From an optimization exercise on the open Yosys and OpenROAD flow, aimed at small area and a short achievable clock period; shortcuts taken in it are not production practice. Where RTL was checked, it was by simulation tests only, not by an equivalence proof against the original. Some runs may be left out. An edit can pass the tests and still lose a function that they never use. The RTL of runs 3 to 6 and 12 was laid out without a check of its function.

[flow/design.v]
module alu_decode(
input	[31:0]	instr_i,
input	[31:0]	pc_i,
input	[31:0]	data_a_i,
input	[31:0]	data_b_i,
output	[31:0]	x_o,
output	[31:0]	y_o,
output		sub_o,		 
output		eq_o,		 
output		sum_o,		 
output		br_o,		 
output		sll_o,		 
output		sys_o,		 
output		mul_o,		 
output		illegal_o);
wire	[6:0]	opcode = instr_i[6:0];
wire	[2:0]	funct3 = instr_i[14:12];
wire	[6:0]	funct7 = instr_i[31:25];
wire is_r    = opcode == 7'b0110011;
wire is_i    = opcode == 7'b0010011;
wire is_ld   = opcode == 7'b0000011;
wire is_st   = opcode == 7'b0100011;
wire is_br   = opcode == 7'b1100011;
wire is_jal  = opcode == 7'b1101111;
wire is_sys  = opcode == 7'b1110011;
wire f3_0    = funct3 == 3'b000;
wire r_add   = is_r & f3_0 & (funct7 == 7'b0000000);
wire r_sub   = is_r & f3_0 & (funct7 == 7'b0100000);
wire r_sll   = is_r & (funct3 == 3'b001) & (funct7 == 7'b0000000);
wire i_add   = is_i & f3_0;
wire	[31:0]	imm;
assign imm[0]     = is_st ? instr_i[7] : (is_br | is_jal) ? 1'b0 : instr_i[20];
assign imm[4:1]   = (is_st | is_br) ? instr_i[11:8] : instr_i[24:21];
assign imm[10:5]  = instr_i[30:25];
assign imm[11]    = is_br ? instr_i[7] : is_jal ? instr_i[20] : instr_i[31];
assign imm[19:12] = is_jal ? instr_i[19:12] : {8{instr_i[31]}};
assign imm[31:20] = {12{instr_i[31]}};
assign x_o = (is_br | is_jal) ? pc_i : data_a_i;
assign y_o = (r_add | r_sub | r_sll) ? (data_b_i ^ {32{r_sub}}) : imm;
assign sub_o = r_sub;
assign eq_o = data_a_i == data_b_i;
assign sum_o = r_add | r_sub | i_add | is_ld | is_st | is_jal;
assign br_o = is_br;
assign sll_o = r_sll;
assign sys_o = is_sys;
assign mul_o = is_r & (funct7 == 7'b0000001);
assign illegal_o = ~(is_r | i_add | is_ld | is_st | is_br | is_jal | is_sys);
endmodule
module int_alu(
input	[31:0]	x_i,
input	[31:0]	y_i,
input		sub_i,
input		eq_i,
input		sum_i,
input		br_i,
input		sll_i,
input		sys_i,
input		en_i,		 
output	[31:0]	sum_o,		 
output		sel_sum_o,
output	[31:0]	other_o);	 
add32 add32(
	.x	(x_i),
	.y	(y_i),
	.ci	(sub_i),
	.s	(sum_o)
);
wire	[31:0]	shl = x_i << y_i[4:0];
assign sel_sum_o = en_i & (sum_i | (br_i & eq_i));
wire sel_x   = en_i & ((br_i & ~eq_i) | sys_i);
wire sel_shl = en_i & sll_i & ~(|y_i[31:5]);
assign other_o = ({32{sel_x}} & x_i) | ({32{sel_shl}} & shl);
endmodule
module add32(input [31:0] x, input [31:0] y, input ci, output [31:0] s);
wire [31:0] g0 = x & y;
wire [31:0] p0 = x ^ y;
wire [31:0] G0 = {g0[31:1], g0[0] | (p0[0] & ci)};
wire g1_1 = G0[1] | (p0[1] & G0[0]);
wire g1_3 = G0[3] | (p0[3] & G0[2]);
wire p1_3 = p0[3] & p0[2];
wire g1_5 = G0[5] | (p0[5] & G0[4]);
wire p1_5 = p0[5] & p0[4];
wire g1_7 = G0[7] | (p0[7] & G0[6]);
wire p1_7 = p0[7] & p0[6];
wire g1_9 = G0[9] | (p0[9] & G0[8]);
wire p1_9 = p0[9] & p0[8];
wire g1_11 = G0[11] | (p0[11] & G0[10]);
wire p1_11 = p0[11] & p0[10];
wire g1_13 = G0[13] | (p0[13] & G0[12]);
wire p1_13 = p0[13] & p0[12];
wire g1_15 = G0[15] | (p0[15] & G0[14]);
wire p1_15 = p0[15] & p0[14];
wire g1_17 = G0[17] | (p0[17] & G0[16]);
wire p1_17 = p0[17] & p0[16];
wire g1_19 = G0[19] | (p0[19] & G0[18]);
wire p1_19 = p0[19] & p0[18];
wire g1_21 = G0[21] | (p0[21] & G0[20]);
wire p1_21 = p0[21] & p0[20];
wire g1_23 = G0[23] | (p0[23] & G0[22]);
wire p1_23 = p0[23] & p0[22];
wire g1_25 = G0[25] | (p0[25] & G0[24]);
wire p1_25 = p0[25] & p0[24];
wire g1_27 = G0[27] | (p0[27] & G0[26]);
wire p1_27 = p0[27] & p0[26];
wire g1_29 = G0[29] | (p0[29] & G0[28]);
wire p1_29 = p0[29] & p0[28];
wire g1_31 = G0[31] | (p0[31] & G0[30]);
wire p1_31 = p0[31] & p0[30];
wire g2_2 = G0[2] | (p0[2] & g1_1);
wire g2_3 = g1_3 | (p1_3 & g1_1);
wire g2_6 = G0[6] | (p0[6] & g1_5);
wire p2_6 = p0[6] & p1_5;
wire g2_7 = g1_7 | (p1_7 & g1_5);
wire p2_7 = p1_7 & p1_5;
wire g2_10 = G0[10] | (p0[10] & g1_9);
wire p2_10 = p0[10] & p1_9;
wire g2_11 = g1_11 | (p1_11 & g1_9);
wire p2_11 = p1_11 & p1_9;
wire g2_14 = G0[14] | (p0[14] & g1_13);
wire p2_14 = p0[14] & p1_13;
wire g2_15 = g1_15 | (p1_15 & g1_13);
wire p2_15 = p1_15 & p1_13;
wire g2_18 = G0[18] | (p0[18] & g1_17);
wire p2_18 = p0[18] & p1_17;
wire g2_19 = g1_19 | (p1_19 & g1_17);
wire p2_19 = p1_19 & p1_17;
wire g2_22 = G0[22] | (p0[22] & g1_21);
wire p2_22 = p0[22] & p1_21;
wire g2_23 = g1_23 | (p1_23 & g1_21);
wire p2_23 = p1_23 & p1_21;
wire g2_26 = G0[26] | (p0[26] & g1_25);
wire p2_26 = p0[26] & p1_25;
wire g2_27 = g1_27 | (p1_27 & g1_25);
wire p2_27 = p1_27 & p1_25;
wire g2_30 = G0[30] | (p0[30] & g1_29);
wire p2_30 = p0[30] & p1_29;
wire g2_31 = g1_31 | (p1_31 & g1_29);
wire p2_31 = p1_31 & p1_29;
wire g3_4 = G0[4] | (p0[4] & g2_3);
wire g3_5 = g1_5 | (p1_5 & g2_3);
wire g3_6 = g2_6 | (p2_6 & g2_3);
wire g3_7 = g2_7 | (p2_7 & g2_3);
wire g3_12 = G0[12] | (p0[12] & g2_11);
wire p3_12 = p0[12] & p2_11;
wire g3_13 = g1_13 | (p1_13 & g2_11);
wire p3_13 = p1_13 & p2_11;
wire g3_14 = g2_14 | (p2_14 & g2_11);
wire p3_14 = p2_14 & p2_11;
wire g3_15 = g2_15 | (p2_15 & g2_11);
wire p3_15 = p2_15 & p2_11;
wire g3_20 = G0[20] | (p0[20] & g2_19);
wire p3_20 = p0[20] & p2_19;
wire g3_21 = g1_21 | (p1_21 & g2_19);
wire p3_21 = p1_21 & p2_19;
wire g3_22 = g2_22 | (p2_22 & g2_19);
wire p3_22 = p2_22 & p2_19;
wire g3_23 = g2_23 | (p2_23 & g2_19);
wire p3_23 = p2_23 & p2_19;
wire g3_28 = G0[28] | (p0[28] & g2_27);
wire p3_28 = p0[28] & p2_27;
wire g3_29 = g1_29 | (p1_29 & g2_27);
wire p3_29 = p1_29 & p2_27;
wire g3_30 = g2_30 | (p2_30 & g2_27);
wire p3_30 = p2_30 & p2_27;
wire g3_31 = g2_31 | (p2_31 & g2_27);
wire p3_31 = p2_31 & p2_27;
wire g4_8 = G0[8] | (p0[8] & g3_7);
wire g4_9 = g1_9 | (p1_9 & g3_7);
wire g4_10 = g2_10 | (p2_10 & g3_7);
wire g4_11 = g2_11 | (p2_11 & g3_7);
wire g4_12 = g3_12 | (p3_12 & g3_7);
wire g4_13 = g3_13 | (p3_13 & g3_7);
wire g4_14 = g3_14 | (p3_14 & g3_7);
wire g4_15 = g3_15 | (p3_15 & g3_7);
wire g4_24 = G0[24] | (p0[24] & g3_23);
wire p4_24 = p0[24] & p3_23;
wire g4_25 = g1_25 | (p1_25 & g3_23);
wire p4_25 = p1_25 & p3_23;
wire g4_26 = g2_26 | (p2_26 & g3_23);
wire p4_26 = p2_26 & p3_23;
wire g4_27 = g2_27 | (p2_27 & g3_23);
wire p4_27 = p2_27 & p3_23;
wire g4_28 = g3_28 | (p3_28 & g3_23);
wire p4_28 = p3_28 & p3_23;
wire g4_29 = g3_29 | (p3_29 & g3_23);
wire p4_29 = p3_29 & p3_23;
wire g4_30 = g3_30 | (p3_30 & g3_23);
wire p4_30 = p3_30 & p3_23;
wire g4_31 = g3_31 | (p3_31 & g3_23);
wire p4_31 = p3_31 & p3_23;
wire g5_16 = G0[16] | (p0[16] & g4_15);
wire g5_17 = g1_17 | (p1_17 & g4_15);
wire g5_18 = g2_18 | (p2_18 & g4_15);
wire g5_19 = g2_19 | (p2_19 & g4_15);
wire g5_20 = g3_20 | (p3_20 & g4_15);
wire g5_21 = g3_21 | (p3_21 & g4_15);
wire g5_22 = g3_22 | (p3_22 & g4_15);
wire g5_23 = g3_23 | (p3_23 & g4_15);
wire g5_24 = g4_24 | (p4_24 & g4_15);
wire g5_25 = g4_25 | (p4_25 & g4_15);
wire g5_26 = g4_26 | (p4_26 & g4_15);
wire g5_27 = g4_27 | (p4_27 & g4_15);
wire g5_28 = g4_28 | (p4_28 & g4_15);
wire g5_29 = g4_29 | (p4_29 & g4_15);
wire g5_30 = g4_30 | (p4_30 & g4_15);
wire g5_31 = g4_31 | (p4_31 & g4_15);
assign s = p0 ^ {g5_30, g5_29, g5_28, g5_27, g5_26, g5_25, g5_24, g5_23, g5_22, g5_21, g5_20, g5_19, g5_18, g5_17, g5_16, g4_15, g4_14, g4_13, g4_12, g4_11, g4_10, g4_9, g4_8, g3_7, g3_6, g3_5, g3_4, g2_3, g2_2, g1_1, G0[0], ci};
endmodule
module mul_s1(
input [31:0] a,
input [31:0] b,
input [15:0] bone,
input [15:0] btwo,
input [15:0] bneg,
output [31:0] ra_n,
output [86:0] rb_n);
wire [32:0] bx = {b, 1'b0};
wire bone0 = bone[0];
wire btwo0 = btwo[0];
wire bneg0 = bneg[0];
wire [31:0] xa0 = a[31:0] ^ {32{bneg0}};
wire p0_0;
mul_bsel u_p0_0 (.x0(xa0[0]), .x1(bneg0), .one(bone0), .two(btwo0), .p(p0_0));
wire p0_1;
mul_bsel u_p0_1 (.x0(xa0[1]), .x1(xa0[0]), .one(bone0), .two(btwo0), .p(p0_1));
wire p0_2;
mul_bsel u_p0_2 (.x0(xa0[2]), .x1(xa0[1]), .one(bone0), .two(btwo0), .p(p0_2));
wire p0_3;
mul_bsel u_p0_3 (.x0(xa0[3]), .x1(xa0[2]), .one(bone0), .two(btwo0), .p(p0_3));
wire p0_4;
mul_bsel u_p0_4 (.x0(xa0[4]), .x1(xa0[3]), .one(bone0), .two(btwo0), .p(p0_4));
wire p0_5;
mul_bsel u_p0_5 (.x0(xa0[5]), .x1(xa0[4]), .one(bone0), .two(btwo0), .p(p0_5));
wire p0_6;
mul_bsel u_p0_6 (.x0(xa0[6]), .x1(xa0[5]), .one(bone0), .two(btwo0), .p(p0_6));
wire p0_7;
mul_bsel u_p0_7 (.x0(xa0[7]), .x1(xa0[6]), .one(bone0), .two(btwo0), .p(p0_7));
wire p0_8;
mul_bsel u_p0_8 (.x0(xa0[8]), .x1(xa0[7]), .one(bone0), .two(btwo0), .p(p0_8));
wire p0_9;
mul_bsel u_p0_9 (.x0(xa0[9]), .x1(xa0[8]), .one(bone0), .two(btwo0), .p(p0_9));
wire p0_10;
mul_bsel u_p0_10 (.x0(xa0[10]), .x1(xa0[9]), .one(bone0), .two(btwo0), .p(p0_10));
wire p0_11;
mul_bsel u_p0_11 (.x0(xa0[11]), .x1(xa0[10]), .one(bone0), .two(btwo0), .p(p0_11));
wire p0_12;
mul_bsel u_p0_12 (.x0(xa0[12]), .x1(xa0[11]), .one(bone0), .two(btwo0), .p(p0_12));
wire p0_13;
mul_bsel u_p0_13 (.x0(xa0[13]), .x1(xa0[12]), .one(bone0), .two(btwo0), .p(p0_13));
wire p0_14;
mul_bsel u_p0_14 (.x0(xa0[14]), .x1(xa0[13]), .one(bone0), .two(btwo0), .p(p0_14));
wire p0_15;
mul_bsel u_p0_15 (.x0(xa0[15]), .x1(xa0[14]), .one(bone0), .two(btwo0), .p(p0_15));
wire p0_16;
mul_bsel u_p0_16 (.x0(xa0[16]), .x1(xa0[15]), .one(bone0), .two(btwo0), .p(p0_16));
wire p0_17;
mul_bsel u_p0_17 (.x0(xa0[17]), .x1(xa0[16]), .one(bone0), .two(btwo0), .p(p0_17));
wire p0_18;
mul_bsel u_p0_18 (.x0(xa0[18]), .x1(xa0[17]), .one(bone0), .two(btwo0), .p(p0_18));
wire p0_19;
mul_bsel u_p0_19 (.x0(xa0[19]), .x1(xa0[18]), .one(bone0), .two(btwo0), .p(p0_19));
wire p0_20;
mul_bsel u_p0_20 (.x0(xa0[20]), .x1(xa0[19]), .one(bone0), .two(btwo0), .p(p0_20));
wire p0_21;
mul_bsel u_p0_21 (.x0(xa0[21]), .x1(xa0[20]), .one(bone0), .two(btwo0), .p(p0_21));
wire p0_22;
mul_bsel u_p0_22 (.x0(xa0[22]), .x1(xa0[21]), .one(bone0), .two(btwo0), .p(p0_22));
wire p0_23;
mul_bsel u_p0_23 (.x0(xa0[23]), .x1(xa0[22]), .one(bone0), .two(btwo0), .p(p0_23));
wire p0_24;
mul_bsel u_p0_24 (.x0(xa0[24]), .x1(xa0[23]), .one(bone0), .two(btwo0), .p(p0_24));
wire p0_25;
mul_bsel u_p0_25 (.x0(xa0[25]), .x1(xa0[24]), .one(bone0), .two(btwo0), .p(p0_25));
wire p0_26;
mul_bsel u_p0_26 (.x0(xa0[26]), .x1(xa0[25]), .one(bone0), .two(btwo0), .p(p0_26));
wire p0_27;
mul_bsel u_p0_27 (.x0(xa0[27]), .x1(xa0[26]), .one(bone0), .two(btwo0), .p(p0_27));
wire p0_28;
mul_bsel u_p0_28 (.x0(xa0[28]), .x1(xa0[27]), .one(bone0), .two(btwo0), .p(p0_28));
wire p0_29;
mul_bsel u_p0_29 (.x0(xa0[29]), .x1(xa0[28]), .one(bone0), .two(btwo0), .p(p0_29));
wire p0_30;
mul_bsel u_p0_30 (.x0(xa0[30]), .x1(xa0[29]), .one(bone0), .two(btwo0), .p(p0_30));
wire p0_31;
mul_bsel u_p0_31 (.x0(xa0[31]), .x1(xa0[30]), .one(bone0), .two(btwo0), .p(p0_31));
wire bone1 = bone[1];
wire btwo1 = btwo[1];
wire bneg1 = bneg[1];
wire [29:0] xa1 = a[29:0] ^ {30{bneg1}};
wire p1_0;
mul_bsel u_p1_0 (.x0(xa1[0]), .x1(bneg1), .one(bone1), .two(btwo1), .p(p1_0));
wire p1_1;
mul_bsel u_p1_1 (.x0(xa1[1]), .x1(xa1[0]), .one(bone1), .two(btwo1), .p(p1_1));
wire p1_2;
mul_bsel u_p1_2 (.x0(xa1[2]), .x1(xa1[1]), .one(bone1), .two(btwo1), .p(p1_2));
wire p1_3;
mul_bsel u_p1_3 (.x0(xa1[3]), .x1(xa1[2]), .one(bone1), .two(btwo1), .p(p1_3));
wire p1_4;
mul_bsel u_p1_4 (.x0(xa1[4]), .x1(xa1[3]), .one(bone1), .two(btwo1), .p(p1_4));
wire p1_5;
mul_bsel u_p1_5 (.x0(xa1[5]), .x1(xa1[4]), .one(bone1), .two(btwo1), .p(p1_5));
wire p1_6;
mul_bsel u_p1_6 (.x0(xa1[6]), .x1(xa1[5]), .one(bone1), .two(btwo1), .p(p1_6));
wire p1_7;
mul_bsel u_p1_7 (.x0(xa1[7]), .x1(xa1[6]), .one(bone1), .two(btwo1), .p(p1_7));
wire p1_8;
mul_bsel u_p1_8 (.x0(xa1[8]), .x1(xa1[7]), .one(bone1), .two(btwo1), .p(p1_8));
wire p1_9;
mul_bsel u_p1_9 (.x0(xa1[9]), .x1(xa1[8]), .one(bone1), .two(btwo1), .p(p1_9));
wire p1_10;
mul_bsel u_p1_10 (.x0(xa1[10]), .x1(xa1[9]), .one(bone1), .two(btwo1), .p(p1_10));
wire p1_11;
mul_bsel u_p1_11 (.x0(xa1[11]), .x1(xa1[10]), .one(bone1), .two(btwo1), .p(p1_11));
wire p1_12;
mul_bsel u_p1_12 (.x0(xa1[12]), .x1(xa1[11]), .one(bone1), .two(btwo1), .p(p1_12));
wire p1_13;
mul_bsel u_p1_13 (.x0(xa1[13]), .x1(xa1[12]), .one(bone1), .two(btwo1), .p(p1_13));
wire p1_14;
mul_bsel u_p1_14 (.x0(xa1[14]), .x1(xa1[13]), .one(bone1), .two(btwo1), .p(p1_14));
wire p1_15;
mul_bsel u_p1_15 (.x0(xa1[15]), .x1(xa1[14]), .one(bone1), .two(btwo1), .p(p1_15));
wire p1_16;
mul_bsel u_p1_16 (.x0(xa1[16]), .x1(xa1[15]), .one(bone1), .two(btwo1), .p(p1_16));
wire p1_17;
mul_bsel u_p1_17 (.x0(xa1[17]), .x1(xa1[16]), .one(bone1), .two(btwo1), .p(p1_17));
wire p1_18;
mul_bsel u_p1_18 (.x0(xa1[18]), .x1(xa1[17]), .one(bone1), .two(btwo1), .p(p1_18));
wire p1_19;
mul_bsel u_p1_19 (.x0(xa1[19]), .x1(xa1[18]), .one(bone1), .two(btwo1), .p(p1_19));
wire p1_20;
mul_bsel u_p1_20 (.x0(xa1[20]), .x1(xa1[19]), .one(bone1), .two(btwo1), .p(p1_20));
wire p1_21;
mul_bsel u_p1_21 (.x0(xa1[21]), .x1(xa1[20]), .one(bone1), .two(btwo1), .p(p1_21));
wire p1_22;
mul_bsel u_p1_22 (.x0(xa1[22]), .x1(xa1[21]), .one(bone1), .two(btwo1), .p(p1_22));
wire p1_23;
mul_bsel u_p1_23 (.x0(xa1[23]), .x1(xa1[22]), .one(bone1), .two(btwo1), .p(p1_23));
wire p1_24;
mul_bsel u_p1_24 (.x0(xa1[24]), .x1(xa1[23]), .one(bone1), .two(btwo1), .p(p1_24));
wire p1_25;
mul_bsel u_p1_25 (.x0(xa1[25]), .x1(xa1[24]), .one(bone1), .two(btwo1), .p(p1_25));
wire p1_26;
mul_bsel u_p1_26 (.x0(xa1[26]), .x1(xa1[25]), .one(bone1), .two(btwo1), .p(p1_26));
wire p1_27;
mul_bsel u_p1_27 (.x0(xa1[27]), .x1(xa1[26]), .one(bone1), .two(btwo1), .p(p1_27));
wire p1_28;
mul_bsel u_p1_28 (.x0(xa1[28]), .x1(xa1[27]), .one(bone1), .two(btwo1), .p(p1_28));
wire p1_29;
mul_bsel u_p1_29 (.x0(xa1[29]), .x1(xa1[28]), .one(bone1), .two(btwo1), .p(p1_29));
wire bone2 = bone[2];
wire btwo2 = btwo[2];
wire bneg2 = bneg[2];
wire [27:0] xa2 = a[27:0] ^ {28{bneg2}};
wire p2_0;
mul_bsel u_p2_0 (.x0(xa2[0]), .x1(bneg2), .one(bone2), .two(btwo2), .p(p2_0));
wire p2_1;
mul_bsel u_p2_1 (.x0(xa2[1]), .x1(xa2[0]), .one(bone2), .two(btwo2), .p(p2_1));
wire p2_2;
mul_bsel u_p2_2 (.x0(xa2[2]), .x1(xa2[1]), .one(bone2), .two(btwo2), .p(p2_2));
wire p2_3;
mul_bsel u_p2_3 (.x0(xa2[3]), .x1(xa2[2]), .one(bone2), .two(btwo2), .p(p2_3));
wire p2_4;
mul_bsel u_p2_4 (.x0(xa2[4]), .x1(xa2[3]), .one(bone2), .two(btwo2), .p(p2_4));
wire p2_5;
mul_bsel u_p2_5 (.x0(xa2[5]), .x1(xa2[4]), .one(bone2), .two(btwo2), .p(p2_5));
wire p2_6;
mul_bsel u_p2_6 (.x0(xa2[6]), .x1(xa2[5]), .one(bone2), .two(btwo2), .p(p2_6));
wire p2_7;
mul_bsel u_p2_7 (.x0(xa2[7]), .x1(xa2[6]), .one(bone2), .two(btwo2), .p(p2_7));
wire p2_8;
mul_bsel u_p2_8 (.x0(xa2[8]), .x1(xa2[7]), .one(bone2), .two(btwo2), .p(p2_8));
wire p2_9;
mul_bsel u_p2_9 (.x0(xa2[9]), .x1(xa2[8]), .one(bone2), .two(btwo2), .p(p2_9));
wire p2_10;
mul_bsel u_p2_10 (.x0(xa2[10]), .x1(xa2[9]), .one(bone2), .two(btwo2), .p(p2_10));
wire p2_11;
mul_bsel u_p2_11 (.x0(xa2[11]), .x1(xa2[10]), .one(bone2), .two(btwo2), .p(p2_11));
wire p2_12;
mul_bsel u_p2_12 (.x0(xa2[12]), .x1(xa2[11]), .one(bone2), .two(btwo2), .p(p2_12));
wire p2_13;
mul_bsel u_p2_13 (.x0(xa2[13]), .x1(xa2[12]), .one(bone2), .two(btwo2), .p(p2_13));
wire p2_14;
mul_bsel u_p2_14 (.x0(xa2[14]), .x1(xa2[13]), .one(bone2), .two(btwo2), .p(p2_14));
wire p2_15;
mul_bsel u_p2_15 (.x0(xa2[15]), .x1(xa2[14]), .one(bone2), .two(btwo2), .p(p2_15));
wire p2_16;
mul_bsel u_p2_16 (.x0(xa2[16]), .x1(xa2[15]), .one(bone2), .two(btwo2), .p(p2_16));
wire p2_17;
mul_bsel u_p2_17 (.x0(xa2[17]), .x1(xa2[16]), .one(bone2), .two(btwo2), .p(p2_17));
wire p2_18;
mul_bsel u_p2_18 (.x0(xa2[18]), .x1(xa2[17]), .one(bone2), .two(btwo2), .p(p2_18));
wire p2_19;
mul_bsel u_p2_19 (.x0(xa2[19]), .x1(xa2[18]), .one(bone2), .two(btwo2), .p(p2_19));
wire p2_20;
mul_bsel u_p2_20 (.x0(xa2[20]), .x1(xa2[19]), .one(bone2), .two(btwo2), .p(p2_20));
wire p2_21;
mul_bsel u_p2_21 (.x0(xa2[21]), .x1(xa2[20]), .one(bone2), .two(btwo2), .p(p2_21));
wire p2_22;
mul_bsel u_p2_22 (.x0(xa2[22]), .x1(xa2[21]), .one(bone2), .two(btwo2), .p(p2_22));
wire p2_23;
mul_bsel u_p2_23 (.x0(xa2[23]), .x1(xa2[22]), .one(bone2), .two(btwo2), .p(p2_23));
wire p2_24;
mul_bsel u_p2_24 (.x0(xa2[24]), .x1(xa2[23]), .one(bone2), .two(btwo2), .p(p2_24));
wire p2_25;
mul_bsel u_p2_25 (.x0(xa2[25]), .x1(xa2[24]), .one(bone2), .two(btwo2), .p(p2_25));
wire p2_26;
mul_bsel u_p2_26 (.x0(xa2[26]), .x1(xa2[25]), .one(bone2), .two(btwo2), .p(p2_26));
wire p2_27;
mul_bsel u_p2_27 (.x0(xa2[27]), .x1(xa2[26]), .one(bone2), .two(btwo2), .p(p2_27));
wire bone3 = bone[3];
wire btwo3 = btwo[3];
wire bneg3 = bneg[3];
wire [25:0] xa3 = a[25:0] ^ {26{bneg3}};
wire p3_0;
mul_bsel u_p3_0 (.x0(xa3[0]), .x1(bneg3), .one(bone3), .two(btwo3), .p(p3_0));
wire p3_1;
mul_bsel u_p3_1 (.x0(xa3[1]), .x1(xa3[0]), .one(bone3), .two(btwo3), .p(p3_1));
wire p3_2;
mul_bsel u_p3_2 (.x0(xa3[2]), .x1(xa3[1]), .one(bone3), .two(btwo3), .p(p3_2));
wire p3_3;
mul_bsel u_p3_3 (.x0(xa3[3]), .x1(xa3[2]), .one(bone3), .two(btwo3), .p(p3_3));
wire p3_4;
mul_bsel u_p3_4 (.x0(xa3[4]), .x1(xa3[3]), .one(bone3), .two(btwo3), .p(p3_4));
wire p3_5;
mul_bsel u_p3_5 (.x0(xa3[5]), .x1(xa3[4]), .one(bone3), .two(btwo3), .p(p3_5));
wire p3_6;
mul_bsel u_p3_6 (.x0(xa3[6]), .x1(xa3[5]), .one(bone3), .two(btwo3), .p(p3_6));
wire p3_7;
mul_bsel u_p3_7 (.x0(xa3[7]), .x1(xa3[6]), .one(bone3), .two(btwo3), .p(p3_7));
wire p3_8;
mul_bsel u_p3_8 (.x0(xa3[8]), .x1(xa3[7]), .one(bone3), .two(btwo3), .p(p3_8));
wire p3_9;
mul_bsel u_p3_9 (.x0(xa3[9]), .x1(xa3[8]), .one(bone3), .two(btwo3), .p(p3_9));
wire p3_10;
mul_bsel u_p3_10 (.x0(xa3[10]), .x1(xa3[9]), .one(bone3), .two(btwo3), .p(p3_10));
wire p3_11;
mul_bsel u_p3_11 (.x0(xa3[11]), .x1(xa3[10]), .one(bone3), .two(btwo3), .p(p3_11));
wire p3_12;
mul_bsel u_p3_12 (.x0(xa3[12]), .x1(xa3[11]), .one(bone3), .two(btwo3), .p(p3_12));
wire p3_13;
mul_bsel u_p3_13 (.x0(xa3[13]), .x1(xa3[12]), .one(bone3), .two(btwo3), .p(p3_13));
wire p3_14;
mul_bsel u_p3_14 (.x0(xa3[14]), .x1(xa3[13]), .one(bone3), .two(btwo3), .p(p3_14));
wire p3_15;
mul_bsel u_p3_15 (.x0(xa3[15]), .x1(xa3[14]), .one(bone3), .two(btwo3), .p(p3_15));
wire p3_16;
mul_bsel u_p3_16 (.x0(xa3[16]), .x1(xa3[15]), .one(bone3), .two(btwo3), .p(p3_16));
wire p3_17;
mul_bsel u_p3_17 (.x0(xa3[17]), .x1(xa3[16]), .one(bone3), .two(btwo3), .p(p3_17));
wire p3_18;
mul_bsel u_p3_18 (.x0(xa3[18]), .x1(xa3[17]), .one(bone3), .two(btwo3), .p(p3_18));
wire p3_19;
mul_bsel u_p3_19 (.x0(xa3[19]), .x1(xa3[18]), .one(bone3), .two(btwo3), .p(p3_19));
wire p3_20;
mul_bsel u_p3_20 (.x0(xa3[20]), .x1(xa3[19]), .one(bone3), .two(btwo3), .p(p3_20));
wire p3_21;
mul_bsel u_p3_21 (.x0(xa3[21]), .x1(xa3[20]), .one(bone3), .two(btwo3), .p(p3_21));
wire p3_22;
mul_bsel u_p3_22 (.x0(xa3[22]), .x1(xa3[21]), .one(bone3), .two(btwo3), .p(p3_22));
wire p3_23;
mul_bsel u_p3_23 (.x0(xa3[23]), .x1(xa3[22]), .one(bone3), .two(btwo3), .p(p3_23));
wire p3_24;
mul_bsel u_p3_24 (.x0(xa3[24]), .x1(xa3[23]), .one(bone3), .two(btwo3), .p(p3_24));
wire p3_25;
mul_bsel u_p3_25 (.x0(xa3[25]), .x1(xa3[24]), .one(bone3), .two(btwo3), .p(p3_25));
wire bone4 = bone[4];
wire btwo4 = btwo[4];
wire bneg4 = bneg[4];
wire [23:0] xa4 = a[23:0] ^ {24{bneg4}};
wire p4_0;
mul_bsel u_p4_0 (.x0(xa4[0]), .x1(bneg4), .one(bone4), .two(btwo4), .p(p4_0));
wire p4_1;
mul_bsel u_p4_1 (.x0(xa4[1]), .x1(xa4[0]), .one(bone4), .two(btwo4), .p(p4_1));
wire p4_2;
mul_bsel u_p4_2 (.x0(xa4[2]), .x1(xa4[1]), .one(bone4), .two(btwo4), .p(p4_2));
wire p4_3;
mul_bsel u_p4_3 (.x0(xa4[3]), .x1(xa4[2]), .one(bone4), .two(btwo4), .p(p4_3));
wire p4_4;
mul_bsel u_p4_4 (.x0(xa4[4]), .x1(xa4[3]), .one(bone4), .two(btwo4), .p(p4_4));
wire p4_5;
mul_bsel u_p4_5 (.x0(xa4[5]), .x1(xa4[4]), .one(bone4), .two(btwo4), .p(p4_5));
wire p4_6;
mul_bsel u_p4_6 (.x0(xa4[6]), .x1(xa4[5]), .one(bone4), .two(btwo4), .p(p4_6));
wire p4_7;
mul_bsel u_p4_7 (.x0(xa4[7]), .x1(xa4[6]), .one(bone4), .two(btwo4), .p(p4_7));
wire p4_8;
mul_bsel u_p4_8 (.x0(xa4[8]), .x1(xa4[7]), .one(bone4), .two(btwo4), .p(p4_8));
wire p4_9;
mul_bsel u_p4_9 (.x0(xa4[9]), .x1(xa4[8]), .one(bone4), .two(btwo4), .p(p4_9));
wire p4_10;
mul_bsel u_p4_10 (.x0(xa4[10]), .x1(xa4[9]), .one(bone4), .two(btwo4), .p(p4_10));
wire p4_11;
mul_bsel u_p4_11 (.x0(xa4[11]), .x1(xa4[10]), .one(bone4), .two(btwo4), .p(p4_11));
wire p4_12;
mul_bsel u_p4_12 (.x0(xa4[12]), .x1(xa4[11]), .one(bone4), .two(btwo4), .p(p4_12));
wire p4_13;
mul_bsel u_p4_13 (.x0(xa4[13]), .x1(xa4[12]), .one(bone4), .two(btwo4), .p(p4_13));
wire p4_14;
mul_bsel u_p4_14 (.x0(xa4[14]), .x1(xa4[13]), .one(bone4), .two(btwo4), .p(p4_14));
wire p4_15;
mul_bsel u_p4_15 (.x0(xa4[15]), .x1(xa4[14]), .one(bone4), .two(btwo4), .p(p4_15));
wire p4_16;
mul_bsel u_p4_16 (.x0(xa4[16]), .x1(xa4[15]), .one(bone4), .two(btwo4), .p(p4_16));
wire p4_17;
mul_bsel u_p4_17 (.x0(xa4[17]), .x1(xa4[16]), .one(bone4), .two(btwo4), .p(p4_17));
wire p4_18;
mul_bsel u_p4_18 (.x0(xa4[18]), .x1(xa4[17]), .one(bone4), .two(btwo4), .p(p4_18));
wire p4_19;
mul_bsel u_p4_19 (.x0(xa4[19]), .x1(xa4[18]), .one(bone4), .two(btwo4), .p(p4_19));
wire p4_20;
mul_bsel u_p4_20 (.x0(xa4[20]), .x1(xa4[19]), .one(bone4), .two(btwo4), .p(p4_20));
wire p4_21;
mul_bsel u_p4_21 (.x0(xa4[21]), .x1(xa4[20]), .one(bone4), .two(btwo4), .p(p4_21));
wire p4_22;
mul_bsel u_p4_22 (.x0(xa4[22]), .x1(xa4[21]), .one(bone4), .two(btwo4), .p(p4_22));
wire p4_23;
mul_bsel u_p4_23 (.x0(xa4[23]), .x1(xa4[22]), .one(bone4), .two(btwo4), .p(p4_23));
wire bone5 = bone[5];
wire btwo5 = btwo[5];
wire bneg5 = bneg[5];
wire [21:0] xa5 = a[21:0] ^ {22{bneg5}};
wire p5_0;
mul_bsel u_p5_0 (.x0(xa5[0]), .x1(bneg5), .one(bone5), .two(btwo5), .p(p5_0));
wire p5_1;
mul_bsel u_p5_1 (.x0(xa5[1]), .x1(xa5[0]), .one(bone5), .two(btwo5), .p(p5_1));
wire p5_2;
mul_bsel u_p5_2 (.x0(xa5[2]), .x1(xa5[1]), .one(bone5), .two(btwo5), .p(p5_2));
wire p5_3;
mul_bsel u_p5_3 (.x0(xa5[3]), .x1(xa5[2]), .one(bone5), .two(btwo5), .p(p5_3));
wire p5_4;
mul_bsel u_p5_4 (.x0(xa5[4]), .x1(xa5[3]), .one(bone5), .two(btwo5), .p(p5_4));
wire p5_5;
mul_bsel u_p5_5 (.x0(xa5[5]), .x1(xa5[4]), .one(bone5), .two(btwo5), .p(p5_5));
wire p5_6;
mul_bsel u_p5_6 (.x0(xa5[6]), .x1(xa5[5]), .one(bone5), .two(btwo5), .p(p5_6));
wire p5_7;
mul_bsel u_p5_7 (.x0(xa5[7]), .x1(xa5[6]), .one(bone5), .two(btwo5), .p(p5_7));
wire p5_8;
mul_bsel u_p5_8 (.x0(xa5[8]), .x1(xa5[7]), .one(bone5), .two(btwo5), .p(p5_8));
wire p5_9;
mul_bsel u_p5_9 (.x0(xa5[9]), .x1(xa5[8]), .one(bone5), .two(btwo5), .p(p5_9));
wire p5_10;
mul_bsel u_p5_10 (.x0(xa5[10]), .x1(xa5[9]), .one(bone5), .two(btwo5), .p(p5_10));
wire p5_11;
mul_bsel u_p5_11 (.x0(xa5[11]), .x1(xa5[10]), .one(bone5), .two(btwo5), .p(p5_11));
wire p5_12;
mul_bsel u_p5_12 (.x0(xa5[12]), .x1(xa5[11]), .one(bone5), .two(btwo5), .p(p5_12));
wire p5_13;
mul_bsel u_p5_13 (.x0(xa5[13]), .x1(xa5[12]), .one(bone5), .two(btwo5), .p(p5_13));
wire p5_14;
mul_bsel u_p5_14 (.x0(xa5[14]), .x1(xa5[13]), .one(bone5), .two(btwo5), .p(p5_14));
wire p5_15;
mul_bsel u_p5_15 (.x0(xa5[15]), .x1(xa5[14]), .one(bone5), .two(btwo5), .p(p5_15));
wire p5_16;
mul_bsel u_p5_16 (.x0(xa5[16]), .x1(xa5[15]), .one(bone5), .two(btwo5), .p(p5_16));
wire p5_17;
mul_bsel u_p5_17 (.x0(xa5[17]), .x1(xa5[16]), .one(bone5), .two(btwo5), .p(p5_17));
wire p5_18;
mul_bsel u_p5_18 (.x0(xa5[18]), .x1(xa5[17]), .one(bone5), .two(btwo5), .p(p5_18));
wire p5_19;
mul_bsel u_p5_19 (.x0(xa5[19]), .x1(xa5[18]), .one(bone5), .two(btwo5), .p(p5_19));
wire p5_20;
mul_bsel u_p5_20 (.x0(xa5[20]), .x1(xa5[19]), .one(bone5), .two(btwo5), .p(p5_20));
wire p5_21;
mul_bsel u_p5_21 (.x0(xa5[21]), .x1(xa5[20]), .one(bone5), .two(btwo5), .p(p5_21));
wire bone6 = bone[6];
wire btwo6 = btwo[6];
wire bneg6 = bneg[6];
wire [19:0] xa6 = a[19:0] ^ {20{bneg6}};
wire p6_0;
mul_bsel u_p6_0 (.x0(xa6[0]), .x1(bneg6), .one(bone6), .two(btwo6), .p(p6_0));
wire p6_1;
mul_bsel u_p6_1 (.x0(xa6[1]), .x1(xa6[0]), .one(bone6), .two(btwo6), .p(p6_1));
wire p6_2;
mul_bsel u_p6_2 (.x0(xa6[2]), .x1(xa6[1]), .one(bone6), .two(btwo6), .p(p6_2));
wire p6_3;
mul_bsel u_p6_3 (.x0(xa6[3]), .x1(xa6[2]), .one(bone6), .two(btwo6), .p(p6_3));
wire p6_4;
mul_bsel u_p6_4 (.x0(xa6[4]), .x1(xa6[3]), .one(bone6), .two(btwo6), .p(p6_4));
wire p6_5;
mul_bsel u_p6_5 (.x0(xa6[5]), .x1(xa6[4]), .one(bone6), .two(btwo6), .p(p6_5));
wire p6_6;
mul_bsel u_p6_6 (.x0(xa6[6]), .x1(xa6[5]), .one(bone6), .two(btwo6), .p(p6_6));
wire p6_7;
mul_bsel u_p6_7 (.x0(xa6[7]), .x1(xa6[6]), .one(bone6), .two(btwo6), .p(p6_7));
wire p6_8;
mul_bsel u_p6_8 (.x0(xa6[8]), .x1(xa6[7]), .one(bone6), .two(btwo6), .p(p6_8));
wire p6_9;
mul_bsel u_p6_9 (.x0(xa6[9]), .x1(xa6[8]), .one(bone6), .two(btwo6), .p(p6_9));
wire p6_10;
mul_bsel u_p6_10 (.x0(xa6[10]), .x1(xa6[9]), .one(bone6), .two(btwo6), .p(p6_10));
wire p6_11;
mul_bsel u_p6_11 (.x0(xa6[11]), .x1(xa6[10]), .one(bone6), .two(btwo6), .p(p6_11));
wire p6_12;
mul_bsel u_p6_12 (.x0(xa6[12]), .x1(xa6[11]), .one(bone6), .two(btwo6), .p(p6_12));
wire p6_13;
mul_bsel u_p6_13 (.x0(xa6[13]), .x1(xa6[12]), .one(bone6), .two(btwo6), .p(p6_13));
wire p6_14;
mul_bsel u_p6_14 (.x0(xa6[14]), .x1(xa6[13]), .one(bone6), .two(btwo6), .p(p6_14));
wire p6_15;
mul_bsel u_p6_15 (.x0(xa6[15]), .x1(xa6[14]), .one(bone6), .two(btwo6), .p(p6_15));
wire p6_16;
mul_bsel u_p6_16 (.x0(xa6[16]), .x1(xa6[15]), .one(bone6), .two(btwo6), .p(p6_16));
wire p6_17;
mul_bsel u_p6_17 (.x0(xa6[17]), .x1(xa6[16]), .one(bone6), .two(btwo6), .p(p6_17));
wire p6_18;
mul_bsel u_p6_18 (.x0(xa6[18]), .x1(xa6[17]), .one(bone6), .two(btwo6), .p(p6_18));
wire p6_19;
mul_bsel u_p6_19 (.x0(xa6[19]), .x1(xa6[18]), .one(bone6), .two(btwo6), .p(p6_19));
wire bone7 = bone[7];
wire btwo7 = btwo[7];
wire bneg7 = bneg[7];
wire [17:0] xa7 = a[17:0] ^ {18{bneg7}};
wire p7_0;
mul_bsel u_p7_0 (.x0(xa7[0]), .x1(bneg7), .one(bone7), .two(btwo7), .p(p7_0));
wire p7_1;
mul_bsel u_p7_1 (.x0(xa7[1]), .x1(xa7[0]), .one(bone7), .two(btwo7), .p(p7_1));
wire p7_2;
mul_bsel u_p7_2 (.x0(xa7[2]), .x1(xa7[1]), .one(bone7), .two(btwo7), .p(p7_2));
wire p7_3;
mul_bsel u_p7_3 (.x0(xa7[3]), .x1(xa7[2]), .one(bone7), .two(btwo7), .p(p7_3));
wire p7_4;
mul_bsel u_p7_4 (.x0(xa7[4]), .x1(xa7[3]), .one(bone7), .two(btwo7), .p(p7_4));
wire p7_5;
mul_bsel u_p7_5 (.x0(xa7[5]), .x1(xa7[4]), .one(bone7), .two(btwo7), .p(p7_5));
wire p7_6;
mul_bsel u_p7_6 (.x0(xa7[6]), .x1(xa7[5]), .one(bone7), .two(btwo7), .p(p7_6));
wire p7_7;
mul_bsel u_p7_7 (.x0(xa7[7]), .x1(xa7[6]), .one(bone7), .two(btwo7), .p(p7_7));
wire p7_8;
mul_bsel u_p7_8 (.x0(xa7[8]), .x1(xa7[7]), .one(bone7), .two(btwo7), .p(p7_8));
wire p7_9;
mul_bsel u_p7_9 (.x0(xa7[9]), .x1(xa7[8]), .one(bone7), .two(btwo7), .p(p7_9));
wire p7_10;
mul_bsel u_p7_10 (.x0(xa7[10]), .x1(xa7[9]), .one(bone7), .two(btwo7), .p(p7_10));
wire p7_11;
mul_bsel u_p7_11 (.x0(xa7[11]), .x1(xa7[10]), .one(bone7), .two(btwo7), .p(p7_11));
wire p7_12;
mul_bsel u_p7_12 (.x0(xa7[12]), .x1(xa7[11]), .one(bone7), .two(btwo7), .p(p7_12));
wire p7_13;
mul_bsel u_p7_13 (.x0(xa7[13]), .x1(xa7[12]), .one(bone7), .two(btwo7), .p(p7_13));
wire p7_14;
mul_bsel u_p7_14 (.x0(xa7[14]), .x1(xa7[13]), .one(bone7), .two(btwo7), .p(p7_14));
wire p7_15;
mul_bsel u_p7_15 (.x0(xa7[15]), .x1(xa7[14]), .one(bone7), .two(btwo7), .p(p7_15));
wire p7_16;
mul_bsel u_p7_16 (.x0(xa7[16]), .x1(xa7[15]), .one(bone7), .two(btwo7), .p(p7_16));
wire p7_17;
mul_bsel u_p7_17 (.x0(xa7[17]), .x1(xa7[16]), .one(bone7), .two(btwo7), .p(p7_17));
wire bone8 = bone[8];
wire btwo8 = btwo[8];
wire bneg8 = bneg[8];
wire [15:0] xa8 = a[15:0] ^ {16{bneg8}};
wire p8_0;
mul_bsel u_p8_0 (.x0(xa8[0]), .x1(bneg8), .one(bone8), .two(btwo8), .p(p8_0));
wire p8_1;
mul_bsel u_p8_1 (.x0(xa8[1]), .x1(xa8[0]), .one(bone8), .two(btwo8), .p(p8_1));
wire p8_2;
mul_bsel u_p8_2 (.x0(xa8[2]), .x1(xa8[1]), .one(bone8), .two(btwo8), .p(p8_2));
wire p8_3;
mul_bsel u_p8_3 (.x0(xa8[3]), .x1(xa8[2]), .one(bone8), .two(btwo8), .p(p8_3));
wire p8_4;
mul_bsel u_p8_4 (.x0(xa8[4]), .x1(xa8[3]), .one(bone8), .two(btwo8), .p(p8_4));
wire p8_5;
mul_bsel u_p8_5 (.x0(xa8[5]), .x1(xa8[4]), .one(bone8), .two(btwo8), .p(p8_5));
wire p8_6;
mul_bsel u_p8_6 (.x0(xa8[6]), .x1(xa8[5]), .one(bone8), .two(btwo8), .p(p8_6));
wire p8_7;
mul_bsel u_p8_7 (.x0(xa8[7]), .x1(xa8[6]), .one(bone8), .two(btwo8), .p(p8_7));
wire p8_8;
mul_bsel u_p8_8 (.x0(xa8[8]), .x1(xa8[7]), .one(bone8), .two(btwo8), .p(p8_8));
wire p8_9;
mul_bsel u_p8_9 (.x0(xa8[9]), .x1(xa8[8]), .one(bone8), .two(btwo8), .p(p8_9));
wire p8_10;
mul_bsel u_p8_10 (.x0(xa8[10]), .x1(xa8[9]), .one(bone8), .two(btwo8), .p(p8_10));
wire p8_11;
mul_bsel u_p8_11 (.x0(xa8[11]), .x1(xa8[10]), .one(bone8), .two(btwo8), .p(p8_11));
wire p8_12;
mul_bsel u_p8_12 (.x0(xa8[12]), .x1(xa8[11]), .one(bone8), .two(btwo8), .p(p8_12));
wire p8_13;
mul_bsel u_p8_13 (.x0(xa8[13]), .x1(xa8[12]), .one(bone8), .two(btwo8), .p(p8_13));
wire p8_14;
mul_bsel u_p8_14 (.x0(xa8[14]), .x1(xa8[13]), .one(bone8), .two(btwo8), .p(p8_14));
wire p8_15;
mul_bsel u_p8_15 (.x0(xa8[15]), .x1(xa8[14]), .one(bone8), .two(btwo8), .p(p8_15));
wire bone9 = bone[9];
wire btwo9 = btwo[9];
wire bneg9 = bneg[9];
wire [13:0] xa9 = a[13:0] ^ {14{bneg9}};
wire p9_0;
mul_bsel u_p9_0 (.x0(xa9[0]), .x1(bneg9), .one(bone9), .two(btwo9), .p(p9_0));
wire p9_1;
mul_bsel u_p9_1 (.x0(xa9[1]), .x1(xa9[0]), .one(bone9), .two(btwo9), .p(p9_1));
wire p9_2;
mul_bsel u_p9_2 (.x0(xa9[2]), .x1(xa9[1]), .one(bone9), .two(btwo9), .p(p9_2));
wire p9_3;
mul_bsel u_p9_3 (.x0(xa9[3]), .x1(xa9[2]), .one(bone9), .two(btwo9), .p(p9_3));
wire p9_4;
mul_bsel u_p9_4 (.x0(xa9[4]), .x1(xa9[3]), .one(bone9), .two(btwo9), .p(p9_4));
wire p9_5;
mul_bsel u_p9_5 (.x0(xa9[5]), .x1(xa9[4]), .one(bone9), .two(btwo9), .p(p9_5));
wire p9_6;
mul_bsel u_p9_6 (.x0(xa9[6]), .x1(xa9[5]), .one(bone9), .two(btwo9), .p(p9_6));
wire p9_7;
mul_bsel u_p9_7 (.x0(xa9[7]), .x1(xa9[6]), .one(bone9), .two(btwo9), .p(p9_7));
wire p9_8;
mul_bsel u_p9_8 (.x0(xa9[8]), .x1(xa9[7]), .one(bone9), .two(btwo9), .p(p9_8));
wire p9_9;
mul_bsel u_p9_9 (.x0(xa9[9]), .x1(xa9[8]), .one(bone9), .two(btwo9), .p(p9_9));
wire p9_10;
mul_bsel u_p9_10 (.x0(xa9[10]), .x1(xa9[9]), .one(bone9), .two(btwo9), .p(p9_10));
wire p9_11;
mul_bsel u_p9_11 (.x0(xa9[11]), .x1(xa9[10]), .one(bone9), .two(btwo9), .p(p9_11));
wire p9_12;
mul_bsel u_p9_12 (.x0(xa9[12]), .x1(xa9[11]), .one(bone9), .two(btwo9), .p(p9_12));
wire p9_13;
mul_bsel u_p9_13 (.x0(xa9[13]), .x1(xa9[12]), .one(bone9), .two(btwo9), .p(p9_13));
wire bone10 = bone[10];
wire btwo10 = btwo[10];
wire bneg10 = bneg[10];
wire [11:0] xa10 = a[11:0] ^ {12{bneg10}};
wire p10_0;
mul_bsel u_p10_0 (.x0(xa10[0]), .x1(bneg10), .one(bone10), .two(btwo10), .p(p10_0));
wire p10_1;
mul_bsel u_p10_1 (.x0(xa10[1]), .x1(xa10[0]), .one(bone10), .two(btwo10), .p(p10_1));
wire p10_2;
mul_bsel u_p10_2 (.x0(xa10[2]), .x1(xa10[1]), .one(bone10), .two(btwo10), .p(p10_2));
wire p10_3;
mul_bsel u_p10_3 (.x0(xa10[3]), .x1(xa10[2]), .one(bone10), .two(btwo10), .p(p10_3));
wire p10_4;
mul_bsel u_p10_4 (.x0(xa10[4]), .x1(xa10[3]), .one(bone10), .two(btwo10), .p(p10_4));
wire p10_5;
mul_bsel u_p10_5 (.x0(xa10[5]), .x1(xa10[4]), .one(bone10), .two(btwo10), .p(p10_5));
wire p10_6;
mul_bsel u_p10_6 (.x0(xa10[6]), .x1(xa10[5]), .one(bone10), .two(btwo10), .p(p10_6));
wire p10_7;
mul_bsel u_p10_7 (.x0(xa10[7]), .x1(xa10[6]), .one(bone10), .two(btwo10), .p(p10_7));
wire p10_8;
mul_bsel u_p10_8 (.x0(xa10[8]), .x1(xa10[7]), .one(bone10), .two(btwo10), .p(p10_8));
wire p10_9;
mul_bsel u_p10_9 (.x0(xa10[9]), .x1(xa10[8]), .one(bone10), .two(btwo10), .p(p10_9));
wire p10_10;
mul_bsel u_p10_10 (.x0(xa10[10]), .x1(xa10[9]), .one(bone10), .two(btwo10), .p(p10_10));
wire p10_11;
mul_bsel u_p10_11 (.x0(xa10[11]), .x1(xa10[10]), .one(bone10), .two(btwo10), .p(p10_11));
wire bone11 = bone[11];
wire btwo11 = btwo[11];
wire bneg11 = bneg[11];
wire [9:0] xa11 = a[9:0] ^ {10{bneg11}};
wire p11_0;
mul_bsel u_p11_0 (.x0(xa11[0]), .x1(bneg11), .one(bone11), .two(btwo11), .p(p11_0));
wire p11_1;
mul_bsel u_p11_1 (.x0(xa11[1]), .x1(xa11[0]), .one(bone11), .two(btwo11), .p(p11_1));
wire p11_2;
mul_bsel u_p11_2 (.x0(xa11[2]), .x1(xa11[1]), .one(bone11), .two(btwo11), .p(p11_2));
wire p11_3;
mul_bsel u_p11_3 (.x0(xa11[3]), .x1(xa11[2]), .one(bone11), .two(btwo11), .p(p11_3));
wire p11_4;
mul_bsel u_p11_4 (.x0(xa11[4]), .x1(xa11[3]), .one(bone11), .two(btwo11), .p(p11_4));
wire p11_5;
mul_bsel u_p11_5 (.x0(xa11[5]), .x1(xa11[4]), .one(bone11), .two(btwo11), .p(p11_5));
wire p11_6;
mul_bsel u_p11_6 (.x0(xa11[6]), .x1(xa11[5]), .one(bone11), .two(btwo11), .p(p11_6));
wire p11_7;
mul_bsel u_p11_7 (.x0(xa11[7]), .x1(xa11[6]), .one(bone11), .two(btwo11), .p(p11_7));
wire p11_8;
mul_bsel u_p11_8 (.x0(xa11[8]), .x1(xa11[7]), .one(bone11), .two(btwo11), .p(p11_8));
wire p11_9;
mul_bsel u_p11_9 (.x0(xa11[9]), .x1(xa11[8]), .one(bone11), .two(btwo11), .p(p11_9));
wire bone12 = bone[12];
wire btwo12 = btwo[12];
wire bneg12 = bneg[12];
wire [7:0] xa12 = a[7:0] ^ {8{bneg12}};
wire p12_0;
mul_bsel u_p12_0 (.x0(xa12[0]), .x1(bneg12), .one(bone12), .two(btwo12), .p(p12_0));
wire p12_1;
mul_bsel u_p12_1 (.x0(xa12[1]), .x1(xa12[0]), .one(bone12), .two(btwo12), .p(p12_1));
wire p12_2;
mul_bsel u_p12_2 (.x0(xa12[2]), .x1(xa12[1]), .one(bone12), .two(btwo12), .p(p12_2));
wire p12_3;
mul_bsel u_p12_3 (.x0(xa12[3]), .x1(xa12[2]), .one(bone12), .two(btwo12), .p(p12_3));
wire p12_4;
mul_bsel u_p12_4 (.x0(xa12[4]), .x1(xa12[3]), .one(bone12), .two(btwo12), .p(p12_4));
wire p12_5;
mul_bsel u_p12_5 (.x0(xa12[5]), .x1(xa12[4]), .one(bone12), .two(btwo12), .p(p12_5));
wire p12_6;
mul_bsel u_p12_6 (.x0(xa12[6]), .x1(xa12[5]), .one(bone12), .two(btwo12), .p(p12_6));
wire p12_7;
mul_bsel u_p12_7 (.x0(xa12[7]), .x1(xa12[6]), .one(bone12), .two(btwo12), .p(p12_7));
wire bone13 = bone[13];
wire btwo13 = btwo[13];
wire bneg13 = bneg[13];
wire [5:0] xa13 = a[5:0] ^ {6{bneg13}};
wire p13_0;
mul_bsel u_p13_0 (.x0(xa13[0]), .x1(bneg13), .one(bone13), .two(btwo13), .p(p13_0));
wire p13_1;
mul_bsel u_p13_1 (.x0(xa13[1]), .x1(xa13[0]), .one(bone13), .two(btwo13), .p(p13_1));
wire p13_2;
mul_bsel u_p13_2 (.x0(xa13[2]), .x1(xa13[1]), .one(bone13), .two(btwo13), .p(p13_2));
wire p13_3;
mul_bsel u_p13_3 (.x0(xa13[3]), .x1(xa13[2]), .one(bone13), .two(btwo13), .p(p13_3));
wire p13_4;
mul_bsel u_p13_4 (.x0(xa13[4]), .x1(xa13[3]), .one(bone13), .two(btwo13), .p(p13_4));
wire p13_5;
mul_bsel u_p13_5 (.x0(xa13[5]), .x1(xa13[4]), .one(bone13), .two(btwo13), .p(p13_5));
wire bone14 = bone[14];
wire btwo14 = btwo[14];
wire bneg14 = bneg[14];
wire [3:0] xa14 = a[3:0] ^ {4{bneg14}};
wire p14_0;
mul_bsel u_p14_0 (.x0(xa14[0]), .x1(bneg14), .one(bone14), .two(btwo14), .p(p14_0));
wire p14_1;
mul_bsel u_p14_1 (.x0(xa14[1]), .x1(xa14[0]), .one(bone14), .two(btwo14), .p(p14_1));
wire p14_2;
mul_bsel u_p14_2 (.x0(xa14[2]), .x1(xa14[1]), .one(bone14), .two(btwo14), .p(p14_2));
wire p14_3;
mul_bsel u_p14_3 (.x0(xa14[3]), .x1(xa14[2]), .one(bone14), .two(btwo14), .p(p14_3));
wire bone15 = bone[15];
wire btwo15 = btwo[15];
wire bneg15 = bneg[15];
wire [1:0] xa15 = a[1:0] ^ {2{bneg15}};
wire p15_0;
mul_bsel u_p15_0 (.x0(xa15[0]), .x1(bneg15), .one(bone15), .two(btwo15), .p(p15_0));
wire p15_1;
mul_bsel u_p15_1 (.x0(xa15[1]), .x1(xa15[0]), .one(bone15), .two(btwo15), .p(p15_1));
wire s1, c2;
mul_ha u_s1 (.a(p0_24), .b(p1_22), .s(s1), .co(c2));
wire s3, c4;
mul_ha u_s3 (.a(p0_25), .b(p1_23), .s(s3), .co(c4));
wire s5, c6;
mul_fa u_s5 (.a(p0_26), .b(p1_24), .c(p2_22), .s(s5), .co(c6));
wire s7, c8;
mul_ha u_s7 (.a(p3_20), .b(p4_18), .s(s7), .co(c8));
wire s9, c10;
mul_fa u_s9 (.a(p0_27), .b(p1_25), .c(p2_23), .s(s9), .co(c10));
wire s11, c12;
mul_ha u_s11 (.a(p3_21), .b(p4_19), .s(s11), .co(c12));
wire s13, c14;
mul_fa u_s13 (.a(p0_28), .b(p1_26), .c(p2_24), .s(s13), .co(c14));
wire s15, c16;
mul_fa u_s15 (.a(p3_22), .b(p4_20), .c(p5_18), .s(s15), .co(c16));
wire s17, c18;
mul_ha u_s17 (.a(p6_16), .b(p7_14), .s(s17), .co(c18));
wire s19, c20;
mul_fa u_s19 (.a(p0_29), .b(p1_27), .c(p2_25), .s(s19), .co(c20));
wire s21, c22;
mul_fa u_s21 (.a(p3_23), .b(p4_21), .c(p5_19), .s(s21), .co(c22));
wire s23, c24;
mul_ha u_s23 (.a(p6_17), .b(p7_15), .s(s23), .co(c24));
wire s25, c26;
mul_fa u_s25 (.a(p0_30), .b(p1_28), .c(p2_26), .s(s25), .co(c26));
wire s27, c28;
mul_fa u_s27 (.a(p3_24), .b(p4_22), .c(p5_20), .s(s27), .co(c28));
wire s29, c30;
mul_fa u_s29 (.a(p6_18), .b(p7_16), .c(p8_14), .s(s29), .co(c30));
wire s31, c32;
mul_ha u_s31 (.a(p9_12), .b(p10_10), .s(s31), .co(c32));
wire s33, c34;
mul_fa u_s33 (.a(p0_31), .b(p1_29), .c(p2_27), .s(s33), .co(c34));
wire s35, c36;
mul_fa u_s35 (.a(p3_25), .b(p4_23), .c(p5_21), .s(s35), .co(c36));
wire s37, c38;
mul_fa u_s37 (.a(p6_19), .b(p7_17), .c(p8_15), .s(s37), .co(c38));
wire s39, c40;
mul_ha u_s39 (.a(p9_13), .b(p10_11), .s(s39), .co(c40));
wire s41, c42;
mul_ha u_s41 (.a(p0_16), .b(p1_14), .s(s41), .co(c42));
wire s43, c44;
mul_ha u_s43 (.a(p0_17), .b(p1_15), .s(s43), .co(c44));
wire s45, c46;
mul_fa u_s45 (.a(p0_18), .b(p1_16), .c(p2_14), .s(s45), .co(c46));
wire s47, c48;
mul_ha u_s47 (.a(p3_12), .b(p4_10), .s(s47), .co(c48));
wire s49, c50;
mul_fa u_s49 (.a(p0_19), .b(p1_17), .c(p2_15), .s(s49), .co(c50));
wire s51, c52;
mul_ha u_s51 (.a(p3_13), .b(p4_11), .s(s51), .co(c52));
wire s53, c54;
mul_fa u_s53 (.a(p0_20), .b(p1_18), .c(p2_16), .s(s53), .co(c54));
wire s55, c56;
mul_fa u_s55 (.a(p3_14), .b(p4_12), .c(p5_10), .s(s55), .co(c56));
wire s57, c58;
mul_ha u_s57 (.a(p6_8), .b(p7_6), .s(s57), .co(c58));
wire s59, c60;
mul_fa u_s59 (.a(p0_21), .b(p1_19), .c(p2_17), .s(s59), .co(c60));
wire s61, c62;
mul_fa u_s61 (.a(p3_15), .b(p4_13), .c(p5_11), .s(s61), .co(c62));
wire s63, c64;
mul_ha u_s63 (.a(p6_9), .b(p7_7), .s(s63), .co(c64));
wire s65, c66;
mul_fa u_s65 (.a(p0_22), .b(p1_20), .c(p2_18), .s(s65), .co(c66));
wire s67, c68;
mul_fa u_s67 (.a(p3_16), .b(p4_14), .c(p5_12), .s(s67), .co(c68));
wire s69, c70;
mul_fa u_s69 (.a(p6_10), .b(p7_8), .c(p8_6), .s(s69), .co(c70));
wire s71, c72;
mul_ha u_s71 (.a(p9_4), .b(p10_2), .s(s71), .co(c72));
wire s73, c74;
mul_fa u_s73 (.a(p0_23), .b(p1_21), .c(p2_19), .s(s73), .co(c74));
wire s75, c76;
mul_fa u_s75 (.a(p3_17), .b(p4_15), .c(p5_13), .s(s75), .co(c76));
wire s77, c78;
mul_fa u_s77 (.a(p6_11), .b(p7_9), .c(p8_7), .s(s77), .co(c78));
wire s79, c80;
mul_ha u_s79 (.a(p9_5), .b(p10_3), .s(s79), .co(c80));
wire s81, c82;
mul_fa u_s81 (.a(p2_20), .b(p3_18), .c(p4_16), .s(s81), .co(c82));
wire s83, c84;
mul_fa u_s83 (.a(p5_14), .b(p6_12), .c(p7_10), .s(s83), .co(c84));
wire s85, c86;
mul_fa u_s85 (.a(p8_8), .b(p9_6), .c(p10_4), .s(s85), .co(c86));
wire s87, c88;
mul_fa u_s87 (.a(p11_2), .b(p12_0), .c(bneg12), .s(s87), .co(c88));
wire s89, c90;
mul_fa u_s89 (.a(p2_21), .b(p3_19), .c(p4_17), .s(s89), .co(c90));
wire s91, c92;
mul_fa u_s91 (.a(p5_15), .b(p6_13), .c(p7_11), .s(s91), .co(c92));
wire s93, c94;
mul_fa u_s93 (.a(p8_9), .b(p9_7), .c(p10_5), .s(s93), .co(c94));
wire s95, c96;
mul_fa u_s95 (.a(p11_3), .b(p12_1), .c(s3), .s(s95), .co(c96));
wire s97, c98;
mul_fa u_s97 (.a(p5_16), .b(p6_14), .c(p7_12), .s(s97), .co(c98));
wire s99, c100;
mul_fa u_s99 (.a(p8_10), .b(p9_8), .c(p10_6), .s(s99), .co(c100));
wire s101, c102;
mul_fa u_s101 (.a(p11_4), .b(p12_2), .c(p13_0), .s(s101), .co(c102));
wire s103, c104;
mul_fa u_s103 (.a(bneg13), .b(s5), .c(s7), .s(s103), .co(c104));
wire s105, c106;
mul_fa u_s105 (.a(p5_17), .b(p6_15), .c(p7_13), .s(s105), .co(c106));
wire s107, c108;
mul_fa u_s107 (.a(p8_11), .b(p9_9), .c(p10_7), .s(s107), .co(c108));
wire s109, c110;
mul_fa u_s109 (.a(p11_5), .b(p12_3), .c(p13_1), .s(s109), .co(c110));
wire s111, c112;
mul_fa u_s111 (.a(s9), .b(s11), .c(c6), .s(s111), .co(c112));
wire s113, c114;
mul_fa u_s113 (.a(p8_12), .b(p9_10), .c(p10_8), .s(s113), .co(c114));
wire s115, c116;
mul_fa u_s115 (.a(p11_6), .b(p12_4), .c(p13_2), .s(s115), .co(c116));
wire s117, c118;
mul_fa u_s117 (.a(p14_0), .b(bneg14), .c(s13), .s(s117), .co(c118));
wire s119, c120;
mul_fa u_s119 (.a(s15), .b(s17), .c(c10), .s(s119), .co(c120));
wire s121, c122;
mul_fa u_s121 (.a(p8_13), .b(p9_11), .c(p10_9), .s(s121), .co(c122));
wire s123, c124;
mul_fa u_s123 (.a(p11_7), .b(p12_5), .c(p13_3), .s(s123), .co(c124));
wire s125, c126;
mul_fa u_s125 (.a(p14_1), .b(s19), .c(s21), .s(s125), .co(c126));
wire s127, c128;
mul_fa u_s127 (.a(s23), .b(c14), .c(c16), .s(s127), .co(c128));
wire s129, c130;
mul_fa u_s129 (.a(p11_8), .b(p12_6), .c(p13_4), .s(s129), .co(c130));
wire s131, c132;
mul_fa u_s131 (.a(p14_2), .b(p15_0), .c(bneg15), .s(s131), .co(c132));
wire s133, c134;
mul_fa u_s133 (.a(s25), .b(s27), .c(s29), .s(s133), .co(c134));
wire s135, c136;
mul_fa u_s135 (.a(s31), .b(c20), .c(c22), .s(s135), .co(c136));
wire s137, c138;
mul_fa u_s137 (.a(p11_9), .b(p12_7), .c(p13_5), .s(s137), .co(c138));
wire s139, c140;
mul_fa u_s139 (.a(p14_3), .b(p15_1), .c(s33), .s(s139), .co(c140));
wire s141, c142;
mul_fa u_s141 (.a(s35), .b(s37), .c(s39), .s(s141), .co(c142));
wire s143, c144;
mul_fa u_s143 (.a(c26), .b(c28), .c(c30), .s(s143), .co(c144));
wire s145, c146;
mul_ha u_s145 (.a(p0_10), .b(p1_8), .s(s145), .co(c146));
wire s147, c148;
mul_ha u_s147 (.a(p0_11), .b(p1_9), .s(s147), .co(c148));
wire s149, c150;
mul_fa u_s149 (.a(p0_12), .b(p1_10), .c(p2_8), .s(s149), .co(c150));
wire s151, c152;
mul_ha u_s151 (.a(p3_6), .b(p4_4), .s(s151), .co(c152));
wire s153, c154;
mul_fa u_s153 (.a(p0_13), .b(p1_11), .c(p2_9), .s(s153), .co(c154));
wire s155, c156;
mul_ha u_s155 (.a(p3_7), .b(p4_5), .s(s155), .co(c156));
wire s157, c158;
mul_fa u_s157 (.a(p0_14), .b(p1_12), .c(p2_10), .s(s157), .co(c158));
wire s159, c160;
mul_fa u_s159 (.a(p3_8), .b(p4_6), .c(p5_4), .s(s159), .co(c160));
wire s161, c162;
mul_ha u_s161 (.a(p6_2), .b(p7_0), .s(s161), .co(c162));
wire s163, c164;
mul_fa u_s163 (.a(p0_15), .b(p1_13), .c(p2_11), .s(s163), .co(c164));
wire s165, c166;
mul_fa u_s165 (.a(p3_9), .b(p4_7), .c(p5_5), .s(s165), .co(c166));
wire s167, c168;
mul_ha u_s167 (.a(p6_3), .b(p7_1), .s(s167), .co(c168));
wire s169, c170;
mul_fa u_s169 (.a(p2_12), .b(p3_10), .c(p4_8), .s(s169), .co(c170));
wire s171, c172;
mul_fa u_s171 (.a(p5_6), .b(p6_4), .c(p7_2), .s(s171), .co(c172));
wire s173, c174;
mul_fa u_s173 (.a(p8_0), .b(bneg8), .c(s41), .s(s173), .co(c174));
wire s175, c176;
mul_fa u_s175 (.a(p2_13), .b(p3_11), .c(p4_9), .s(s175), .co(c176));
wire s177, c178;
mul_fa u_s177 (.a(p5_7), .b(p6_5), .c(p7_3), .s(s177), .co(c178));
wire s179, c180;
mul_fa u_s179 (.a(p8_1), .b(s43), .c(c42), .s(s179), .co(c180));
wire s181, c182;
mul_fa u_s181 (.a(p5_8), .b(p6_6), .c(p7_4), .s(s181), .co(c182));
wire s183, c184;
mul_fa u_s183 (.a(p8_2), .b(p9_0), .c(bneg9), .s(s183), .co(c184));
wire s185, c186;
mul_fa u_s185 (.a(s45), .b(s47), .c(c44), .s(s185), .co(c186));
wire s187, c188;
mul_fa u_s187 (.a(p5_9), .b(p6_7), .c(p7_5), .s(s187), .co(c188));
wire s189, c190;
mul_fa u_s189 (.a(p8_3), .b(p9_1), .c(s49), .s(s189), .co(c190));
wire s191, c192;
mul_fa u_s191 (.a(s51), .b(c46), .c(c48), .s(s191), .co(c192));
wire s193, c194;
mul_fa u_s193 (.a(p8_4), .b(p9_2), .c(p10_0), .s(s193), .co(c194));
wire s195, c196;
mul_fa u_s195 (.a(bneg10), .b(s53), .c(s55), .s(s195), .co(c196));
wire s197, c198;
mul_fa u_s197 (.a(s57), .b(c50), .c(c52), .s(s197), .co(c198));
wire s199, c200;
mul_fa u_s199 (.a(p8_5), .b(p9_3), .c(p10_1), .s(s199), .co(c200));
wire s201, c202;
mul_fa u_s201 (.a(s59), .b(s61), .c(s63), .s(s201), .co(c202));
wire s203, c204;
mul_fa u_s203 (.a(c54), .b(c56), .c(c58), .s(s203), .co(c204));
wire s205, c206;
mul_fa u_s205 (.a(p11_0), .b(bneg11), .c(s65), .s(s205), .co(c206));
wire s207, c208;
mul_fa u_s207 (.a(s67), .b(s69), .c(s71), .s(s207), .co(c208));
wire s209, c210;
mul_fa u_s209 (.a(c60), .b(c62), .c(c64), .s(s209), .co(c210));
wire s211, c212;
mul_fa u_s211 (.a(p11_1), .b(s73), .c(s75), .s(s211), .co(c212));
wire s213, c214;
mul_fa u_s213 (.a(s77), .b(s79), .c(c66), .s(s213), .co(c214));
wire s215, c216;
mul_fa u_s215 (.a(c68), .b(c70), .c(c72), .s(s215), .co(c216));
wire s217, c218;
mul_fa u_s217 (.a(s1), .b(s81), .c(s83), .s(s217), .co(c218));
wire s219, c220;
mul_fa u_s219 (.a(s85), .b(s87), .c(c74), .s(s219), .co(c220));
wire s221, c222;
mul_fa u_s221 (.a(c76), .b(c78), .c(c80), .s(s221), .co(c222));
wire s223, c224;
mul_fa u_s223 (.a(c2), .b(s89), .c(s91), .s(s223), .co(c224));
wire s225, c226;
mul_fa u_s225 (.a(s93), .b(s95), .c(c82), .s(s225), .co(c226));
wire s227, c228;
mul_fa u_s227 (.a(c84), .b(c86), .c(c88), .s(s227), .co(c228));
wire s229, c230;
mul_fa u_s229 (.a(c4), .b(s97), .c(s99), .s(s229), .co(c230));
wire s231, c232;
mul_fa u_s231 (.a(s101), .b(s103), .c(c90), .s(s231), .co(c232));
wire s233, c234;
mul_fa u_s233 (.a(c92), .b(c94), .c(c96), .s(s233), .co(c234));
wire s235, c236;
mul_fa u_s235 (.a(c8), .b(s105), .c(s107), .s(s235), .co(c236));
wire s237, c238;
mul_fa u_s237 (.a(s109), .b(s111), .c(c98), .s(s237), .co(c238));
wire s239, c240;
mul_fa u_s239 (.a(c100), .b(c102), .c(c104), .s(s239), .co(c240));
wire s241, c242;
mul_fa u_s241 (.a(c12), .b(s113), .c(s115), .s(s241), .co(c242));
wire s243, c244;
mul_fa u_s243 (.a(s117), .b(s119), .c(c106), .s(s243), .co(c244));
wire s245, c246;
mul_fa u_s245 (.a(c108), .b(c110), .c(c112), .s(s245), .co(c246));
wire s247, c248;
mul_fa u_s247 (.a(c18), .b(s121), .c(s123), .s(s247), .co(c248));
wire s249, c250;
mul_fa u_s249 (.a(s125), .b(s127), .c(c114), .s(s249), .co(c250));
wire s251, c252;
mul_fa u_s251 (.a(c116), .b(c118), .c(c120), .s(s251), .co(c252));
wire s253, c254;
mul_fa u_s253 (.a(c24), .b(s129), .c(s131), .s(s253), .co(c254));
wire s255, c256;
mul_fa u_s255 (.a(s133), .b(s135), .c(c122), .s(s255), .co(c256));
wire s257, c258;
mul_fa u_s257 (.a(c124), .b(c126), .c(c128), .s(s257), .co(c258));
wire s259, c260;
mul_fa u_s259 (.a(c32), .b(s137), .c(s139), .s(s259), .co(c260));
wire s261, c262;
mul_fa u_s261 (.a(s141), .b(s143), .c(c130), .s(s261), .co(c262));
wire s263, c264;
mul_fa u_s263 (.a(c132), .b(c134), .c(c136), .s(s263), .co(c264));
wire s265, c266;
mul_ha u_s265 (.a(p0_6), .b(p1_4), .s(s265), .co(c266));
wire s267, c268;
mul_ha u_s267 (.a(p0_7), .b(p1_5), .s(s267), .co(c268));
wire s269, c270;
mul_fa u_s269 (.a(p0_8), .b(p1_6), .c(p2_4), .s(s269), .co(c270));
wire s271, c272;
mul_ha u_s271 (.a(p3_2), .b(p4_0), .s(s271), .co(c272));
wire s273, c274;
mul_fa u_s273 (.a(p0_9), .b(p1_7), .c(p2_5), .s(s273), .co(c274));
wire s275, c276;
mul_ha u_s275 (.a(p3_3), .b(p4_1), .s(s275), .co(c276));
wire s277, c278;
mul_fa u_s277 (.a(p2_6), .b(p3_4), .c(p4_2), .s(s277), .co(c278));
wire s279, c280;
mul_fa u_s279 (.a(p5_0), .b(bneg5), .c(s145), .s(s279), .co(c280));
wire s281, c282;
mul_fa u_s281 (.a(p2_7), .b(p3_5), .c(p4_3), .s(s281), .co(c282));
wire s283, c284;
mul_fa u_s283 (.a(p5_1), .b(s147), .c(c146), .s(s283), .co(c284));
wire s285, c286;
mul_fa u_s285 (.a(p5_2), .b(p6_0), .c(bneg6), .s(s285), .co(c286));
wire s287, c288;
mul_fa u_s287 (.a(s149), .b(s151), .c(c148), .s(s287), .co(c288));
wire s289, c290;
mul_fa u_s289 (.a(p5_3), .b(p6_1), .c(s153), .s(s289), .co(c290));
wire s291, c292;
mul_fa u_s291 (.a(s155), .b(c150), .c(c152), .s(s291), .co(c292));
wire s293, c294;
mul_fa u_s293 (.a(bneg7), .b(s157), .c(s159), .s(s293), .co(c294));
wire s295, c296;
mul_fa u_s295 (.a(s161), .b(c154), .c(c156), .s(s295), .co(c296));
wire s297, c298;
mul_fa u_s297 (.a(s163), .b(s165), .c(s167), .s(s297), .co(c298));
wire s299, c300;
mul_fa u_s299 (.a(c158), .b(c160), .c(c162), .s(s299), .co(c300));
wire s301, c302;
mul_fa u_s301 (.a(s169), .b(s171), .c(s173), .s(s301), .co(c302));
wire s303, c304;
mul_fa u_s303 (.a(c164), .b(c166), .c(c168), .s(s303), .co(c304));
wire s305, c306;
mul_fa u_s305 (.a(s175), .b(s177), .c(s179), .s(s305), .co(c306));
wire s307, c308;
mul_fa u_s307 (.a(c170), .b(c172), .c(c174), .s(s307), .co(c308));
wire s309, c310;
mul_fa u_s309 (.a(s181), .b(s183), .c(s185), .s(s309), .co(c310));
wire s311, c312;
mul_fa u_s311 (.a(c176), .b(c178), .c(c180), .s(s311), .co(c312));
wire s313, c314;
mul_fa u_s313 (.a(s187), .b(s189), .c(s191), .s(s313), .co(c314));
wire s315, c316;
mul_fa u_s315 (.a(c182), .b(c184), .c(c186), .s(s315), .co(c316));
wire s317, c318;
mul_fa u_s317 (.a(s193), .b(s195), .c(s197), .s(s317), .co(c318));
wire s319, c320;
mul_fa u_s319 (.a(c188), .b(c190), .c(c192), .s(s319), .co(c320));
wire s321, c322;
mul_fa u_s321 (.a(s199), .b(s201), .c(s203), .s(s321), .co(c322));
wire s323, c324;
mul_fa u_s323 (.a(c194), .b(c196), .c(c198), .s(s323), .co(c324));
wire s325, c326;
mul_fa u_s325 (.a(s205), .b(s207), .c(s209), .s(s325), .co(c326));
wire s327, c328;
mul_fa u_s327 (.a(c200), .b(c202), .c(c204), .s(s327), .co(c328));
wire s329, c330;
mul_fa u_s329 (.a(s211), .b(s213), .c(s215), .s(s329), .co(c330));
wire s331, c332;
mul_fa u_s331 (.a(c206), .b(c208), .c(c210), .s(s331), .co(c332));
wire s333, c334;
mul_fa u_s333 (.a(s217), .b(s219), .c(s221), .s(s333), .co(c334));
wire s335, c336;
mul_fa u_s335 (.a(c212), .b(c214), .c(c216), .s(s335), .co(c336));
wire s337, c338;
mul_fa u_s337 (.a(s223), .b(s225), .c(s227), .s(s337), .co(c338));
wire s339, c340;
mul_fa u_s339 (.a(c218), .b(c220), .c(c222), .s(s339), .co(c340));
wire s341, c342;
mul_fa u_s341 (.a(s229), .b(s231), .c(s233), .s(s341), .co(c342));
wire s343, c344;
mul_fa u_s343 (.a(c224), .b(c226), .c(c228), .s(s343), .co(c344));
wire s345, c346;
mul_fa u_s345 (.a(s235), .b(s237), .c(s239), .s(s345), .co(c346));
wire s347, c348;
mul_fa u_s347 (.a(c230), .b(c232), .c(c234), .s(s347), .co(c348));
wire s349, c350;
mul_fa u_s349 (.a(s241), .b(s243), .c(s245), .s(s349), .co(c350));
wire s351, c352;
mul_fa u_s351 (.a(c236), .b(c238), .c(c240), .s(s351), .co(c352));
wire s353, c354;
mul_fa u_s353 (.a(s247), .b(s249), .c(s251), .s(s353), .co(c354));
wire s355, c356;
mul_fa u_s355 (.a(c242), .b(c244), .c(c246), .s(s355), .co(c356));
wire s357, c358;
mul_fa u_s357 (.a(s253), .b(s255), .c(s257), .s(s357), .co(c358));
wire s359, c360;
mul_fa u_s359 (.a(c248), .b(c250), .c(c252), .s(s359), .co(c360));
wire s361, c362;
mul_fa u_s361 (.a(s259), .b(s261), .c(s263), .s(s361), .co(c362));
wire s363, c364;
mul_fa u_s363 (.a(c254), .b(c256), .c(c258), .s(s363), .co(c364));
assign ra_n = {s361, s357, s353, s349, s345, s341, s337, s333, s329, s325, s321, s317, s313, s309, s305, s301, s297, s293, s289, s285, s281, s277, s273, bneg4, p2_3, p2_2, p0_5, p0_4, p0_3, p0_2, p0_1, p0_0};
assign rb_n = {c360, c358, s363, c356, c354, s359, c352, c350, s355, c348, c346, s351, c344, c342, s347, c340, c338, s343, c336, c334, s339, c332, c330, s335, c328, c326, s331, c324, c322, s327, c320, c318, s323, c316, c314, s319, c312, c310, s315, c308, c306, s311, c304, c302, s307, c300, c298, s303, c296, c294, s299, c292, c290, s295, c288, c286, s291, c284, c282, s287, c280, c278, s283, c276, c274, s279, c272, c270, s275, c268, s271, s269, c266, s267, p3_1, s265, bneg3, p3_0, p2_1, p1_3, bneg2, p2_0, p1_2, p1_1, bneg1, p1_0, bneg0};
endmodule
module mul_s2(
input [31:0] ra_n,
input [86:0] rb_n,
output [31:0] p);
wire s1, c2;
mul_ha u_s1 (.a(ra_n[4]), .b(rb_n[4]), .s(s1), .co(c2));
wire s3, c4;
mul_ha u_s3 (.a(ra_n[5]), .b(rb_n[7]), .s(s3), .co(c4));
wire s5, c6;
mul_fa u_s5 (.a(ra_n[6]), .b(rb_n[9]), .c(rb_n[10]), .s(s5), .co(c6));
wire s7, c8;
mul_fa u_s7 (.a(ra_n[7]), .b(rb_n[12]), .c(rb_n[13]), .s(s7), .co(c8));
wire s9, c10;
mul_fa u_s9 (.a(ra_n[8]), .b(rb_n[15]), .c(rb_n[16]), .s(s9), .co(c10));
wire s11, c12;
mul_fa u_s11 (.a(ra_n[9]), .b(rb_n[18]), .c(rb_n[19]), .s(s11), .co(c12));
wire s13, c14;
mul_fa u_s13 (.a(ra_n[10]), .b(rb_n[21]), .c(rb_n[22]), .s(s13), .co(c14));
wire s15, c16;
mul_fa u_s15 (.a(ra_n[11]), .b(rb_n[24]), .c(rb_n[25]), .s(s15), .co(c16));
wire s17, c18;
mul_fa u_s17 (.a(ra_n[12]), .b(rb_n[27]), .c(rb_n[28]), .s(s17), .co(c18));
wire s19, c20;
mul_fa u_s19 (.a(ra_n[13]), .b(rb_n[30]), .c(rb_n[31]), .s(s19), .co(c20));
wire s21, c22;
mul_fa u_s21 (.a(ra_n[14]), .b(rb_n[33]), .c(rb_n[34]), .s(s21), .co(c22));
wire s23, c24;
mul_fa u_s23 (.a(ra_n[15]), .b(rb_n[36]), .c(rb_n[37]), .s(s23), .co(c24));
wire s25, c26;
mul_fa u_s25 (.a(ra_n[16]), .b(rb_n[39]), .c(rb_n[40]), .s(s25), .co(c26));
wire s27, c28;
mul_fa u_s27 (.a(ra_n[17]), .b(rb_n[42]), .c(rb_n[43]), .s(s27), .co(c28));
wire s29, c30;
mul_fa u_s29 (.a(ra_n[18]), .b(rb_n[45]), .c(rb_n[46]), .s(s29), .co(c30));
wire s31, c32;
mul_fa u_s31 (.a(ra_n[19]), .b(rb_n[48]), .c(rb_n[49]), .s(s31), .co(c32));
wire s33, c34;
mul_fa u_s33 (.a(ra_n[20]), .b(rb_n[51]), .c(rb_n[52]), .s(s33), .co(c34));
wire s35, c36;
mul_fa u_s35 (.a(ra_n[21]), .b(rb_n[54]), .c(rb_n[55]), .s(s35), .co(c36));
wire s37, c38;
mul_fa u_s37 (.a(ra_n[22]), .b(rb_n[57]), .c(rb_n[58]), .s(s37), .co(c38));
wire s39, c40;
mul_fa u_s39 (.a(ra_n[23]), .b(rb_n[60]), .c(rb_n[61]), .s(s39), .co(c40));
wire s41, c42;
mul_fa u_s41 (.a(ra_n[24]), .b(rb_n[63]), .c(rb_n[64]), .s(s41), .co(c42));
wire s43, c44;
mul_fa u_s43 (.a(ra_n[25]), .b(rb_n[66]), .c(rb_n[67]), .s(s43), .co(c44));
wire s45, c46;
mul_fa u_s45 (.a(ra_n[26]), .b(rb_n[69]), .c(rb_n[70]), .s(s45), .co(c46));
wire s47, c48;
mul_fa u_s47 (.a(ra_n[27]), .b(rb_n[72]), .c(rb_n[73]), .s(s47), .co(c48));
wire s49, c50;
mul_fa u_s49 (.a(ra_n[28]), .b(rb_n[75]), .c(rb_n[76]), .s(s49), .co(c50));
wire s51, c52;
mul_fa u_s51 (.a(ra_n[29]), .b(rb_n[78]), .c(rb_n[79]), .s(s51), .co(c52));
wire s53, c54;
mul_fa u_s53 (.a(ra_n[30]), .b(rb_n[81]), .c(rb_n[82]), .s(s53), .co(c54));
wire s55, c56;
mul_fa u_s55 (.a(ra_n[31]), .b(rb_n[84]), .c(rb_n[85]), .s(s55), .co(c56));
wire s57, c58;
mul_ha u_s57 (.a(ra_n[2]), .b(rb_n[1]), .s(s57), .co(c58));
wire s59, c60;
mul_ha u_s59 (.a(ra_n[3]), .b(rb_n[3]), .s(s59), .co(c60));
wire s61, c62;
mul_fa u_s61 (.a(rb_n[5]), .b(rb_n[6]), .c(s1), .s(s61), .co(c62));
wire s63, c64;
mul_fa u_s63 (.a(rb_n[8]), .b(s3), .c(c2), .s(s63), .co(c64));
wire s65, c66;
mul_fa u_s65 (.a(rb_n[11]), .b(s5), .c(c4), .s(s65), .co(c66));
wire s67, c68;
mul_fa u_s67 (.a(rb_n[14]), .b(s7), .c(c6), .s(s67), .co(c68));
wire s69, c70;
mul_fa u_s69 (.a(rb_n[17]), .b(s9), .c(c8), .s(s69), .co(c70));
wire s71, c72;
mul_fa u_s71 (.a(rb_n[20]), .b(s11), .c(c10), .s(s71), .co(c72));
wire s73, c74;
mul_fa u_s73 (.a(rb_n[23]), .b(s13), .c(c12), .s(s73), .co(c74));
wire s75, c76;
mul_fa u_s75 (.a(rb_n[26]), .b(s15), .c(c14), .s(s75), .co(c76));
wire s77, c78;
mul_fa u_s77 (.a(rb_n[29]), .b(s17), .c(c16), .s(s77), .co(c78));
wire s79, c80;
mul_fa u_s79 (.a(rb_n[32]), .b(s19), .c(c18), .s(s79), .co(c80));
wire s81, c82;
mul_fa u_s81 (.a(rb_n[35]), .b(s21), .c(c20), .s(s81), .co(c82));
wire s83, c84;
mul_fa u_s83 (.a(rb_n[38]), .b(s23), .c(c22), .s(s83), .co(c84));
wire s85, c86;
mul_fa u_s85 (.a(rb_n[41]), .b(s25), .c(c24), .s(s85), .co(c86));
wire s87, c88;
mul_fa u_s87 (.a(rb_n[44]), .b(s27), .c(c26), .s(s87), .co(c88));
wire s89, c90;
mul_fa u_s89 (.a(rb_n[47]), .b(s29), .c(c28), .s(s89), .co(c90));
wire s91, c92;
mul_fa u_s91 (.a(rb_n[50]), .b(s31), .c(c30), .s(s91), .co(c92));
wire s93, c94;
mul_fa u_s93 (.a(rb_n[53]), .b(s33), .c(c32), .s(s93), .co(c94));
wire s95, c96;
mul_fa u_s95 (.a(rb_n[56]), .b(s35), .c(c34), .s(s95), .co(c96));
wire s97, c98;
mul_fa u_s97 (.a(rb_n[59]), .b(s37), .c(c36), .s(s97), .co(c98));
wire s99, c100;
mul_fa u_s99 (.a(rb_n[62]), .b(s39), .c(c38), .s(s99), .co(c100));
wire s101, c102;
mul_fa u_s101 (.a(rb_n[65]), .b(s41), .c(c40), .s(s101), .co(c102));
wire s103, c104;
mul_fa u_s103 (.a(rb_n[68]), .b(s43), .c(c42), .s(s103), .co(c104));
wire s105, c106;
mul_fa u_s105 (.a(rb_n[71]), .b(s45), .c(c44), .s(s105), .co(c106));
wire s107, c108;
mul_fa u_s107 (.a(rb_n[74]), .b(s47), .c(c46), .s(s107), .co(c108));
wire s109, c110;
mul_fa u_s109 (.a(rb_n[77]), .b(s49), .c(c48), .s(s109), .co(c110));
wire s111, c112;
mul_fa u_s111 (.a(rb_n[80]), .b(s51), .c(c50), .s(s111), .co(c112));
wire s113, c114;
mul_fa u_s113 (.a(rb_n[83]), .b(s53), .c(c52), .s(s113), .co(c114));
wire s115, c116;
mul_fa u_s115 (.a(rb_n[86]), .b(s55), .c(c54), .s(s115), .co(c116));
wire [31:0] x_n = {s115, s113, s111, s109, s107, s105, s103, s101, s99, s97, s95, s93, s91, s89, s87, s85, s83, s81, s79, s77, s75, s73, s71, s69, s67, s65, s63, s61, s59, rb_n[2], ra_n[1], ra_n[0]};
wire [31:0] y_n = {c114, c112, c110, c108, c106, c104, c102, c100, c98, c96, c94, c92, c90, c88, c86, c84, c82, c80, c78, c76, c74, c72, c70, c68, c66, c64, c62, c60, c58, s57, 1'b0, rb_n[0]};
add32 u_cpa (.x(x_n), .y(y_n), .ci(1'b0), .s(p));
endmodule
module mul_fa(input a, input b, input c, output s, output co);
assign s = a ^ b ^ c;
assign co = (a & b) | (a & c) | (b & c);
endmodule
module mul_bsel(input x0, input x1, input one, input two, output p);
assign p = (one & x0) | (two & x1);
endmodule
module mul_ha(input a, input b, output s, output co);
assign s = a ^ b;
assign co = a & b;
endmodule
module vi_exe(
input		clk_i,
input		rsn_i,
input		kill_i,
input	[31:0]	instr_i,
input	[31:0]	pc_i,
input	[31:0]	data_a_i,
input	[31:0]	data_b_i,
input	[4:0]	write_addr_i,
input		int_write_enable_i,
output	[31:0]	exe_result_o,
output		exe_illegal_o,
output	[4:0]	mult_wr_en_o,
output	[24:0]	mult_addr_o,
output	[31:0]	mult5_data_o,
output	[31:0]	mult5_instr_o,
output	[31:0]	mult5_pc_o);
wire clr = !rsn_i || kill_i;
wire	[31:0]	d_x, d_y;
wire		d_sub, d_eq, d_sum, d_br, d_sll, d_sys, d_mul, d_illegal;
alu_decode alu_decode(
	.instr_i	(instr_i),
	.pc_i		(pc_i),
	.data_a_i	(data_a_i),
	.data_b_i	(data_b_i),
	.x_o		(d_x),
	.y_o		(d_y),
	.sub_o		(d_sub),
	.eq_o		(d_eq),
	.sum_o		(d_sum),
	.br_o		(d_br),
	.sll_o		(d_sll),
	.sys_o		(d_sys),
	.mul_o		(d_mul),
	.illegal_o	(d_illegal)
);
wire		mul_f3 = instr_i[14:12] == 3'b000;
wire	[32:0]	b_ext = {data_b_i, 1'b0};
wire	[15:0]	d_booth_one, d_booth_two, d_booth_neg;
genvar gj;
generate
	for (gj = 0; gj < 16; gj = gj + 1) begin : booth_enc
		assign d_booth_one[gj] = mul_f3 & (b_ext[2*gj+1] ^ b_ext[2*gj]);
		assign d_booth_two[gj] = mul_f3 & ((b_ext[2*gj+2] & ~b_ext[2*gj+1] & ~b_ext[2*gj]) |
		                                   (~b_ext[2*gj+2] & b_ext[2*gj+1] & b_ext[2*gj]));
		assign d_booth_neg[gj] = mul_f3 & b_ext[2*gj+2] & ~(b_ext[2*gj+1] & b_ext[2*gj]);
	end
endgenerate
reg	[31:0]	exe_instruction;
reg	[31:0]	exe_pc;
reg	[31:0]	exe_x;
reg	[31:0]	exe_y;
reg	[4:0]	exe_write_addr;
reg		exe_int_write_enable;
reg		exe_valid;
reg		exe_sub, exe_eq;
reg		exe_sum, exe_br, exe_sll, exe_sys, exe_mul, exe_ill;
reg	[15:0]	exe_booth_one, exe_booth_two, exe_booth_neg;
always @(posedge clk_i)
begin
	exe_instruction <= instr_i;
	exe_pc <= pc_i;
	exe_x <= d_x;
	exe_y <= d_y;
	exe_write_addr <= write_addr_i;
	exe_int_write_enable <= int_write_enable_i;
	exe_booth_one <= d_booth_one;
	exe_booth_two <= d_booth_two;
	exe_booth_neg <= d_booth_neg;
	exe_valid <= !clr;
	exe_sub <= d_sub;
	exe_eq <= d_eq;
	exe_sum <= !clr && d_sum;
	exe_br <= !clr && d_br;
	exe_sll <= !clr && d_sll;
	exe_sys <= !clr && d_sys;
	exe_mul <= !clr && d_mul;
	exe_ill <= clr || d_illegal;
end
wire	[31:0]	alu_sum, alu_other;
wire		alu_sel_sum;
int_alu int_alu(
	.x_i		(exe_x),
	.y_i		(exe_y),
	.sub_i		(exe_sub),
	.eq_i		(exe_eq),
	.sum_i		(exe_sum),
	.br_i		(exe_br),
	.sll_i		(exe_sll),
	.sys_i		(exe_sys),
	.en_i		(!clr),
	.sum_o		(alu_sum),
	.sel_sum_o	(alu_sel_sum),
	.other_o	(alu_other)
);
wire	[31:0]	mul_ra;
wire	[87-1:0]	mul_rb;
mul_s1 mul_s1(
	.a		(exe_x),
	.b		(exe_y),
	.bone		(exe_booth_one),
	.btwo		(exe_booth_two),
	.bneg		(exe_booth_neg),
	.ra_n		(mul_ra),
	.rb_n		(mul_rb)
);
wire	[31:0]	exe_result_d;
wire		mul_en = exe_mul && !clr;
genvar gi;
generate
	for (gi = 0; gi < 32; gi = gi + 1) begin : res_mux
		res_sel res_sel(.sum(alu_sum[gi]), .sel(alu_sel_sum), .other(alu_other[gi]),
		                .ra(mul_ra[gi]), .en(mul_en), .y(exe_result_d[gi]));
	end
endgenerate
reg	[31:0]	exe_result;
reg		exe_illegal;
always @(posedge clk_i)
begin
	exe_result <= exe_result_d;
	exe_illegal <= clr ? 1'b0 : exe_ill;
end
assign exe_result_o = exe_result;
assign exe_illegal_o = exe_illegal;
reg	[31:0]	mult1_instruction;
reg	[31:0]	mult1_pc;
reg	[4:0]	mult1_write_addr;
reg		mult1_int_write_enable;
reg		mult1_valid;
reg	[87-1:0]	mult1_rb;
always @(posedge clk_i)
begin
	mult1_instruction <= exe_instruction;
	mult1_pc <= exe_pc;
	mult1_write_addr <= exe_write_addr;
	mult1_int_write_enable <= !clr && exe_mul && exe_int_write_enable;
	mult1_valid <= !clr && exe_valid;
	mult1_rb <= mul_rb;
end
wire	[31:0]	mult1_data;
mul_s2 mul_s2(
	.ra_n		(exe_result),
	.rb_n		(mult1_rb),
	.p		(mult1_data)
);
reg	[13:0]	mult2_pk, mult3_pk, mult4_pk;
reg	[17:0]	mult2_instr_mid, mult3_instr_mid, mult4_instr_mid;
reg	[17:0]	mult2_data_hi, mult3_data_hi, mult4_data_hi;
reg	[31:0]	mult2_pc, mult3_pc, mult4_pc;
reg	[4:0]	mult2_write_addr, mult3_write_addr, mult4_write_addr;
reg		mult2_int_write_enable, mult3_int_write_enable, mult4_int_write_enable;
reg		mult2_valid, mult3_valid, mult4_valid;
always @(posedge clk_i)
begin
	mult2_pk <= mult1_int_write_enable ? mult1_data[13:0] :
	            {mult1_instruction[31:25], mult1_instruction[6:0]};
	mult2_instr_mid <= mult1_instruction[24:7];
	mult2_data_hi <= mult1_data[31:14];
	mult2_pc <= mult1_pc;
	mult2_write_addr <= mult1_write_addr;
	mult2_int_write_enable <= !clr && mult1_int_write_enable;
	mult2_valid <= !clr && mult1_valid;
	mult3_pk <= mult2_pk;
	mult3_instr_mid <= mult2_instr_mid;
	mult3_data_hi <= mult2_data_hi;
	mult3_pc <= mult2_pc;
	mult3_write_addr <= mult2_write_addr;
	mult3_int_write_enable <= !clr && mult2_int_write_enable;
	mult3_valid <= !clr && mult2_valid;
	mult4_pk <= mult3_pk;
	mult4_instr_mid <= mult3_instr_mid;
	mult4_data_hi <= mult3_data_hi;
	mult4_pc <= mult3_pc;
	mult4_write_addr <= mult3_write_addr;
	mult4_int_write_enable <= !clr && mult3_int_write_enable;
	mult4_valid <= !clr && mult3_valid;
end
wire		m5_load = !clr && mult4_valid;
reg	[31:0]	mult5_instruction;
reg	[31:0]	mult5_pc;
reg	[4:0]	mult5_write_addr;
reg		mult5_int_write_enable;
reg	[31:0]	mult5_int_write_data;
always @(posedge clk_i)
begin
	mult5_instruction <= !m5_load ? 32'b0 :
		{mult4_int_write_enable ? 7'b0000001 : mult4_pk[13:7], mult4_instr_mid,
		 mult4_int_write_enable ? 7'b0110011 : mult4_pk[6:0]};
	mult5_pc <= m5_load ? mult4_pc : 32'b0;
	mult5_write_addr <= mult4_write_addr;
	mult5_int_write_enable <= !clr && mult4_int_write_enable;
	mult5_int_write_data <= {mult4_data_hi, mult4_pk};
end
assign mult_wr_en_o = {mult5_int_write_enable, mult4_int_write_enable, mult3_int_write_enable,
                       mult2_int_write_enable, mult1_int_write_enable};
assign mult_addr_o = {mult5_write_addr, mult4_write_addr, mult3_write_addr,
                      mult2_write_addr, mult1_write_addr};
assign mult5_data_o = mult5_int_write_data;
assign mult5_instr_o = mult5_instruction;
assign mult5_pc_o = mult5_pc;
endmodule
module res_sel(input sum, input sel, input other, input ra, input en, output y);
assign y = (sum & sel) | other | (ra & en);
endmodule
[flow/standard.sh]
#!/bin/bash
# synth_recipe.tcl (not shown) runs the flow's synth.tcl, then flattens the netlist and writes it again
# the make line also repeats each setting of config.mk as NAME=value (left out here)
make -C /OpenROAD-flow-scripts/flow DESIGN_CONFIG=/design/flow/config.mk WORK_HOME=/design/flow/orfs CLKGATE_MAP_FILE= SYNTH_SCRIPT=/design/flow/synth_recipe.tcl "${@:-finish}"
[flow/constraint.sdc]
create_clock -name core_clock -period 10.0 [get_ports {clk_i}]
set_input_delay 2.0000 -clock core_clock [delete_from_list [all_inputs] [get_ports {clk_i}]]
set_output_delay 2.0000 -clock core_clock [all_outputs]
set_load 0.01 [all_outputs]
[flow/config.mk]
export PLATFORM = sky130hd
export DESIGN_NAME = vi_exe
export DESIGN_NICKNAME = vi_exe
export VERILOG_FILES = /design/flow/design.v
export SDC_FILE = /design/flow/constraint.sdc
export NUM_CORES = 4
export LEC_CHECK = 0
export CAP_MARGIN = 20
export CORE_MARGIN = 2
export CORE_UTILIZATION = 40
export CTS_CLUSTER_DIAMETER = 80
export CTS_CLUSTER_SIZE = 28
export SLEW_MARGIN = 20
export SYNTH_HIERARCHICAL = 1
[flow/flow/run.sh]
#!/bin/bash
set -euo pipefail
export SETUP_SLACK_MARGIN=6.8
export BUFFER_PORTS_ARGS="-buffer_cell sky130_fd_sc_hd__buf_2"
bash standard.sh > standard.log 2>&1
==> run_1/port_nets.png <==
(1 px per um)
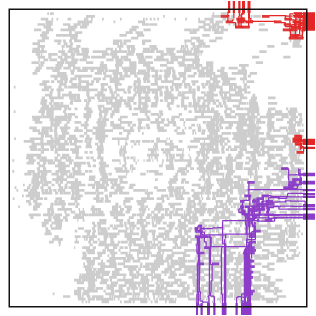
[purple] instr_i | bits: 32 | direction: input | edge: 18 bottom, 14 right | end cells: 80 | wire: 2580 um
[red] mult_addr_o | bits: 25 | direction: output | edge: 18 right, 7 top | end cells: 25 | wire: 565 um

==> run_1/final_clocks.png <==
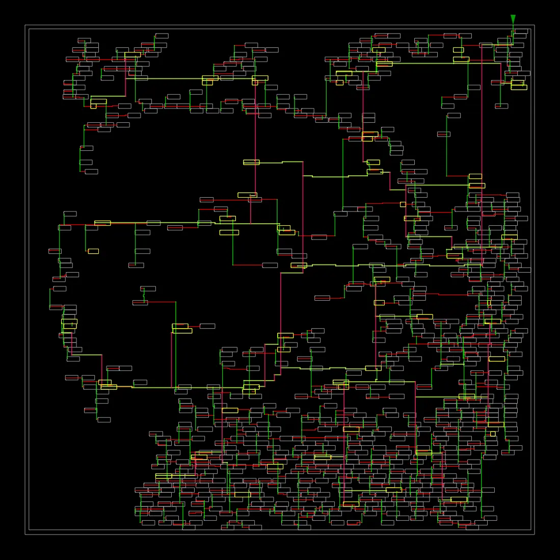
clock buffers: 43
Seq cells: 751

==> impl_metrics.py, run 1 <==
metrics = {
    "setup_path": {
        "slowest_delay_ps": 560,
        "critPathLaunch": "exe_booth_neg[2]$_DFF_P_",
        "crit_path_end_kind": "flop",
        "cp_common_cell": "fa_1",
        "rr_worst_depth": 8,
        "critical_path.top_delay_family": "adder cells",
        "start_kind": "flop",
        "slowest_stage": "fa_1",
        "cp_num_buf_inv": 1,
        "r2r_slack_ps": 6560,
        "r2r-end": "exe_result[30]$_DFF_P_",
        "crit_cells": 8,
        "r2r_start": "exe_booth_neg[2]$_DFF_P_",
        "cp.arrival_ps": 3960,
    },
    "global_route": {
        "met1_usage_pct": 28.1,
        "grt_pass1_vias": 23200,
        "antenna_found_initial": 2,
        "grt_pass1_wl_mm": 148,
        "grt_max_degree": 56,
        "gr-usage-met3_pct": 3.72,
        "grt_usage_pct": 22.8,
    },
    "clocking": {
        "cts_setup_buffers": 48,
        "clockBufferDepth": 3,
        "clock-root-buffer": "clkbuf_16",
        "cts.reportedPaths.clkPinSlew_ps": 100,
        "cts_tree": "built",
        "clkSinkCount": 751,
        "cts_buffers": 43,
    },
    "logic_synthesis": {
        "syn_avg_cell_area_sq_um": 12.6,
        "synth-edff-count": 0,
        "yosys_warnings": 7,
        "ys_seq_area_share_pct": 44.1,
        "synth_top_cell_area_share_pct": 44.1,
        "synth_top_cells_by_area": "dfxtp_1 (44%), fa_1 (13%), xor2_1 (8.3%)",
        "synth_compound_area_share_pct": 12.6,
        "synth_area_sq_um": 34100,
        "synth_top_area_cell": "dfxtp_1",
        "ys.flop_type": "dfxtp_1",
        "asyncSetResetFlopFracSynth_pct": 0,
        "synthDistinctLibCells": 82,
        "synthXorXnorAreaFrac_pct": 9.86,
        "netlist_top_cells_count": "dfxtp_1 (751), xor2_1 (325), a22o_1 (281), fa_1 (222), buf_4 (145)",
        "synth-seq-cells": 751,
    },
    "final_layout": {
        "drive_gt1_share_pct": 27.5,
        "nNonClkInverters": 38,
        "comb.multi_input.count": 1688,
        "largest_reg_flops": 87,
        "antenna_cells": 1,
        "multi_input_area_sq_um": 17800,
        "fin_cells": 4114,
        "seq_share_pct": 38.9,
        "area_delta_synth_final_pct": 15.0,
        "design_area_sq_um": 39200,
        "buffer_area_share_pct": 7.82,
        "fillerInstances": 7763,
        "nets": 3409,
        "regArea_sq_um": 15300,
    },
    "hold_path": {
        "whs_path_depth": 0,
        "worst_hold_path.endpoint": "mult4_pk[10]$_DFF_P_",
        "min_from": "mult3_pk[10]$_DFF_P_",
    },
    "die": {
        "rows": 107,
        "ios": 296,
        "tapCellCount": 1144,
        "die_h_um": 296,
        "die_x_um": 296,
        "die-area_sq_um": 87600,
    },
    "sta": {
        "clock.fmax_mhz": 290,
        "layout_min_cycle_time_ps": 3440,
        "hold_violations": 0,
        "fin_ws_ps": 6560,
        "slew_violations": 0,
        "fin_skew_ps": 48.7,
        "tightest_slew_ps": 850,
        "final.setup.tns_ps": 0,
        "fin_crit_sh_pct": 34.4,
        "rsz0062_at_grt": "true",
    },
    "run": {
        "drv_cap": 0,
    },
    "placed_design": {
        "dp.cells": 3969,
        "post_dp_cell_area_sq_um": 35700,
        "gp_congestion": 0.867,
        "hpwlAfterDp_mm": 71.3,
        "port_buffers": 295,
    },
    "route": {
        "firstDrtPassIters": 6,
        "met1_length_mm": 40.3,
        "vias_per_cell": 5.38,
        "drt_iter0_drc": 1806,
        "routed_wirelength_mm": 100,
        "via_count": 22100,
        "detail_route.wl_per_cell_um": 24.4,
    },
    "outcome": {
        "status": "complete, no violations",
    },
}
==> run_1/pins.png <==
(1.5 px per um) Pins as bars across the die edge, other pins in grey.
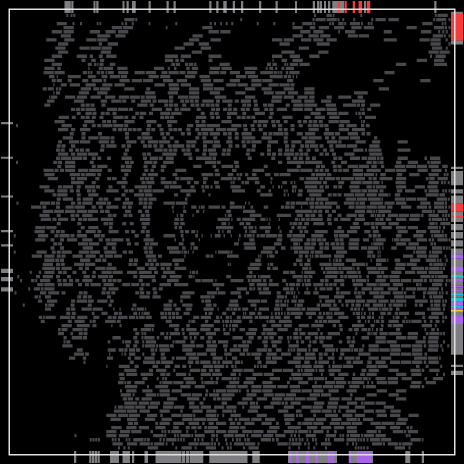
[cyan] mult_wr_en_o | pins: 5 | direction: output | edge: right
[purple] instr_i | pins: 32 | direction: input | edge: 18 bottom, 14 right
[red] mult_addr_o | pins: 25 | direction: output | edge: 18 right, 7 top
[yellow] rsn_i | pins: 1 | direction: input | edge: right
all pins by edge: 138 bottom, 103 right, 44 top, 11 left

==> run_1/density.png <==
(1 px per um) The die is cut into 30 by 30 equal tiles; white is low, dark blue is high, 0 to 100% covered.
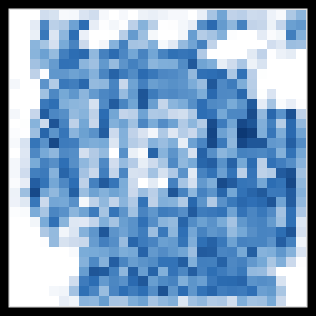

==> run 2: changes to the inputs <==
--- a/flow/config.mk
+++ b/flow/config.mk
@@ -8,7 +8,5 @@
 export CAP_MARGIN = 20
 export CORE_MARGIN = 2
 export CORE_UTILIZATION = 40
-export CTS_CLUSTER_DIAMETER = 80
-export CTS_CLUSTER_SIZE = 28
 export SLEW_MARGIN = 20
 export SYNTH_HIERARCHICAL = 1
==> run_2/density.png <==
(1 px per um) The die is cut into 30 by 30 equal tiles; white is low, dark blue is high, 0 to 100% covered.
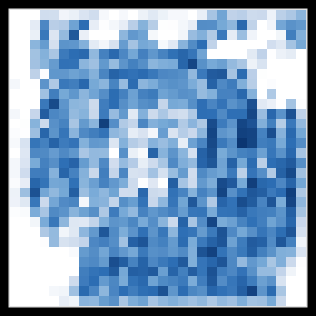
mean over tiles: 45%
tiles over 75% full: 14%
nearly empty tiles: 15%

==> run_2/pins.png <==
(1.5 px per um) Pins as bars across the die edge, other pins in grey.
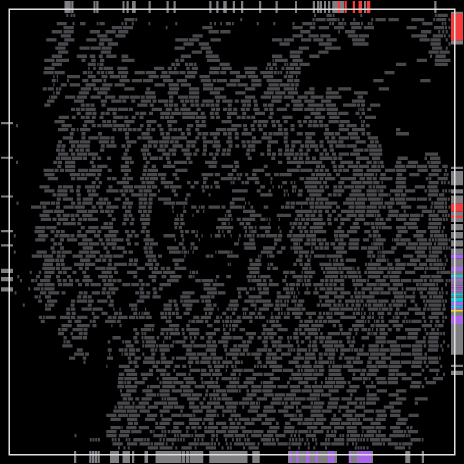
[yellow] rsn_i | pins: 1 | direction: input | edge: right
[purple] instr_i | pins: 32 | direction: input | edge: 18 bottom, 14 right
[cyan] mult_wr_en_o | pins: 5 | direction: output | edge: right
[red] mult_addr_o | pins: 25 | direction: output | edge: 18 right, 7 top
all pins by edge: 138 bottom, 103 right, 44 top, 11 left

==> run 2 against run 1 <==
Compared with the run above:
- clock-buffer cell count up 55
- utilization up 1.8 points
- global-route usage up 0.42 points
- largest cell class unchanged
- sequential cell count unchanged
- maximum frequency down 0.36%
- first-iteration DRC count down 8.6%
- routed wire length up 1.5%
- sequential share of layout area down 1.5 points
==> impl_metrics.py, run 2 <==
metrics = {
    "final_layout": {
        "design_area_sq_um": 40800,
        "area_delta_synth_final_pct": 19.5,
        "regArea_sq_um": 15300,
        "nets": 3445,
        "fillerInstances": 7594,
        "comb.multi_input.count": 1688,
        "nNonClkInverters": 38,
        "seq_share_pct": 37.4,
        "seq_cells": 751,
        "clock_buffers": 98,
        "fin_cells": 4192,
        "buffer_area_share_pct": 7.60,
        "antenna_cells": 2,
        "drive_gt1_share_pct": 29.2,
        "regMostFlops": "mult1_rb",
        "largest_reg_flops": 87,
        "multi_input_area_sq_um": 17800,
    },
    "route": {
        "via_count": 22400,
        "routed_wirelength_mm": 102,
        "drt_iter0_drc": 1650,
        "met3WireLength_mm": 6.71,
        "top_layer": "met5",
        "met1_length_mm": 41.0,
        "firstDrtPassIters": 6,
        "vias_per_cell": 5.35,
        "detail_route.wl_per_cell_um": 24.3,
    },
    "setup_path": {
        "r2r_start": "exe_booth_neg[2]$_DFF_P_",
        "slowest_stage": "fa_1",
        "r2r_slack_ps": 6540,
        "cp.arrival_ps": 3990,
        "cp_common_cell": "fa_1",
        "r2r-end": "exe_result[30]$_DFF_P_",
        "rr_worst_depth": 8,
        "crit_path_end_kind": "flop",
        "start_kind": "flop",
        "crit_cells": 8,
        "cp_num_buf_inv": 1,
        "critPathLaunch": "exe_booth_neg[2]$_DFF_P_",
        "critical_path.top_delay_family": "adder cells",
        "crit_type": "flop to flop",
        "slowest_delay_ps": 590,
    },
    "logic_synthesis": {
        "netlist_top_cells_count": "dfxtp_1 (751), xor2_1 (325), a22o_1 (281), fa_1 (222), buf_4 (145)",
        "synth-edff-count": 0,
        "synth_compound_area_share_pct": 12.6,
        "asyncSetResetFlopFracSynth_pct": 0,
        "synth_top_cells_by_area": "dfxtp_1 (44%), fa_1 (13%), xor2_1 (8.3%)",
        "synthDistinctLibCells": 82,
        "synth-seq-cells": 751,
        "synth_top_cell_area_share_pct": 44.1,
        "ys.flop_type": "dfxtp_1",
        "yosys_warnings": 7,
        "synth_top_area_cell": "dfxtp_1",
        "syn_avg_cell_area_sq_um": 12.6,
        "synth_area_sq_um": 34100,
        "synthXorXnorAreaFrac_pct": 9.86,
        "ys_seq_area_share_pct": 44.1,
    },
    "sta": {
        "fin_skew_ps": 61.2,
        "fin_ws_ps": 6540,
        "hold_violations": 0,
        "rsz0062_at_grt": "true",
        "final.setup.tns_ps": 0,
        "setup_viol": 0,
        "tightest_slew_ps": 854,
        "slew_violations": 0,
        "fin_crit_sh_pct": 34.6,
        "clock.fmax_mhz": 289,
        "layout_min_cycle_time_ps": 3460,
    },
    "hold_path": {
        "min_from": "mult3_data_hi[8]$_DFF_P_",
        "whs_path_depth": 0,
        "worst_hold_path.endpoint": "mult4_data_hi[8]$_DFF_P_",
    },
    "global_route": {
        "grt_usage_pct": 23.2,
        "gr-usage-met3_pct": 4.10,
        "met1_usage_pct": 28.4,
        "antenna_found_initial": 3,
        "grt_pass1_wl_mm": 151,
        "grt_pass1_vias": 23700,
        "grt_max_degree": 56,
    },
    "clocking": {
        "cts_tree": "built",
        "cts.reportedPaths.clkPinSlew_ps": 70,
        "clock-root-buffer": "clkbuf_16",
        "cts_buffers": 78,
        "clockBufferDepth": 3,
        "cts_resized": 237,
        "cts_setup_buffers": 55,
        "clkSinkCount": 751,
    },
    "placed_design": {
        "hpwlAfterDp_mm": 71.3,
        "gp_congestion": 0.867,
        "post_dp_cell_area_sq_um": 35700,
        "dp.cells": 3969,
    },
    "die": {
        "die_h_um": 296,
        "rows": 107,
        "tapCellCount": 1144,
        "die_x_um": 296,
        "die-area_sq_um": 87600,
    },
    "outcome": {
        "status": "complete, no violations",
    },
    "run": {
        "drv_cap": 0,
    },
}
==> run_2/zoom.png <==
Region (128, 128) to (168, 168) um. Cells in grey, sequential cells in the stronger grey; small squares are vias.
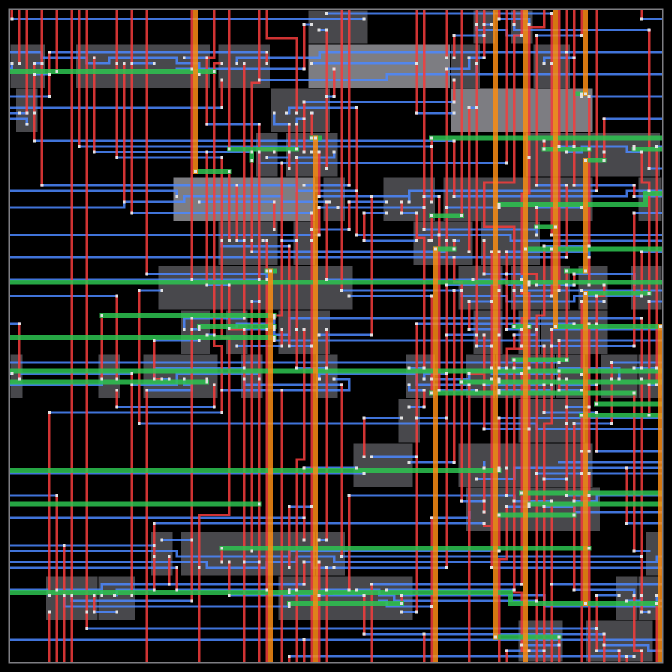
[blue] met1
[orange] met4
[green] met3
[red] met2
sequential cells in the window: 3
cells with their middle in the window: 58
most frequent: nand2_1 (10), mux4_2 (6), o221ai_1 (6)
netlist names of flops here include: exe_result (3)

==> run_2/port_nets.png <==
(1 px per um)
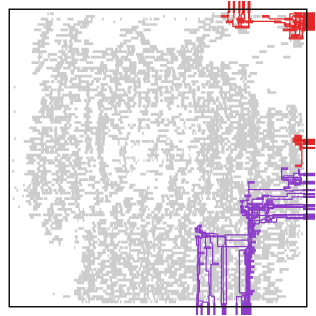
[red] mult_addr_o | bits: 25 | direction: output | edge: 18 right, 7 top | end cells: 25 | wire: 575 um
[purple] instr_i | bits: 32 | direction: input | edge: 18 bottom, 14 right | end cells: 80 | wire: 2630 um
# IOs: 296
Port Buf Inserts: 295

==> run 3: changes to the inputs <==
--- a/flow/design.v
+++ b/flow/design.v
@@ -55,7 +55,6 @@
 input		br_i,
 input		sll_i,
 input		sys_i,
-input		en_i,		 
 output	[31:0]	sum_o,		 
 output		sel_sum_o,
 output	[31:0]	other_o);	 
@@ -66,9 +65,9 @@
 	.s	(sum_o)
 );
 wire	[31:0]	shl = x_i << y_i[4:0];
-assign sel_sum_o = en_i & (sum_i | (br_i & eq_i));
-wire sel_x   = en_i & ((br_i & ~eq_i) | sys_i);
-wire sel_shl = en_i & sll_i & ~(|y_i[31:5]);
+assign sel_sum_o = sum_i | (br_i & eq_i);
+wire sel_x   = (br_i & ~eq_i) | sys_i;
+wire sel_shl = sll_i & ~(|y_i[31:5]);
 assign other_o = ({32{sel_x}} & x_i) | ({32{sel_shl}} & shl);
 endmodule
 module add32(input [31:0] x, input [31:0] y, input ci, output [31:0] s);
@@ -1312,7 +1311,7 @@
 mul_fa u_s115 (.a(rb_n[86]), .b(s55), .c(c54), .s(s115), .co(c116));
 wire [31:0] x_n = {s115, s113, s111, s109, s107, s105, s103, s101, s99, s97, s95, s93, s91, s89, s87, s85, s83, s81, s79, s77, s75, s73, s71, s69, s67, s65, s63, s61, s59, rb_n[2], ra_n[1], ra_n[0]};
 wire [31:0] y_n = {c114, c112, c110, c108, c106, c104, c102, c100, c98, c96, c94, c92, c90, c88, c86, c84, c82, c80, c78, c76, c74, c72, c70, c68, c66, c64, c62, c60, c58, s57, 1'b0, rb_n[0]};
-add32 u_cpa (.x(x_n), .y(y_n), .ci(1'b0), .s(p));
+assign p = x_n + y_n;
 endmodule
 module mul_fa(input a, input b, input c, output s, output co);
 assign s = a ^ b ^ c;
@@ -1378,10 +1377,9 @@
 reg	[31:0]	exe_x;
 reg	[31:0]	exe_y;
 reg	[4:0]	exe_write_addr;
-reg		exe_int_write_enable;
 reg		exe_valid;
 reg		exe_sub, exe_eq;
-reg		exe_sum, exe_br, exe_sll, exe_sys, exe_mul, exe_ill;
+reg		exe_sum, exe_br, exe_sll, exe_sys, exe_mul_we, exe_ill;
 reg	[15:0]	exe_booth_one, exe_booth_two, exe_booth_neg;
 always @(posedge clk_i)
 begin
@@ -1390,7 +1388,6 @@
 	exe_x <= d_x;
 	exe_y <= d_y;
 	exe_write_addr <= write_addr_i;
-	exe_int_write_enable <= int_write_enable_i;
 	exe_booth_one <= d_booth_one;
 	exe_booth_two <= d_booth_two;
 	exe_booth_neg <= d_booth_neg;
@@ -1401,7 +1398,7 @@
 	exe_br <= !clr && d_br;
 	exe_sll <= !clr && d_sll;
 	exe_sys <= !clr && d_sys;
-	exe_mul <= !clr && d_mul;
+	exe_mul_we <= !clr && d_mul && int_write_enable_i;	 
 	exe_ill <= clr || d_illegal;
 end
 wire	[31:0]	alu_sum, alu_other;
@@ -1415,7 +1412,6 @@
 	.br_i		(exe_br),
 	.sll_i		(exe_sll),
 	.sys_i		(exe_sys),
-	.en_i		(!clr),
 	.sum_o		(alu_sum),
 	.sel_sum_o	(alu_sel_sum),
 	.other_o	(alu_other)
@@ -1432,12 +1428,12 @@
 	.rb_n		(mul_rb)
 );
 wire	[31:0]	exe_result_d;
-wire		mul_en = exe_mul && !clr;
+wire		en = !clr;
 genvar gi;
 generate
 	for (gi = 0; gi < 32; gi = gi + 1) begin : res_mux
 		res_sel res_sel(.sum(alu_sum[gi]), .sel(alu_sel_sum), .other(alu_other[gi]),
-		                .ra(mul_ra[gi]), .en(mul_en), .y(exe_result_d[gi]));
+		                .en(en), .y(exe_result_d[gi]));
 	end
 endgenerate
 reg	[31:0]	exe_result;
@@ -1454,19 +1450,21 @@
 reg	[4:0]	mult1_write_addr;
 reg		mult1_int_write_enable;
 reg		mult1_valid;
+reg	[31:0]	mult1_ra;
 reg	[87-1:0]	mult1_rb;
 always @(posedge clk_i)
 begin
 	mult1_instruction <= exe_instruction;
 	mult1_pc <= exe_pc;
 	mult1_write_addr <= exe_write_addr;
-	mult1_int_write_enable <= !clr && exe_mul && exe_int_write_enable;
+	mult1_int_write_enable <= !clr && exe_mul_we;
 	mult1_valid <= !clr && exe_valid;
+	mult1_ra <= mul_ra;
 	mult1_rb <= mul_rb;
 end
 wire	[31:0]	mult1_data;
 mul_s2 mul_s2(
-	.ra_n		(exe_result),
+	.ra_n		(mult1_ra),
 	.rb_n		(mult1_rb),
 	.p		(mult1_data)
 );
@@ -1526,6 +1524,6 @@
 assign mult5_instr_o = mult5_instruction;
 assign mult5_pc_o = mult5_pc;
 endmodule
-module res_sel(input sum, input sel, input other, input ra, input en, output y);
-assign y = (sum & sel) | other | (ra & en);
+module res_sel(input sum, input sel, input other, input en, output y);
+assign y = ((sum & sel) | other) & en;
 endmodule
==> run_3/pins.png <==
(1.5 px per um) Pins as bars across the die edge, other pins in grey.
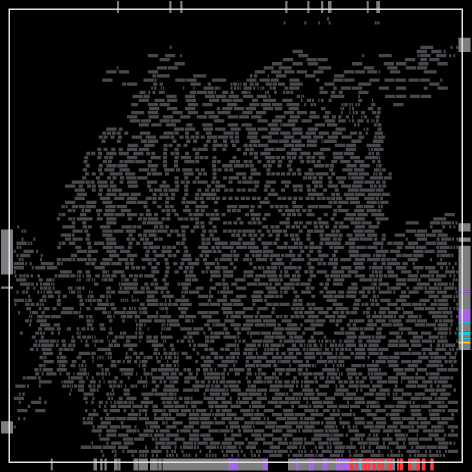
[purple] instr_i | pins: 32 | direction: input | edge: 25 bottom, 7 right
[red] mult_addr_o | pins: 25 | direction: output | edge: bottom
[yellow] rsn_i | pins: 1 | direction: input | edge: right
[cyan] mult_wr_en_o | pins: 5 | direction: output | edge: 4 right, 1 bottom

==> run_3/final_clocks.png <==
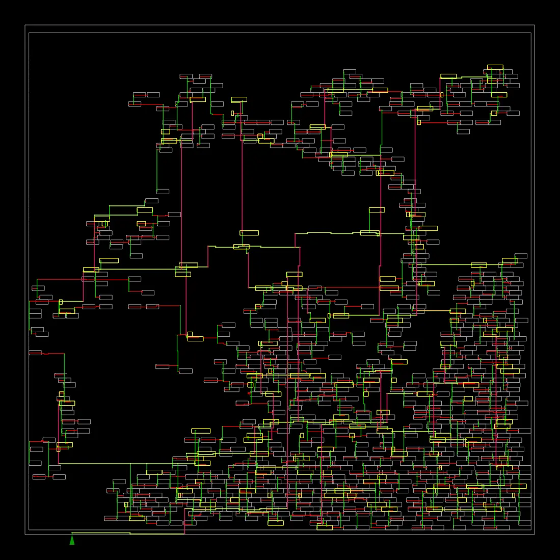
Seq cells: 782
worst skew pair latency: 670 ps
clock sinks: 782

==> run 3 against run 2 <==
Compared with the run above:
- still clean
- synthesized cell count rose by 5.3%
- hold slack got worse by 20 ps
- via count rose by 0.18%
- clock skew rose by 10 ps
- first-iteration DRC count rose by 18%
- die area rose by 3.4%
- routed wire length fell by 3.9%
- largest cell class unchanged
==> impl_metrics.py, run 3 <==
metrics = {
    "route": {
        "met3WireLength_mm": 7.34,
        "top_layer": "met4",
        "drt_iter0_drc": 1949,
        "detail_route.wl_per_cell_um": 22.8,
        "vias_per_cell": 5.23,
        "met1_length_mm": 41.8,
        "via_count": 22500,
    },
    "hold_path": {
        "worst_hold_path.endpoint": "mult5_int_write_data[23]$_DFF_P_",
        "whs_path_depth": 0,
    },
    "logic_synthesis": {
        "ys_seq_area_share_pct": 44.4,
        "synth_area_sq_um": 35300,
        "synth_top_cells_by_area": "dfxtp_1 (44%), fa_1 (12%), xor2_1 (8.1%)",
        "synth-edff-count": 0,
        "syn_avg_cell_area_sq_um": 12.3,
        "synthDistinctLibCells": 98,
        "netlist_top_cells_count": "dfxtp_1 (782), xor2_1 (327), a22o_1 (280), fa_1 (216), buf_4 (150)",
        "asyncSetResetFlopFracSynth_pct": 0,
    },
    "sta": {
        "fin_crit_sh_pct": 33.3,
        "layout_min_cycle_time_ps": 3330,
        "fin_skew_ps": 71.3,
    },
    "clocking": {
        "cts_resized": 92,
        "clockBufferDepth": 3,
        "cts.reportedPaths.clkPinSlew_ps": 60,
        "clock-root-buffer": "clkbuf_16",
    },
    "final_layout": {
        "regArea_sq_um": 15700,
        "fillerInstances": 7956,
        "antenna_cells": 7,
        "buffer_area_share_pct": 5.80,
        "seq_share_pct": 38.7,
        "area_delta_synth_final_pct": 15.3,
        "design_area_sq_um": 40700,
        "largest_reg_flops": 87,
    },
    "setup_path": {
        "r2r_start": "mult1_ra[6]$_DFF_P_",
        "critical_path.top_delay_family": "compound AO/OA/AOI/OAI gates",
        "cp_common_cell": "fa_1",
        "crit_cells": 9,
        "cp.arrival_ps": 3910,
    },
    "global_route": {
        "grt_usage_pct": 21.3,
    },
    "die": {
        "rows": 108,
        "tapCellCount": 1155,
        "die_x_um": 301,
    },
    "run": {
        "drv_cap": 0,
    },
    "outcome": {
        "status": "complete, no violations",
    },
    "placed_design": {
        "gp_congestion": 0.915,
    },
}
==> run_3/density.png <==
(1 px per um) The die is cut into 30 by 30 equal tiles; white is low, dark blue is high, 0 to 100% covered.
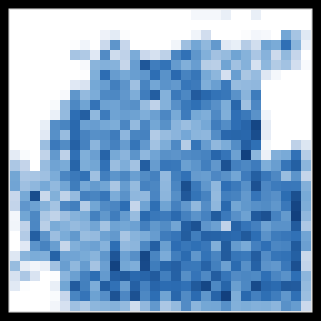
tiles over 75% full: 11%
mean over tiles: 43%
nearly empty tiles: 21%
emptiest ninth of the die: top left
Starting Density: 40.5%
CORE AREA: 87200 sq um
post-layout util: 46.7%

==> run_3/port_nets.png <==
(1 px per um)
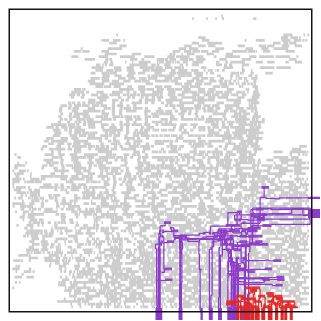
[purple] instr_i | bits: 32 | direction: input | edge: 25 bottom, 7 right | end cells: 80 | wire: 3520 um
[red] mult_addr_o | bits: 25 | direction: output | edge: bottom | end cells: 25 | wire: 397 um

==> run 4: changes to the inputs <==
--- a/flow/design.v
+++ b/flow/design.v
@@ -1192,7 +1192,8 @@
 module mul_s2(
 input [31:0] ra_n,
 input [86:0] rb_n,
-output [31:0] p);
+output [31:0] x,
+output [31:0] y);
 wire s1, c2;
 mul_ha u_s1 (.a(ra_n[4]), .b(rb_n[4]), .s(s1), .co(c2));
 wire s3, c4;
@@ -1311,7 +1312,8 @@
 mul_fa u_s115 (.a(rb_n[86]), .b(s55), .c(c54), .s(s115), .co(c116));
 wire [31:0] x_n = {s115, s113, s111, s109, s107, s105, s103, s101, s99, s97, s95, s93, s91, s89, s87, s85, s83, s81, s79, s77, s75, s73, s71, s69, s67, s65, s63, s61, s59, rb_n[2], ra_n[1], ra_n[0]};
 wire [31:0] y_n = {c114, c112, c110, c108, c106, c104, c102, c100, c98, c96, c94, c92, c90, c88, c86, c84, c82, c80, c78, c76, c74, c72, c70, c68, c66, c64, c62, c60, c58, s57, 1'b0, rb_n[0]};
-assign p = x_n + y_n;
+assign x = x_n;
+assign y = y_n;
 endmodule
 module mul_fa(input a, input b, input c, output s, output co);
 assign s = a ^ b ^ c;
@@ -1462,32 +1464,41 @@
 	mult1_ra <= mul_ra;
 	mult1_rb <= mul_rb;
 end
-wire	[31:0]	mult1_data;
+wire	[31:0]	mul_x, mul_y;
 mul_s2 mul_s2(
 	.ra_n		(mult1_ra),
 	.rb_n		(mult1_rb),
-	.p		(mult1_data)
+	.x		(mul_x),
+	.y		(mul_y)
 );
+wire	[16:0]	mult1_lo = mul_x[15:0] + mul_y[15:0];
 reg	[13:0]	mult2_pk, mult3_pk, mult4_pk;
 reg	[17:0]	mult2_instr_mid, mult3_instr_mid, mult4_instr_mid;
-reg	[17:0]	mult2_data_hi, mult3_data_hi, mult4_data_hi;
+reg	[1:0]	mult2_data_lo;
+reg	[15:0]	mult2_x_hi, mult2_y_hi;
+reg		mult2_carry;
+reg	[17:0]	mult3_data_hi, mult4_data_hi;
 reg	[31:0]	mult2_pc, mult3_pc, mult4_pc;
 reg	[4:0]	mult2_write_addr, mult3_write_addr, mult4_write_addr;
 reg		mult2_int_write_enable, mult3_int_write_enable, mult4_int_write_enable;
 reg		mult2_valid, mult3_valid, mult4_valid;
+wire	[15:0]	mult2_hi = mult2_x_hi + mult2_y_hi + mult2_carry;
 always @(posedge clk_i)
 begin
-	mult2_pk <= mult1_int_write_enable ? mult1_data[13:0] :
+	mult2_pk <= mult1_int_write_enable ? mult1_lo[13:0] :
 	            {mult1_instruction[31:25], mult1_instruction[6:0]};
 	mult2_instr_mid <= mult1_instruction[24:7];
-	mult2_data_hi <= mult1_data[31:14];
+	mult2_data_lo <= mult1_lo[15:14];
+	mult2_x_hi <= mul_x[31:16];
+	mult2_y_hi <= mul_y[31:16];
+	mult2_carry <= mult1_lo[16];
 	mult2_pc <= mult1_pc;
 	mult2_write_addr <= mult1_write_addr;
 	mult2_int_write_enable <= !clr && mult1_int_write_enable;
 	mult2_valid <= !clr && mult1_valid;
 	mult3_pk <= mult2_pk;
 	mult3_instr_mid <= mult2_instr_mid;
-	mult3_data_hi <= mult2_data_hi;
+	mult3_data_hi <= {mult2_hi, mult2_data_lo};
 	mult3_pc <= mult2_pc;
 	mult3_write_addr <= mult2_write_addr;
 	mult3_int_write_enable <= !clr && mult2_int_write_enable;
--- a/flow/config.mk
+++ b/flow/config.mk
@@ -8,5 +8,7 @@
 export CAP_MARGIN = 20
 export CORE_MARGIN = 2
 export CORE_UTILIZATION = 40
+export CTS_CLUSTER_DIAMETER = 80
+export CTS_CLUSTER_SIZE = 28
 export SLEW_MARGIN = 20
 export SYNTH_HIERARCHICAL = 1
==> run_4/pins.png <==
(1.5 px per um) Pins as bars across the die edge, other pins in grey.
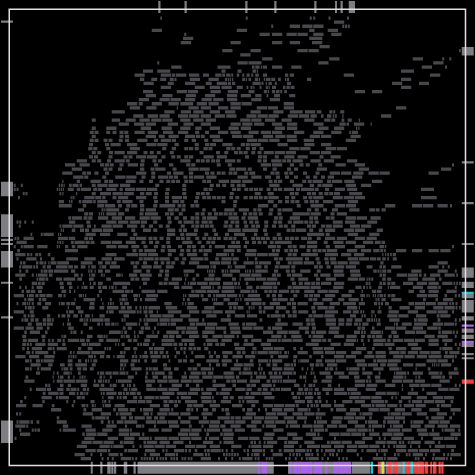
[yellow] rsn_i | pins: 1 | direction: input | edge: bottom
[cyan] mult_wr_en_o | pins: 5 | direction: output | edge: 4 bottom, 1 right
[red] mult_addr_o | pins: 25 | direction: output | edge: 23 bottom, 2 right
[purple] instr_i | pins: 32 | direction: input | edge: 30 bottom, 2 right
all pins by edge: 205 bottom, 42 left, 38 right, 11 top
Die W: 303 um
die height: 303 um

==> run_4/port_nets.png <==
(1 px per um)
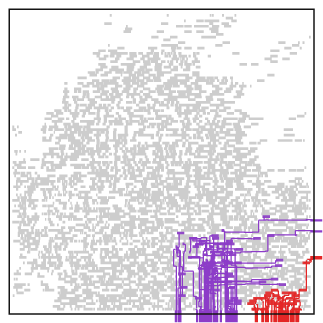
[red] mult_addr_o | bits: 25 | direction: output | edge: 23 bottom, 2 right | end cells: 25 | wire: 469 um
[purple] instr_i | bits: 32 | direction: input | edge: 30 bottom, 2 right | end cells: 80 | wire: 3050 um

==> run 4 against run 3 <==
Compared with the run above:
- highest routed layer is now met5
- utilization shrank 2.2 points
- clock-buffer cell count down 63
- maximum frequency up 2.2%
- critical path depth unchanged
==> impl_metrics.py, run 4 <==
metrics = {
    "setup_path": {
        "cp_num_buf_inv": 3,
        "r2r_slack_ps": 6740,
        "rr_worst_depth": 9,
        "cp_common_cell": "fa_1",
        "critical_path.top_delay_family": "adder cells",
        "r2r-end": "mult1_ra[25]$_DFF_P_",
        "r2r_start": "exe_booth_neg[1]$_DFF_P_",
        "critPathLaunch": "exe_booth_neg[1]$_DFF_P_",
        "crit_type": "flop to flop",
        "slowest_delay_ps": 550,
    },
    "logic_synthesis": {
        "syn_avg_cell_area_sq_um": 12.1,
        "synth-edff-count": 0,
        "synth_area_sq_um": 35800,
        "ys.flop_type": "dfxtp_1",
        "synth-seq-cells": 799,
        "synth_top_cell_area_share_pct": 44.7,
        "synthDistinctLibCells": 99,
        "ys_seq_area_share_pct": 44.7,
        "asyncSetResetFlopFracSynth_pct": 0,
    },
    "outcome": {
        "status": "complete, no violations",
    },
    "route": {
        "met1_length_mm": 41.1,
        "firstDrtPassIters": 6,
        "drt_iter0_drc": 2049,
        "met3WireLength_mm": 6.93,
        "routed_wirelength_mm": 96.6,
        "detail_route.wl_per_cell_um": 22.5,
        "via_count": 22500,
    },
    "final_layout": {
        "area_delta_synth_final_pct": 10.0,
        "final_util_pct": 44.5,
        "regArea_sq_um": 16100,
        "multi_input_area_sq_um": 17500,
        "comb.multi_input.count": 1819,
        "fillerInstances": 8157,
        "nNonClkInverters": 36,
        "nets": 3552,
        "fin_cells": 4285,
        "seq_share_pct": 40.9,
        "buffer_area_share_pct": 6.88,
    },
    "die": {
        "rows": 109,
        "ios": 296,
    },
    "global_route": {
        "met1_usage_pct": 27.8,
        "grt_pass1_wl_mm": 143,
        "grt_max_degree": 77,
        "grt_pass1_vias": 22300,
    },
    "sta": {
        "slew_violations": 0,
        "setup_viol": 0,
        "clock.fmax_mhz": 307,
        "hold_violations": 0,
        "rsz0062_at_grt": "true",
        "fin_ws_ps": 6740,
        "final.setup.tns_ps": 0,
        "tightest_slew_ps": 1090,
        "fin_crit_sh_pct": 32.6,
    },
    "hold_path": {
        "worst_hold_path.endpoint": "mult1_pc[7]$_DFF_P_",
        "whs_path_depth": 0,
        "min_from": "exe_pc[7]$_DFF_P_",
    },
    "run": {
        "drv_cap": 0,
    },
    "placed_design": {
        "hpwlAfterDp_mm": 70.2,
        "post_dp_cell_area_sq_um": 36700,
        "gp_congestion": 0.914,
    },
    "clocking": {
        "clockBufferDepth": 3,
        "cts_setup_buffers": 8,
        "cts_tree": "built",
        "clk_latency_ps": 650,
        "cts_resized": 88,
    },
}
==> run_4/final_clocks.png <==
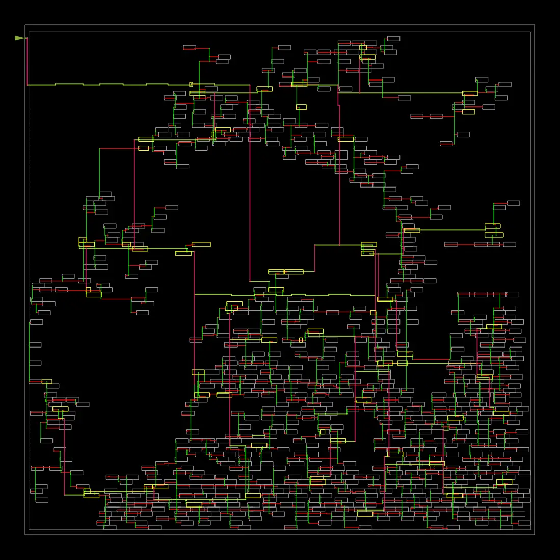
Worst Skew: 76.5 ps
Inserted Clock Buffers: 43
clock sinks: 799

==> run_4/zoom.png <==
Region (132, 132) to (172, 172) um. Cells in grey, sequential cells in the stronger grey; small squares are vias.
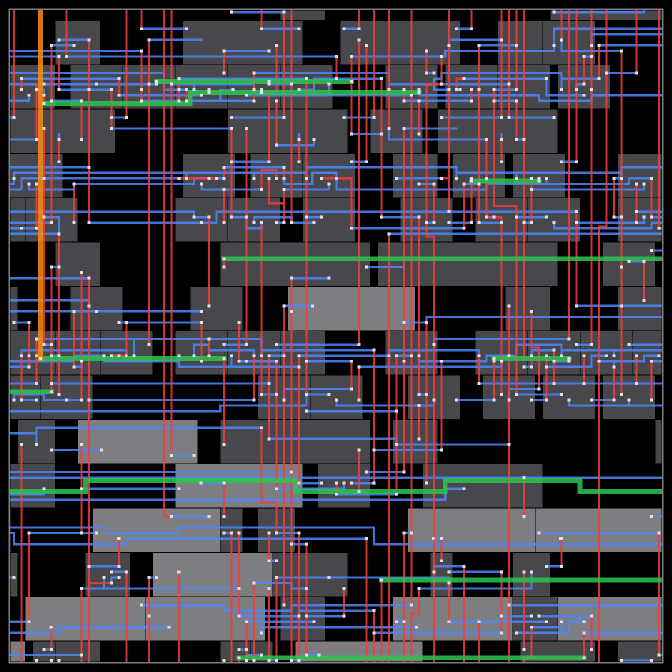
[green] met3
[red] met2
[orange] met4
[blue] met1
cells with their middle in the window: 86
most frequent: xor2_1 (24), a22o_1 (24), buf_4 (9)
sequential cells in the window: 11
netlist names of flops here include: exe_booth_neg (3), exe_booth_one (3), exe_booth_two (3)

==> run 5: changes to the inputs <==
==> flow/flow/run.sh (replaced) <==
#!/bin/bash
set -euo pipefail
export SETUP_SLACK_MARGIN=7.0
export BUFFER_PORTS_ARGS="-buffer_cell sky130_fd_sc_hd__buf_2"
bash standard.sh > standard.log 2>&1
==> run_5/pins.png <==
(1.5 px per um) Pins as bars across the die edge, other pins in grey.
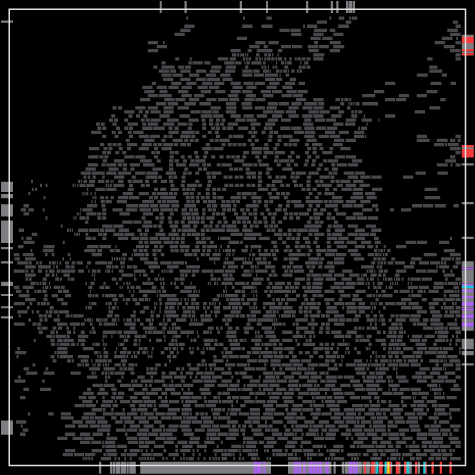
[purple] instr_i | pins: 32 | direction: input | edge: 21 bottom, 11 right
[red] mult_addr_o | pins: 25 | direction: output | edge: 15 bottom, 10 right
[cyan] mult_wr_en_o | pins: 5 | direction: output | edge: 4 bottom, 1 right
[yellow] rsn_i | pins: 1 | direction: input | edge: bottom
all pins by edge: 185 bottom, 61 right, 39 left, 11 top

==> run_5/zoom.png <==
Region (132, 132) to (172, 172) um. Cells in grey, sequential cells in the stronger grey; small squares are vias.
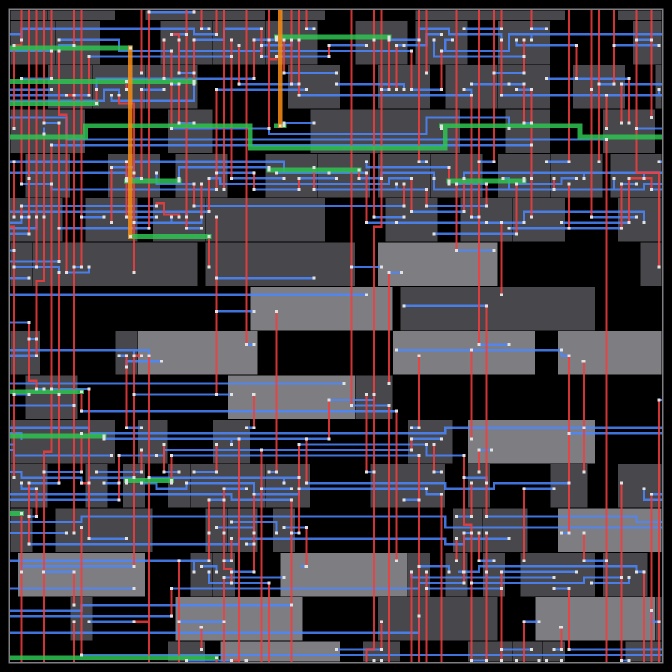
[red] met2
[blue] met1
[orange] met4
[green] met3
sequential cells in the window: 12
cells with their middle in the window: 88
netlist names of flops here include: exe_booth_two (5), exe_booth_one (4), exe_booth_neg (3)
most frequent: xor2_1 (18), a22o_1 (17), nor2_1 (10)

==> run_5/final_clocks.png <==
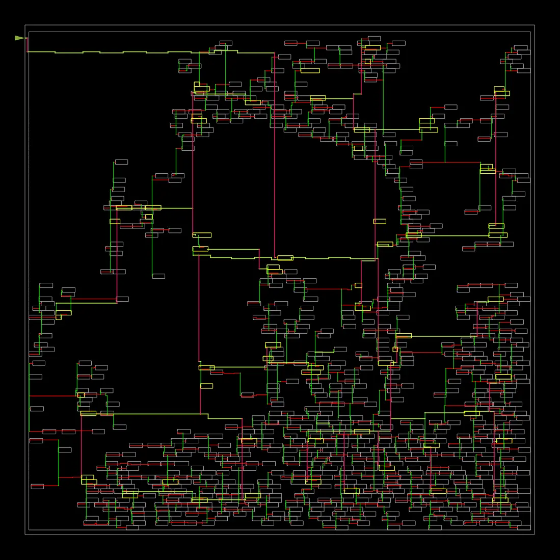
worst skew pair latency: 640 ps
clock buffers: 44
Seq cells: 799

==> run_5/density.png <==
(1 px per um) The die is cut into 30 by 30 equal tiles; white is low, dark blue is high, 0 to 100% covered.
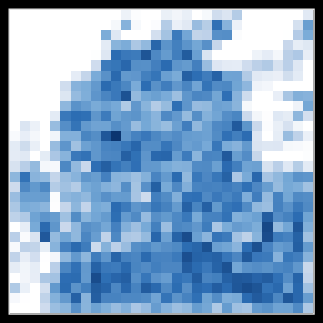
nearly empty tiles: 17%
emptiest ninth of the die: top left
tiles over 75% full: 11%
CORE AREA: 88500 sq um
post-layout util: 46.2%

==> run 5 against run 4 <==
Compared with the run above:
- still clean on timing, DRC and antenna
- maximum frequency increased by 3.0%
- clock-buffer cell count is 2 lower
- utilization rose by 1.7 points
- critical path type unchanged
==> impl_metrics.py, run 5 <==
metrics = {
    "final_layout": {
        "fillerInstances": 8037,
        "buffers": 417,
        "area_delta_synth_final_pct": 14.3,
        "drive_gt1_share_pct": 26.8,
        "nNonClkInverters": 36,
        "multi_input_area_sq_um": 17900,
        "antenna_cells": 3,
        "mostFrequentLayoutCells": "dfxtp_1 (636), xor2_1 (302), a22o_1 (279), fa_1 (196), buf_2 (171)",
        "largest_reg_flops": 87,
        "fin_cells": 4304,
        "design_area_sq_um": 40900,
        "seq_share_pct": 39.7,
        "regArea_sq_um": 16300,
    },
    "die": {
        "die-area_sq_um": 91900,
        "tapCellCount": 1165,
        "die_x_um": 303,
        "initial_core_util_pct": 40.5,
        "rows": 109,
        "ios": 296,
        "die_h_um": 303,
    },
    "hold_path": {
        "whs_path_depth": 0,
        "min_from": "mult4_data_hi[14]$_DFF_P_",
        "worst_hold_path.endpoint": "mult5_int_write_data[28]$_DFF_P_",
    },
    "placed_design": {
        "hpwlAfterDp_mm": 69.9,
        "post_dp_cell_area_sq_um": 36900,
        "dp.cells": 4155,
        "gp_congestion": 0.920,
        "port_buffers": 295,
    },
    "setup_path": {
        "r2r-end": "exe_result[31]$_DFF_P_",
        "start_kind": "flop",
        "crit_path_end_kind": "flop",
        "slowest_stage": "dfxtp_4",
        "crit_type": "flop to flop",
        "critical_path.top_delay_family": "compound AO/OA/AOI/OAI gates",
        "r2r_slack_ps": 6840,
        "cp_common_cell": "fa_2",
        "endpoint": "exe_result[31]$_DFF_P_",
        "rr_worst_depth": 16,
        "r2r_start": "exe_y[0]$_DFF_P_",
        "critical_path_required_ps": 10490,
        "cp.arrival_ps": 3650,
        "slowest_delay_ps": 370,
        "cp_num_buf_inv": 4,
        "crit_cells": 16,
        "critPathLaunch": "exe_y[0]$_DFF_P_",
    },
    "global_route": {
        "antenna_found_initial": 6,
        "grt_pass1_vias": 22500,
        "grt_pass1_wl_mm": 145,
        "met1_usage_pct": 28.4,
        "grt_max_degree": 80,
        "gr-usage-met3_pct": 3.39,
        "grt_usage_pct": 21.1,
    },
    "route": {
        "met1_length_mm": 42.2,
        "detail_route.wl_per_cell_um": 22.9,
        "met2_length_mm": 46.6,
        "firstDrtPassIters": 5,
        "top_layer": "met5",
        "via_count": 22500,
        "met3WireLength_mm": 6.99,
        "drc": 0,
        "routed_wirelength_mm": 98.5,
        "drt_iter0_drc": 1767,
        "vias_per_cell": 5.23,
    },
    "logic_synthesis": {
        "netlist_top_cells_count": "dfxtp_1 (799), xor2_1 (323), a22o_1 (280), fa_1 (219), buf_4 (209)",
        "synth-edff-count": 0,
        "synth_top_cell_area_share_pct": 44.7,
        "synthDistinctLibCells": 99,
        "ys_seq_area_share_pct": 44.7,
        "synth_compound_area_share_pct": 11.8,
        "synth_area_sq_um": 35800,
        "yosys_warnings": 7,
        "syn_avg_cell_area_sq_um": 12.1,
        "synth-seq-cells": 799,
        "synthXorXnorAreaFrac_pct": 9.41,
        "synth_top_area_cell": "dfxtp_1",
        "asyncSetResetFlopFracSynth_pct": 0,
        "synth_top_cells_by_area": "dfxtp_1 (45%), fa_1 (12%), xor2_1 (7.9%)",
        "ys.flop_type": "dfxtp_1",
    },
    "clocking": {
        "cts.reportedPaths.clkPinSlew_ps": 110,
        "cts_resized": 337,
        "clkSinkCount": 799,
        "cts_tree": "built",
        "clockBufferDepth": 3,
        "cts_setup_buffers": 45,
    },
    "sta": {
        "slew_violations": 0,
        "clock.fmax_mhz": 316,
        "setup_viol": 0,
        "final.setup.tns_ps": 0,
        "rsz0062_at_grt": "true",
        "hold_violations": 0,
        "layout_min_cycle_time_ps": 3160,
        "fin_crit_sh_pct": 31.6,
        "fin_skew_ps": 59.1,
        "fin_ws_ps": 6840,
    },
    "run": {
        "drv_cap": 0,
    },
    "outcome": {
        "status": "complete, no violations",
    },
}
==> run_5/port_nets.png <==
(1 px per um)
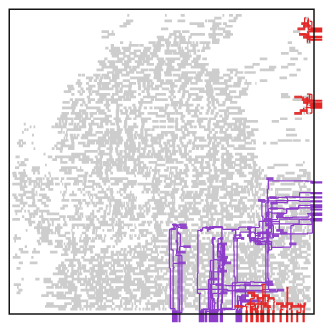

==> run 6: changes to the inputs <==
==> flow/flow/run.sh (replaced) <==
#!/bin/bash
set -euo pipefail
export SETUP_SLACK_MARGIN=6.8
export BUFFER_PORTS_ARGS="-buffer_cell sky130_fd_sc_hd__buf_2"
bash standard.sh > standard.log 2>&1
--- a/flow/config.mk
+++ b/flow/config.mk
@@ -7,7 +7,7 @@
 export LEC_CHECK = 0
 export CAP_MARGIN = 20
 export CORE_MARGIN = 2
-export CORE_UTILIZATION = 40
+export CORE_UTILIZATION = 55
 export CTS_CLUSTER_DIAMETER = 80
 export CTS_CLUSTER_SIZE = 28
 export SLEW_MARGIN = 20
==> run_6/port_nets.png <==
(1.5 px per um)
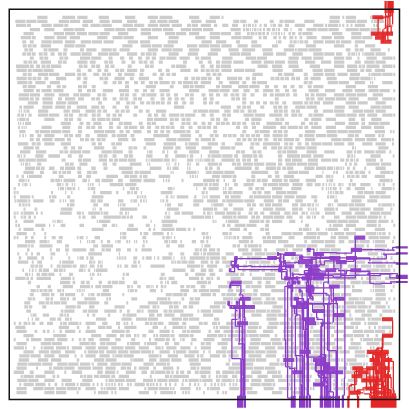
[red] mult_addr_o | bits: 25 | direction: output | edge: 20 bottom, 5 top | end cells: 25 | wire: 728 um
[purple] instr_i | bits: 32 | direction: input | edge: 26 bottom, 6 right | end cells: 80 | wire: 2960 um

==> run_6/final_clocks.png <==
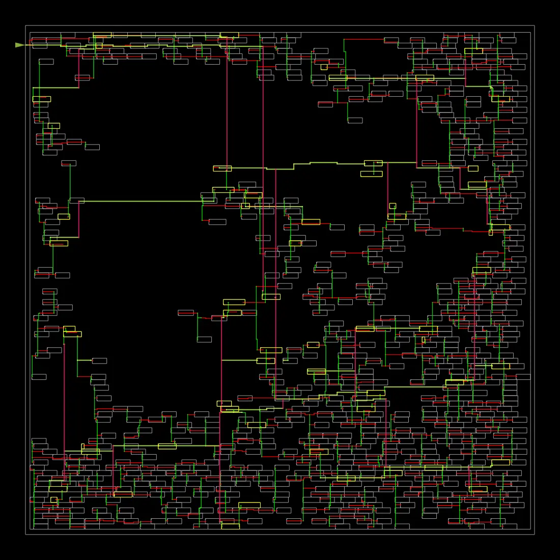
clock buffers: 43
Worst Skew: 40.1 ps

==> run_6/pins.png <==
(2 px per um) Pins as bars across the die edge, other pins in grey.
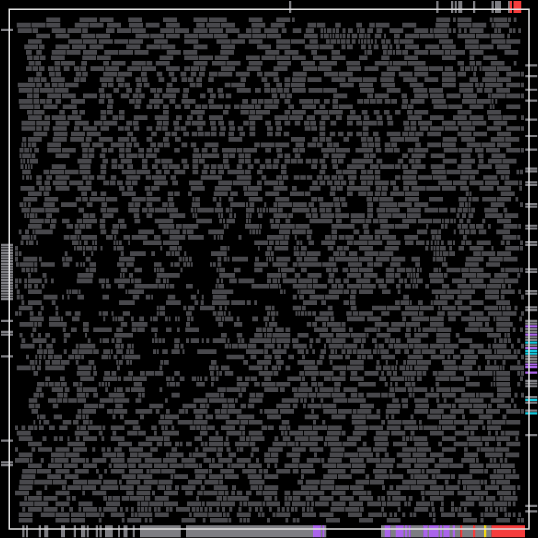
[yellow] rsn_i | pins: 1 | direction: input | edge: bottom
[purple] instr_i | pins: 32 | direction: input | edge: 26 bottom, 6 right
[cyan] mult_wr_en_o | pins: 5 | direction: output | edge: right
[red] mult_addr_o | pins: 25 | direction: output | edge: 20 bottom, 5 top
all pins by edge: 197 bottom, 53 right, 29 left, 17 top

==> run_6/zoom.png <==
Region (110, 110) to (150, 150) um. Cells in grey, sequential cells in the stronger grey; small squares are vias.
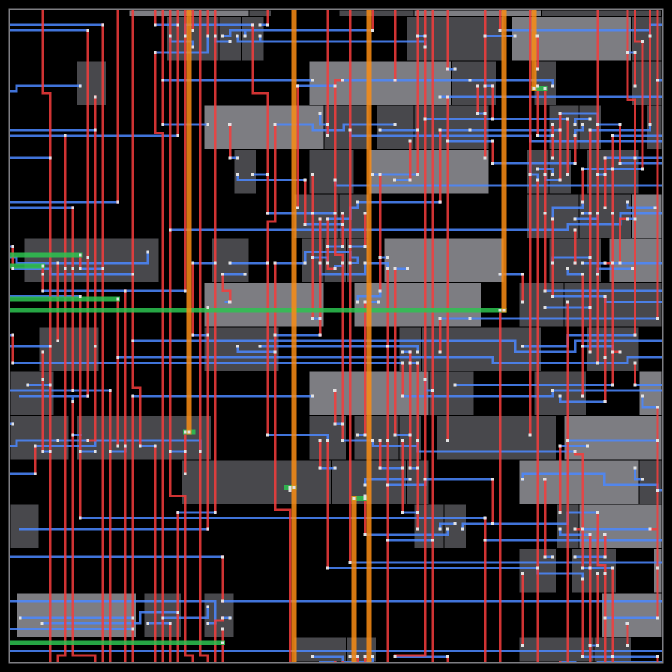
[red] met2
[blue] met1
[green] met3
[orange] met4
most frequent: nor2_1 (12), dfxtp_1 (10)
cells with their middle in the window: 73
sequential cells in the window: 13
netlist names of flops here include: exe_booth_one (5), exe_booth_two (4), exe_booth_neg (3)

==> run 6 against run 5 <==
Compared with the run above:
- routed wire length up 0.90%
- non-clock buffer count decreased by 34
- setup slack got worse by 52 ps
- cell count is 8.2% lower
- largest cell class unchanged
- sequential share of layout area up 1.7 points
- via count up 1.0%
==> impl_metrics.py, run 6 <==
metrics = {
    "outcome": {
        "status": "complete, no violations",
    },
    "clocking": {
        "cts_setup_buffers": 17,
        "cts_resized": 87,
        "cts_buffers": 40,
        "clock-root-buffer": "clkbuf_16",
        "clockBufferDepth": 3,
        "clk_latency_ps": 640,
    },
    "die": {
        "tapCellCount": 855,
        "die_h_um": 259,
        "die_x_um": 259,
        "core-area_sq_um": 64500,
        "ios": 296,
        "initial_core_util_pct": 55.6,
        "rows": 93,
    },
    "route": {
        "via_count": 22700,
        "firstDrtPassIters": 5,
        "met2_length_mm": 47.0,
        "drt_iter0_drc": 2037,
        "detail_route.wl_per_cell_um": 25.1,
        "routed_wirelength_mm": 99.4,
        "top_layer": "met4",
        "vias_per_cell": 5.75,
    },
    "logic_synthesis": {
        "ys.flop_type": "dfxtp_1",
        "ys_seq_area_share_pct": 44.7,
        "asyncSetResetFlopFracSynth_pct": 0,
        "synth-edff-count": 0,
        "netlist_top_cells_count": "dfxtp_1 (799), xor2_1 (323), a22o_1 (280), fa_1 (219), buf_4 (209)",
        "synth-seq-cells": 799,
        "yosys_warnings": 7,
        "syn_avg_cell_area_sq_um": 12.1,
        "synth_area_sq_um": 35800,
        "synth_top_cell_area_share_pct": 44.7,
        "synth_top_area_cell": "dfxtp_1",
        "synth_compound_area_share_pct": 11.8,
        "synthDistinctLibCells": 99,
    },
    "setup_path": {
        "critical_path.top_delay_family": "simple AND/OR/NAND/NOR gates",
        "endpoint": "exe_y[2]$_DFF_P_",
        "slowest_delay_ps": 920,
        "rr_worst_depth": 7,
        "r2r_slack_ps": 6850,
        "critical_path_required_ps": 10510,
        "critPathLaunch": "instr_i[14]",
        "start_kind": "primary input",
        "crit_cells": 4,
        "crit_path_end_kind": "flop",
        "r2r_start": "exe_x[20]$_DFF_P_",
        "cp.arrival_ps": 3730,
        "slowest_stage": "nor3_1",
        "cp_num_buf_inv": 1,
    },
    "sta": {
        "final.setup.tns_ps": 0,
        "hold_violations": 0,
        "setup_viol": 0,
        "layout_min_cycle_time_ps": 3220,
        "clock.fmax_mhz": 311,
        "fin_ws_ps": 6780,
        "tightest_slew_ps": 1140,
        "rsz0062_at_grt": "true",
    },
    "global_route": {
        "grt_max_degree": 68,
        "grt_usage_pct": 29.3,
        "grt_pass1_wl_mm": 146,
        "grt_pass1_vias": 22700,
        "antenna_found_initial": 0,
        "met1_usage_pct": 40.6,
    },
    "final_layout": {
        "multi_input_area_sq_um": 17600,
        "design_area_sq_um": 38800,
        "mostFrequentLayoutCells": "dfxtp_1 (770), xor2_1 (307), buf_2 (293), a22o_1 (280), fa_1 (215)",
        "regArea_sq_um": 16100,
        "final_util_pct": 60.2,
        "seq_cells": 799,
        "buffers": 383,
        "nNonClkInverters": 36,
        "area_delta_synth_final_pct": 8.34,
        "seq_share_pct": 41.4,
        "comb.multi_input.count": 1819,
        "regMostFlops": "mult1_rb",
        "fin_cells": 3952,
    },
    "placed_design": {
        "dp.cells": 3862,
        "gp_congestion": 0.930,
    },
    "hold_path": {
        "whs_path_depth": 0,
        "min_from": "mult3_pc[18]$_DFF_P_",
        "worst_hold_path.endpoint": "mult4_pc[18]$_DFF_P_",
    },
    "run": {
        "drv_cap": 0,
    },
}
==> run 7: changes to the inputs <==
--- a/flow/design.v
+++ b/flow/design.v
@@ -28,16 +28,20 @@
 wire r_sub   = is_r & f3_0 & (funct7 == 7'b0100000);
 wire r_sll   = is_r & (funct3 == 3'b001) & (funct7 == 7'b0000000);
 wire i_add   = is_i & f3_0;
+wire	imm_s = ~opcode[6] & opcode[5];
+wire	imm_b = opcode[6] & ~opcode[3];
+wire	imm_j = opcode[3];
+wire	y_inv = is_r & funct7[5];
 wire	[31:0]	imm;
-assign imm[0]     = is_st ? instr_i[7] : (is_br | is_jal) ? 1'b0 : instr_i[20];
-assign imm[4:1]   = (is_st | is_br) ? instr_i[11:8] : instr_i[24:21];
+assign imm[0]     = imm_s ? instr_i[7] : (imm_b | imm_j) ? 1'b0 : instr_i[20];
+assign imm[4:1]   = (imm_s | imm_b) ? instr_i[11:8] : instr_i[24:21];
 assign imm[10:5]  = instr_i[30:25];
-assign imm[11]    = is_br ? instr_i[7] : is_jal ? instr_i[20] : instr_i[31];
-assign imm[19:12] = is_jal ? instr_i[19:12] : {8{instr_i[31]}};
+assign imm[11]    = imm_b ? instr_i[7] : imm_j ? instr_i[20] : instr_i[31];
+assign imm[19:12] = imm_j ? instr_i[19:12] : {8{instr_i[31]}};
 assign imm[31:20] = {12{instr_i[31]}};
-assign x_o = (is_br | is_jal) ? pc_i : data_a_i;
-assign y_o = (r_add | r_sub | r_sll) ? (data_b_i ^ {32{r_sub}}) : imm;
-assign sub_o = r_sub;
+assign x_o = (opcode[6] & ~opcode[4]) ? pc_i : data_a_i;
+assign y_o = is_r ? (data_b_i ^ {32{y_inv}}) : imm;
+assign sub_o = y_inv;
 assign eq_o = data_a_i == data_b_i;
 assign sum_o = r_add | r_sub | i_add | is_ld | is_st | is_jal;
 assign br_o = is_br;
==> flow/flow/run.sh (replaced) <==
#!/bin/bash
set -euo pipefail
export SETUP_SLACK_MARGIN=6.6
export BUFFER_PORTS_ARGS="-buffer_cell sky130_fd_sc_hd__buf_2"
bash standard.sh > standard.log 2>&1
--- a/flow/config.mk
+++ b/flow/config.mk
@@ -7,7 +7,7 @@
 export LEC_CHECK = 0
 export CAP_MARGIN = 20
 export CORE_MARGIN = 2
-export CORE_UTILIZATION = 55
+export CORE_UTILIZATION = 40
 export CTS_CLUSTER_DIAMETER = 80
 export CTS_CLUSTER_SIZE = 28
 export SLEW_MARGIN = 20
==> run 7 against run 6 <==
Compared with the run above:
- clock-buffer cell count grew 2
- sequential share of layout area up 0.20 points
- utilization shrank 17 points
- global-route usage decreased by 8.8 points
- synthesized area is 0.11% lower
- largest cell class unchanged
- hold slack worse by 38 ps
- maximum frequency fell by 3.6%
- first-iteration DRC count shrank 4.8%
- sequential cell count unchanged
==> impl_metrics.py, run 7 <==
metrics = {
    "logic_synthesis": {
        "synthDistinctLibCells": 94,
        "synth-edff-count": 0,
        "synth_top_cells_by_area": "dfxtp_1 (45%), fa_1 (12%), xor2_1 (8.1%)",
        "asyncSetResetFlopFracSynth_pct": 0,
        "yosys_warnings": 7,
        "synth_top_cell_area_share_pct": 44.7,
        "syn_avg_cell_area_sq_um": 12.0,
        "netlist_top_cells_count": "dfxtp_1 (799), xor2_1 (329), a22o_1 (281), fa_1 (219), buf_4 (212)",
        "synth-seq-cells": 799,
        "synth_top_area_cell": "dfxtp_1",
        "ys.flop_type": "dfxtp_1",
        "synth_compound_area_share_pct": 11.9,
        "ys_seq_area_share_pct": 44.7,
        "synthXorXnorAreaFrac_pct": 9.45,
        "synth_area_sq_um": 35800,
    },
    "final_layout": {
        "seq_share_pct": 41.6,
        "design_area_sq_um": 38600,
        "multi_input_area_sq_um": 17300,
        "antenna_cells": 13,
        "regMostFlops": "mult1_rb",
        "nets": 3525,
        "fillerInstances": 8324,
        "buffers": 359,
        "fin_cells": 4266,
        "seq_cells": 799,
        "final_util_pct": 43.6,
        "area_delta_synth_final_pct": 7.83,
        "mostFrequentLayoutCells": "dfxtp_1 (767), xor2_1 (329), buf_2 (295), a22o_1 (281), fa_1 (218)",
        "nNonClkInverters": 35,
        "comb.multi_input.count": 1825,
    },
    "setup_path": {
        "cp_num_buf_inv": 1,
        "r2r-end": "mult1_ra[26]$_DFF_P_",
        "endpoint": "mult1_ra[26]$_DFF_P_",
        "rr_worst_depth": 7,
        "slowest_delay_ps": 550,
        "cp_common_cell": "fa_1",
        "critical_path_required_ps": 10470,
        "r2r_start": "exe_booth_neg[2]$_DFF_P_",
        "critical_path.top_delay_family": "adder cells",
        "critPathLaunch": "exe_booth_neg[2]$_DFF_P_",
        "r2r_slack_ps": 6660,
        "slowest_stage": "fa_1",
        "cp.arrival_ps": 3810,
        "crit_cells": 7,
    },
    "outcome": {
        "status": "complete, no violations",
    },
    "route": {
        "met2_length_mm": 44.5,
        "met1_length_mm": 41.5,
        "firstDrtPassIters": 8,
        "detail_route.wl_per_cell_um": 22.3,
        "drc": 0,
        "drt_iter0_drc": 1940,
        "met3WireLength_mm": 5.91,
        "routed_wirelength_mm": 95.2,
        "via_count": 22300,
        "vias_per_cell": 5.23,
        "top_layer": "met5",
    },
    "sta": {
        "layout_min_cycle_time_ps": 3340,
        "final.setup.tns_ps": 0,
        "slew_violations": 0,
        "tightest_slew_ps": 1050,
        "clock.fmax_mhz": 300,
        "setup_viol": 0,
        "fin_ws_ps": 6660,
        "rsz0062_at_grt": "false",
        "hold_violations": 0,
        "fin_crit_sh_pct": 33.4,
    },
    "clocking": {
        "clockBufferDepth": 3,
        "cts_resized": 26,
        "clock-root-buffer": "clkbuf_16",
        "clkSinkCount": 799,
        "cts_tree": "built",
    },
    "hold_path": {
        "whs_path_depth": 0,
        "min_from": "exe_pc[24]$_DFF_P_",
        "worst_hold_path.endpoint": "mult1_pc[24]$_DFF_P_",
    },
    "global_route": {
        "gr-usage-met3_pct": 2.70,
        "grt_pass1_vias": 22400,
        "grt_max_degree": 57,
        "met1_usage_pct": 27.7,
        "grt_usage_pct": 20.5,
    },
    "die": {
        "die_x_um": 303,
        "ios": 296,
        "die-area_sq_um": 91800,
        "rows": 109,
        "die_h_um": 303,
        "core-area_sq_um": 88500,
    },
    "placed_design": {
        "dp.cells": 4165,
        "gp_congestion": 0.912,
        "hpwlAfterDp_mm": 70.6,
        "port_buffers": 295,
        "post_dp_cell_area_sq_um": 36700,
    },
}
==> run_7/final_clocks.png <==
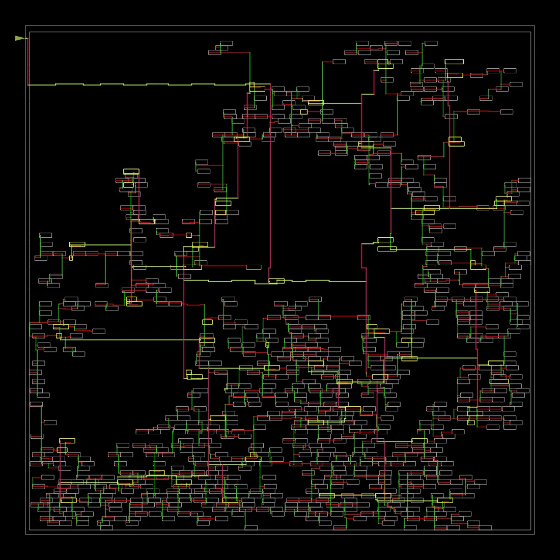
Inserted Clock Buffers: 45
Worst Skew: 69.0 ps
worst skew pair latency: 650 ps
clock buffers: 45

==> run_7/pins.png <==
(1.5 px per um) Pins as bars across the die edge, other pins in grey.
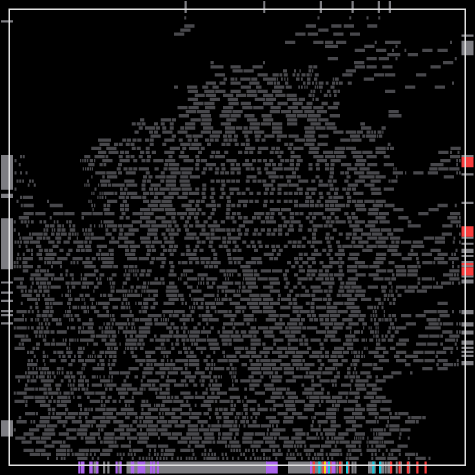
[red] mult_addr_o | pins: 25 | direction: output | edge: 15 right, 10 bottom
[cyan] mult_wr_en_o | pins: 5 | direction: output | edge: bottom
[purple] instr_i | pins: 32 | direction: input | edge: bottom
[yellow] rsn_i | pins: 1 | direction: input | edge: bottom
all pins by edge: 182 bottom, 59 left, 49 right, 6 top

==> run_7/density.png <==
(1 px per um) The die is cut into 30 by 30 equal tiles; white is low, dark blue is high, 0 to 100% covered.
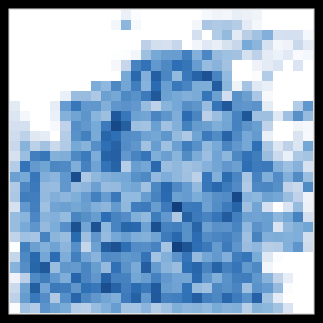
mean over tiles: 40%
tiles over 75% full: 7.4%
emptiest ninth of the die: top left

==> run_7/port_nets.png <==
(1 px per um)
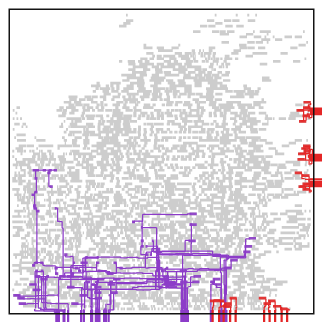
[red] mult_addr_o | bits: 25 | direction: output | edge: 15 right, 10 bottom | end cells: 25 | wire: 415 um
[purple] instr_i | bits: 32 | direction: input | edge: bottom | end cells: 111 | wire: 3980 um

==> run_7/zoom.png <==
Region (132, 132) to (172, 172) um. Cells in grey, sequential cells in the stronger grey; small squares are vias.
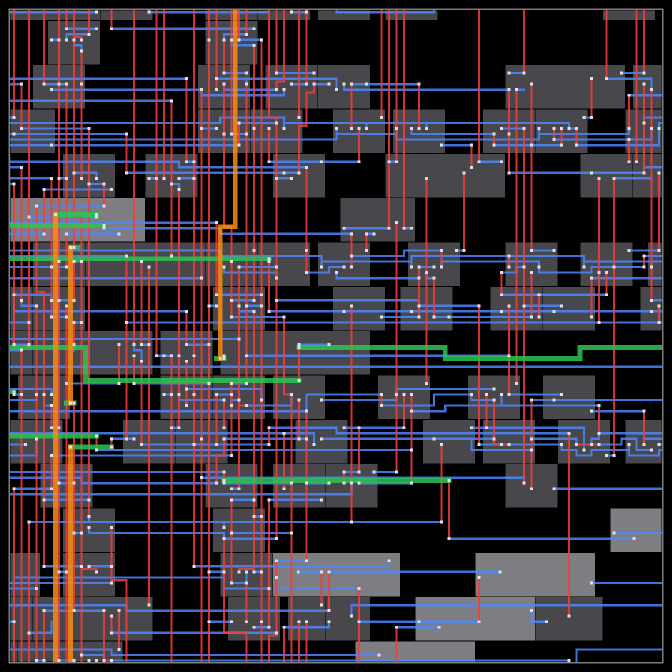

==> run 8: changes to the inputs <==
==> flow/flow/run.sh (replaced) <==
#!/bin/bash
set -euo pipefail
export SETUP_SLACK_MARGIN=6.8
export BUFFER_PORTS_ARGS="-buffer_cell sky130_fd_sc_hd__buf_2"
bash standard.sh > standard.log 2>&1
==> run_8/zoom.png <==
Region (132, 132) to (172, 172) um. Cells in grey, sequential cells in the stronger grey; small squares are vias.
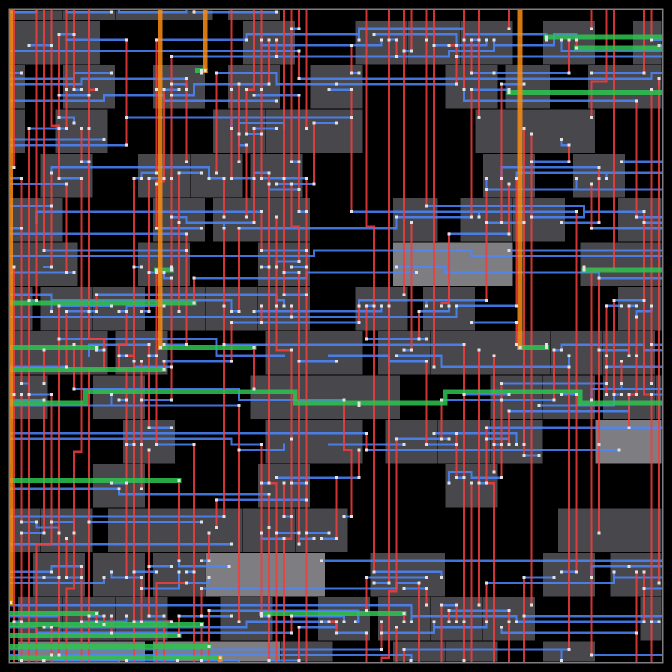
[green] met3
[blue] met1
[orange] met4
[red] met2
most frequent: a22o_1 (34), xor2_1 (30), xor2_2 (6)
sequential cells in the window: 3
cells with their middle in the window: 86
netlist names of flops here include: mult2_pc (3)

==> run_8/port_nets.png <==
(1 px per um)
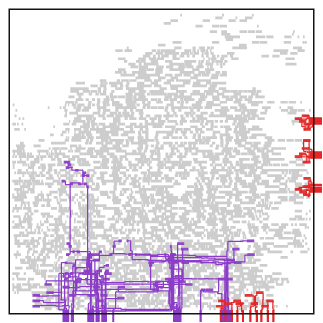
[purple] instr_i | bits: 32 | direction: input | edge: bottom | end cells: 111 | wire: 3940 um
[red] mult_addr_o | bits: 25 | direction: output | edge: 15 right, 10 bottom | end cells: 25 | wire: 436 um

==> run_8/pins.png <==
(1.5 px per um) Pins as bars across the die edge, other pins in grey.
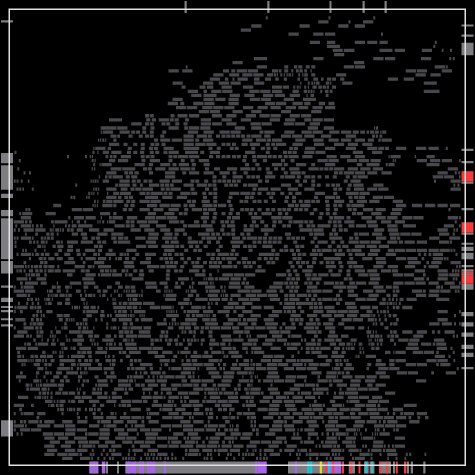
[purple] instr_i | pins: 32 | direction: input | edge: bottom
[yellow] rsn_i | pins: 1 | direction: input | edge: bottom
[red] mult_addr_o | pins: 25 | direction: output | edge: 15 right, 10 bottom
[cyan] mult_wr_en_o | pins: 5 | direction: output | edge: bottom
all pins by edge: 176 bottom, 64 left, 51 right, 5 top
Die W: 303 um
die height: 303 um

==> run_8/density.png <==
(1 px per um) The die is cut into 30 by 30 equal tiles; white is low, dark blue is high, 0 to 100% covered.
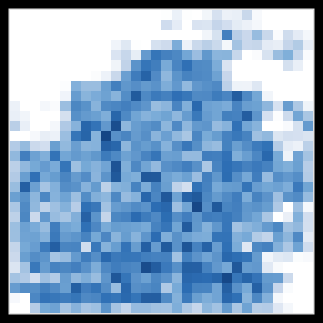
fullest tile: 91%
tiles over 75% full: 6.8%
mean over tiles: 41%
emptiest ninth of the die: top left
nearly empty tiles: 19%
post-layout util: 44.3%
Starting Density: 40.4%

==> run 8 against run 7 <==
Compared with the run above:
- still clean on timing, DRC and antenna
- first-iteration DRC count is 12% lower
- utilization up 0.70 points
- cell count is 0.52% higher
- maximum frequency rose by 5.6%
- global-route usage hardly changed
- non-clock buffer count up 25
- design area increased by 1.6%
- synthesized area did not move
- hold slack improved by 34 ps
- routed wire length rose by 0.98%
- critical endpoint is now mult5_instr_o[11]
==> impl_metrics.py, run 8 <==
metrics = {
    "placed_design": {
        "port_buffers": 295,
        "post_dp_cell_area_sq_um": 36700,
        "hpwlAfterDp_mm": 71.5,
        "gp_congestion": 0.915,
    },
    "logic_synthesis": {
        "synth-edff-count": 0,
        "synth_top_cells_by_area": "dfxtp_1 (45%), fa_1 (12%), xor2_1 (8.1%)",
        "synthXorXnorAreaFrac_pct": 9.45,
        "ys_seq_area_share_pct": 44.7,
        "yosys_warnings": 7,
        "synth_compound_area_share_pct": 11.9,
        "netlist_top_cells_count": "dfxtp_1 (799), xor2_1 (329), a22o_1 (281), fa_1 (219), buf_4 (212)",
        "asyncSetResetFlopFracSynth_pct": 0,
        "synth-seq-cells": 799,
        "synth_top_area_cell": "dfxtp_1",
    },
    "sta": {
        "final.setup.tns_ps": 0,
        "layout_min_cycle_time_ps": 3160,
        "fin_crit_sh_pct": 31.6,
        "tightest_slew_ps": 1020,
        "fin_skew_ps": 35.3,
        "fin_ws_ps": 6840,
    },
    "route": {
        "firstDrtPassIters": 5,
        "routed_wirelength_mm": 96.1,
        "vias_per_cell": 5.21,
        "detail_route.wl_per_cell_um": 22.4,
        "met1_length_mm": 42.1,
    },
    "global_route": {
        "grt_pass1_vias": 22200,
        "grt_pass1_wl_mm": 141,
        "gr-usage-met3_pct": 3.37,
        "met1_usage_pct": 27.5,
    },
    "final_layout": {
        "design_area_sq_um": 39200,
        "regMostFlops": "mult1_rb",
        "nNonClkInverters": 35,
        "seq_share_pct": 41.1,
        "drive_gt1_share_pct": 20.7,
        "nets": 3549,
        "clock_buffers": 50,
        "area_delta_synth_final_pct": 9.56,
        "largest_reg_flops": 87,
        "mostFrequentLayoutCells": "dfxtp_1 (747), xor2_1 (317), buf_2 (295), a22o_1 (281), fa_1 (214)",
    },
    "clocking": {
        "cts_tree": "built",
        "clkSinkCount": 799,
        "clockBufferDepth": 3,
        "clk_latency_ps": 640,
        "cts_resized": 72,
    },
    "setup_path": {
        "crit_cells": 1,
        "crit_path_end_kind": "primary output",
        "crit_type": "flop to primary output",
        "r2r_start": "exe_booth_neg[2]$_DFF_P_",
        "cp_num_buf_inv": 1,
        "r2r-end": "mult1_ra[31]$_DFF_P_",
        "endpoint": "mult5_instr_o[11]",
        "critical_path.top_delay_family": "flip-flops",
        "critical_path_required_ps": 8000,
        "cp.arrival_ps": 1160,
    },
    "die": {
        "core-area_sq_um": 88500,
    },
    "outcome": {
        "status": "complete, no violations",
    },
}
==> run_8/final_clocks.png <==
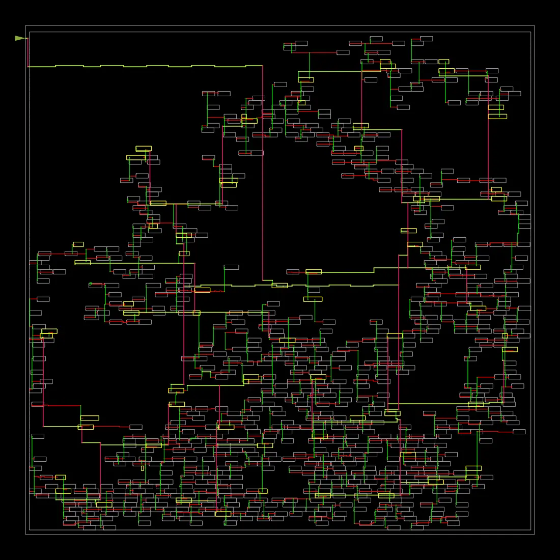

==> run 9: changes to the inputs <==
--- a/flow/config.mk
+++ b/flow/config.mk
@@ -8,7 +8,7 @@
 export CAP_MARGIN = 20
 export CORE_MARGIN = 2
 export CORE_UTILIZATION = 40
-export CTS_CLUSTER_DIAMETER = 80
-export CTS_CLUSTER_SIZE = 28
+export CTS_CLUSTER_DIAMETER = 90
+export CTS_CLUSTER_SIZE = 32
 export SLEW_MARGIN = 20
 export SYNTH_HIERARCHICAL = 1
==> run_9/final_clocks.png <==
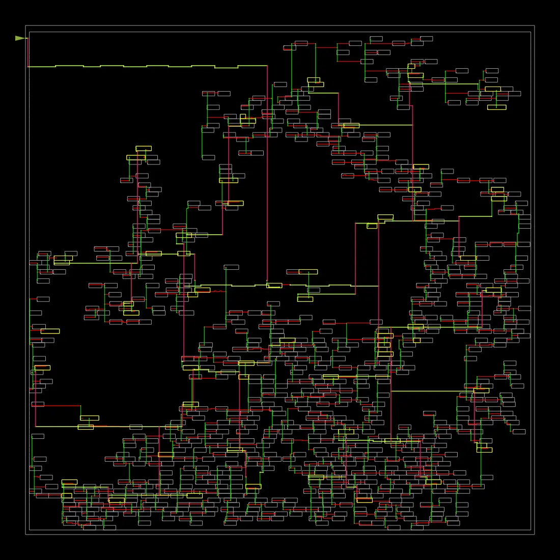
worst skew pair latency: 640 ps
clock buffers: 42

==> run_9/pins.png <==
(1.5 px per um) Pins as bars across the die edge, other pins in grey.
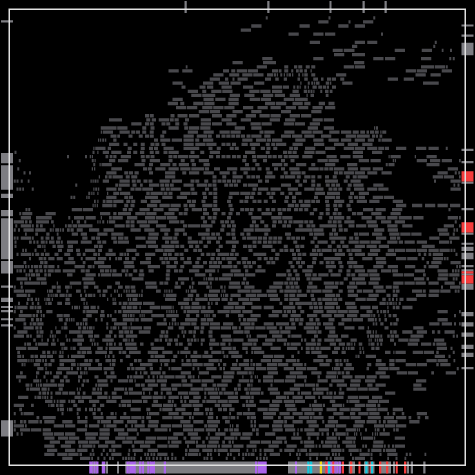
[yellow] rsn_i | pins: 1 | direction: input | edge: bottom
[red] mult_addr_o | pins: 25 | direction: output | edge: 15 right, 10 bottom
[purple] instr_i | pins: 32 | direction: input | edge: bottom
[cyan] mult_wr_en_o | pins: 5 | direction: output | edge: bottom
all pins by edge: 176 bottom, 64 left, 51 right, 5 top

==> run_9/density.png <==
(1 px per um) The die is cut into 30 by 30 equal tiles; white is low, dark blue is high, 0 to 100% covered.
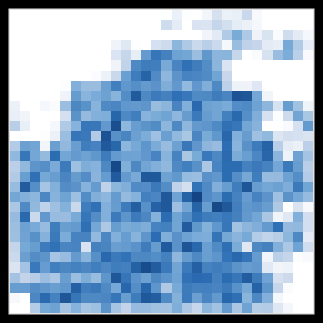
tiles over 75% full: 7.0%
mean over tiles: 41%
fullest tile: 92%
emptiest ninth of the die: top left
nearly empty tiles: 19%
post-layout util: 44.1%

==> run_9/port_nets.png <==
(1 px per um)
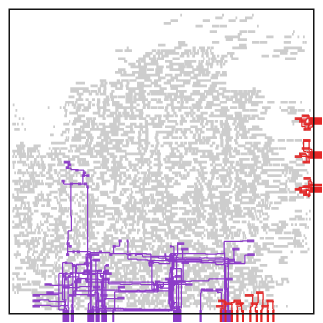
[red] mult_addr_o | bits: 25 | direction: output | edge: 15 right, 10 bottom | end cells: 25 | wire: 431 um
[purple] instr_i | bits: 32 | direction: input | edge: bottom | end cells: 111 | wire: 3940 um

==> run 9 against run 8 <==
Compared with the run above:
- utilization fell by 0.14 points
- global-route usage is essentially flat
- routed wire length is 0.23% lower
- register-to-register slack got worse by 30 ps
- via count decreased by 0.64%
- non-clock buffer count is 6 lower
- sequential cell count is the same
- hold slack better by 3.3 ps
- critical path type is now flop to flop
- largest cell class unchanged
==> impl_metrics.py, run 9 <==
metrics = {
    "outcome": {
        "status": "complete, no violations",
    },
    "setup_path": {
        "critical_path.top_delay_family": "adder cells",
        "rr_worst_depth": 6,
        "r2r_start": "exe_x[24]$_DFF_P_",
        "r2r-end": "mult1_ra[28]$_DFF_P_",
        "crit_path_end_kind": "flop",
        "crit_cells": 6,
        "cp_common_cell": "fa_1",
        "endpoint": "mult1_ra[28]$_DFF_P_",
        "cp_num_buf_inv": 0,
        "crit_type": "flop to flop",
        "slowest_stage": "fa_1",
        "critPathLaunch": "exe_x[24]$_DFF_P_",
        "critical_path_required_ps": 10470,
        "start_kind": "flop",
        "r2r_slack_ps": 6820,
    },
    "global_route": {
        "grt_usage_pct": 20.5,
        "grt_pass1_vias": 22200,
        "met1_usage_pct": 27.7,
        "grt_max_degree": 66,
        "gr-usage-met3_pct": 3.23,
        "antenna_found_initial": 18,
        "grt_pass1_wl_mm": 141,
    },
    "clocking": {
        "clockBufferDepth": 3,
        "cts_resized": 80,
        "cts_tree": "built",
        "cts_buffers": 41,
        "cts.reportedPaths.clkPinSlew_ps": 110,
        "clkSinkCount": 799,
        "cts_setup_buffers": 13,
    },
    "final_layout": {
        "buffers": 378,
        "drive_gt1_share_pct": 20.2,
        "regMostFlops": "mult1_rb",
        "design_area_sq_um": 39100,
        "nets": 3540,
        "antenna_cells": 9,
        "multi_input_area_sq_um": 17400,
        "regArea_sq_um": 16100,
        "buffer_area_share_pct": 6.31,
        "nNonClkInverters": 35,
        "area_delta_synth_final_pct": 9.21,
        "fillerInstances": 8225,
        "fin_cells": 4274,
        "largest_reg_flops": 87,
        "comb.multi_input.count": 1825,
        "mostFrequentLayoutCells": "dfxtp_1 (749), xor2_1 (325), buf_2 (295), a22o_1 (281), fa_1 (214)",
    },
    "logic_synthesis": {
        "synth_top_area_cell": "dfxtp_1",
        "synth_top_cells_by_area": "dfxtp_1 (45%), fa_1 (12%), xor2_1 (8.1%)",
        "syn_avg_cell_area_sq_um": 12.0,
        "ys.flop_type": "dfxtp_1",
        "ys_seq_area_share_pct": 44.7,
        "synthXorXnorAreaFrac_pct": 9.45,
        "netlist_top_cells_count": "dfxtp_1 (799), xor2_1 (329), a22o_1 (281), fa_1 (219), buf_4 (212)",
        "synth_area_sq_um": 35800,
        "synthDistinctLibCells": 94,
        "yosys_warnings": 7,
    },
    "sta": {
        "final.setup.tns_ps": 0,
        "fin_ws_ps": 6820,
        "tightest_slew_ps": 1000,
        "clock.fmax_mhz": 315,
        "fin_crit_sh_pct": 31.8,
        "layout_min_cycle_time_ps": 3180,
        "fin_skew_ps": 62.1,
        "rsz0062_at_grt": "true",
        "hold_violations": 0,
        "slew_violations": 0,
    },
    "die": {
        "die_h_um": 303,
        "ios": 296,
        "core-area_sq_um": 88500,
        "die-area_sq_um": 91800,
        "die_x_um": 303,
    },
    "placed_design": {
        "post_dp_cell_area_sq_um": 36700,
        "gp_congestion": 0.915,
        "hpwlAfterDp_mm": 71.5,
    },
    "route": {
        "drt_iter0_drc": 1838,
        "drc": 0,
        "met3WireLength_mm": 5.78,
        "top_layer": "met5",
        "via_count": 22200,
        "vias_per_cell": 5.19,
        "firstDrtPassIters": 5,
        "detail_route.wl_per_cell_um": 22.4,
    },
    "hold_path": {
        "worst_hold_path.endpoint": "mult2_instr_mid[8]$_DFF_P_",
        "whs_path_depth": 0,
    },
}
==> run 10: changes to the inputs <==
--- a/flow/design.v
+++ b/flow/design.v
@@ -31,7 +31,8 @@
 wire	imm_s = ~opcode[6] & opcode[5];
 wire	imm_b = opcode[6] & ~opcode[3];
 wire	imm_j = opcode[3];
-wire	y_inv = is_r & funct7[5];
+wire	y_rs2 = ~opcode[6] & opcode[5] & opcode[4];
+wire	y_inv = y_rs2 & funct7[5];
 wire	[31:0]	imm;
 assign imm[0]     = imm_s ? instr_i[7] : (imm_b | imm_j) ? 1'b0 : instr_i[20];
 assign imm[4:1]   = (imm_s | imm_b) ? instr_i[11:8] : instr_i[24:21];
@@ -40,7 +41,7 @@
 assign imm[19:12] = imm_j ? instr_i[19:12] : {8{instr_i[31]}};
 assign imm[31:20] = {12{instr_i[31]}};
 assign x_o = (opcode[6] & ~opcode[4]) ? pc_i : data_a_i;
-assign y_o = is_r ? (data_b_i ^ {32{y_inv}}) : imm;
+assign y_o = y_rs2 ? (data_b_i ^ {32{y_inv}}) : imm;
 assign sub_o = y_inv;
 assign eq_o = data_a_i == data_b_i;
 assign sum_o = r_add | r_sub | i_add | is_ld | is_st | is_jal;
@@ -62,153 +63,14 @@
 output	[31:0]	sum_o,		 
 output		sel_sum_o,
 output	[31:0]	other_o);	 
-add32 add32(
-	.x	(x_i),
-	.y	(y_i),
-	.ci	(sub_i),
-	.s	(sum_o)
-);
+wire	[32:0]	sum_c = {x_i, 1'b1} + {y_i, sub_i};
+assign sum_o = sum_c[32:1];
 wire	[31:0]	shl = x_i << y_i[4:0];
 assign sel_sum_o = sum_i | (br_i & eq_i);
 wire sel_x   = (br_i & ~eq_i) | sys_i;
 wire sel_shl = sll_i & ~(|y_i[31:5]);
 assign other_o = ({32{sel_x}} & x_i) | ({32{sel_shl}} & shl);
 endmodule
-module add32(input [31:0] x, input [31:0] y, input ci, output [31:0] s);
-wire [31:0] g0 = x & y;
-wire [31:0] p0 = x ^ y;
-wire [31:0] G0 = {g0[31:1], g0[0] | (p0[0] & ci)};
-wire g1_1 = G0[1] | (p0[1] & G0[0]);
-wire g1_3 = G0[3] | (p0[3] & G0[2]);
-wire p1_3 = p0[3] & p0[2];
-wire g1_5 = G0[5] | (p0[5] & G0[4]);
-wire p1_5 = p0[5] & p0[4];
-wire g1_7 = G0[7] | (p0[7] & G0[6]);
-wire p1_7 = p0[7] & p0[6];
-wire g1_9 = G0[9] | (p0[9] & G0[8]);
-wire p1_9 = p0[9] & p0[8];
-wire g1_11 = G0[11] | (p0[11] & G0[10]);
-wire p1_11 = p0[11] & p0[10];
-wire g1_13 = G0[13] | (p0[13] & G0[12]);
-wire p1_13 = p0[13] & p0[12];
-wire g1_15 = G0[15] | (p0[15] & G0[14]);
-wire p1_15 = p0[15] & p0[14];
-wire g1_17 = G0[17] | (p0[17] & G0[16]);
-wire p1_17 = p0[17] & p0[16];
-wire g1_19 = G0[19] | (p0[19] & G0[18]);
-wire p1_19 = p0[19] & p0[18];
-wire g1_21 = G0[21] | (p0[21] & G0[20]);
-wire p1_21 = p0[21] & p0[20];
-wire g1_23 = G0[23] | (p0[23] & G0[22]);
-wire p1_23 = p0[23] & p0[22];
-wire g1_25 = G0[25] | (p0[25] & G0[24]);
-wire p1_25 = p0[25] & p0[24];
-wire g1_27 = G0[27] | (p0[27] & G0[26]);
-wire p1_27 = p0[27] & p0[26];
-wire g1_29 = G0[29] | (p0[29] & G0[28]);
-wire p1_29 = p0[29] & p0[28];
-wire g1_31 = G0[31] | (p0[31] & G0[30]);
-wire p1_31 = p0[31] & p0[30];
-wire g2_2 = G0[2] | (p0[2] & g1_1);
-wire g2_3 = g1_3 | (p1_3 & g1_1);
-wire g2_6 = G0[6] | (p0[6] & g1_5);
-wire p2_6 = p0[6] & p1_5;
-wire g2_7 = g1_7 | (p1_7 & g1_5);
-wire p2_7 = p1_7 & p1_5;
-wire g2_10 = G0[10] | (p0[10] & g1_9);
-wire p2_10 = p0[10] & p1_9;
-wire g2_11 = g1_11 | (p1_11 & g1_9);
-wire p2_11 = p1_11 & p1_9;
-wire g2_14 = G0[14] | (p0[14] & g1_13);
-wire p2_14 = p0[14] & p1_13;
-wire g2_15 = g1_15 | (p1_15 & g1_13);
-wire p2_15 = p1_15 & p1_13;
-wire g2_18 = G0[18] | (p0[18] & g1_17);
-wire p2_18 = p0[18] & p1_17;
-wire g2_19 = g1_19 | (p1_19 & g1_17);
-wire p2_19 = p1_19 & p1_17;
-wire g2_22 = G0[22] | (p0[22] & g1_21);
-wire p2_22 = p0[22] & p1_21;
-wire g2_23 = g1_23 | (p1_23 & g1_21);
-wire p2_23 = p1_23 & p1_21;
-wire g2_26 = G0[26] | (p0[26] & g1_25);
-wire p2_26 = p0[26] & p1_25;
-wire g2_27 = g1_27 | (p1_27 & g1_25);
-wire p2_27 = p1_27 & p1_25;
-wire g2_30 = G0[30] | (p0[30] & g1_29);
-wire p2_30 = p0[30] & p1_29;
-wire g2_31 = g1_31 | (p1_31 & g1_29);
-wire p2_31 = p1_31 & p1_29;
-wire g3_4 = G0[4] | (p0[4] & g2_3);
-wire g3_5 = g1_5 | (p1_5 & g2_3);
-wire g3_6 = g2_6 | (p2_6 & g2_3);
-wire g3_7 = g2_7 | (p2_7 & g2_3);
-wire g3_12 = G0[12] | (p0[12] & g2_11);
-wire p3_12 = p0[12] & p2_11;
-wire g3_13 = g1_13 | (p1_13 & g2_11);
-wire p3_13 = p1_13 & p2_11;
-wire g3_14 = g2_14 | (p2_14 & g2_11);
-wire p3_14 = p2_14 & p2_11;
-wire g3_15 = g2_15 | (p2_15 & g2_11);
-wire p3_15 = p2_15 & p2_11;
-wire g3_20 = G0[20] | (p0[20] & g2_19);
-wire p3_20 = p0[20] & p2_19;
-wire g3_21 = g1_21 | (p1_21 & g2_19);
-wire p3_21 = p1_21 & p2_19;
-wire g3_22 = g2_22 | (p2_22 & g2_19);
-wire p3_22 = p2_22 & p2_19;
-wire g3_23 = g2_23 | (p2_23 & g2_19);
-wire p3_23 = p2_23 & p2_19;
-wire g3_28 = G0[28] | (p0[28] & g2_27);
-wire p3_28 = p0[28] & p2_27;
-wire g3_29 = g1_29 | (p1_29 & g2_27);
-wire p3_29 = p1_29 & p2_27;
-wire g3_30 = g2_30 | (p2_30 & g2_27);
-wire p3_30 = p2_30 & p2_27;
-wire g3_31 = g2_31 | (p2_31 & g2_27);
-wire p3_31 = p2_31 & p2_27;
-wire g4_8 = G0[8] | (p0[8] & g3_7);
-wire g4_9 = g1_9 | (p1_9 & g3_7);
-wire g4_10 = g2_10 | (p2_10 & g3_7);
-wire g4_11 = g2_11 | (p2_11 & g3_7);
-wire g4_12 = g3_12 | (p3_12 & g3_7);
-wire g4_13 = g3_13 | (p3_13 & g3_7);
-wire g4_14 = g3_14 | (p3_14 & g3_7);
-wire g4_15 = g3_15 | (p3_15 & g3_7);
-wire g4_24 = G0[24] | (p0[24] & g3_23);
-wire p4_24 = p0[24] & p3_23;
-wire g4_25 = g1_25 | (p1_25 & g3_23);
-wire p4_25 = p1_25 & p3_23;
-wire g4_26 = g2_26 | (p2_26 & g3_23);
-wire p4_26 = p2_26 & p3_23;
-wire g4_27 = g2_27 | (p2_27 & g3_23);
-wire p4_27 = p2_27 & p3_23;
-wire g4_28 = g3_28 | (p3_28 & g3_23);
-wire p4_28 = p3_28 & p3_23;
-wire g4_29 = g3_29 | (p3_29 & g3_23);
-wire p4_29 = p3_29 & p3_23;
-wire g4_30 = g3_30 | (p3_30 & g3_23);
-wire p4_30 = p3_30 & p3_23;
-wire g4_31 = g3_31 | (p3_31 & g3_23);
-wire p4_31 = p3_31 & p3_23;
-wire g5_16 = G0[16] | (p0[16] & g4_15);
-wire g5_17 = g1_17 | (p1_17 & g4_15);
-wire g5_18 = g2_18 | (p2_18 & g4_15);
-wire g5_19 = g2_19 | (p2_19 & g4_15);
-wire g5_20 = g3_20 | (p3_20 & g4_15);
-wire g5_21 = g3_21 | (p3_21 & g4_15);
-wire g5_22 = g3_22 | (p3_22 & g4_15);
-wire g5_23 = g3_23 | (p3_23 & g4_15);
-wire g5_24 = g4_24 | (p4_24 & g4_15);
-wire g5_25 = g4_25 | (p4_25 & g4_15);
-wire g5_26 = g4_26 | (p4_26 & g4_15);
-wire g5_27 = g4_27 | (p4_27 & g4_15);
-wire g5_28 = g4_28 | (p4_28 & g4_15);
-wire g5_29 = g4_29 | (p4_29 & g4_15);
-wire g5_30 = g4_30 | (p4_30 & g4_15);
-wire g5_31 = g4_31 | (p4_31 & g4_15);
-assign s = p0 ^ {g5_30, g5_29, g5_28, g5_27, g5_26, g5_25, g5_24, g5_23, g5_22, g5_21, g5_20, g5_19, g5_18, g5_17, g5_16, g4_15, g4_14, g4_13, g4_12, g4_11, g4_10, g4_9, g4_8, g3_7, g3_6, g3_5, g3_4, g2_3, g2_2, g1_1, G0[0], ci};
-endmodule
 module mul_s1(
 input [31:0] a,
 input [31:0] b,
@@ -1486,7 +1348,13 @@
 reg	[4:0]	mult2_write_addr, mult3_write_addr, mult4_write_addr;
 reg		mult2_int_write_enable, mult3_int_write_enable, mult4_int_write_enable;
 reg		mult2_valid, mult3_valid, mult4_valid;
-wire	[15:0]	mult2_hi = mult2_x_hi + mult2_y_hi + mult2_carry;
+wire	[15:0]	mult2_hi;
+add16bk add16bk(
+	.x	(mult2_x_hi),
+	.y	(mult2_y_hi),
+	.ci	(mult2_carry),
+	.s	(mult2_hi)
+);
 always @(posedge clk_i)
 begin
 	mult2_pk <= mult1_int_write_enable ? mult1_lo[13:0] :
@@ -1542,3 +1410,50 @@
 module res_sel(input sum, input sel, input other, input en, output y);
 assign y = ((sum & sel) | other) & en;
 endmodule
+module add16bk(input [15:0] x, input [15:0] y, input ci, output [15:0] s);
+wire [15:0] g0 = x & y;
+wire [15:0] p0 = x ^ y;
+wire [15:0] G0 = {g0[15:1], g0[0] | (p0[0] & ci)};
+wire g1_1 = G0[1] | (p0[1] & G0[0]);
+wire p1_1 = p0[1] & p0[0];
+wire g1_3 = G0[3] | (p0[3] & G0[2]);
+wire p1_3 = p0[3] & p0[2];
+wire g1_5 = G0[5] | (p0[5] & G0[4]);
+wire p1_5 = p0[5] & p0[4];
+wire g1_7 = G0[7] | (p0[7] & G0[6]);
+wire p1_7 = p0[7] & p0[6];
+wire g1_9 = G0[9] | (p0[9] & G0[8]);
+wire p1_9 = p0[9] & p0[8];
+wire g1_11 = G0[11] | (p0[11] & G0[10]);
+wire p1_11 = p0[11] & p0[10];
+wire g1_13 = G0[13] | (p0[13] & G0[12]);
+wire p1_13 = p0[13] & p0[12];
+wire g1_15 = G0[15] | (p0[15] & G0[14]);
+wire p1_15 = p0[15] & p0[14];
+wire g2_3 = g1_3 | (p1_3 & g1_1);
+wire p2_3 = p1_3 & p1_1;
+wire g2_7 = g1_7 | (p1_7 & g1_5);
+wire p2_7 = p1_7 & p1_5;
+wire g2_11 = g1_11 | (p1_11 & g1_9);
+wire p2_11 = p1_11 & p1_9;
+wire g2_15 = g1_15 | (p1_15 & g1_13);
+wire p2_15 = p1_15 & p1_13;
+wire g3_7 = g2_7 | (p2_7 & g2_3);
+wire p3_7 = p2_7 & p2_3;
+wire g3_15 = g2_15 | (p2_15 & g2_11);
+wire p3_15 = p2_15 & p2_11;
+wire g4_15 = g3_15 | (p3_15 & g3_7);
+wire p4_15 = p3_15 & p3_7;
+wire g5_11 = g2_11 | (p2_11 & g3_7);
+wire g6_5 = g1_5 | (p1_5 & g2_3);
+wire g6_9 = g1_9 | (p1_9 & g3_7);
+wire g6_13 = g1_13 | (p1_13 & g5_11);
+wire g7_2 = G0[2] | (p0[2] & g1_1);
+wire g7_4 = G0[4] | (p0[4] & g2_3);
+wire g7_6 = G0[6] | (p0[6] & g6_5);
+wire g7_8 = G0[8] | (p0[8] & g3_7);
+wire g7_10 = G0[10] | (p0[10] & g6_9);
+wire g7_12 = G0[12] | (p0[12] & g5_11);
+wire g7_14 = G0[14] | (p0[14] & g6_13);
+assign s = p0 ^ {g7_14, g6_13, g7_12, g5_11, g7_10, g6_9, g7_8, g3_7, g7_6, g6_5, g7_4, g2_3, g7_2, g1_1, G0[0], ci};
+endmodule
--- a/flow/config.mk
+++ b/flow/config.mk
@@ -8,7 +8,7 @@
 export CAP_MARGIN = 20
 export CORE_MARGIN = 2
 export CORE_UTILIZATION = 40
-export CTS_CLUSTER_DIAMETER = 90
-export CTS_CLUSTER_SIZE = 32
+export CTS_CLUSTER_DIAMETER = 80
+export CTS_CLUSTER_SIZE = 28
 export SLEW_MARGIN = 20
 export SYNTH_HIERARCHICAL = 1
==> run 10 against run 9 <==
Compared with the run above:
- first-iteration DRC count increased by 9.0%
- critical endpoint is now mult_wr_en_o[0]
- setup slack got worse by 32 ps
- clock skew increased by 8.2 ps
- die area decreased by 0.22%
- critical path depth decreased by 4
- global-route usage decreased by 0.45 points
- via count decreased by 0.12%
- synthesized cell count increased by 0.34%
- hold slack got worse by 13 ps
==> impl_metrics.py, run 10 <==
metrics = {
    "clocking": {
        "clockBufferDepth": 3,
        "cts_resized": 63,
        "clkSinkCount": 799,
    },
    "sta": {
        "hold_violations": 0,
        "tightest_slew_ps": 857,
        "rsz0062_at_grt": "true",
        "clock.fmax_mhz": 311,
        "fin_ws_ps": 6790,
    },
    "final_layout": {
        "multi_input_area_sq_um": 17400,
        "comb.multi_input.count": 1845,
        "mostFrequentLayoutCells": "dfxtp_1 (747), xor2_1 (311), buf_2 (294), a22o_1 (293), fa_1 (220)",
        "clock_buffers": 45,
        "nets": 3537,
        "seq_share_pct": 41.5,
        "regArea_sq_um": 16100,
    },
    "placed_design": {
        "gp_congestion": 0.927,
        "hpwlAfterDp_mm": 68.7,
        "port_buffers": 295,
    },
    "outcome": {
        "status": "complete, no violations",
    },
    "setup_path": {
        "slowest_stage": "dfxtp_2",
        "critical_path.top_delay_family": "flip-flops",
        "crit_path_end_kind": "primary output",
        "crit_cells": 2,
        "rr_worst_depth": 7,
        "crit_type": "flop to primary output",
    },
    "hold_path": {
        "whs_path_depth": 0,
    },
    "route": {
        "met3WireLength_mm": 6.93,
        "firstDrtPassIters": 6,
        "drt_iter0_drc": 2004,
        "top_layer": "met5",
    },
    "logic_synthesis": {
        "synthDistinctLibCells": 85,
        "synth_top_area_cell": "dfxtp_1",
        "synth_compound_area_share_pct": 12.9,
    },
    "die": {
        "tapCellCount": 1165,
        "core-area_sq_um": 88400,
        "ios": 296,
    },
    "global_route": {
        "gr-usage-met3_pct": 3.77,
    },
}
==> run_10/density.png <==
(1 px per um) The die is cut into 30 by 30 equal tiles; white is low, dark blue is high, 0 to 100% covered.
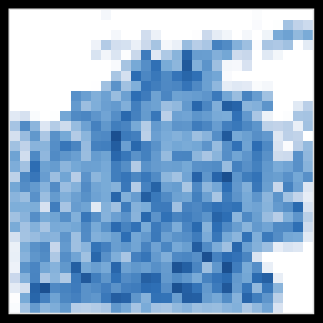
fullest tile: 88%
tiles over 75% full: 6.2%
mean over tiles: 41%

==> run_10/pins.png <==
(1.5 px per um) Pins as bars across the die edge, other pins in grey.
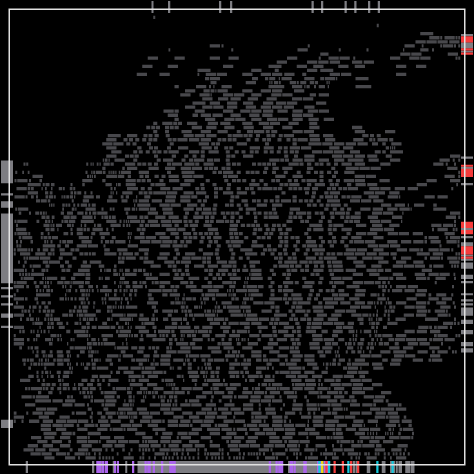
[yellow] rsn_i | pins: 1 | direction: input | edge: bottom
[cyan] mult_wr_en_o | pins: 5 | direction: output | edge: bottom
[red] mult_addr_o | pins: 25 | direction: output | edge: 20 right, 5 bottom
[purple] instr_i | pins: 32 | direction: input | edge: bottom
die height: 303 um
Die W: 303 um

==> run_10/port_nets.png <==
(1 px per um)
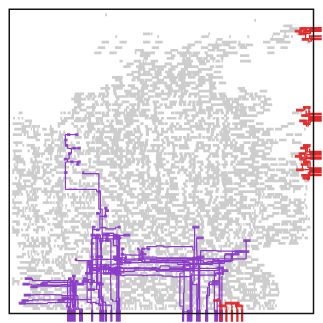
[purple] instr_i | bits: 32 | direction: input | edge: bottom | end cells: 112 | wire: 4460 um
[red] mult_addr_o | bits: 25 | direction: output | edge: 20 right, 5 bottom | end cells: 25 | wire: 349 um

==> run_10/final_clocks.png <==
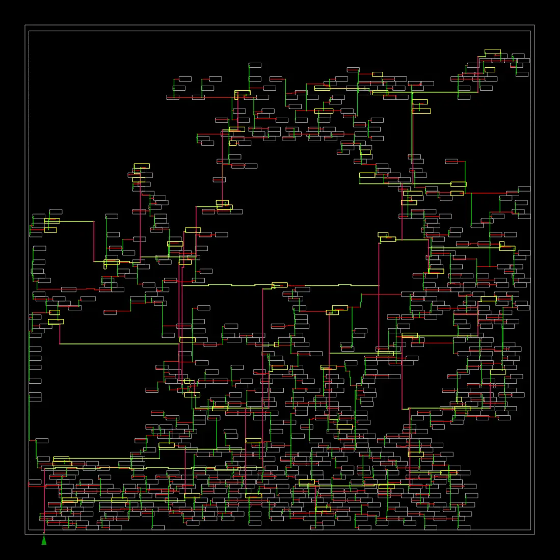
worst skew pair latency: 650 ps
Inserted Clock Buffers: 44

==> run 11: changes to the inputs <==
==> flow/flow/run.sh (replaced) <==
#!/bin/bash
set -euo pipefail
export SETUP_SLACK_MARGIN=6.9
export BUFFER_PORTS_ARGS="-buffer_cell sky130_fd_sc_hd__buf_2"
bash standard.sh > standard.log 2>&1
==> run_11/port_nets.png <==
(1 px per um)
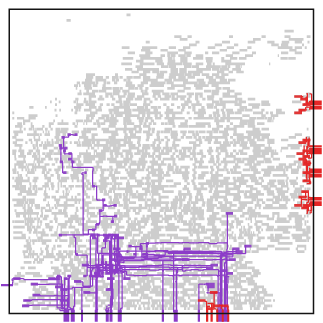
[purple] instr_i | bits: 32 | direction: input | edge: 31 bottom, 1 left | end cells: 112 | wire: 4290 um
[red] mult_addr_o | bits: 25 | direction: output | edge: 20 right, 5 bottom | end cells: 25 | wire: 438 um

==> run_11/pins.png <==
(1.5 px per um) Pins as bars across the die edge, other pins in grey.
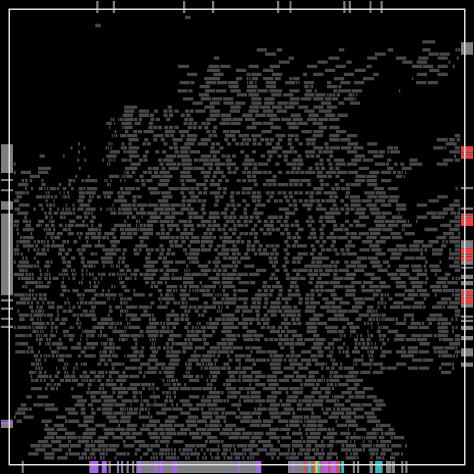
[yellow] rsn_i | pins: 1 | direction: input | edge: bottom
[cyan] mult_wr_en_o | pins: 5 | direction: output | edge: bottom
[red] mult_addr_o | pins: 25 | direction: output | edge: 20 right, 5 bottom
[purple] instr_i | pins: 32 | direction: input | edge: 31 bottom, 1 left

==> run_11/final_clocks.png <==
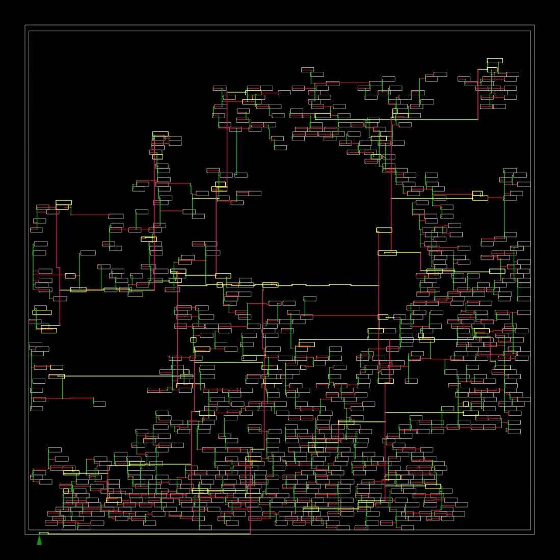
Inserted Clock Buffers: 42
worst skew pair latency: 630 ps

==> run_11/zoom.png <==
Region (131, 131) to (171, 171) um. Cells in grey, sequential cells in the stronger grey; small squares are vias.
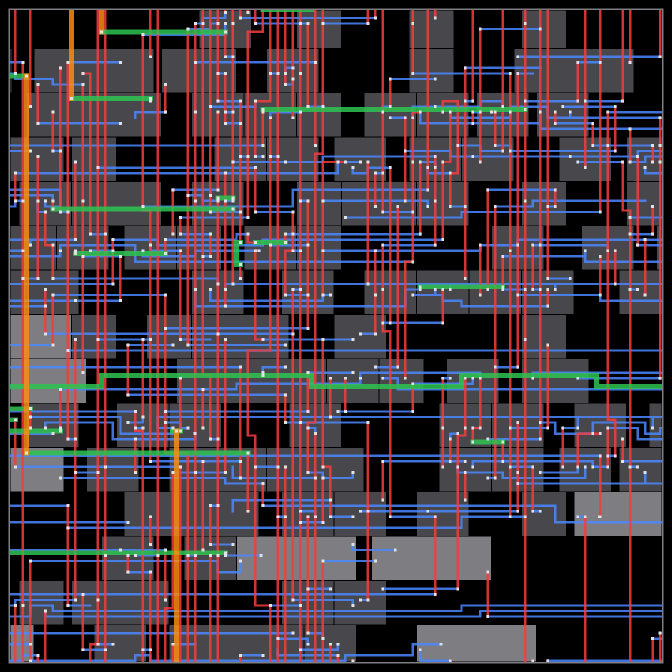
[orange] met4
[blue] met1
[green] met3
[red] met2
sequential cells in the window: 6
cells with their middle in the window: 92
most frequent: xor2_1 (28), a22o_1 (28), buf_4 (16)
netlist names of flops here include: mult1_pc (4)

==> run 11 against run 10 <==
Compared with the run above:
- still clean
- first-iteration DRC count rose by 5.1%
- critical path depth did not move
- synthesized cell count did not move
- die area did not move
- sequential cell count did not move
- non-clock buffer count rose by 25
- maximum frequency barely moved
- clock skew fell by 36 ps
- via count rose by 0.19%
- global-route usage rose by 0.085 points
==> impl_metrics.py, run 11 <==
metrics = {
    "placed_design": {
        "port_buffers": 295,
        "gp_congestion": 0.939,
    },
    "route": {
        "firstDrtPassIters": 6,
        "met2_length_mm": 42.3,
        "routed_wirelength_mm": 92.6,
        "via_count": 22200,
        "met3WireLength_mm": 6.46,
    },
    "sta": {
        "slew_violations": 0,
        "fin_ws_ps": 6790,
        "fin_skew_ps": 34.1,
        "rsz0062_at_grt": "true",
        "tightest_slew_ps": 800,
    },
    "setup_path": {
        "critical_path_required_ps": 8000,
        "endpoint": "mult_wr_en_o[0]",
        "crit_type": "flop to primary output",
        "cp_num_buf_inv": 2,
        "rr_worst_depth": 7,
        "r2r_slack_ps": 6940,
        "crit_path_end_kind": "primary output",
    },
    "die": {
        "core-area_sq_um": 88400,
        "die-area_sq_um": 91600,
        "die_x_um": 303,
        "initial_core_util_pct": 40.4,
    },
    "clocking": {
        "cts_resized": 211,
        "cts_setup_buffers": 10,
        "clockBufferDepth": 3,
    },
    "final_layout": {
        "seq_share_pct": 41.0,
        "buffers": 378,
        "area_delta_synth_final_pct": 11.2,
        "mostFrequentLayoutCells": "dfxtp_1 (655), xor2_1 (315), a22o_1 (293), fa_1 (216), buf_2 (196)",
        "final_util_pct": 44.9,
        "largest_reg_flops": 87,
        "regMostFlops": "mult1_rb",
        "drive_gt1_share_pct": 23.1,
        "antenna_cells": 9,
    },
    "global_route": {
        "grt_pass1_vias": 22500,
        "grt_usage_pct": 20.2,
        "grt_pass1_wl_mm": 140,
        "antenna_found_initial": 25,
        "met1_usage_pct": 27.4,
    },
    "logic_synthesis": {
        "synth-edff-count": 0,
        "synth_top_area_cell": "dfxtp_1",
        "syn_avg_cell_area_sq_um": 12.0,
        "synth-seq-cells": 799,
        "synth_area_sq_um": 35700,
    },
    "outcome": {
        "status": "complete, no violations",
    },
}
==> run 12: changes to the inputs <==
--- a/flow/design.v
+++ b/flow/design.v
@@ -913,45 +913,45 @@
 wire s223, c224;
 mul_fa u_s223 (.a(c2), .b(s89), .c(s91), .s(s223), .co(c224));
 wire s225, c226;
-mul_fa u_s225 (.a(s93), .b(s95), .c(c82), .s(s225), .co(c226));
+mul_fa u_s225 (.a(s93), .b(c82), .c(c84), .s(s225), .co(c226));
 wire s227, c228;
-mul_fa u_s227 (.a(c84), .b(c86), .c(c88), .s(s227), .co(c228));
+mul_fa u_s227 (.a(c86), .b(c88), .c(s95), .s(s227), .co(c228));
 wire s229, c230;
 mul_fa u_s229 (.a(c4), .b(s97), .c(s99), .s(s229), .co(c230));
 wire s231, c232;
-mul_fa u_s231 (.a(s101), .b(s103), .c(c90), .s(s231), .co(c232));
+mul_fa u_s231 (.a(s101), .b(c90), .c(c92), .s(s231), .co(c232));
 wire s233, c234;
-mul_fa u_s233 (.a(c92), .b(c94), .c(c96), .s(s233), .co(c234));
+mul_fa u_s233 (.a(c94), .b(s103), .c(c96), .s(s233), .co(c234));
 wire s235, c236;
 mul_fa u_s235 (.a(c8), .b(s105), .c(s107), .s(s235), .co(c236));
 wire s237, c238;
-mul_fa u_s237 (.a(s109), .b(s111), .c(c98), .s(s237), .co(c238));
+mul_fa u_s237 (.a(s109), .b(c98), .c(c100), .s(s237), .co(c238));
 wire s239, c240;
-mul_fa u_s239 (.a(c100), .b(c102), .c(c104), .s(s239), .co(c240));
+mul_fa u_s239 (.a(c102), .b(s111), .c(c104), .s(s239), .co(c240));
 wire s241, c242;
 mul_fa u_s241 (.a(c12), .b(s113), .c(s115), .s(s241), .co(c242));
 wire s243, c244;
-mul_fa u_s243 (.a(s117), .b(s119), .c(c106), .s(s243), .co(c244));
+mul_fa u_s243 (.a(c106), .b(c108), .c(c110), .s(s243), .co(c244));
 wire s245, c246;
-mul_fa u_s245 (.a(c108), .b(c110), .c(c112), .s(s245), .co(c246));
+mul_fa u_s245 (.a(s117), .b(s119), .c(c112), .s(s245), .co(c246));
 wire s247, c248;
 mul_fa u_s247 (.a(c18), .b(s121), .c(s123), .s(s247), .co(c248));
 wire s249, c250;
-mul_fa u_s249 (.a(s125), .b(s127), .c(c114), .s(s249), .co(c250));
+mul_fa u_s249 (.a(c114), .b(c116), .c(s125), .s(s249), .co(c250));
 wire s251, c252;
-mul_fa u_s251 (.a(c116), .b(c118), .c(c120), .s(s251), .co(c252));
+mul_fa u_s251 (.a(s127), .b(c118), .c(c120), .s(s251), .co(c252));
 wire s253, c254;
 mul_fa u_s253 (.a(c24), .b(s129), .c(s131), .s(s253), .co(c254));
 wire s255, c256;
-mul_fa u_s255 (.a(s133), .b(s135), .c(c122), .s(s255), .co(c256));
+mul_fa u_s255 (.a(c122), .b(c124), .c(s133), .s(s255), .co(c256));
 wire s257, c258;
-mul_fa u_s257 (.a(c124), .b(c126), .c(c128), .s(s257), .co(c258));
+mul_fa u_s257 (.a(s135), .b(c126), .c(c128), .s(s257), .co(c258));
 wire s259, c260;
-mul_fa u_s259 (.a(c32), .b(s137), .c(s139), .s(s259), .co(c260));
+mul_fa u_s259 (.a(c32), .b(s137), .c(c130), .s(s259), .co(c260));
 wire s261, c262;
-mul_fa u_s261 (.a(s141), .b(s143), .c(c130), .s(s261), .co(c262));
+mul_fa u_s261 (.a(c132), .b(s139), .c(s141), .s(s261), .co(c262));
 wire s263, c264;
-mul_fa u_s263 (.a(c132), .b(c134), .c(c136), .s(s263), .co(c264));
+mul_fa u_s263 (.a(s143), .b(c134), .c(c136), .s(s263), .co(c264));
 wire s265, c266;
 mul_ha u_s265 (.a(p0_6), .b(p1_4), .s(s265), .co(c266));
 wire s267, c268;
@@ -989,33 +989,33 @@
 wire s299, c300;
 mul_fa u_s299 (.a(c158), .b(c160), .c(c162), .s(s299), .co(c300));
 wire s301, c302;
-mul_fa u_s301 (.a(s169), .b(s171), .c(s173), .s(s301), .co(c302));
+mul_fa u_s301 (.a(s169), .b(s171), .c(c164), .s(s301), .co(c302));
 wire s303, c304;
-mul_fa u_s303 (.a(c164), .b(c166), .c(c168), .s(s303), .co(c304));
+mul_fa u_s303 (.a(c166), .b(c168), .c(s173), .s(s303), .co(c304));
 wire s305, c306;
-mul_fa u_s305 (.a(s175), .b(s177), .c(s179), .s(s305), .co(c306));
+mul_fa u_s305 (.a(s175), .b(s177), .c(c170), .s(s305), .co(c306));
 wire s307, c308;
-mul_fa u_s307 (.a(c170), .b(c172), .c(c174), .s(s307), .co(c308));
+mul_fa u_s307 (.a(c172), .b(s179), .c(c174), .s(s307), .co(c308));
 wire s309, c310;
-mul_fa u_s309 (.a(s181), .b(s183), .c(s185), .s(s309), .co(c310));
+mul_fa u_s309 (.a(s181), .b(s183), .c(c176), .s(s309), .co(c310));
 wire s311, c312;
-mul_fa u_s311 (.a(c176), .b(c178), .c(c180), .s(s311), .co(c312));
+mul_fa u_s311 (.a(c178), .b(s185), .c(c180), .s(s311), .co(c312));
 wire s313, c314;
-mul_fa u_s313 (.a(s187), .b(s189), .c(s191), .s(s313), .co(c314));
+mul_fa u_s313 (.a(s187), .b(c182), .c(c184), .s(s313), .co(c314));
 wire s315, c316;
-mul_fa u_s315 (.a(c182), .b(c184), .c(c186), .s(s315), .co(c316));
+mul_fa u_s315 (.a(s189), .b(s191), .c(c186), .s(s315), .co(c316));
 wire s317, c318;
-mul_fa u_s317 (.a(s193), .b(s195), .c(s197), .s(s317), .co(c318));
+mul_fa u_s317 (.a(s193), .b(c188), .c(s195), .s(s317), .co(c318));
 wire s319, c320;
-mul_fa u_s319 (.a(c188), .b(c190), .c(c192), .s(s319), .co(c320));
+mul_fa u_s319 (.a(s197), .b(c190), .c(c192), .s(s319), .co(c320));
 wire s321, c322;
-mul_fa u_s321 (.a(s199), .b(s201), .c(s203), .s(s321), .co(c322));
+mul_fa u_s321 (.a(s199), .b(c194), .c(s201), .s(s321), .co(c322));
 wire s323, c324;
-mul_fa u_s323 (.a(c194), .b(c196), .c(c198), .s(s323), .co(c324));
+mul_fa u_s323 (.a(s203), .b(c196), .c(c198), .s(s323), .co(c324));
 wire s325, c326;
-mul_fa u_s325 (.a(s205), .b(s207), .c(s209), .s(s325), .co(c326));
+mul_fa u_s325 (.a(c200), .b(s205), .c(s207), .s(s325), .co(c326));
 wire s327, c328;
-mul_fa u_s327 (.a(c200), .b(c202), .c(c204), .s(s327), .co(c328));
+mul_fa u_s327 (.a(s209), .b(c202), .c(c204), .s(s327), .co(c328));
 wire s329, c330;
 mul_fa u_s329 (.a(s211), .b(s213), .c(s215), .s(s329), .co(c330));
 wire s331, c332;
@@ -1025,33 +1025,33 @@
 wire s335, c336;
 mul_fa u_s335 (.a(c212), .b(c214), .c(c216), .s(s335), .co(c336));
 wire s337, c338;
-mul_fa u_s337 (.a(s223), .b(s225), .c(s227), .s(s337), .co(c338));
+mul_fa u_s337 (.a(s223), .b(s225), .c(c218), .s(s337), .co(c338));
 wire s339, c340;
-mul_fa u_s339 (.a(c218), .b(c220), .c(c222), .s(s339), .co(c340));
+mul_fa u_s339 (.a(c220), .b(c222), .c(s227), .s(s339), .co(c340));
 wire s341, c342;
-mul_fa u_s341 (.a(s229), .b(s231), .c(s233), .s(s341), .co(c342));
+mul_fa u_s341 (.a(s229), .b(s231), .c(c224), .s(s341), .co(c342));
 wire s343, c344;
-mul_fa u_s343 (.a(c224), .b(c226), .c(c228), .s(s343), .co(c344));
+mul_fa u_s343 (.a(c226), .b(s233), .c(c228), .s(s343), .co(c344));
 wire s345, c346;
-mul_fa u_s345 (.a(s235), .b(s237), .c(s239), .s(s345), .co(c346));
+mul_fa u_s345 (.a(s235), .b(s237), .c(c230), .s(s345), .co(c346));
 wire s347, c348;
-mul_fa u_s347 (.a(c230), .b(c232), .c(c234), .s(s347), .co(c348));
+mul_fa u_s347 (.a(c232), .b(s239), .c(c234), .s(s347), .co(c348));
 wire s349, c350;
-mul_fa u_s349 (.a(s241), .b(s243), .c(s245), .s(s349), .co(c350));
+mul_fa u_s349 (.a(s241), .b(s243), .c(c236), .s(s349), .co(c350));
 wire s351, c352;
-mul_fa u_s351 (.a(c236), .b(c238), .c(c240), .s(s351), .co(c352));
+mul_fa u_s351 (.a(c238), .b(s245), .c(c240), .s(s351), .co(c352));
 wire s353, c354;
-mul_fa u_s353 (.a(s247), .b(s249), .c(s251), .s(s353), .co(c354));
+mul_fa u_s353 (.a(s247), .b(c242), .c(c244), .s(s353), .co(c354));
 wire s355, c356;
-mul_fa u_s355 (.a(c242), .b(c244), .c(c246), .s(s355), .co(c356));
+mul_fa u_s355 (.a(s249), .b(s251), .c(c246), .s(s355), .co(c356));
 wire s357, c358;
-mul_fa u_s357 (.a(s253), .b(s255), .c(s257), .s(s357), .co(c358));
+mul_fa u_s357 (.a(s253), .b(c248), .c(s255), .s(s357), .co(c358));
 wire s359, c360;
-mul_fa u_s359 (.a(c248), .b(c250), .c(c252), .s(s359), .co(c360));
+mul_fa u_s359 (.a(s257), .b(c250), .c(c252), .s(s359), .co(c360));
 wire s361, c362;
-mul_fa u_s361 (.a(s259), .b(s261), .c(s263), .s(s361), .co(c362));
+mul_fa u_s361 (.a(s259), .b(c254), .c(s261), .s(s361), .co(c362));
 wire s363, c364;
-mul_fa u_s363 (.a(c254), .b(c256), .c(c258), .s(s363), .co(c364));
+mul_fa u_s363 (.a(s263), .b(c256), .c(c258), .s(s363), .co(c364));
 assign ra_n = {s361, s357, s353, s349, s345, s341, s337, s333, s329, s325, s321, s317, s313, s309, s305, s301, s297, s293, s289, s285, s281, s277, s273, bneg4, p2_3, p2_2, p0_5, p0_4, p0_3, p0_2, p0_1, p0_0};
 assign rb_n = {c360, c358, s363, c356, c354, s359, c352, c350, s355, c348, c346, s351, c344, c342, s347, c340, c338, s343, c336, c334, s339, c332, c330, s335, c328, c326, s331, c324, c322, s327, c320, c318, s323, c316, c314, s319, c312, c310, s315, c308, c306, s311, c304, c302, s307, c300, c298, s303, c296, c294, s299, c292, c290, s295, c288, c286, s291, c284, c282, s287, c280, c278, s283, c276, c274, s279, c272, c270, s275, c268, s271, s269, c266, s267, p3_1, s265, bneg3, p3_0, p2_1, p1_3, bneg2, p2_0, p1_2, p1_1, bneg1, p1_0, bneg0};
 endmodule
@@ -1318,6 +1318,7 @@
 reg	[4:0]	mult1_write_addr;
 reg		mult1_int_write_enable;
 reg		mult1_valid;
+reg		mult1_pk_sel;	 
 reg	[31:0]	mult1_ra;
 reg	[87-1:0]	mult1_rb;
 always @(posedge clk_i)
@@ -1326,6 +1327,7 @@
 	mult1_pc <= exe_pc;
 	mult1_write_addr <= exe_write_addr;
 	mult1_int_write_enable <= !clr && exe_mul_we;
+	mult1_pk_sel <= exe_mul_we;
 	mult1_valid <= !clr && exe_valid;
 	mult1_ra <= mul_ra;
 	mult1_rb <= mul_rb;
@@ -1357,7 +1359,7 @@
 );
 always @(posedge clk_i)
 begin
-	mult2_pk <= mult1_int_write_enable ? mult1_lo[13:0] :
+	mult2_pk <= mult1_pk_sel ? mult1_lo[13:0] :
 	            {mult1_instruction[31:25], mult1_instruction[6:0]};
 	mult2_instr_mid <= mult1_instruction[24:7];
 	mult2_data_lo <= mult1_lo[15:14];
==> flow/flow/run.sh (replaced) <==
#!/bin/bash
set -euo pipefail
export SETUP_SLACK_MARGIN=6.8
export BUFFER_PORTS_ARGS="-buffer_cell sky130_fd_sc_hd__buf_2"
bash standard.sh > standard.log 2>&1
==> run 12 against run 11 <==
Compared with the run above:
- via count about the same
- critical endpoint is now mult1_rb[69]$_DFF_P_
- clock-buffer cell count rose by 3
- still clean on timing, DRC and antenna
- hold slack got worse by 30 ps
- maximum frequency is 0.88% higher
- largest cell class unchanged
- clock skew up 41 ps
- routed wire length increased by 0.37%
==> impl_metrics.py, run 12 <==
metrics = {
    "hold_path": {
        "whs_path_depth": 0,
        "worst_hold_path.endpoint": "mult4_pc[25]$_DFF_P_",
    },
    "final_layout": {
        "regMostFlops": "mult1_rb",
        "seq_share_pct": 41.4,
        "mostFrequentLayoutCells": "dfxtp_1 (757), xor2_1 (319), buf_2 (295), a22o_1 (293), fa_1 (217)",
        "area_delta_synth_final_pct": 8.62,
        "fillerInstances": 8280,
        "comb.multi_input.count": 1839,
        "regArea_sq_um": 16100,
        "antenna_cells": 11,
        "final_util_pct": 43.9,
        "multi_input_area_sq_um": 17400,
        "largest_reg_flops": 87,
    },
    "logic_synthesis": {
        "yosys_warnings": 7,
        "synth_top_cells_by_area": "dfxtp_1 (45%), fa_1 (12%), xor2_1 (8.0%)",
        "synth_top_area_cell": "dfxtp_1",
        "synth_compound_area_share_pct": 12.8,
        "asyncSetResetFlopFracSynth_pct": 0,
        "synth_top_cell_area_share_pct": 44.7,
        "synthXorXnorAreaFrac_pct": 9.49,
        "synth_area_sq_um": 35800,
        "netlist_top_cells_count": "dfxtp_1 (800), xor2_1 (325), a22o_1 (293), fa_1 (221), buf_4 (210)",
    },
    "placed_design": {
        "gp_congestion": 0.953,
        "post_dp_cell_area_sq_um": 36700,
        "dp.cells": 4170,
    },
    "setup_path": {
        "endpoint": "mult1_rb[69]$_DFF_P_",
        "rr_worst_depth": 7,
        "crit_cells": 7,
        "r2r_start": "exe_booth_neg[0]$_DFF_P_",
        "cp_common_cell": "fa_1",
        "crit_type": "flop to flop",
        "r2r-end": "mult1_rb[69]$_DFF_P_",
        "cp.arrival_ps": 3670,
        "slowest_stage": "fa_1",
        "critical_path_required_ps": 10490,
        "critical_path.top_delay_family": "adder cells",
        "start_kind": "flop",
    },
    "outcome": {
        "status": "complete, no violations",
    },
    "clocking": {
        "clock-root-buffer": "clkbuf_16",
        "cts_resized": 48,
        "clkSinkCount": 800,
        "cts_tree": "built",
        "clockBufferDepth": 3,
        "cts.reportedPaths.clkPinSlew_ps": 110,
    },
    "run": {
        "drv_cap": 0,
    },
    "global_route": {
        "met1_usage_pct": 26.5,
        "grt_max_degree": 101,
        "grt_pass1_wl_mm": 137,
        "grt_pass1_vias": 22000,
        "antenna_found_initial": 27,
    },
    "die": {
        "initial_core_util_pct": 40.4,
        "ios": 296,
        "core-area_sq_um": 88500,
        "rows": 109,
    },
    "route": {
        "detail_route.wl_per_cell_um": 21.8,
        "via_count": 22200,
        "vias_per_cell": 5.20,
        "routed_wirelength_mm": 92.9,
        "drc": 0,
        "met2_length_mm": 41.7,
        "met1_length_mm": 40.4,
        "firstDrtPassIters": 6,
    },
    "sta": {
        "hold_violations": 0,
        "fin_skew_ps": 75.4,
        "tightest_slew_ps": 809,
        "rsz0062_at_grt": "true",
        "clock.fmax_mhz": 314,
    },
}
==> run_12/zoom.png <==
Region (132, 132) to (172, 172) um. Cells in grey, sequential cells in the stronger grey; small squares are vias.
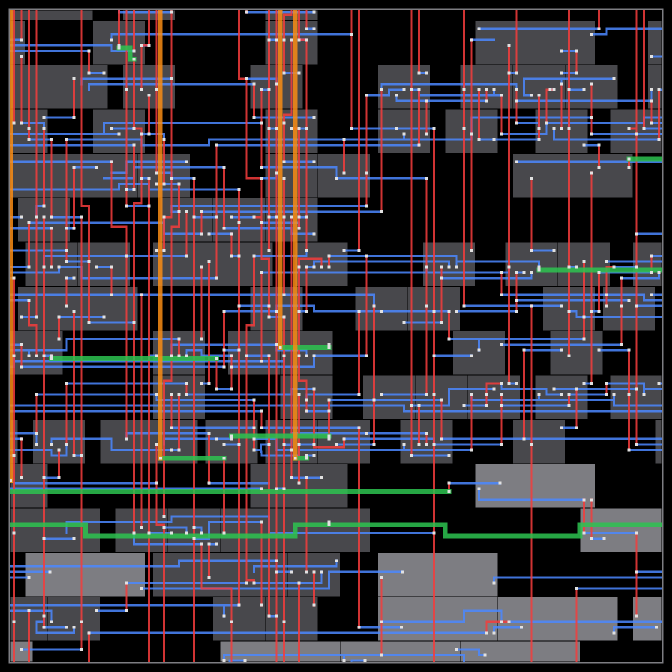
[red] met2
[blue] met1
[green] met3
[orange] met4
sequential cells in the window: 6
netlist names of flops here include: exe_pc (3), mult1_pc (3)
most frequent: a22o_1 (31), xor2_1 (29), dfxtp_1 (6)
cells with their middle in the window: 77

==> run_12/final_clocks.png <==
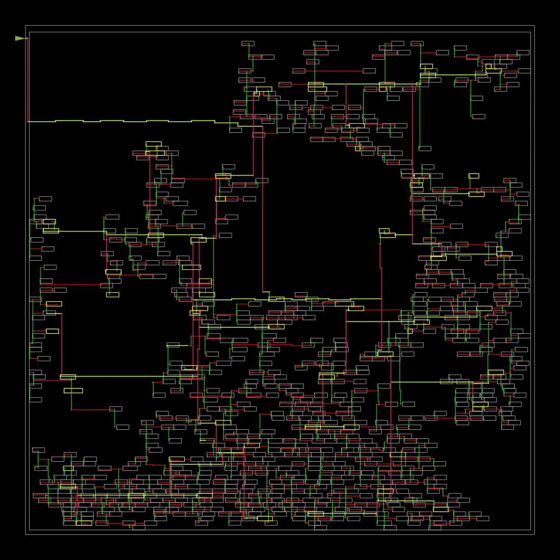
worst skew pair latency: 660 ps
Inserted Clock Buffers: 45
clock buffers: 45

==> run_12/pins.png <==
(1.5 px per um) Pins as bars across the die edge, other pins in grey.
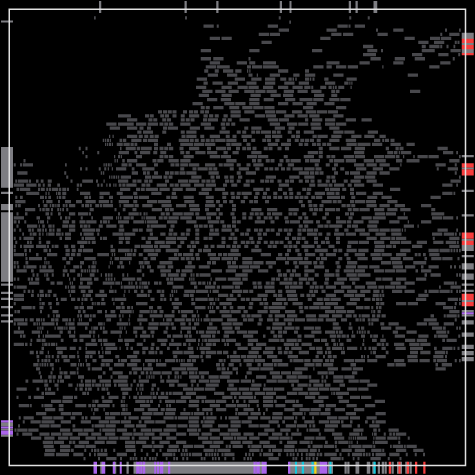
[cyan] mult_wr_en_o | pins: 5 | direction: output | edge: bottom
[yellow] rsn_i | pins: 1 | direction: input | edge: bottom
[red] mult_addr_o | pins: 25 | direction: output | edge: 20 right, 5 bottom
[purple] instr_i | pins: 32 | direction: input | edge: 27 bottom, 4 left, 1 right
all pins by edge: 157 bottom, 73 left, 57 right, 9 top
die height: 303 um
Die W: 303 um

==> run_12/port_nets.png <==
(1 px per um)
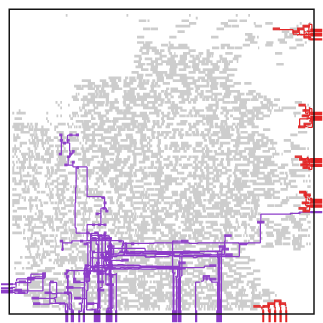
[red] mult_addr_o | bits: 25 | direction: output | edge: 20 right, 5 bottom | end cells: 25 | wire: 399 um
[purple] instr_i | bits: 32 | direction: input | edge: 27 bottom, 4 left, 1 right | end cells: 112 | wire: 4240 um

==> run 13: changes to the inputs <==
--- a/flow/design.v
+++ b/flow/design.v
@@ -1053,7 +1053,7 @@
 wire s363, c364;
 mul_fa u_s363 (.a(s263), .b(c256), .c(c258), .s(s363), .co(c364));
 assign ra_n = {s361, s357, s353, s349, s345, s341, s337, s333, s329, s325, s321, s317, s313, s309, s305, s301, s297, s293, s289, s285, s281, s277, s273, bneg4, p2_3, p2_2, p0_5, p0_4, p0_3, p0_2, p0_1, p0_0};
-assign rb_n = {c360, c358, s363, c356, c354, s359, c352, c350, s355, c348, c346, s351, c344, c342, s347, c340, c338, s343, c336, c334, s339, c332, c330, s335, c328, c326, s331, c324, c322, s327, c320, c318, s323, c316, c314, s319, c312, c310, s315, c308, c306, s311, c304, c302, s307, c300, c298, s303, c296, c294, s299, c292, c290, s295, c288, c286, s291, c284, c282, s287, c280, c278, s283, c276, c274, s279, c272, c270, s275, c268, s271, s269, c266, s267, p3_1, s265, bneg3, p3_0, p2_1, p1_3, bneg2, p2_0, p1_2, p1_1, bneg1, p1_0, bneg0};
+assign rb_n = {c360, c358, s363, c356, c354, s359, c352, c350, s355, c348, c346, s351, c344, c342, s347, c340, c338, s343, c336, c334, s339, c332, c330, s335, c328, c326, s331, c324, c322, s327, c320, c318, s323, c316, c314, s319, c312, c310, s315, c308, c306, s311, c304, c302, s307, c300, c298, s303, c296, c294, s299, c292, c290, s295, c288, c286, s291, c284, c282, s287, c280, c278, s283, c276, c274, s279, c272, c270, s275, c268, s271, s269, c266, s267, s265, p3_1, bneg3, p3_0, p2_1, p1_3, bneg2, p2_0, p1_2, p1_1, bneg1, p1_0, bneg0};
 endmodule
 module mul_s2(
 input [31:0] ra_n,
@@ -1067,7 +1067,7 @@
 wire s5, c6;
 mul_fa u_s5 (.a(ra_n[6]), .b(rb_n[9]), .c(rb_n[10]), .s(s5), .co(c6));
 wire s7, c8;
-mul_fa u_s7 (.a(ra_n[7]), .b(rb_n[12]), .c(rb_n[13]), .s(s7), .co(c8));
+mul_fa u_s7 (.a(ra_n[7]), .b(rb_n[11]), .c(rb_n[13]), .s(s7), .co(c8));
 wire s9, c10;
 mul_fa u_s9 (.a(ra_n[8]), .b(rb_n[15]), .c(rb_n[16]), .s(s9), .co(c10));
 wire s11, c12;
@@ -1125,7 +1125,7 @@
 wire s63, c64;
 mul_fa u_s63 (.a(rb_n[8]), .b(s3), .c(c2), .s(s63), .co(c64));
 wire s65, c66;
-mul_fa u_s65 (.a(rb_n[11]), .b(s5), .c(c4), .s(s65), .co(c66));
+mul_fa u_s65 (.a(rb_n[12]), .b(s5), .c(c4), .s(s65), .co(c66));
 wire s67, c68;
 mul_fa u_s67 (.a(rb_n[14]), .b(s7), .c(c6), .s(s67), .co(c68));
 wire s69, c70;
@@ -1320,22 +1320,24 @@
 reg		mult1_valid;
 reg		mult1_pk_sel;	 
 reg	[31:0]	mult1_ra;
-reg	[87-1:0]	mult1_rb;
+reg	[87-1:14]	mult1_rb;
 always @(posedge clk_i)
 begin
-	mult1_instruction <= exe_instruction;
+	mult1_instruction[24:7] <= exe_instruction[24:7];
+	{mult1_instruction[31:25], mult1_instruction[6:0]} <= exe_mul_we ? mul_rb[13:0] :
+		{exe_instruction[31:25], exe_instruction[6:0]};
 	mult1_pc <= exe_pc;
 	mult1_write_addr <= exe_write_addr;
 	mult1_int_write_enable <= !clr && exe_mul_we;
 	mult1_pk_sel <= exe_mul_we;
 	mult1_valid <= !clr && exe_valid;
 	mult1_ra <= mul_ra;
-	mult1_rb <= mul_rb;
+	mult1_rb <= mul_rb[87-1:14];
 end
 wire	[31:0]	mul_x, mul_y;
 mul_s2 mul_s2(
 	.ra_n		(mult1_ra),
-	.rb_n		(mult1_rb),
+	.rb_n		({mult1_rb, mult1_instruction[31:25], mult1_instruction[6:0]}),
 	.x		(mul_x),
 	.y		(mul_y)
 );
==> run_13/port_nets.png <==
(1 px per um)
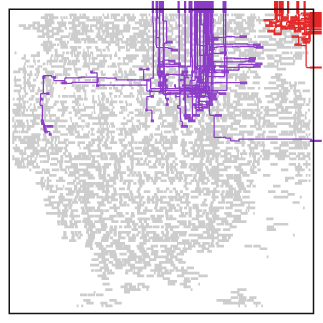
[red] mult_addr_o | bits: 25 | direction: output | edge: 15 right, 10 top | end cells: 25 | wire: 549 um
[purple] instr_i | bits: 32 | direction: input | edge: 31 top, 1 right | end cells: 112 | wire: 4400 um

==> run_13/final_clocks.png <==
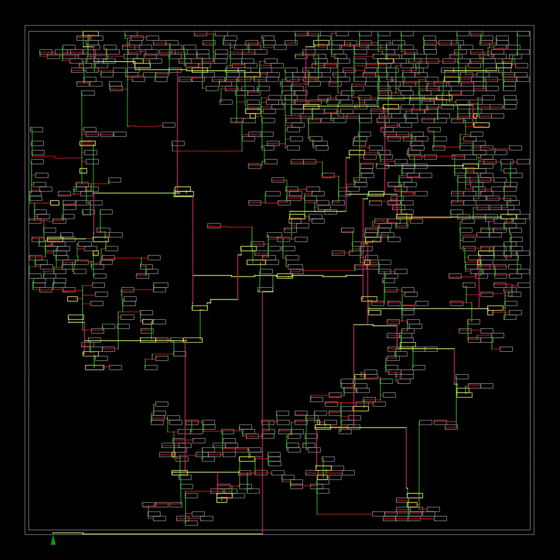
clock sinks: 786
Seq cells: 786
clock buffers: 44
Worst Skew: 46.2 ps

==> run_13/pins.png <==
(1.5 px per um) Pins as bars across the die edge, other pins in grey.
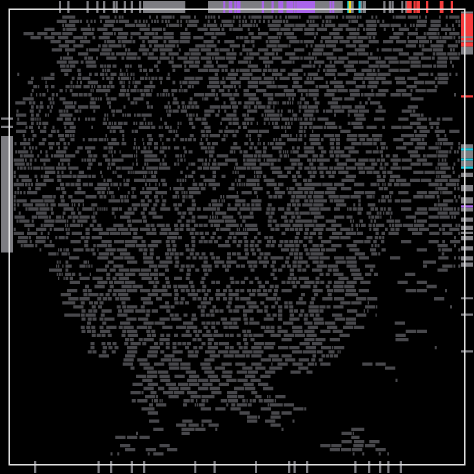
[cyan] mult_wr_en_o | pins: 5 | direction: output | edge: 3 right, 2 top
[purple] instr_i | pins: 32 | direction: input | edge: 31 top, 1 right
[red] mult_addr_o | pins: 25 | direction: output | edge: 15 right, 10 top
[yellow] rsn_i | pins: 1 | direction: input | edge: top
all pins by edge: 160 top, 61 right, 59 left, 16 bottom

==> run_13/density.png <==
(1 px per um) The die is cut into 30 by 30 equal tiles; white is low, dark blue is high, 0 to 100% covered.
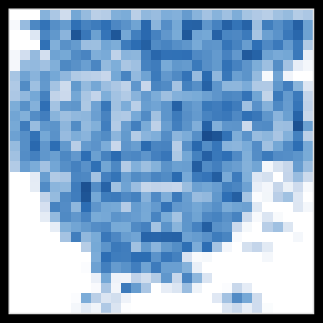
mean over tiles: 41%
emptiest ninth of the die: bottom right
tiles over 75% full: 5.4%
nearly empty tiles: 19%
fullest tile: 89%

==> run 13 against run 12 <==
Compared with the run above:
- still clean on timing, DRC and antenna
- global-route usage up 0.15 points
- clock-buffer cell count down 1
- via count up 0.62%
- routed wire length up 2.0%
- critical path depth unchanged
==> impl_metrics.py, run 13 <==
metrics = {
    "setup_path": {
        "start_kind": "flop",
        "critical_path_required_ps": 10490,
        "crit_path_end_kind": "flop",
        "cp.arrival_ps": 3640,
        "crit_type": "flop to flop",
        "crit_cells": 7,
        "critPathLaunch": "exe_booth_neg[1]$_DFF_P_",
        "rr_worst_depth": 7,
        "r2r-end": "mult1_rb[72]$_DFF_P_",
        "r2r_slack_ps": 6850,
        "slowest_stage": "fa_1",
        "r2r_start": "exe_booth_neg[1]$_DFF_P_",
        "slowest_delay_ps": 580,
        "cp_num_buf_inv": 1,
    },
    "global_route": {
        "grt_pass1_vias": 22200,
        "gr-usage-met3_pct": 3.61,
        "grt_usage_pct": 20.0,
        "grt_max_degree": 63,
    },
    "outcome": {
        "status": "complete, no violations",
    },
    "final_layout": {
        "comb.multi_input.count": 1854,
        "buffer_area_share_pct": 6.11,
        "design_area_sq_um": 38800,
        "seq_share_pct": 40.8,
        "nNonClkInverters": 31,
        "buffers": 379,
        "mostFrequentLayoutCells": "dfxtp_1 (752), xor2_1 (314), buf_2 (294), a22o_1 (293), fa_1 (220)",
        "fin_cells": 4286,
        "multi_input_area_sq_um": 17600,
        "regMostFlops": "mult1_rb",
        "final_util_pct": 43.9,
    },
    "logic_synthesis": {
        "synth_compound_area_share_pct": 12.8,
        "synthDistinctLibCells": 87,
        "synth_top_area_cell": "dfxtp_1",
        "synthXorXnorAreaFrac_pct": 9.52,
        "synth_top_cells_by_area": "dfxtp_1 (44%), fa_1 (12%), xor2_1 (8.0%)",
        "synth_top_cell_area_share_pct": 44.1,
        "ys_seq_area_share_pct": 44.1,
        "synth-edff-count": 0,
        "syn_avg_cell_area_sq_um": 12.0,
        "yosys_warnings": 7,
        "netlist_top_cells_count": "dfxtp_1 (786), xor2_1 (325), a22o_1 (293), fa_1 (221), buf_4 (210)",
        "asyncSetResetFlopFracSynth_pct": 0,
    },
    "sta": {
        "slew_violations": 0,
        "fin_crit_sh_pct": 31.5,
        "final.setup.tns_ps": 0,
        "fin_ws_ps": 6850,
        "tightest_slew_ps": 1050,
        "setup_viol": 0,
        "layout_min_cycle_time_ps": 3150,
    },
    "placed_design": {
        "dp.cells": 4180,
        "gp_congestion": 0.951,
        "hpwlAfterDp_mm": 70.2,
        "post_dp_cell_area_sq_um": 36600,
    },
    "clocking": {
        "cts_resized": 45,
        "cts_setup_buffers": 1,
        "clk_latency_ps": 650,
        "cts_buffers": 42,
        "clock-root-buffer": "clkbuf_16",
        "cts.reportedPaths.clkPinSlew_ps": 110,
    },
    "die": {
        "initial_core_util_pct": 40.4,
        "die_x_um": 303,
        "ios": 296,
        "rows": 109,
        "tapCellCount": 1165,
        "core-area_sq_um": 88400,
        "die-area_sq_um": 91600,
    },
    "route": {
        "met3WireLength_mm": 6.67,
        "detail_route.wl_per_cell_um": 22.1,
        "drt_iter0_drc": 1995,
        "met2_length_mm": 44.0,
        "vias_per_cell": 5.21,
        "routed_wirelength_mm": 94.8,
        "drc": 0,
    },
    "hold_path": {
        "whs_path_depth": 0,
    },
    "run": {
        "drv_cap": 0,
    },
}
==> run 14: changes to the inputs <==
==> flow/flow/run.sh (replaced) <==
#!/bin/bash
set -euo pipefail
export SETUP_SLACK_MARGIN=6.8
export PRE_GLOBAL_PLACE_TCL="$PWD/flow/ports.tcl"
export BUFFER_PORTS_ARGS="-inputs -buffer_cell sky130_fd_sc_hd__buf_1"
bash standard.sh > standard.log 2>&1
==> flow/flow/ports.tcl (new file) <==
# Run before global placement: buffer the outputs with buf_2 here; the flow's
# own buffer_ports call (BUFFER_PORTS_ARGS) then buffers the inputs with buf_1.
buffer_ports -outputs -buffer_cell sky130_fd_sc_hd__buf_2
==> run_14/port_nets.png <==
(1 px per um)
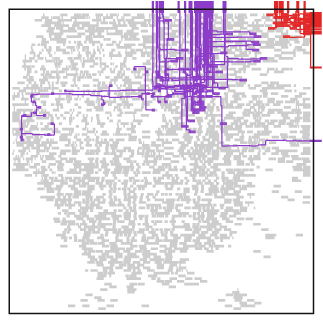
[red] mult_addr_o | bits: 25 | direction: output | edge: 15 right, 10 top | end cells: 25 | wire: 470 um
[purple] instr_i | bits: 32 | direction: input | edge: 31 top, 1 right | end cells: 112 | wire: 4350 um

==> run_14/zoom.png <==
Region (131, 131) to (171, 171) um. Cells in grey, sequential cells in the stronger grey; small squares are vias.
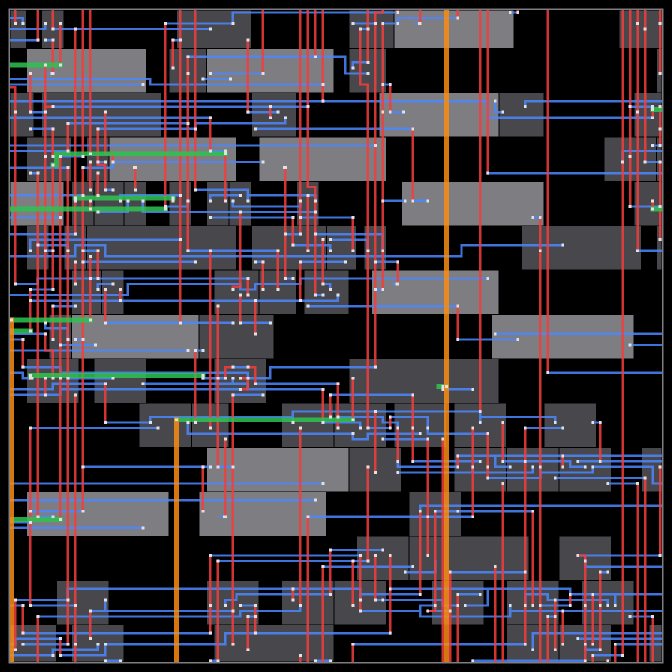
[orange] met4
[blue] met1
[red] met2
[green] met3
netlist names of flops here include: exe_booth_neg (5), exe_booth_one (4), exe_booth_two (4)
sequential cells in the window: 13
cells with their middle in the window: 80
most frequent: xor2_1 (16), a22o_1 (15), nor2_1 (10)

==> run_14/final_clocks.png <==
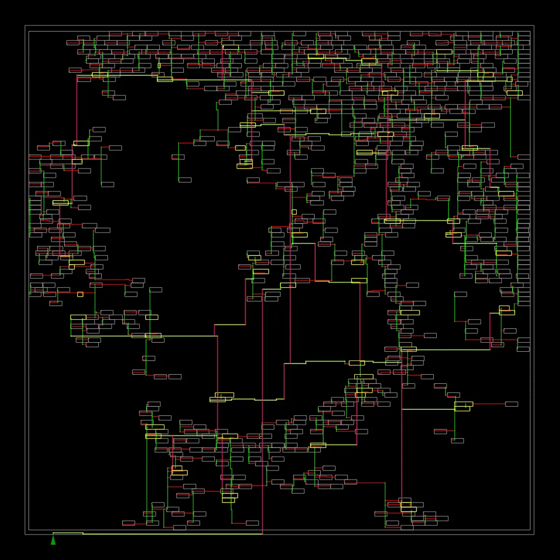
worst skew pair latency: 650 ps
clock buffers: 43
Inserted Clock Buffers: 42
Worst Skew: 38.3 ps

==> run_14/density.png <==
(1 px per um) The die is cut into 30 by 30 equal tiles; white is low, dark blue is high, 0 to 100% covered.
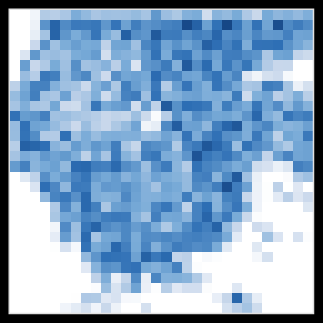
mean over tiles: 40%
densest ninth of the die: top middle
nearly empty tiles: 20%
Starting Density: 40.4%
post-layout util: 42.6%
CORE AREA: 88400 sq um

==> run 14 against run 13 <==
Compared with the run above:
- synthesized area is the same
- die area is the same
- clock-buffer cell count shrank 1
- sequential cell count is the same
- critical path type unchanged
- critical endpoint is now mult1_rb[75]$_DFF_P_
==> impl_metrics.py, run 14 <==
metrics = {
    "route": {
        "via_count": 21600,
        "met1_length_mm": 40.5,
        "top_layer": "met5",
        "met2_length_mm": 43.2,
        "drt_iter0_drc": 1673,
        "vias_per_cell": 5.26,
        "met3WireLength_mm": 6.48,
        "firstDrtPassIters": 5,
    },
    "final_layout": {
        "drive_gt1_share_pct": 10.6,
        "antenna_cells": 2,
        "seq_cells": 786,
        "regMostFlops": "mult1_rb",
        "buffer_area_share_pct": 3.32,
        "comb.multi_input.count": 1853,
        "nNonClkInverters": 31,
        "fillerInstances": 8317,
        "regArea_sq_um": 15800,
        "design_area_sq_um": 37600,
        "fin_cells": 4099,
        "seq_share_pct": 42.0,
        "multi_input_area_sq_um": 17500,
        "nets": 3375,
        "buffers": 198,
    },
    "logic_synthesis": {
        "netlist_top_cells_count": "dfxtp_1 (786), xor2_1 (325), a22o_1 (293), fa_1 (221), buf_4 (210)",
        "ys.flop_type": "dfxtp_1",
        "synth-seq-cells": 786,
        "synth_area_sq_um": 35700,
        "synth_top_area_cell": "dfxtp_1",
        "synth_compound_area_share_pct": 12.8,
        "synthXorXnorAreaFrac_pct": 9.52,
        "synth_top_cells_by_area": "dfxtp_1 (44%), fa_1 (12%), xor2_1 (8.0%)",
        "syn_avg_cell_area_sq_um": 12.0,
        "asyncSetResetFlopFracSynth_pct": 0,
        "yosys_warnings": 7,
        "synthDistinctLibCells": 87,
        "synth_top_cell_area_share_pct": 44.1,
        "ys_seq_area_share_pct": 44.1,
    },
    "global_route": {
        "grt_pass1_wl_mm": 137,
        "met1_usage_pct": 27.1,
        "grt_max_degree": 101,
        "grt_pass1_vias": 21400,
    },
    "sta": {
        "tightest_slew_ps": 948,
        "layout_min_cycle_time_ps": 3150,
        "fin_crit_sh_pct": 31.5,
        "setup_viol": 0,
        "fin_ws_ps": 6850,
        "slew_violations": 0,
        "hold_violations": 0,
        "clock.fmax_mhz": 317,
    },
    "die": {
        "tapCellCount": 1165,
        "die_h_um": 303,
        "die-area_sq_um": 91600,
        "die_x_um": 303,
        "ios": 296,
    },
    "setup_path": {
        "crit_cells": 7,
        "crit_type": "flop to flop",
        "critical_path.top_delay_family": "adder cells",
        "r2r_start": "exe_booth_neg[0]$_DFF_P_",
        "cp_num_buf_inv": 1,
        "critPathLaunch": "exe_booth_neg[0]$_DFF_P_",
        "rr_worst_depth": 7,
        "start_kind": "flop",
        "crit_path_end_kind": "flop",
        "endpoint": "mult1_rb[75]$_DFF_P_",
        "r2r-end": "mult1_rb[75]$_DFF_P_",
        "r2r_slack_ps": 6850,
        "cp.arrival_ps": 3660,
        "critical_path_required_ps": 10510,
    },
    "hold_path": {
        "min_from": "mult3_data_hi[11]$_DFF_P_",
        "worst_hold_path.endpoint": "mult4_data_hi[11]$_DFF_P_",
    },
    "placed_design": {
        "post_dp_cell_area_sq_um": 35700,
        "dp.cells": 4022,
        "hpwlAfterDp_mm": 69.4,
        "gp_congestion": 0.981,
    },
    "clocking": {
        "cts_tree": "built",
        "clockBufferDepth": 3,
        "clock-root-buffer": "clkbuf_16",
        "cts.reportedPaths.clkPinSlew_ps": 100,
        "cts_setup_buffers": 0,
        "cts_resized": 47,
        "clkSinkCount": 786,
    },
    "outcome": {
        "status": "complete, no violations",
    },
}
==> run 15: changes to the inputs <==
==> flow/flow/run.sh (replaced) <==
#!/bin/bash
set -euo pipefail
export SETUP_SLACK_MARGIN=6.8
export POST_GLOBAL_PLACE_TCL="$PWD/flow/ports.tcl"
export BUFFER_PORTS_ARGS="-buffer_cell sky130_fd_sc_hd__buf_2"
bash standard.sh > standard.log 2>&1
==> flow/flow/ports.tcl (replaced) <==
# Run after global placement (POST_GLOBAL_PLACE_TCL): the flow's buffer_ports
# gave every port a buf_2; the input ports' buffers become buf_1 (the
# resizer may size them up again where timing needs it).
foreach inst [get_cells input*] {
  if {[get_property [get_lib_cells -of_objects $inst] name] == "sky130_fd_sc_hd__buf_2"} {
    replace_cell $inst sky130_fd_sc_hd__buf_1
  }
}
==> run_15/density.png <==
(1 px per um) The die is cut into 30 by 30 equal tiles; white is low, dark blue is high, 0 to 100% covered.
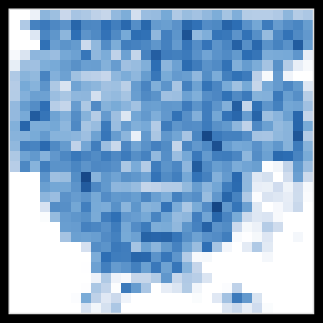
emptiest ninth of the die: bottom right
mean over tiles: 40%
fullest tile: 91%
nearly empty tiles: 20%
post-layout util: 43.4%

==> run_15/pins.png <==
(1.5 px per um) Pins as bars across the die edge, other pins in grey.
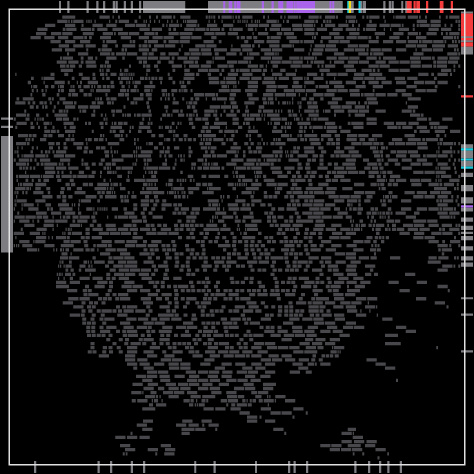
[red] mult_addr_o | pins: 25 | direction: output | edge: 15 right, 10 top
[purple] instr_i | pins: 32 | direction: input | edge: 31 top, 1 right
[cyan] mult_wr_en_o | pins: 5 | direction: output | edge: 3 right, 2 top
[yellow] rsn_i | pins: 1 | direction: input | edge: top
all pins by edge: 160 top, 61 right, 59 left, 16 bottom

==> run_15/port_nets.png <==
(1 px per um)
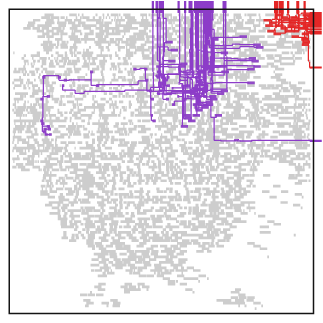
[purple] instr_i | bits: 32 | direction: input | edge: 31 top, 1 right | end cells: 112 | wire: 4400 um
[red] mult_addr_o | bits: 25 | direction: output | edge: 15 right, 10 top | end cells: 25 | wire: 561 um

==> run_15/final_clocks.png <==
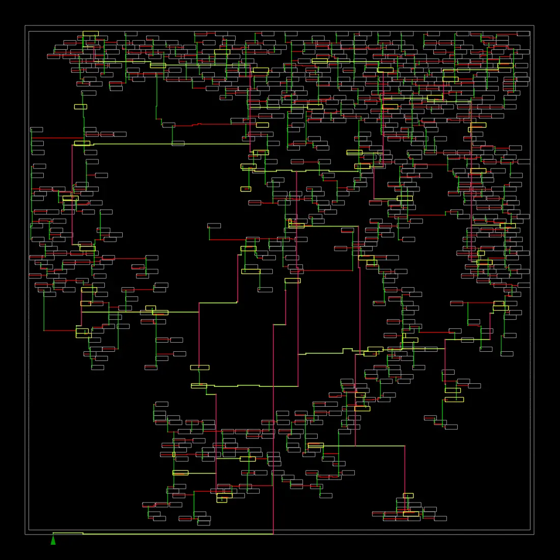
Inserted Clock Buffers: 41
worst skew pair latency: 640 ps

==> run 15 against run 14 <==
Compared with the run above:
- cell count grew 4.0%
- sequential cell count is the same
- die area is the same
- maximum frequency hardly changed
- routed wire length rose by 0.89%
- non-clock buffer count grew 164
- highest routed layer unchanged
==> impl_metrics.py, run 15 <==
metrics = {
    "outcome": {
        "status": "complete, no violations",
    },
    "sta": {
        "fin_crit_sh_pct": 31.5,
        "fin_skew_ps": 43.4,
        "fin_ws_ps": 6850,
        "final.setup.tns_ps": 0,
        "slew_violations": 0,
        "setup_viol": 0,
        "rsz0062_at_grt": "true",
        "layout_min_cycle_time_ps": 3150,
        "hold_violations": 0,
        "tightest_slew_ps": 1120,
    },
    "setup_path": {
        "crit_path_end_kind": "flop",
        "rr_worst_depth": 6,
        "critPathLaunch": "exe_x[23]$_DFF_P_",
        "slowest_delay_ps": 590,
        "critical_path_required_ps": 10500,
        "r2r_slack_ps": 6850,
        "cp_common_cell": "fa_1",
        "r2r_start": "exe_x[23]$_DFF_P_",
        "crit_cells": 6,
        "endpoint": "mult1_rb[75]$_DFF_P_",
        "cp.arrival_ps": 3650,
        "start_kind": "flop",
        "r2r-end": "mult1_rb[75]$_DFF_P_",
    },
    "placed_design": {
        "port_buffers": 295,
        "dp.cells": 4180,
    },
    "logic_synthesis": {
        "ys_seq_area_share_pct": 44.1,
        "synthXorXnorAreaFrac_pct": 9.52,
        "synth_top_cell_area_share_pct": 44.1,
        "synth-seq-cells": 786,
        "synth_area_sq_um": 35700,
        "yosys_warnings": 7,
        "synth-edff-count": 0,
        "ys.flop_type": "dfxtp_1",
        "netlist_top_cells_count": "dfxtp_1 (786), xor2_1 (325), a22o_1 (293), fa_1 (221), buf_4 (210)",
        "synth_top_area_cell": "dfxtp_1",
        "syn_avg_cell_area_sq_um": 12.0,
    },
    "die": {
        "ios": 296,
        "die-area_sq_um": 91600,
        "rows": 109,
        "tapCellCount": 1165,
        "die_h_um": 303,
        "initial_core_util_pct": 40.4,
        "core-area_sq_um": 88400,
    },
    "clocking": {
        "cts.reportedPaths.clkPinSlew_ps": 110,
        "cts_tree": "built",
        "clockBufferDepth": 3,
        "clkSinkCount": 786,
        "cts_setup_buffers": 1,
        "cts_resized": 41,
    },
    "hold_path": {
        "min_from": "mult1_pc[26]$_DFF_P_",
        "whs_path_depth": 0,
        "worst_hold_path.endpoint": "mult2_pc[26]$_DFF_P_",
    },
    "route": {
        "met3WireLength_mm": 6.94,
        "firstDrtPassIters": 6,
        "met2_length_mm": 43.7,
        "drt_iter0_drc": 1956,
        "detail_route.wl_per_cell_um": 22.1,
        "drc": 0,
        "met1_length_mm": 41.1,
    },
    "final_layout": {
        "design_area_sq_um": 38300,
        "antenna_cells": 5,
        "buffer_area_share_pct": 5.26,
        "fillerInstances": 8409,
        "clock_buffers": 44,
        "mostFrequentLayoutCells": "dfxtp_1 (752), xor2_1 (316), a22o_1 (293), fa_1 (221), buf_2 (159)",
        "nNonClkInverters": 31,
        "fin_cells": 4263,
        "nets": 3538,
        "multi_input_area_sq_um": 17600,
        "area_delta_synth_final_pct": 7.42,
        "regMostFlops": "mult1_rb",
        "largest_reg_flops": 73,
    },
    "global_route": {
        "grt_max_degree": 63,
        "antenna_found_initial": 9,
        "met1_usage_pct": 27.5,
        "grt_usage_pct": 20.1,
        "grt_pass1_wl_mm": 139,
        "gr-usage-met3_pct": 3.86,
        "top_usage_layer": "met2",
    },
    "run": {
        "drv_cap": 0,
    },
}
==> run 16: changes to the inputs <==
--- a/flow/config.mk
+++ b/flow/config.mk
@@ -10,5 +10,6 @@
 export CORE_UTILIZATION = 40
 export CTS_CLUSTER_DIAMETER = 80
 export CTS_CLUSTER_SIZE = 28
+export PLACE_DENSITY = 0.75
 export SLEW_MARGIN = 20
 export SYNTH_HIERARCHICAL = 1
==> run 16 against run 15 <==
Compared with the run above:
- still clean
- register-to-register slack worse by 30 ps
- routed wire length is 2.5% lower
- hold slack better by 21 ps
- clock skew is 5.5 ps lower
- first-iteration DRC count is 5.6% lower
- design area is 0.39% higher
- clock-buffer cell count stayed put
- non-clock buffer count is 9 lower
==> impl_metrics.py, run 16 <==
metrics = {
    "placed_design": {
        "post_dp_cell_area_sq_um": 36500,
        "dp.cells": 4178,
        "hpwlAfterDp_mm": 68.0,
    },
    "logic_synthesis": {
        "synthDistinctLibCells": 87,
        "synth-seq-cells": 786,
        "synth_area_sq_um": 35700,
        "synth_top_cell_area_share_pct": 44.1,
        "synth_top_area_cell": "dfxtp_1",
        "yosys_warnings": 7,
        "syn_avg_cell_area_sq_um": 12.0,
        "ys.flop_type": "dfxtp_1",
        "synthXorXnorAreaFrac_pct": 9.52,
        "asyncSetResetFlopFracSynth_pct": 0,
    },
    "die": {
        "core-area_sq_um": 88400,
        "die-area_sq_um": 91600,
        "rows": 109,
        "ios": 296,
    },
    "clocking": {
        "cts_tree": "built",
        "clkSinkCount": 786,
        "cts.reportedPaths.clkPinSlew_ps": 100,
    },
    "hold_path": {
        "whs_path_depth": 0,
    },
    "sta": {
        "hold_violations": 0,
        "fin_ws_ps": 6820,
        "clock.fmax_mhz": 314,
        "setup_viol": 0,
        "slew_violations": 0,
        "final.setup.tns_ps": 0,
    },
    "route": {
        "drt_iter0_drc": 1847,
        "top_layer": "met5",
        "routed_wirelength_mm": 91.8,
        "via_count": 22300,
        "vias_per_cell": 5.24,
        "detail_route.wl_per_cell_um": 21.6,
        "met3WireLength_mm": 8.84,
        "drc": 0,
        "met1_length_mm": 36.9,
    },
    "final_layout": {
        "seq_cells": 786,
        "buffer_area_share_pct": 5.21,
        "design_area_sq_um": 38500,
        "antenna_cells": 5,
        "final_util_pct": 43.5,
        "buffers": 353,
        "regMostFlops": "mult1_rb",
        "seq_share_pct": 41.1,
        "fillerInstances": 8120,
        "mostFrequentLayoutCells": "dfxtp_1 (742), xor2_1 (314), a22o_1 (293), fa_1 (219), buf_2 (158)",
    },
    "setup_path": {
        "critPathLaunch": "exe_x[14]$_DFF_P_",
        "cp_num_buf_inv": 1,
        "crit_cells": 7,
        "endpoint": "mult1_ra[30]$_DFF_P_",
        "crit_type": "flop to flop",
        "cp_common_cell": "fa_1",
        "slowest_delay_ps": 630,
        "cp.arrival_ps": 3730,
        "start_kind": "flop",
        "r2r-end": "mult1_ra[30]$_DFF_P_",
        "critical_path.top_delay_family": "adder cells",
        "r2r_start": "exe_x[14]$_DFF_P_",
        "critical_path_required_ps": 10550,
        "crit_path_end_kind": "flop",
    },
    "global_route": {
        "grt_pass1_vias": 22200,
        "grt_usage_pct": 19.4,
        "grt_pass1_wl_mm": 134,
        "antenna_found_initial": 18,
        "met1_usage_pct": 24.2,
    },
    "run": {
        "drv_cap": 0,
    },
    "outcome": {
        "status": "complete, no violations",
    },
}
==> run_16/port_nets.png <==
(1 px per um)
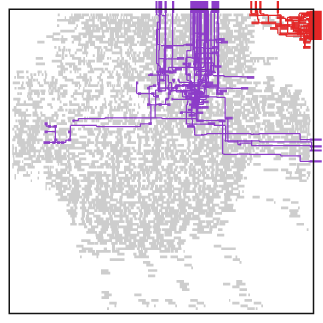
[red] mult_addr_o | bits: 25 | direction: output | edge: 21 right, 4 top | end cells: 25 | wire: 676 um
[purple] instr_i | bits: 32 | direction: input | edge: 28 top, 4 right | end cells: 112 | wire: 4390 um

==> run_16/pins.png <==
(1.5 px per um) Pins as bars across the die edge, other pins in grey.
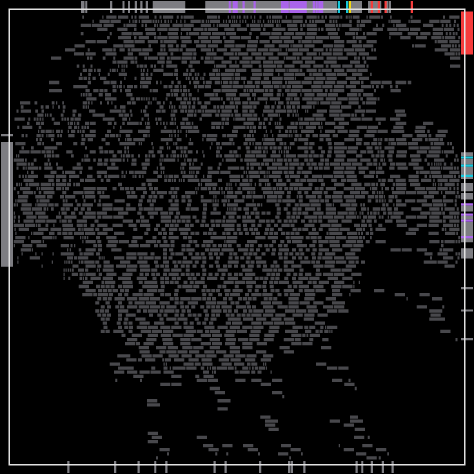
[purple] instr_i | pins: 32 | direction: input | edge: 28 top, 4 right
[cyan] mult_wr_en_o | pins: 5 | direction: output | edge: 3 right, 2 top
[red] mult_addr_o | pins: 25 | direction: output | edge: 21 right, 4 top
[yellow] rsn_i | pins: 1 | direction: input | edge: top
Die W: 303 um
die height: 303 um

==> run_16/final_clocks.png <==
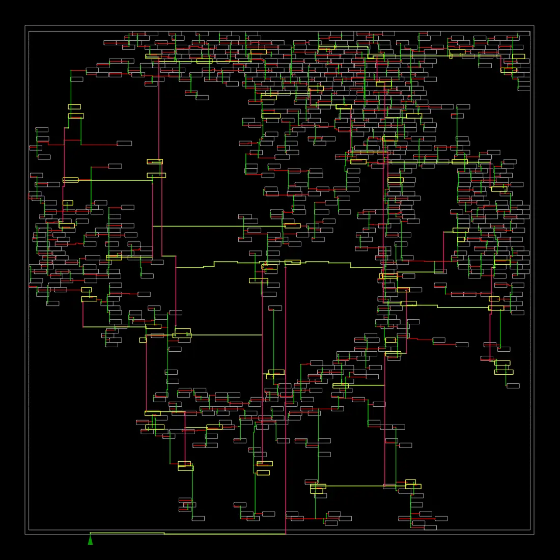
clock buffers: 44
Worst Skew: 37.9 ps
worst skew pair latency: 660 ps
Inserted Clock Buffers: 43

==> run_16/zoom.png <==
Region (131, 131) to (171, 171) um. Cells in grey, sequential cells in the stronger grey; small squares are vias.
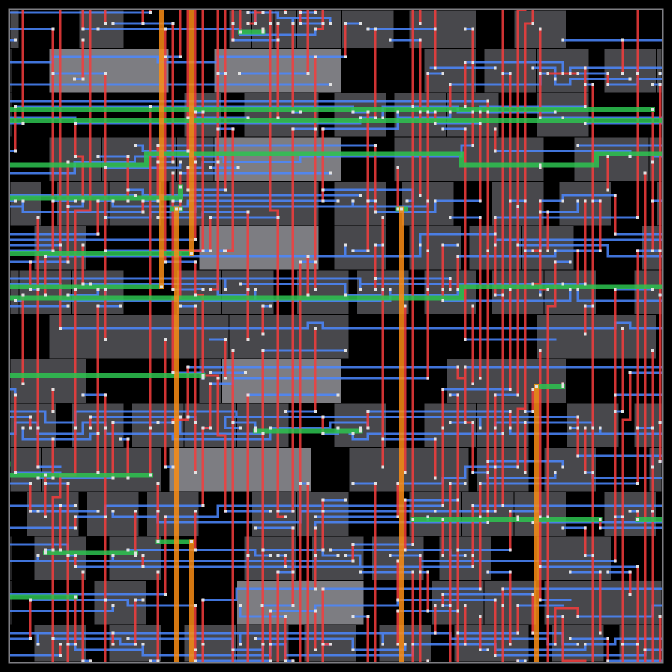
[green] met3
[red] met2
[blue] met1
[orange] met4
sequential cells in the window: 7
most frequent: xor2_1 (37), a22o_1 (33), fa_1 (7)
netlist names of flops here include: exe_booth_neg (3), exe_booth_one (3)
cells with their middle in the window: 103

==> run_16/density.png <==
(1 px per um) The die is cut into 30 by 30 equal tiles; white is low, dark blue is high, 0 to 100% covered.
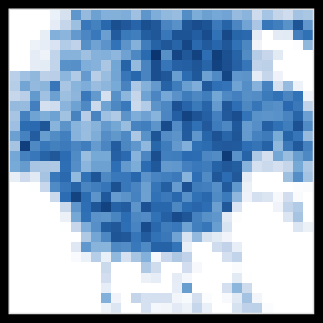

==> run 17: changes to the inputs <==
--- a/flow/config.mk
+++ b/flow/config.mk
@@ -7,9 +7,8 @@
 export LEC_CHECK = 0
 export CAP_MARGIN = 20
 export CORE_MARGIN = 2
-export CORE_UTILIZATION = 40
+export CORE_UTILIZATION = 55
 export CTS_CLUSTER_DIAMETER = 80
 export CTS_CLUSTER_SIZE = 28
-export PLACE_DENSITY = 0.75
 export SLEW_MARGIN = 20
 export SYNTH_HIERARCHICAL = 1
==> run_17/density.png <==
(1.5 px per um) The die is cut into 26 by 26 equal tiles; white is low, dark blue is high, 0 to 100% covered.
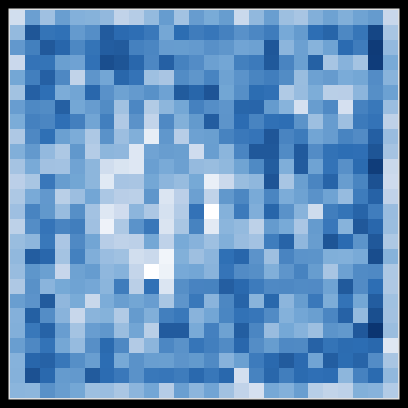
mean over tiles: 55%
tiles over 75% full: 15%
fullest tile: 98%
nearly empty tiles: 0.30%
CORE AREA: 64300 sq um
Starting Density: 55.4%
post-layout util: 58.9%

==> run_17/pins.png <==
(2 px per um) Pins as bars across the die edge, other pins in grey.
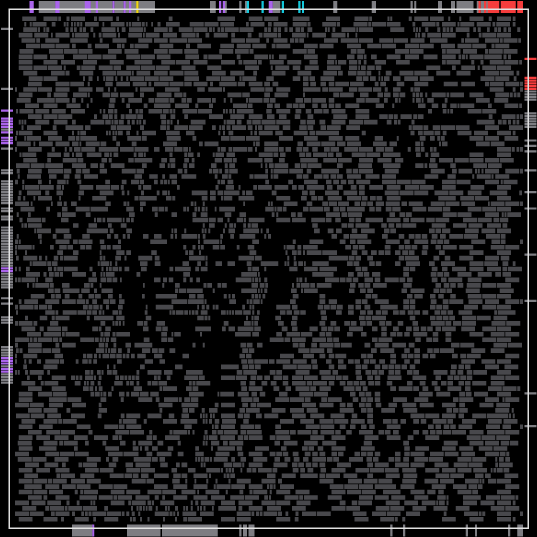
[cyan] mult_wr_en_o | pins: 5 | direction: output | edge: top
[purple] instr_i | pins: 32 | direction: input | edge: 16 left, 15 top, 1 bottom
[yellow] rsn_i | pins: 1 | direction: input | edge: top
[red] mult_addr_o | pins: 25 | direction: output | edge: 19 top, 6 right
all pins by edge: 126 top, 74 bottom, 70 left, 26 right
Die W: 259 um
die height: 259 um

==> run_17/zoom.png <==
Region (109, 109) to (149, 149) um. Cells in grey, sequential cells in the stronger grey; small squares are vias.
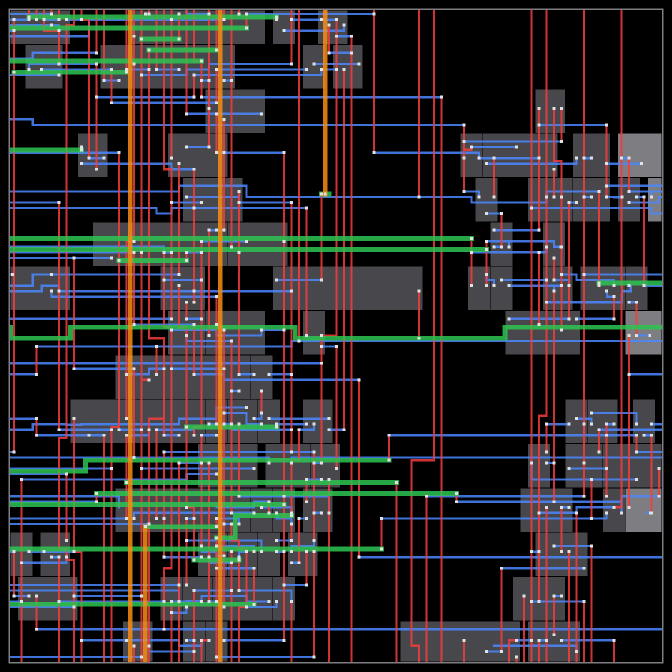
[green] met3
[orange] met4
[blue] met1
[red] met2
cells with their middle in the window: 76
sequential cells in the window: 0
most frequent: nand2_1 (16), nor2_1 (10)

==> run_17/port_nets.png <==
(1.5 px per um)
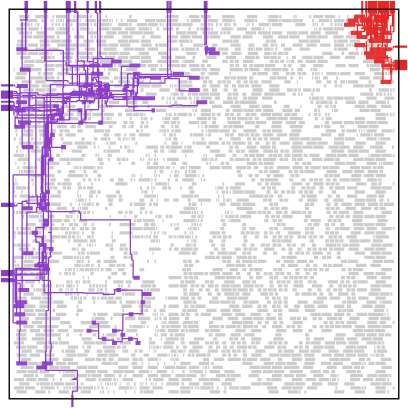
[red] mult_addr_o | bits: 25 | direction: output | edge: 19 top, 6 right | end cells: 25 | wire: 559 um
[purple] instr_i | bits: 32 | direction: input | edge: 16 left, 15 top, 1 bottom | end cells: 112 | wire: 4150 um

==> run 17 against run 16 <==
Compared with the run above:
- still clean on timing, DRC and antenna
- sequential share of layout area increased by 0.60 points
- global-route usage up 7.9 points
- register-to-register slack better by 30 ps
- die area down 27%
- sequential cell count did not move
- synthesized area unchanged
- critical path depth stayed put
- largest cell class unchanged
==> impl_metrics.py, run 17 <==
metrics = {
    "logic_synthesis": {
        "netlist_top_cells_count": "dfxtp_1 (786), xor2_1 (325), a22o_1 (293), fa_1 (221), buf_4 (210)",
        "synth_top_cells_by_area": "dfxtp_1 (44%), fa_1 (12%), xor2_1 (8.0%)",
        "synth_top_area_cell": "dfxtp_1",
        "synthCells": 2985,
        "asyncSetResetFlopFracSynth_pct": 0,
        "synth-seq-cells": 786,
        "ys.flop_type": "dfxtp_1",
        "synth_area_sq_um": 35700,
        "ys_seq_area_share_pct": 44.1,
        "synthDistinctLibCells": 87,
        "syn_avg_cell_area_sq_um": 12.0,
        "synthXorXnorAreaFrac_pct": 9.52,
        "synth_top_cell_area_share_pct": 44.1,
        "synth-edff-count": 0,
        "synth_compound_area_share_pct": 12.8,
    },
    "clocking": {
        "clkSinkCount": 786,
        "clock-root-buffer": "clkbuf_16",
        "cts_tree": "built",
        "cts_buffers": 39,
        "cts.reportedPaths.clkPinSlew_ps": 110,
        "clk_latency_ps": 600,
        "clockBufferDepth": 3,
        "cts_resized": 40,
        "cts_setup_buffers": 0,
    },
    "final_layout": {
        "largest_reg_flops": 73,
        "fillerInstances": 5400,
        "buffers": 353,
        "area_delta_synth_final_pct": 6.19,
        "mostFrequentLayoutCells": "dfxtp_1 (750), xor2_1 (312), a22o_1 (293), fa_1 (220), buf_2 (160)",
        "antenna_cells": 1,
        "clock_buffers": 44,
        "buffer_area_share_pct": 5.26,
        "design_area_sq_um": 37900,
        "multi_input_area_sq_um": 17600,
        "fin_cells": 3937,
        "nNonClkInverters": 31,
        "comb.multi_input.count": 1853,
        "nets": 3527,
        "multi_input_area_share_pct": 46.4,
        "seq_cells": 786,
        "regMostFlops": "mult1_rb",
        "drive_gt1_share_pct": 15.0,
        "seq_share_pct": 41.7,
    },
    "global_route": {
        "grt_usage_pct": 27.3,
        "grt_max_degree": 99,
        "top_usage_layer": "met2",
        "gr-usage-met3_pct": 3.54,
        "antenna_found_initial": 2,
        "grt_pass1_wl_mm": 139,
        "met1_usage_pct": 36.8,
    },
    "die": {
        "tapCellCount": 855,
        "ios": 296,
        "die-area_sq_um": 66900,
        "rows": 93,
    },
    "route": {
        "vias_per_cell": 5.70,
        "met3WireLength_mm": 5.47,
        "drt_iter0_drc": 1883,
        "met1_length_mm": 40.3,
        "via_count": 22400,
        "met2_length_mm": 45.0,
        "detail_route.wl_per_cell_um": 23.8,
        "firstDrtPassIters": 5,
        "drc": 0,
        "routed_wirelength_mm": 93.7,
    },
    "setup_path": {
        "crit_path_end_kind": "flop",
        "start_kind": "flop",
        "endpoint": "mult1_rb[75]$_DFF_P_",
        "crit_type": "flop to flop",
        "slowest_delay_ps": 600,
        "cp.arrival_ps": 3630,
        "r2r_slack_ps": 6850,
        "critical_path_required_ps": 10480,
        "cp_num_buf_inv": 1,
        "rr_worst_depth": 7,
        "crit_cells": 7,
        "critPathLaunch": "exe_booth_neg[0]$_DFF_P_",
        "cp_common_cell": "fa_1",
    },
    "sta": {
        "slew_headroom_pct": 31.4,
        "final.setup.tns_ps": 0,
        "slew_violations": 0,
        "clock.fmax_mhz": 318,
        "fin_crit_sh_pct": 31.5,
        "rsz0062_at_grt": "true",
        "hold_violations": 0,
        "fin_skew_ps": 24.4,
        "layout_min_cycle_time_ps": 3150,
        "tightest_slew_ps": 1030,
        "setup_viol": 0,
    },
    "hold_path": {
        "min_from": "mult1_pc[3]$_DFF_P_",
        "whs_path_depth": 0,
        "worst_hold_path.endpoint": "mult2_pc[3]$_DFF_P_",
    },
    "run": {
        "drv_cap": 0,
    },
    "placed_design": {
        "dp.cells": 3869,
        "post_dp_cell_area_sq_um": 36100,
        "port_buffers": 295,
    },
    "outcome": {
        "status": "complete, no violations",
    },
}

[re-timing with driven ports]
The flow's constraints put no driver on any port. The routed layouts listed below were extracted and timed again, unchanged, in two steps. Step 1 (the two cells are an assumption about what drives the block):
set clk [get_ports {clk_i}]
set_driving_cell -lib_cell sky130_fd_sc_hd__clkbuf_16 $clk
set_driving_cell -lib_cell sky130_fd_sc_hd__buf_2 [delete_from_list [all_inputs] $clk]
Step 2 times the ports against the registers' clock, not the clock port: input delays grow and output delays shrink by t, the midpoint of the rising clock arrivals with the driver on. a / b / c = ideal / step 1 / step 2; a / b = the first two.
| run | t (ns) | slack for setup (ns) | hold WS [ns] | clock arrival spread, ns | worst slew at a driven data input, ns |
|---|---|---|---|---|---|
| run 1 | 0.683 | 6.556 / 6.556 / 6.031 | 0.320 / 0.320 / 0.320 | 0.049 / 0.049 | 0.09 |
| run 2 | 0.706 | 6.543 / 6.543 / 6.073 | 0.310 / 0.310 / 0.310 | 0.064 / 0.063 | 0.08 |
| run 3 | 0.701 | 6.671 / 6.671 / 6.138 | 0.289 / 0.289 / 0.289 | 0.085 / 0.086 | 0.12 |
| run 4 | 0.679 | 6.743 / 6.743 / 6.168 | 0.312 / 0.312 / 0.312 | 0.080 / 0.080 | 0.10 |
| run 5 | 0.678 | 6.837 / 6.820 / 6.221 | 0.309 / 0.309 / 0.309 | 0.062 / 0.062 | 0.14 |
| run 6 | 0.684 | 6.785 / 6.758 / 6.117 | 0.324 / 0.324 / 0.324 | 0.045 / 0.045 | 0.09 |
| run 7 | 0.682 | 6.665 / 6.627 / 6.052 | 0.286 / 0.286 / 0.286 | 0.069 / 0.069 | 0.12 |
| run 8 | 0.689 | 6.840 / 6.775 / 6.275 | 0.320 / 0.320 / 0.320 | 0.041 / 0.040 | 0.11 |
| run 9 | 0.679 | 6.822 / 6.788 / 6.279 | 0.323 / 0.323 / 0.323 | 0.064 / 0.063 | 0.11 |
| run 10 | 0.690 | 6.789 / 6.718 / 6.421 | 0.310 / 0.310 / 0.310 | 0.071 / 0.070 | 0.11 |
| run 11 | 0.679 | 6.786 / 6.722 / 6.448 | 0.328 / 0.328 / 0.328 | 0.034 / 0.035 | 0.12 |
| run 12 | 0.685 | 6.814 / 6.782 / 6.404 | 0.298 / 0.298 / 0.298 | 0.076 / 0.075 | 0.13 |
| run 13 | 0.676 | 6.852 / 6.800 / 6.389 | 0.301 / 0.301 / 0.301 | 0.063 / 0.063 | 0.13 |
| run 14 | 0.693 | 6.846 / 6.812 / 6.304 | 0.312 / 0.312 / 0.312 | 0.046 / 0.047 | 0.14 |
| run 15 | 0.679 | 6.849 / 6.794 / 6.253 | 0.292 / 0.292 / 0.292 | 0.043 / 0.044 | 0.14 |
| run 16 | 0.702 | 6.819 / 6.794 / 6.225 | 0.313 / 0.313 / 0.313 | 0.047 / 0.047 | 0.16 |
| run 17 | 0.657 | 6.851 / 6.791 / 6.226 | 0.327 / 0.327 / 0.327 | 0.035 / 0.035 | 0.06 |
After both steps every run listed still meets setup and hold. For run 6, which loses most, drivers alone change the setup slack by -0.027 ns; drivers and shift together by -0.668 ns.
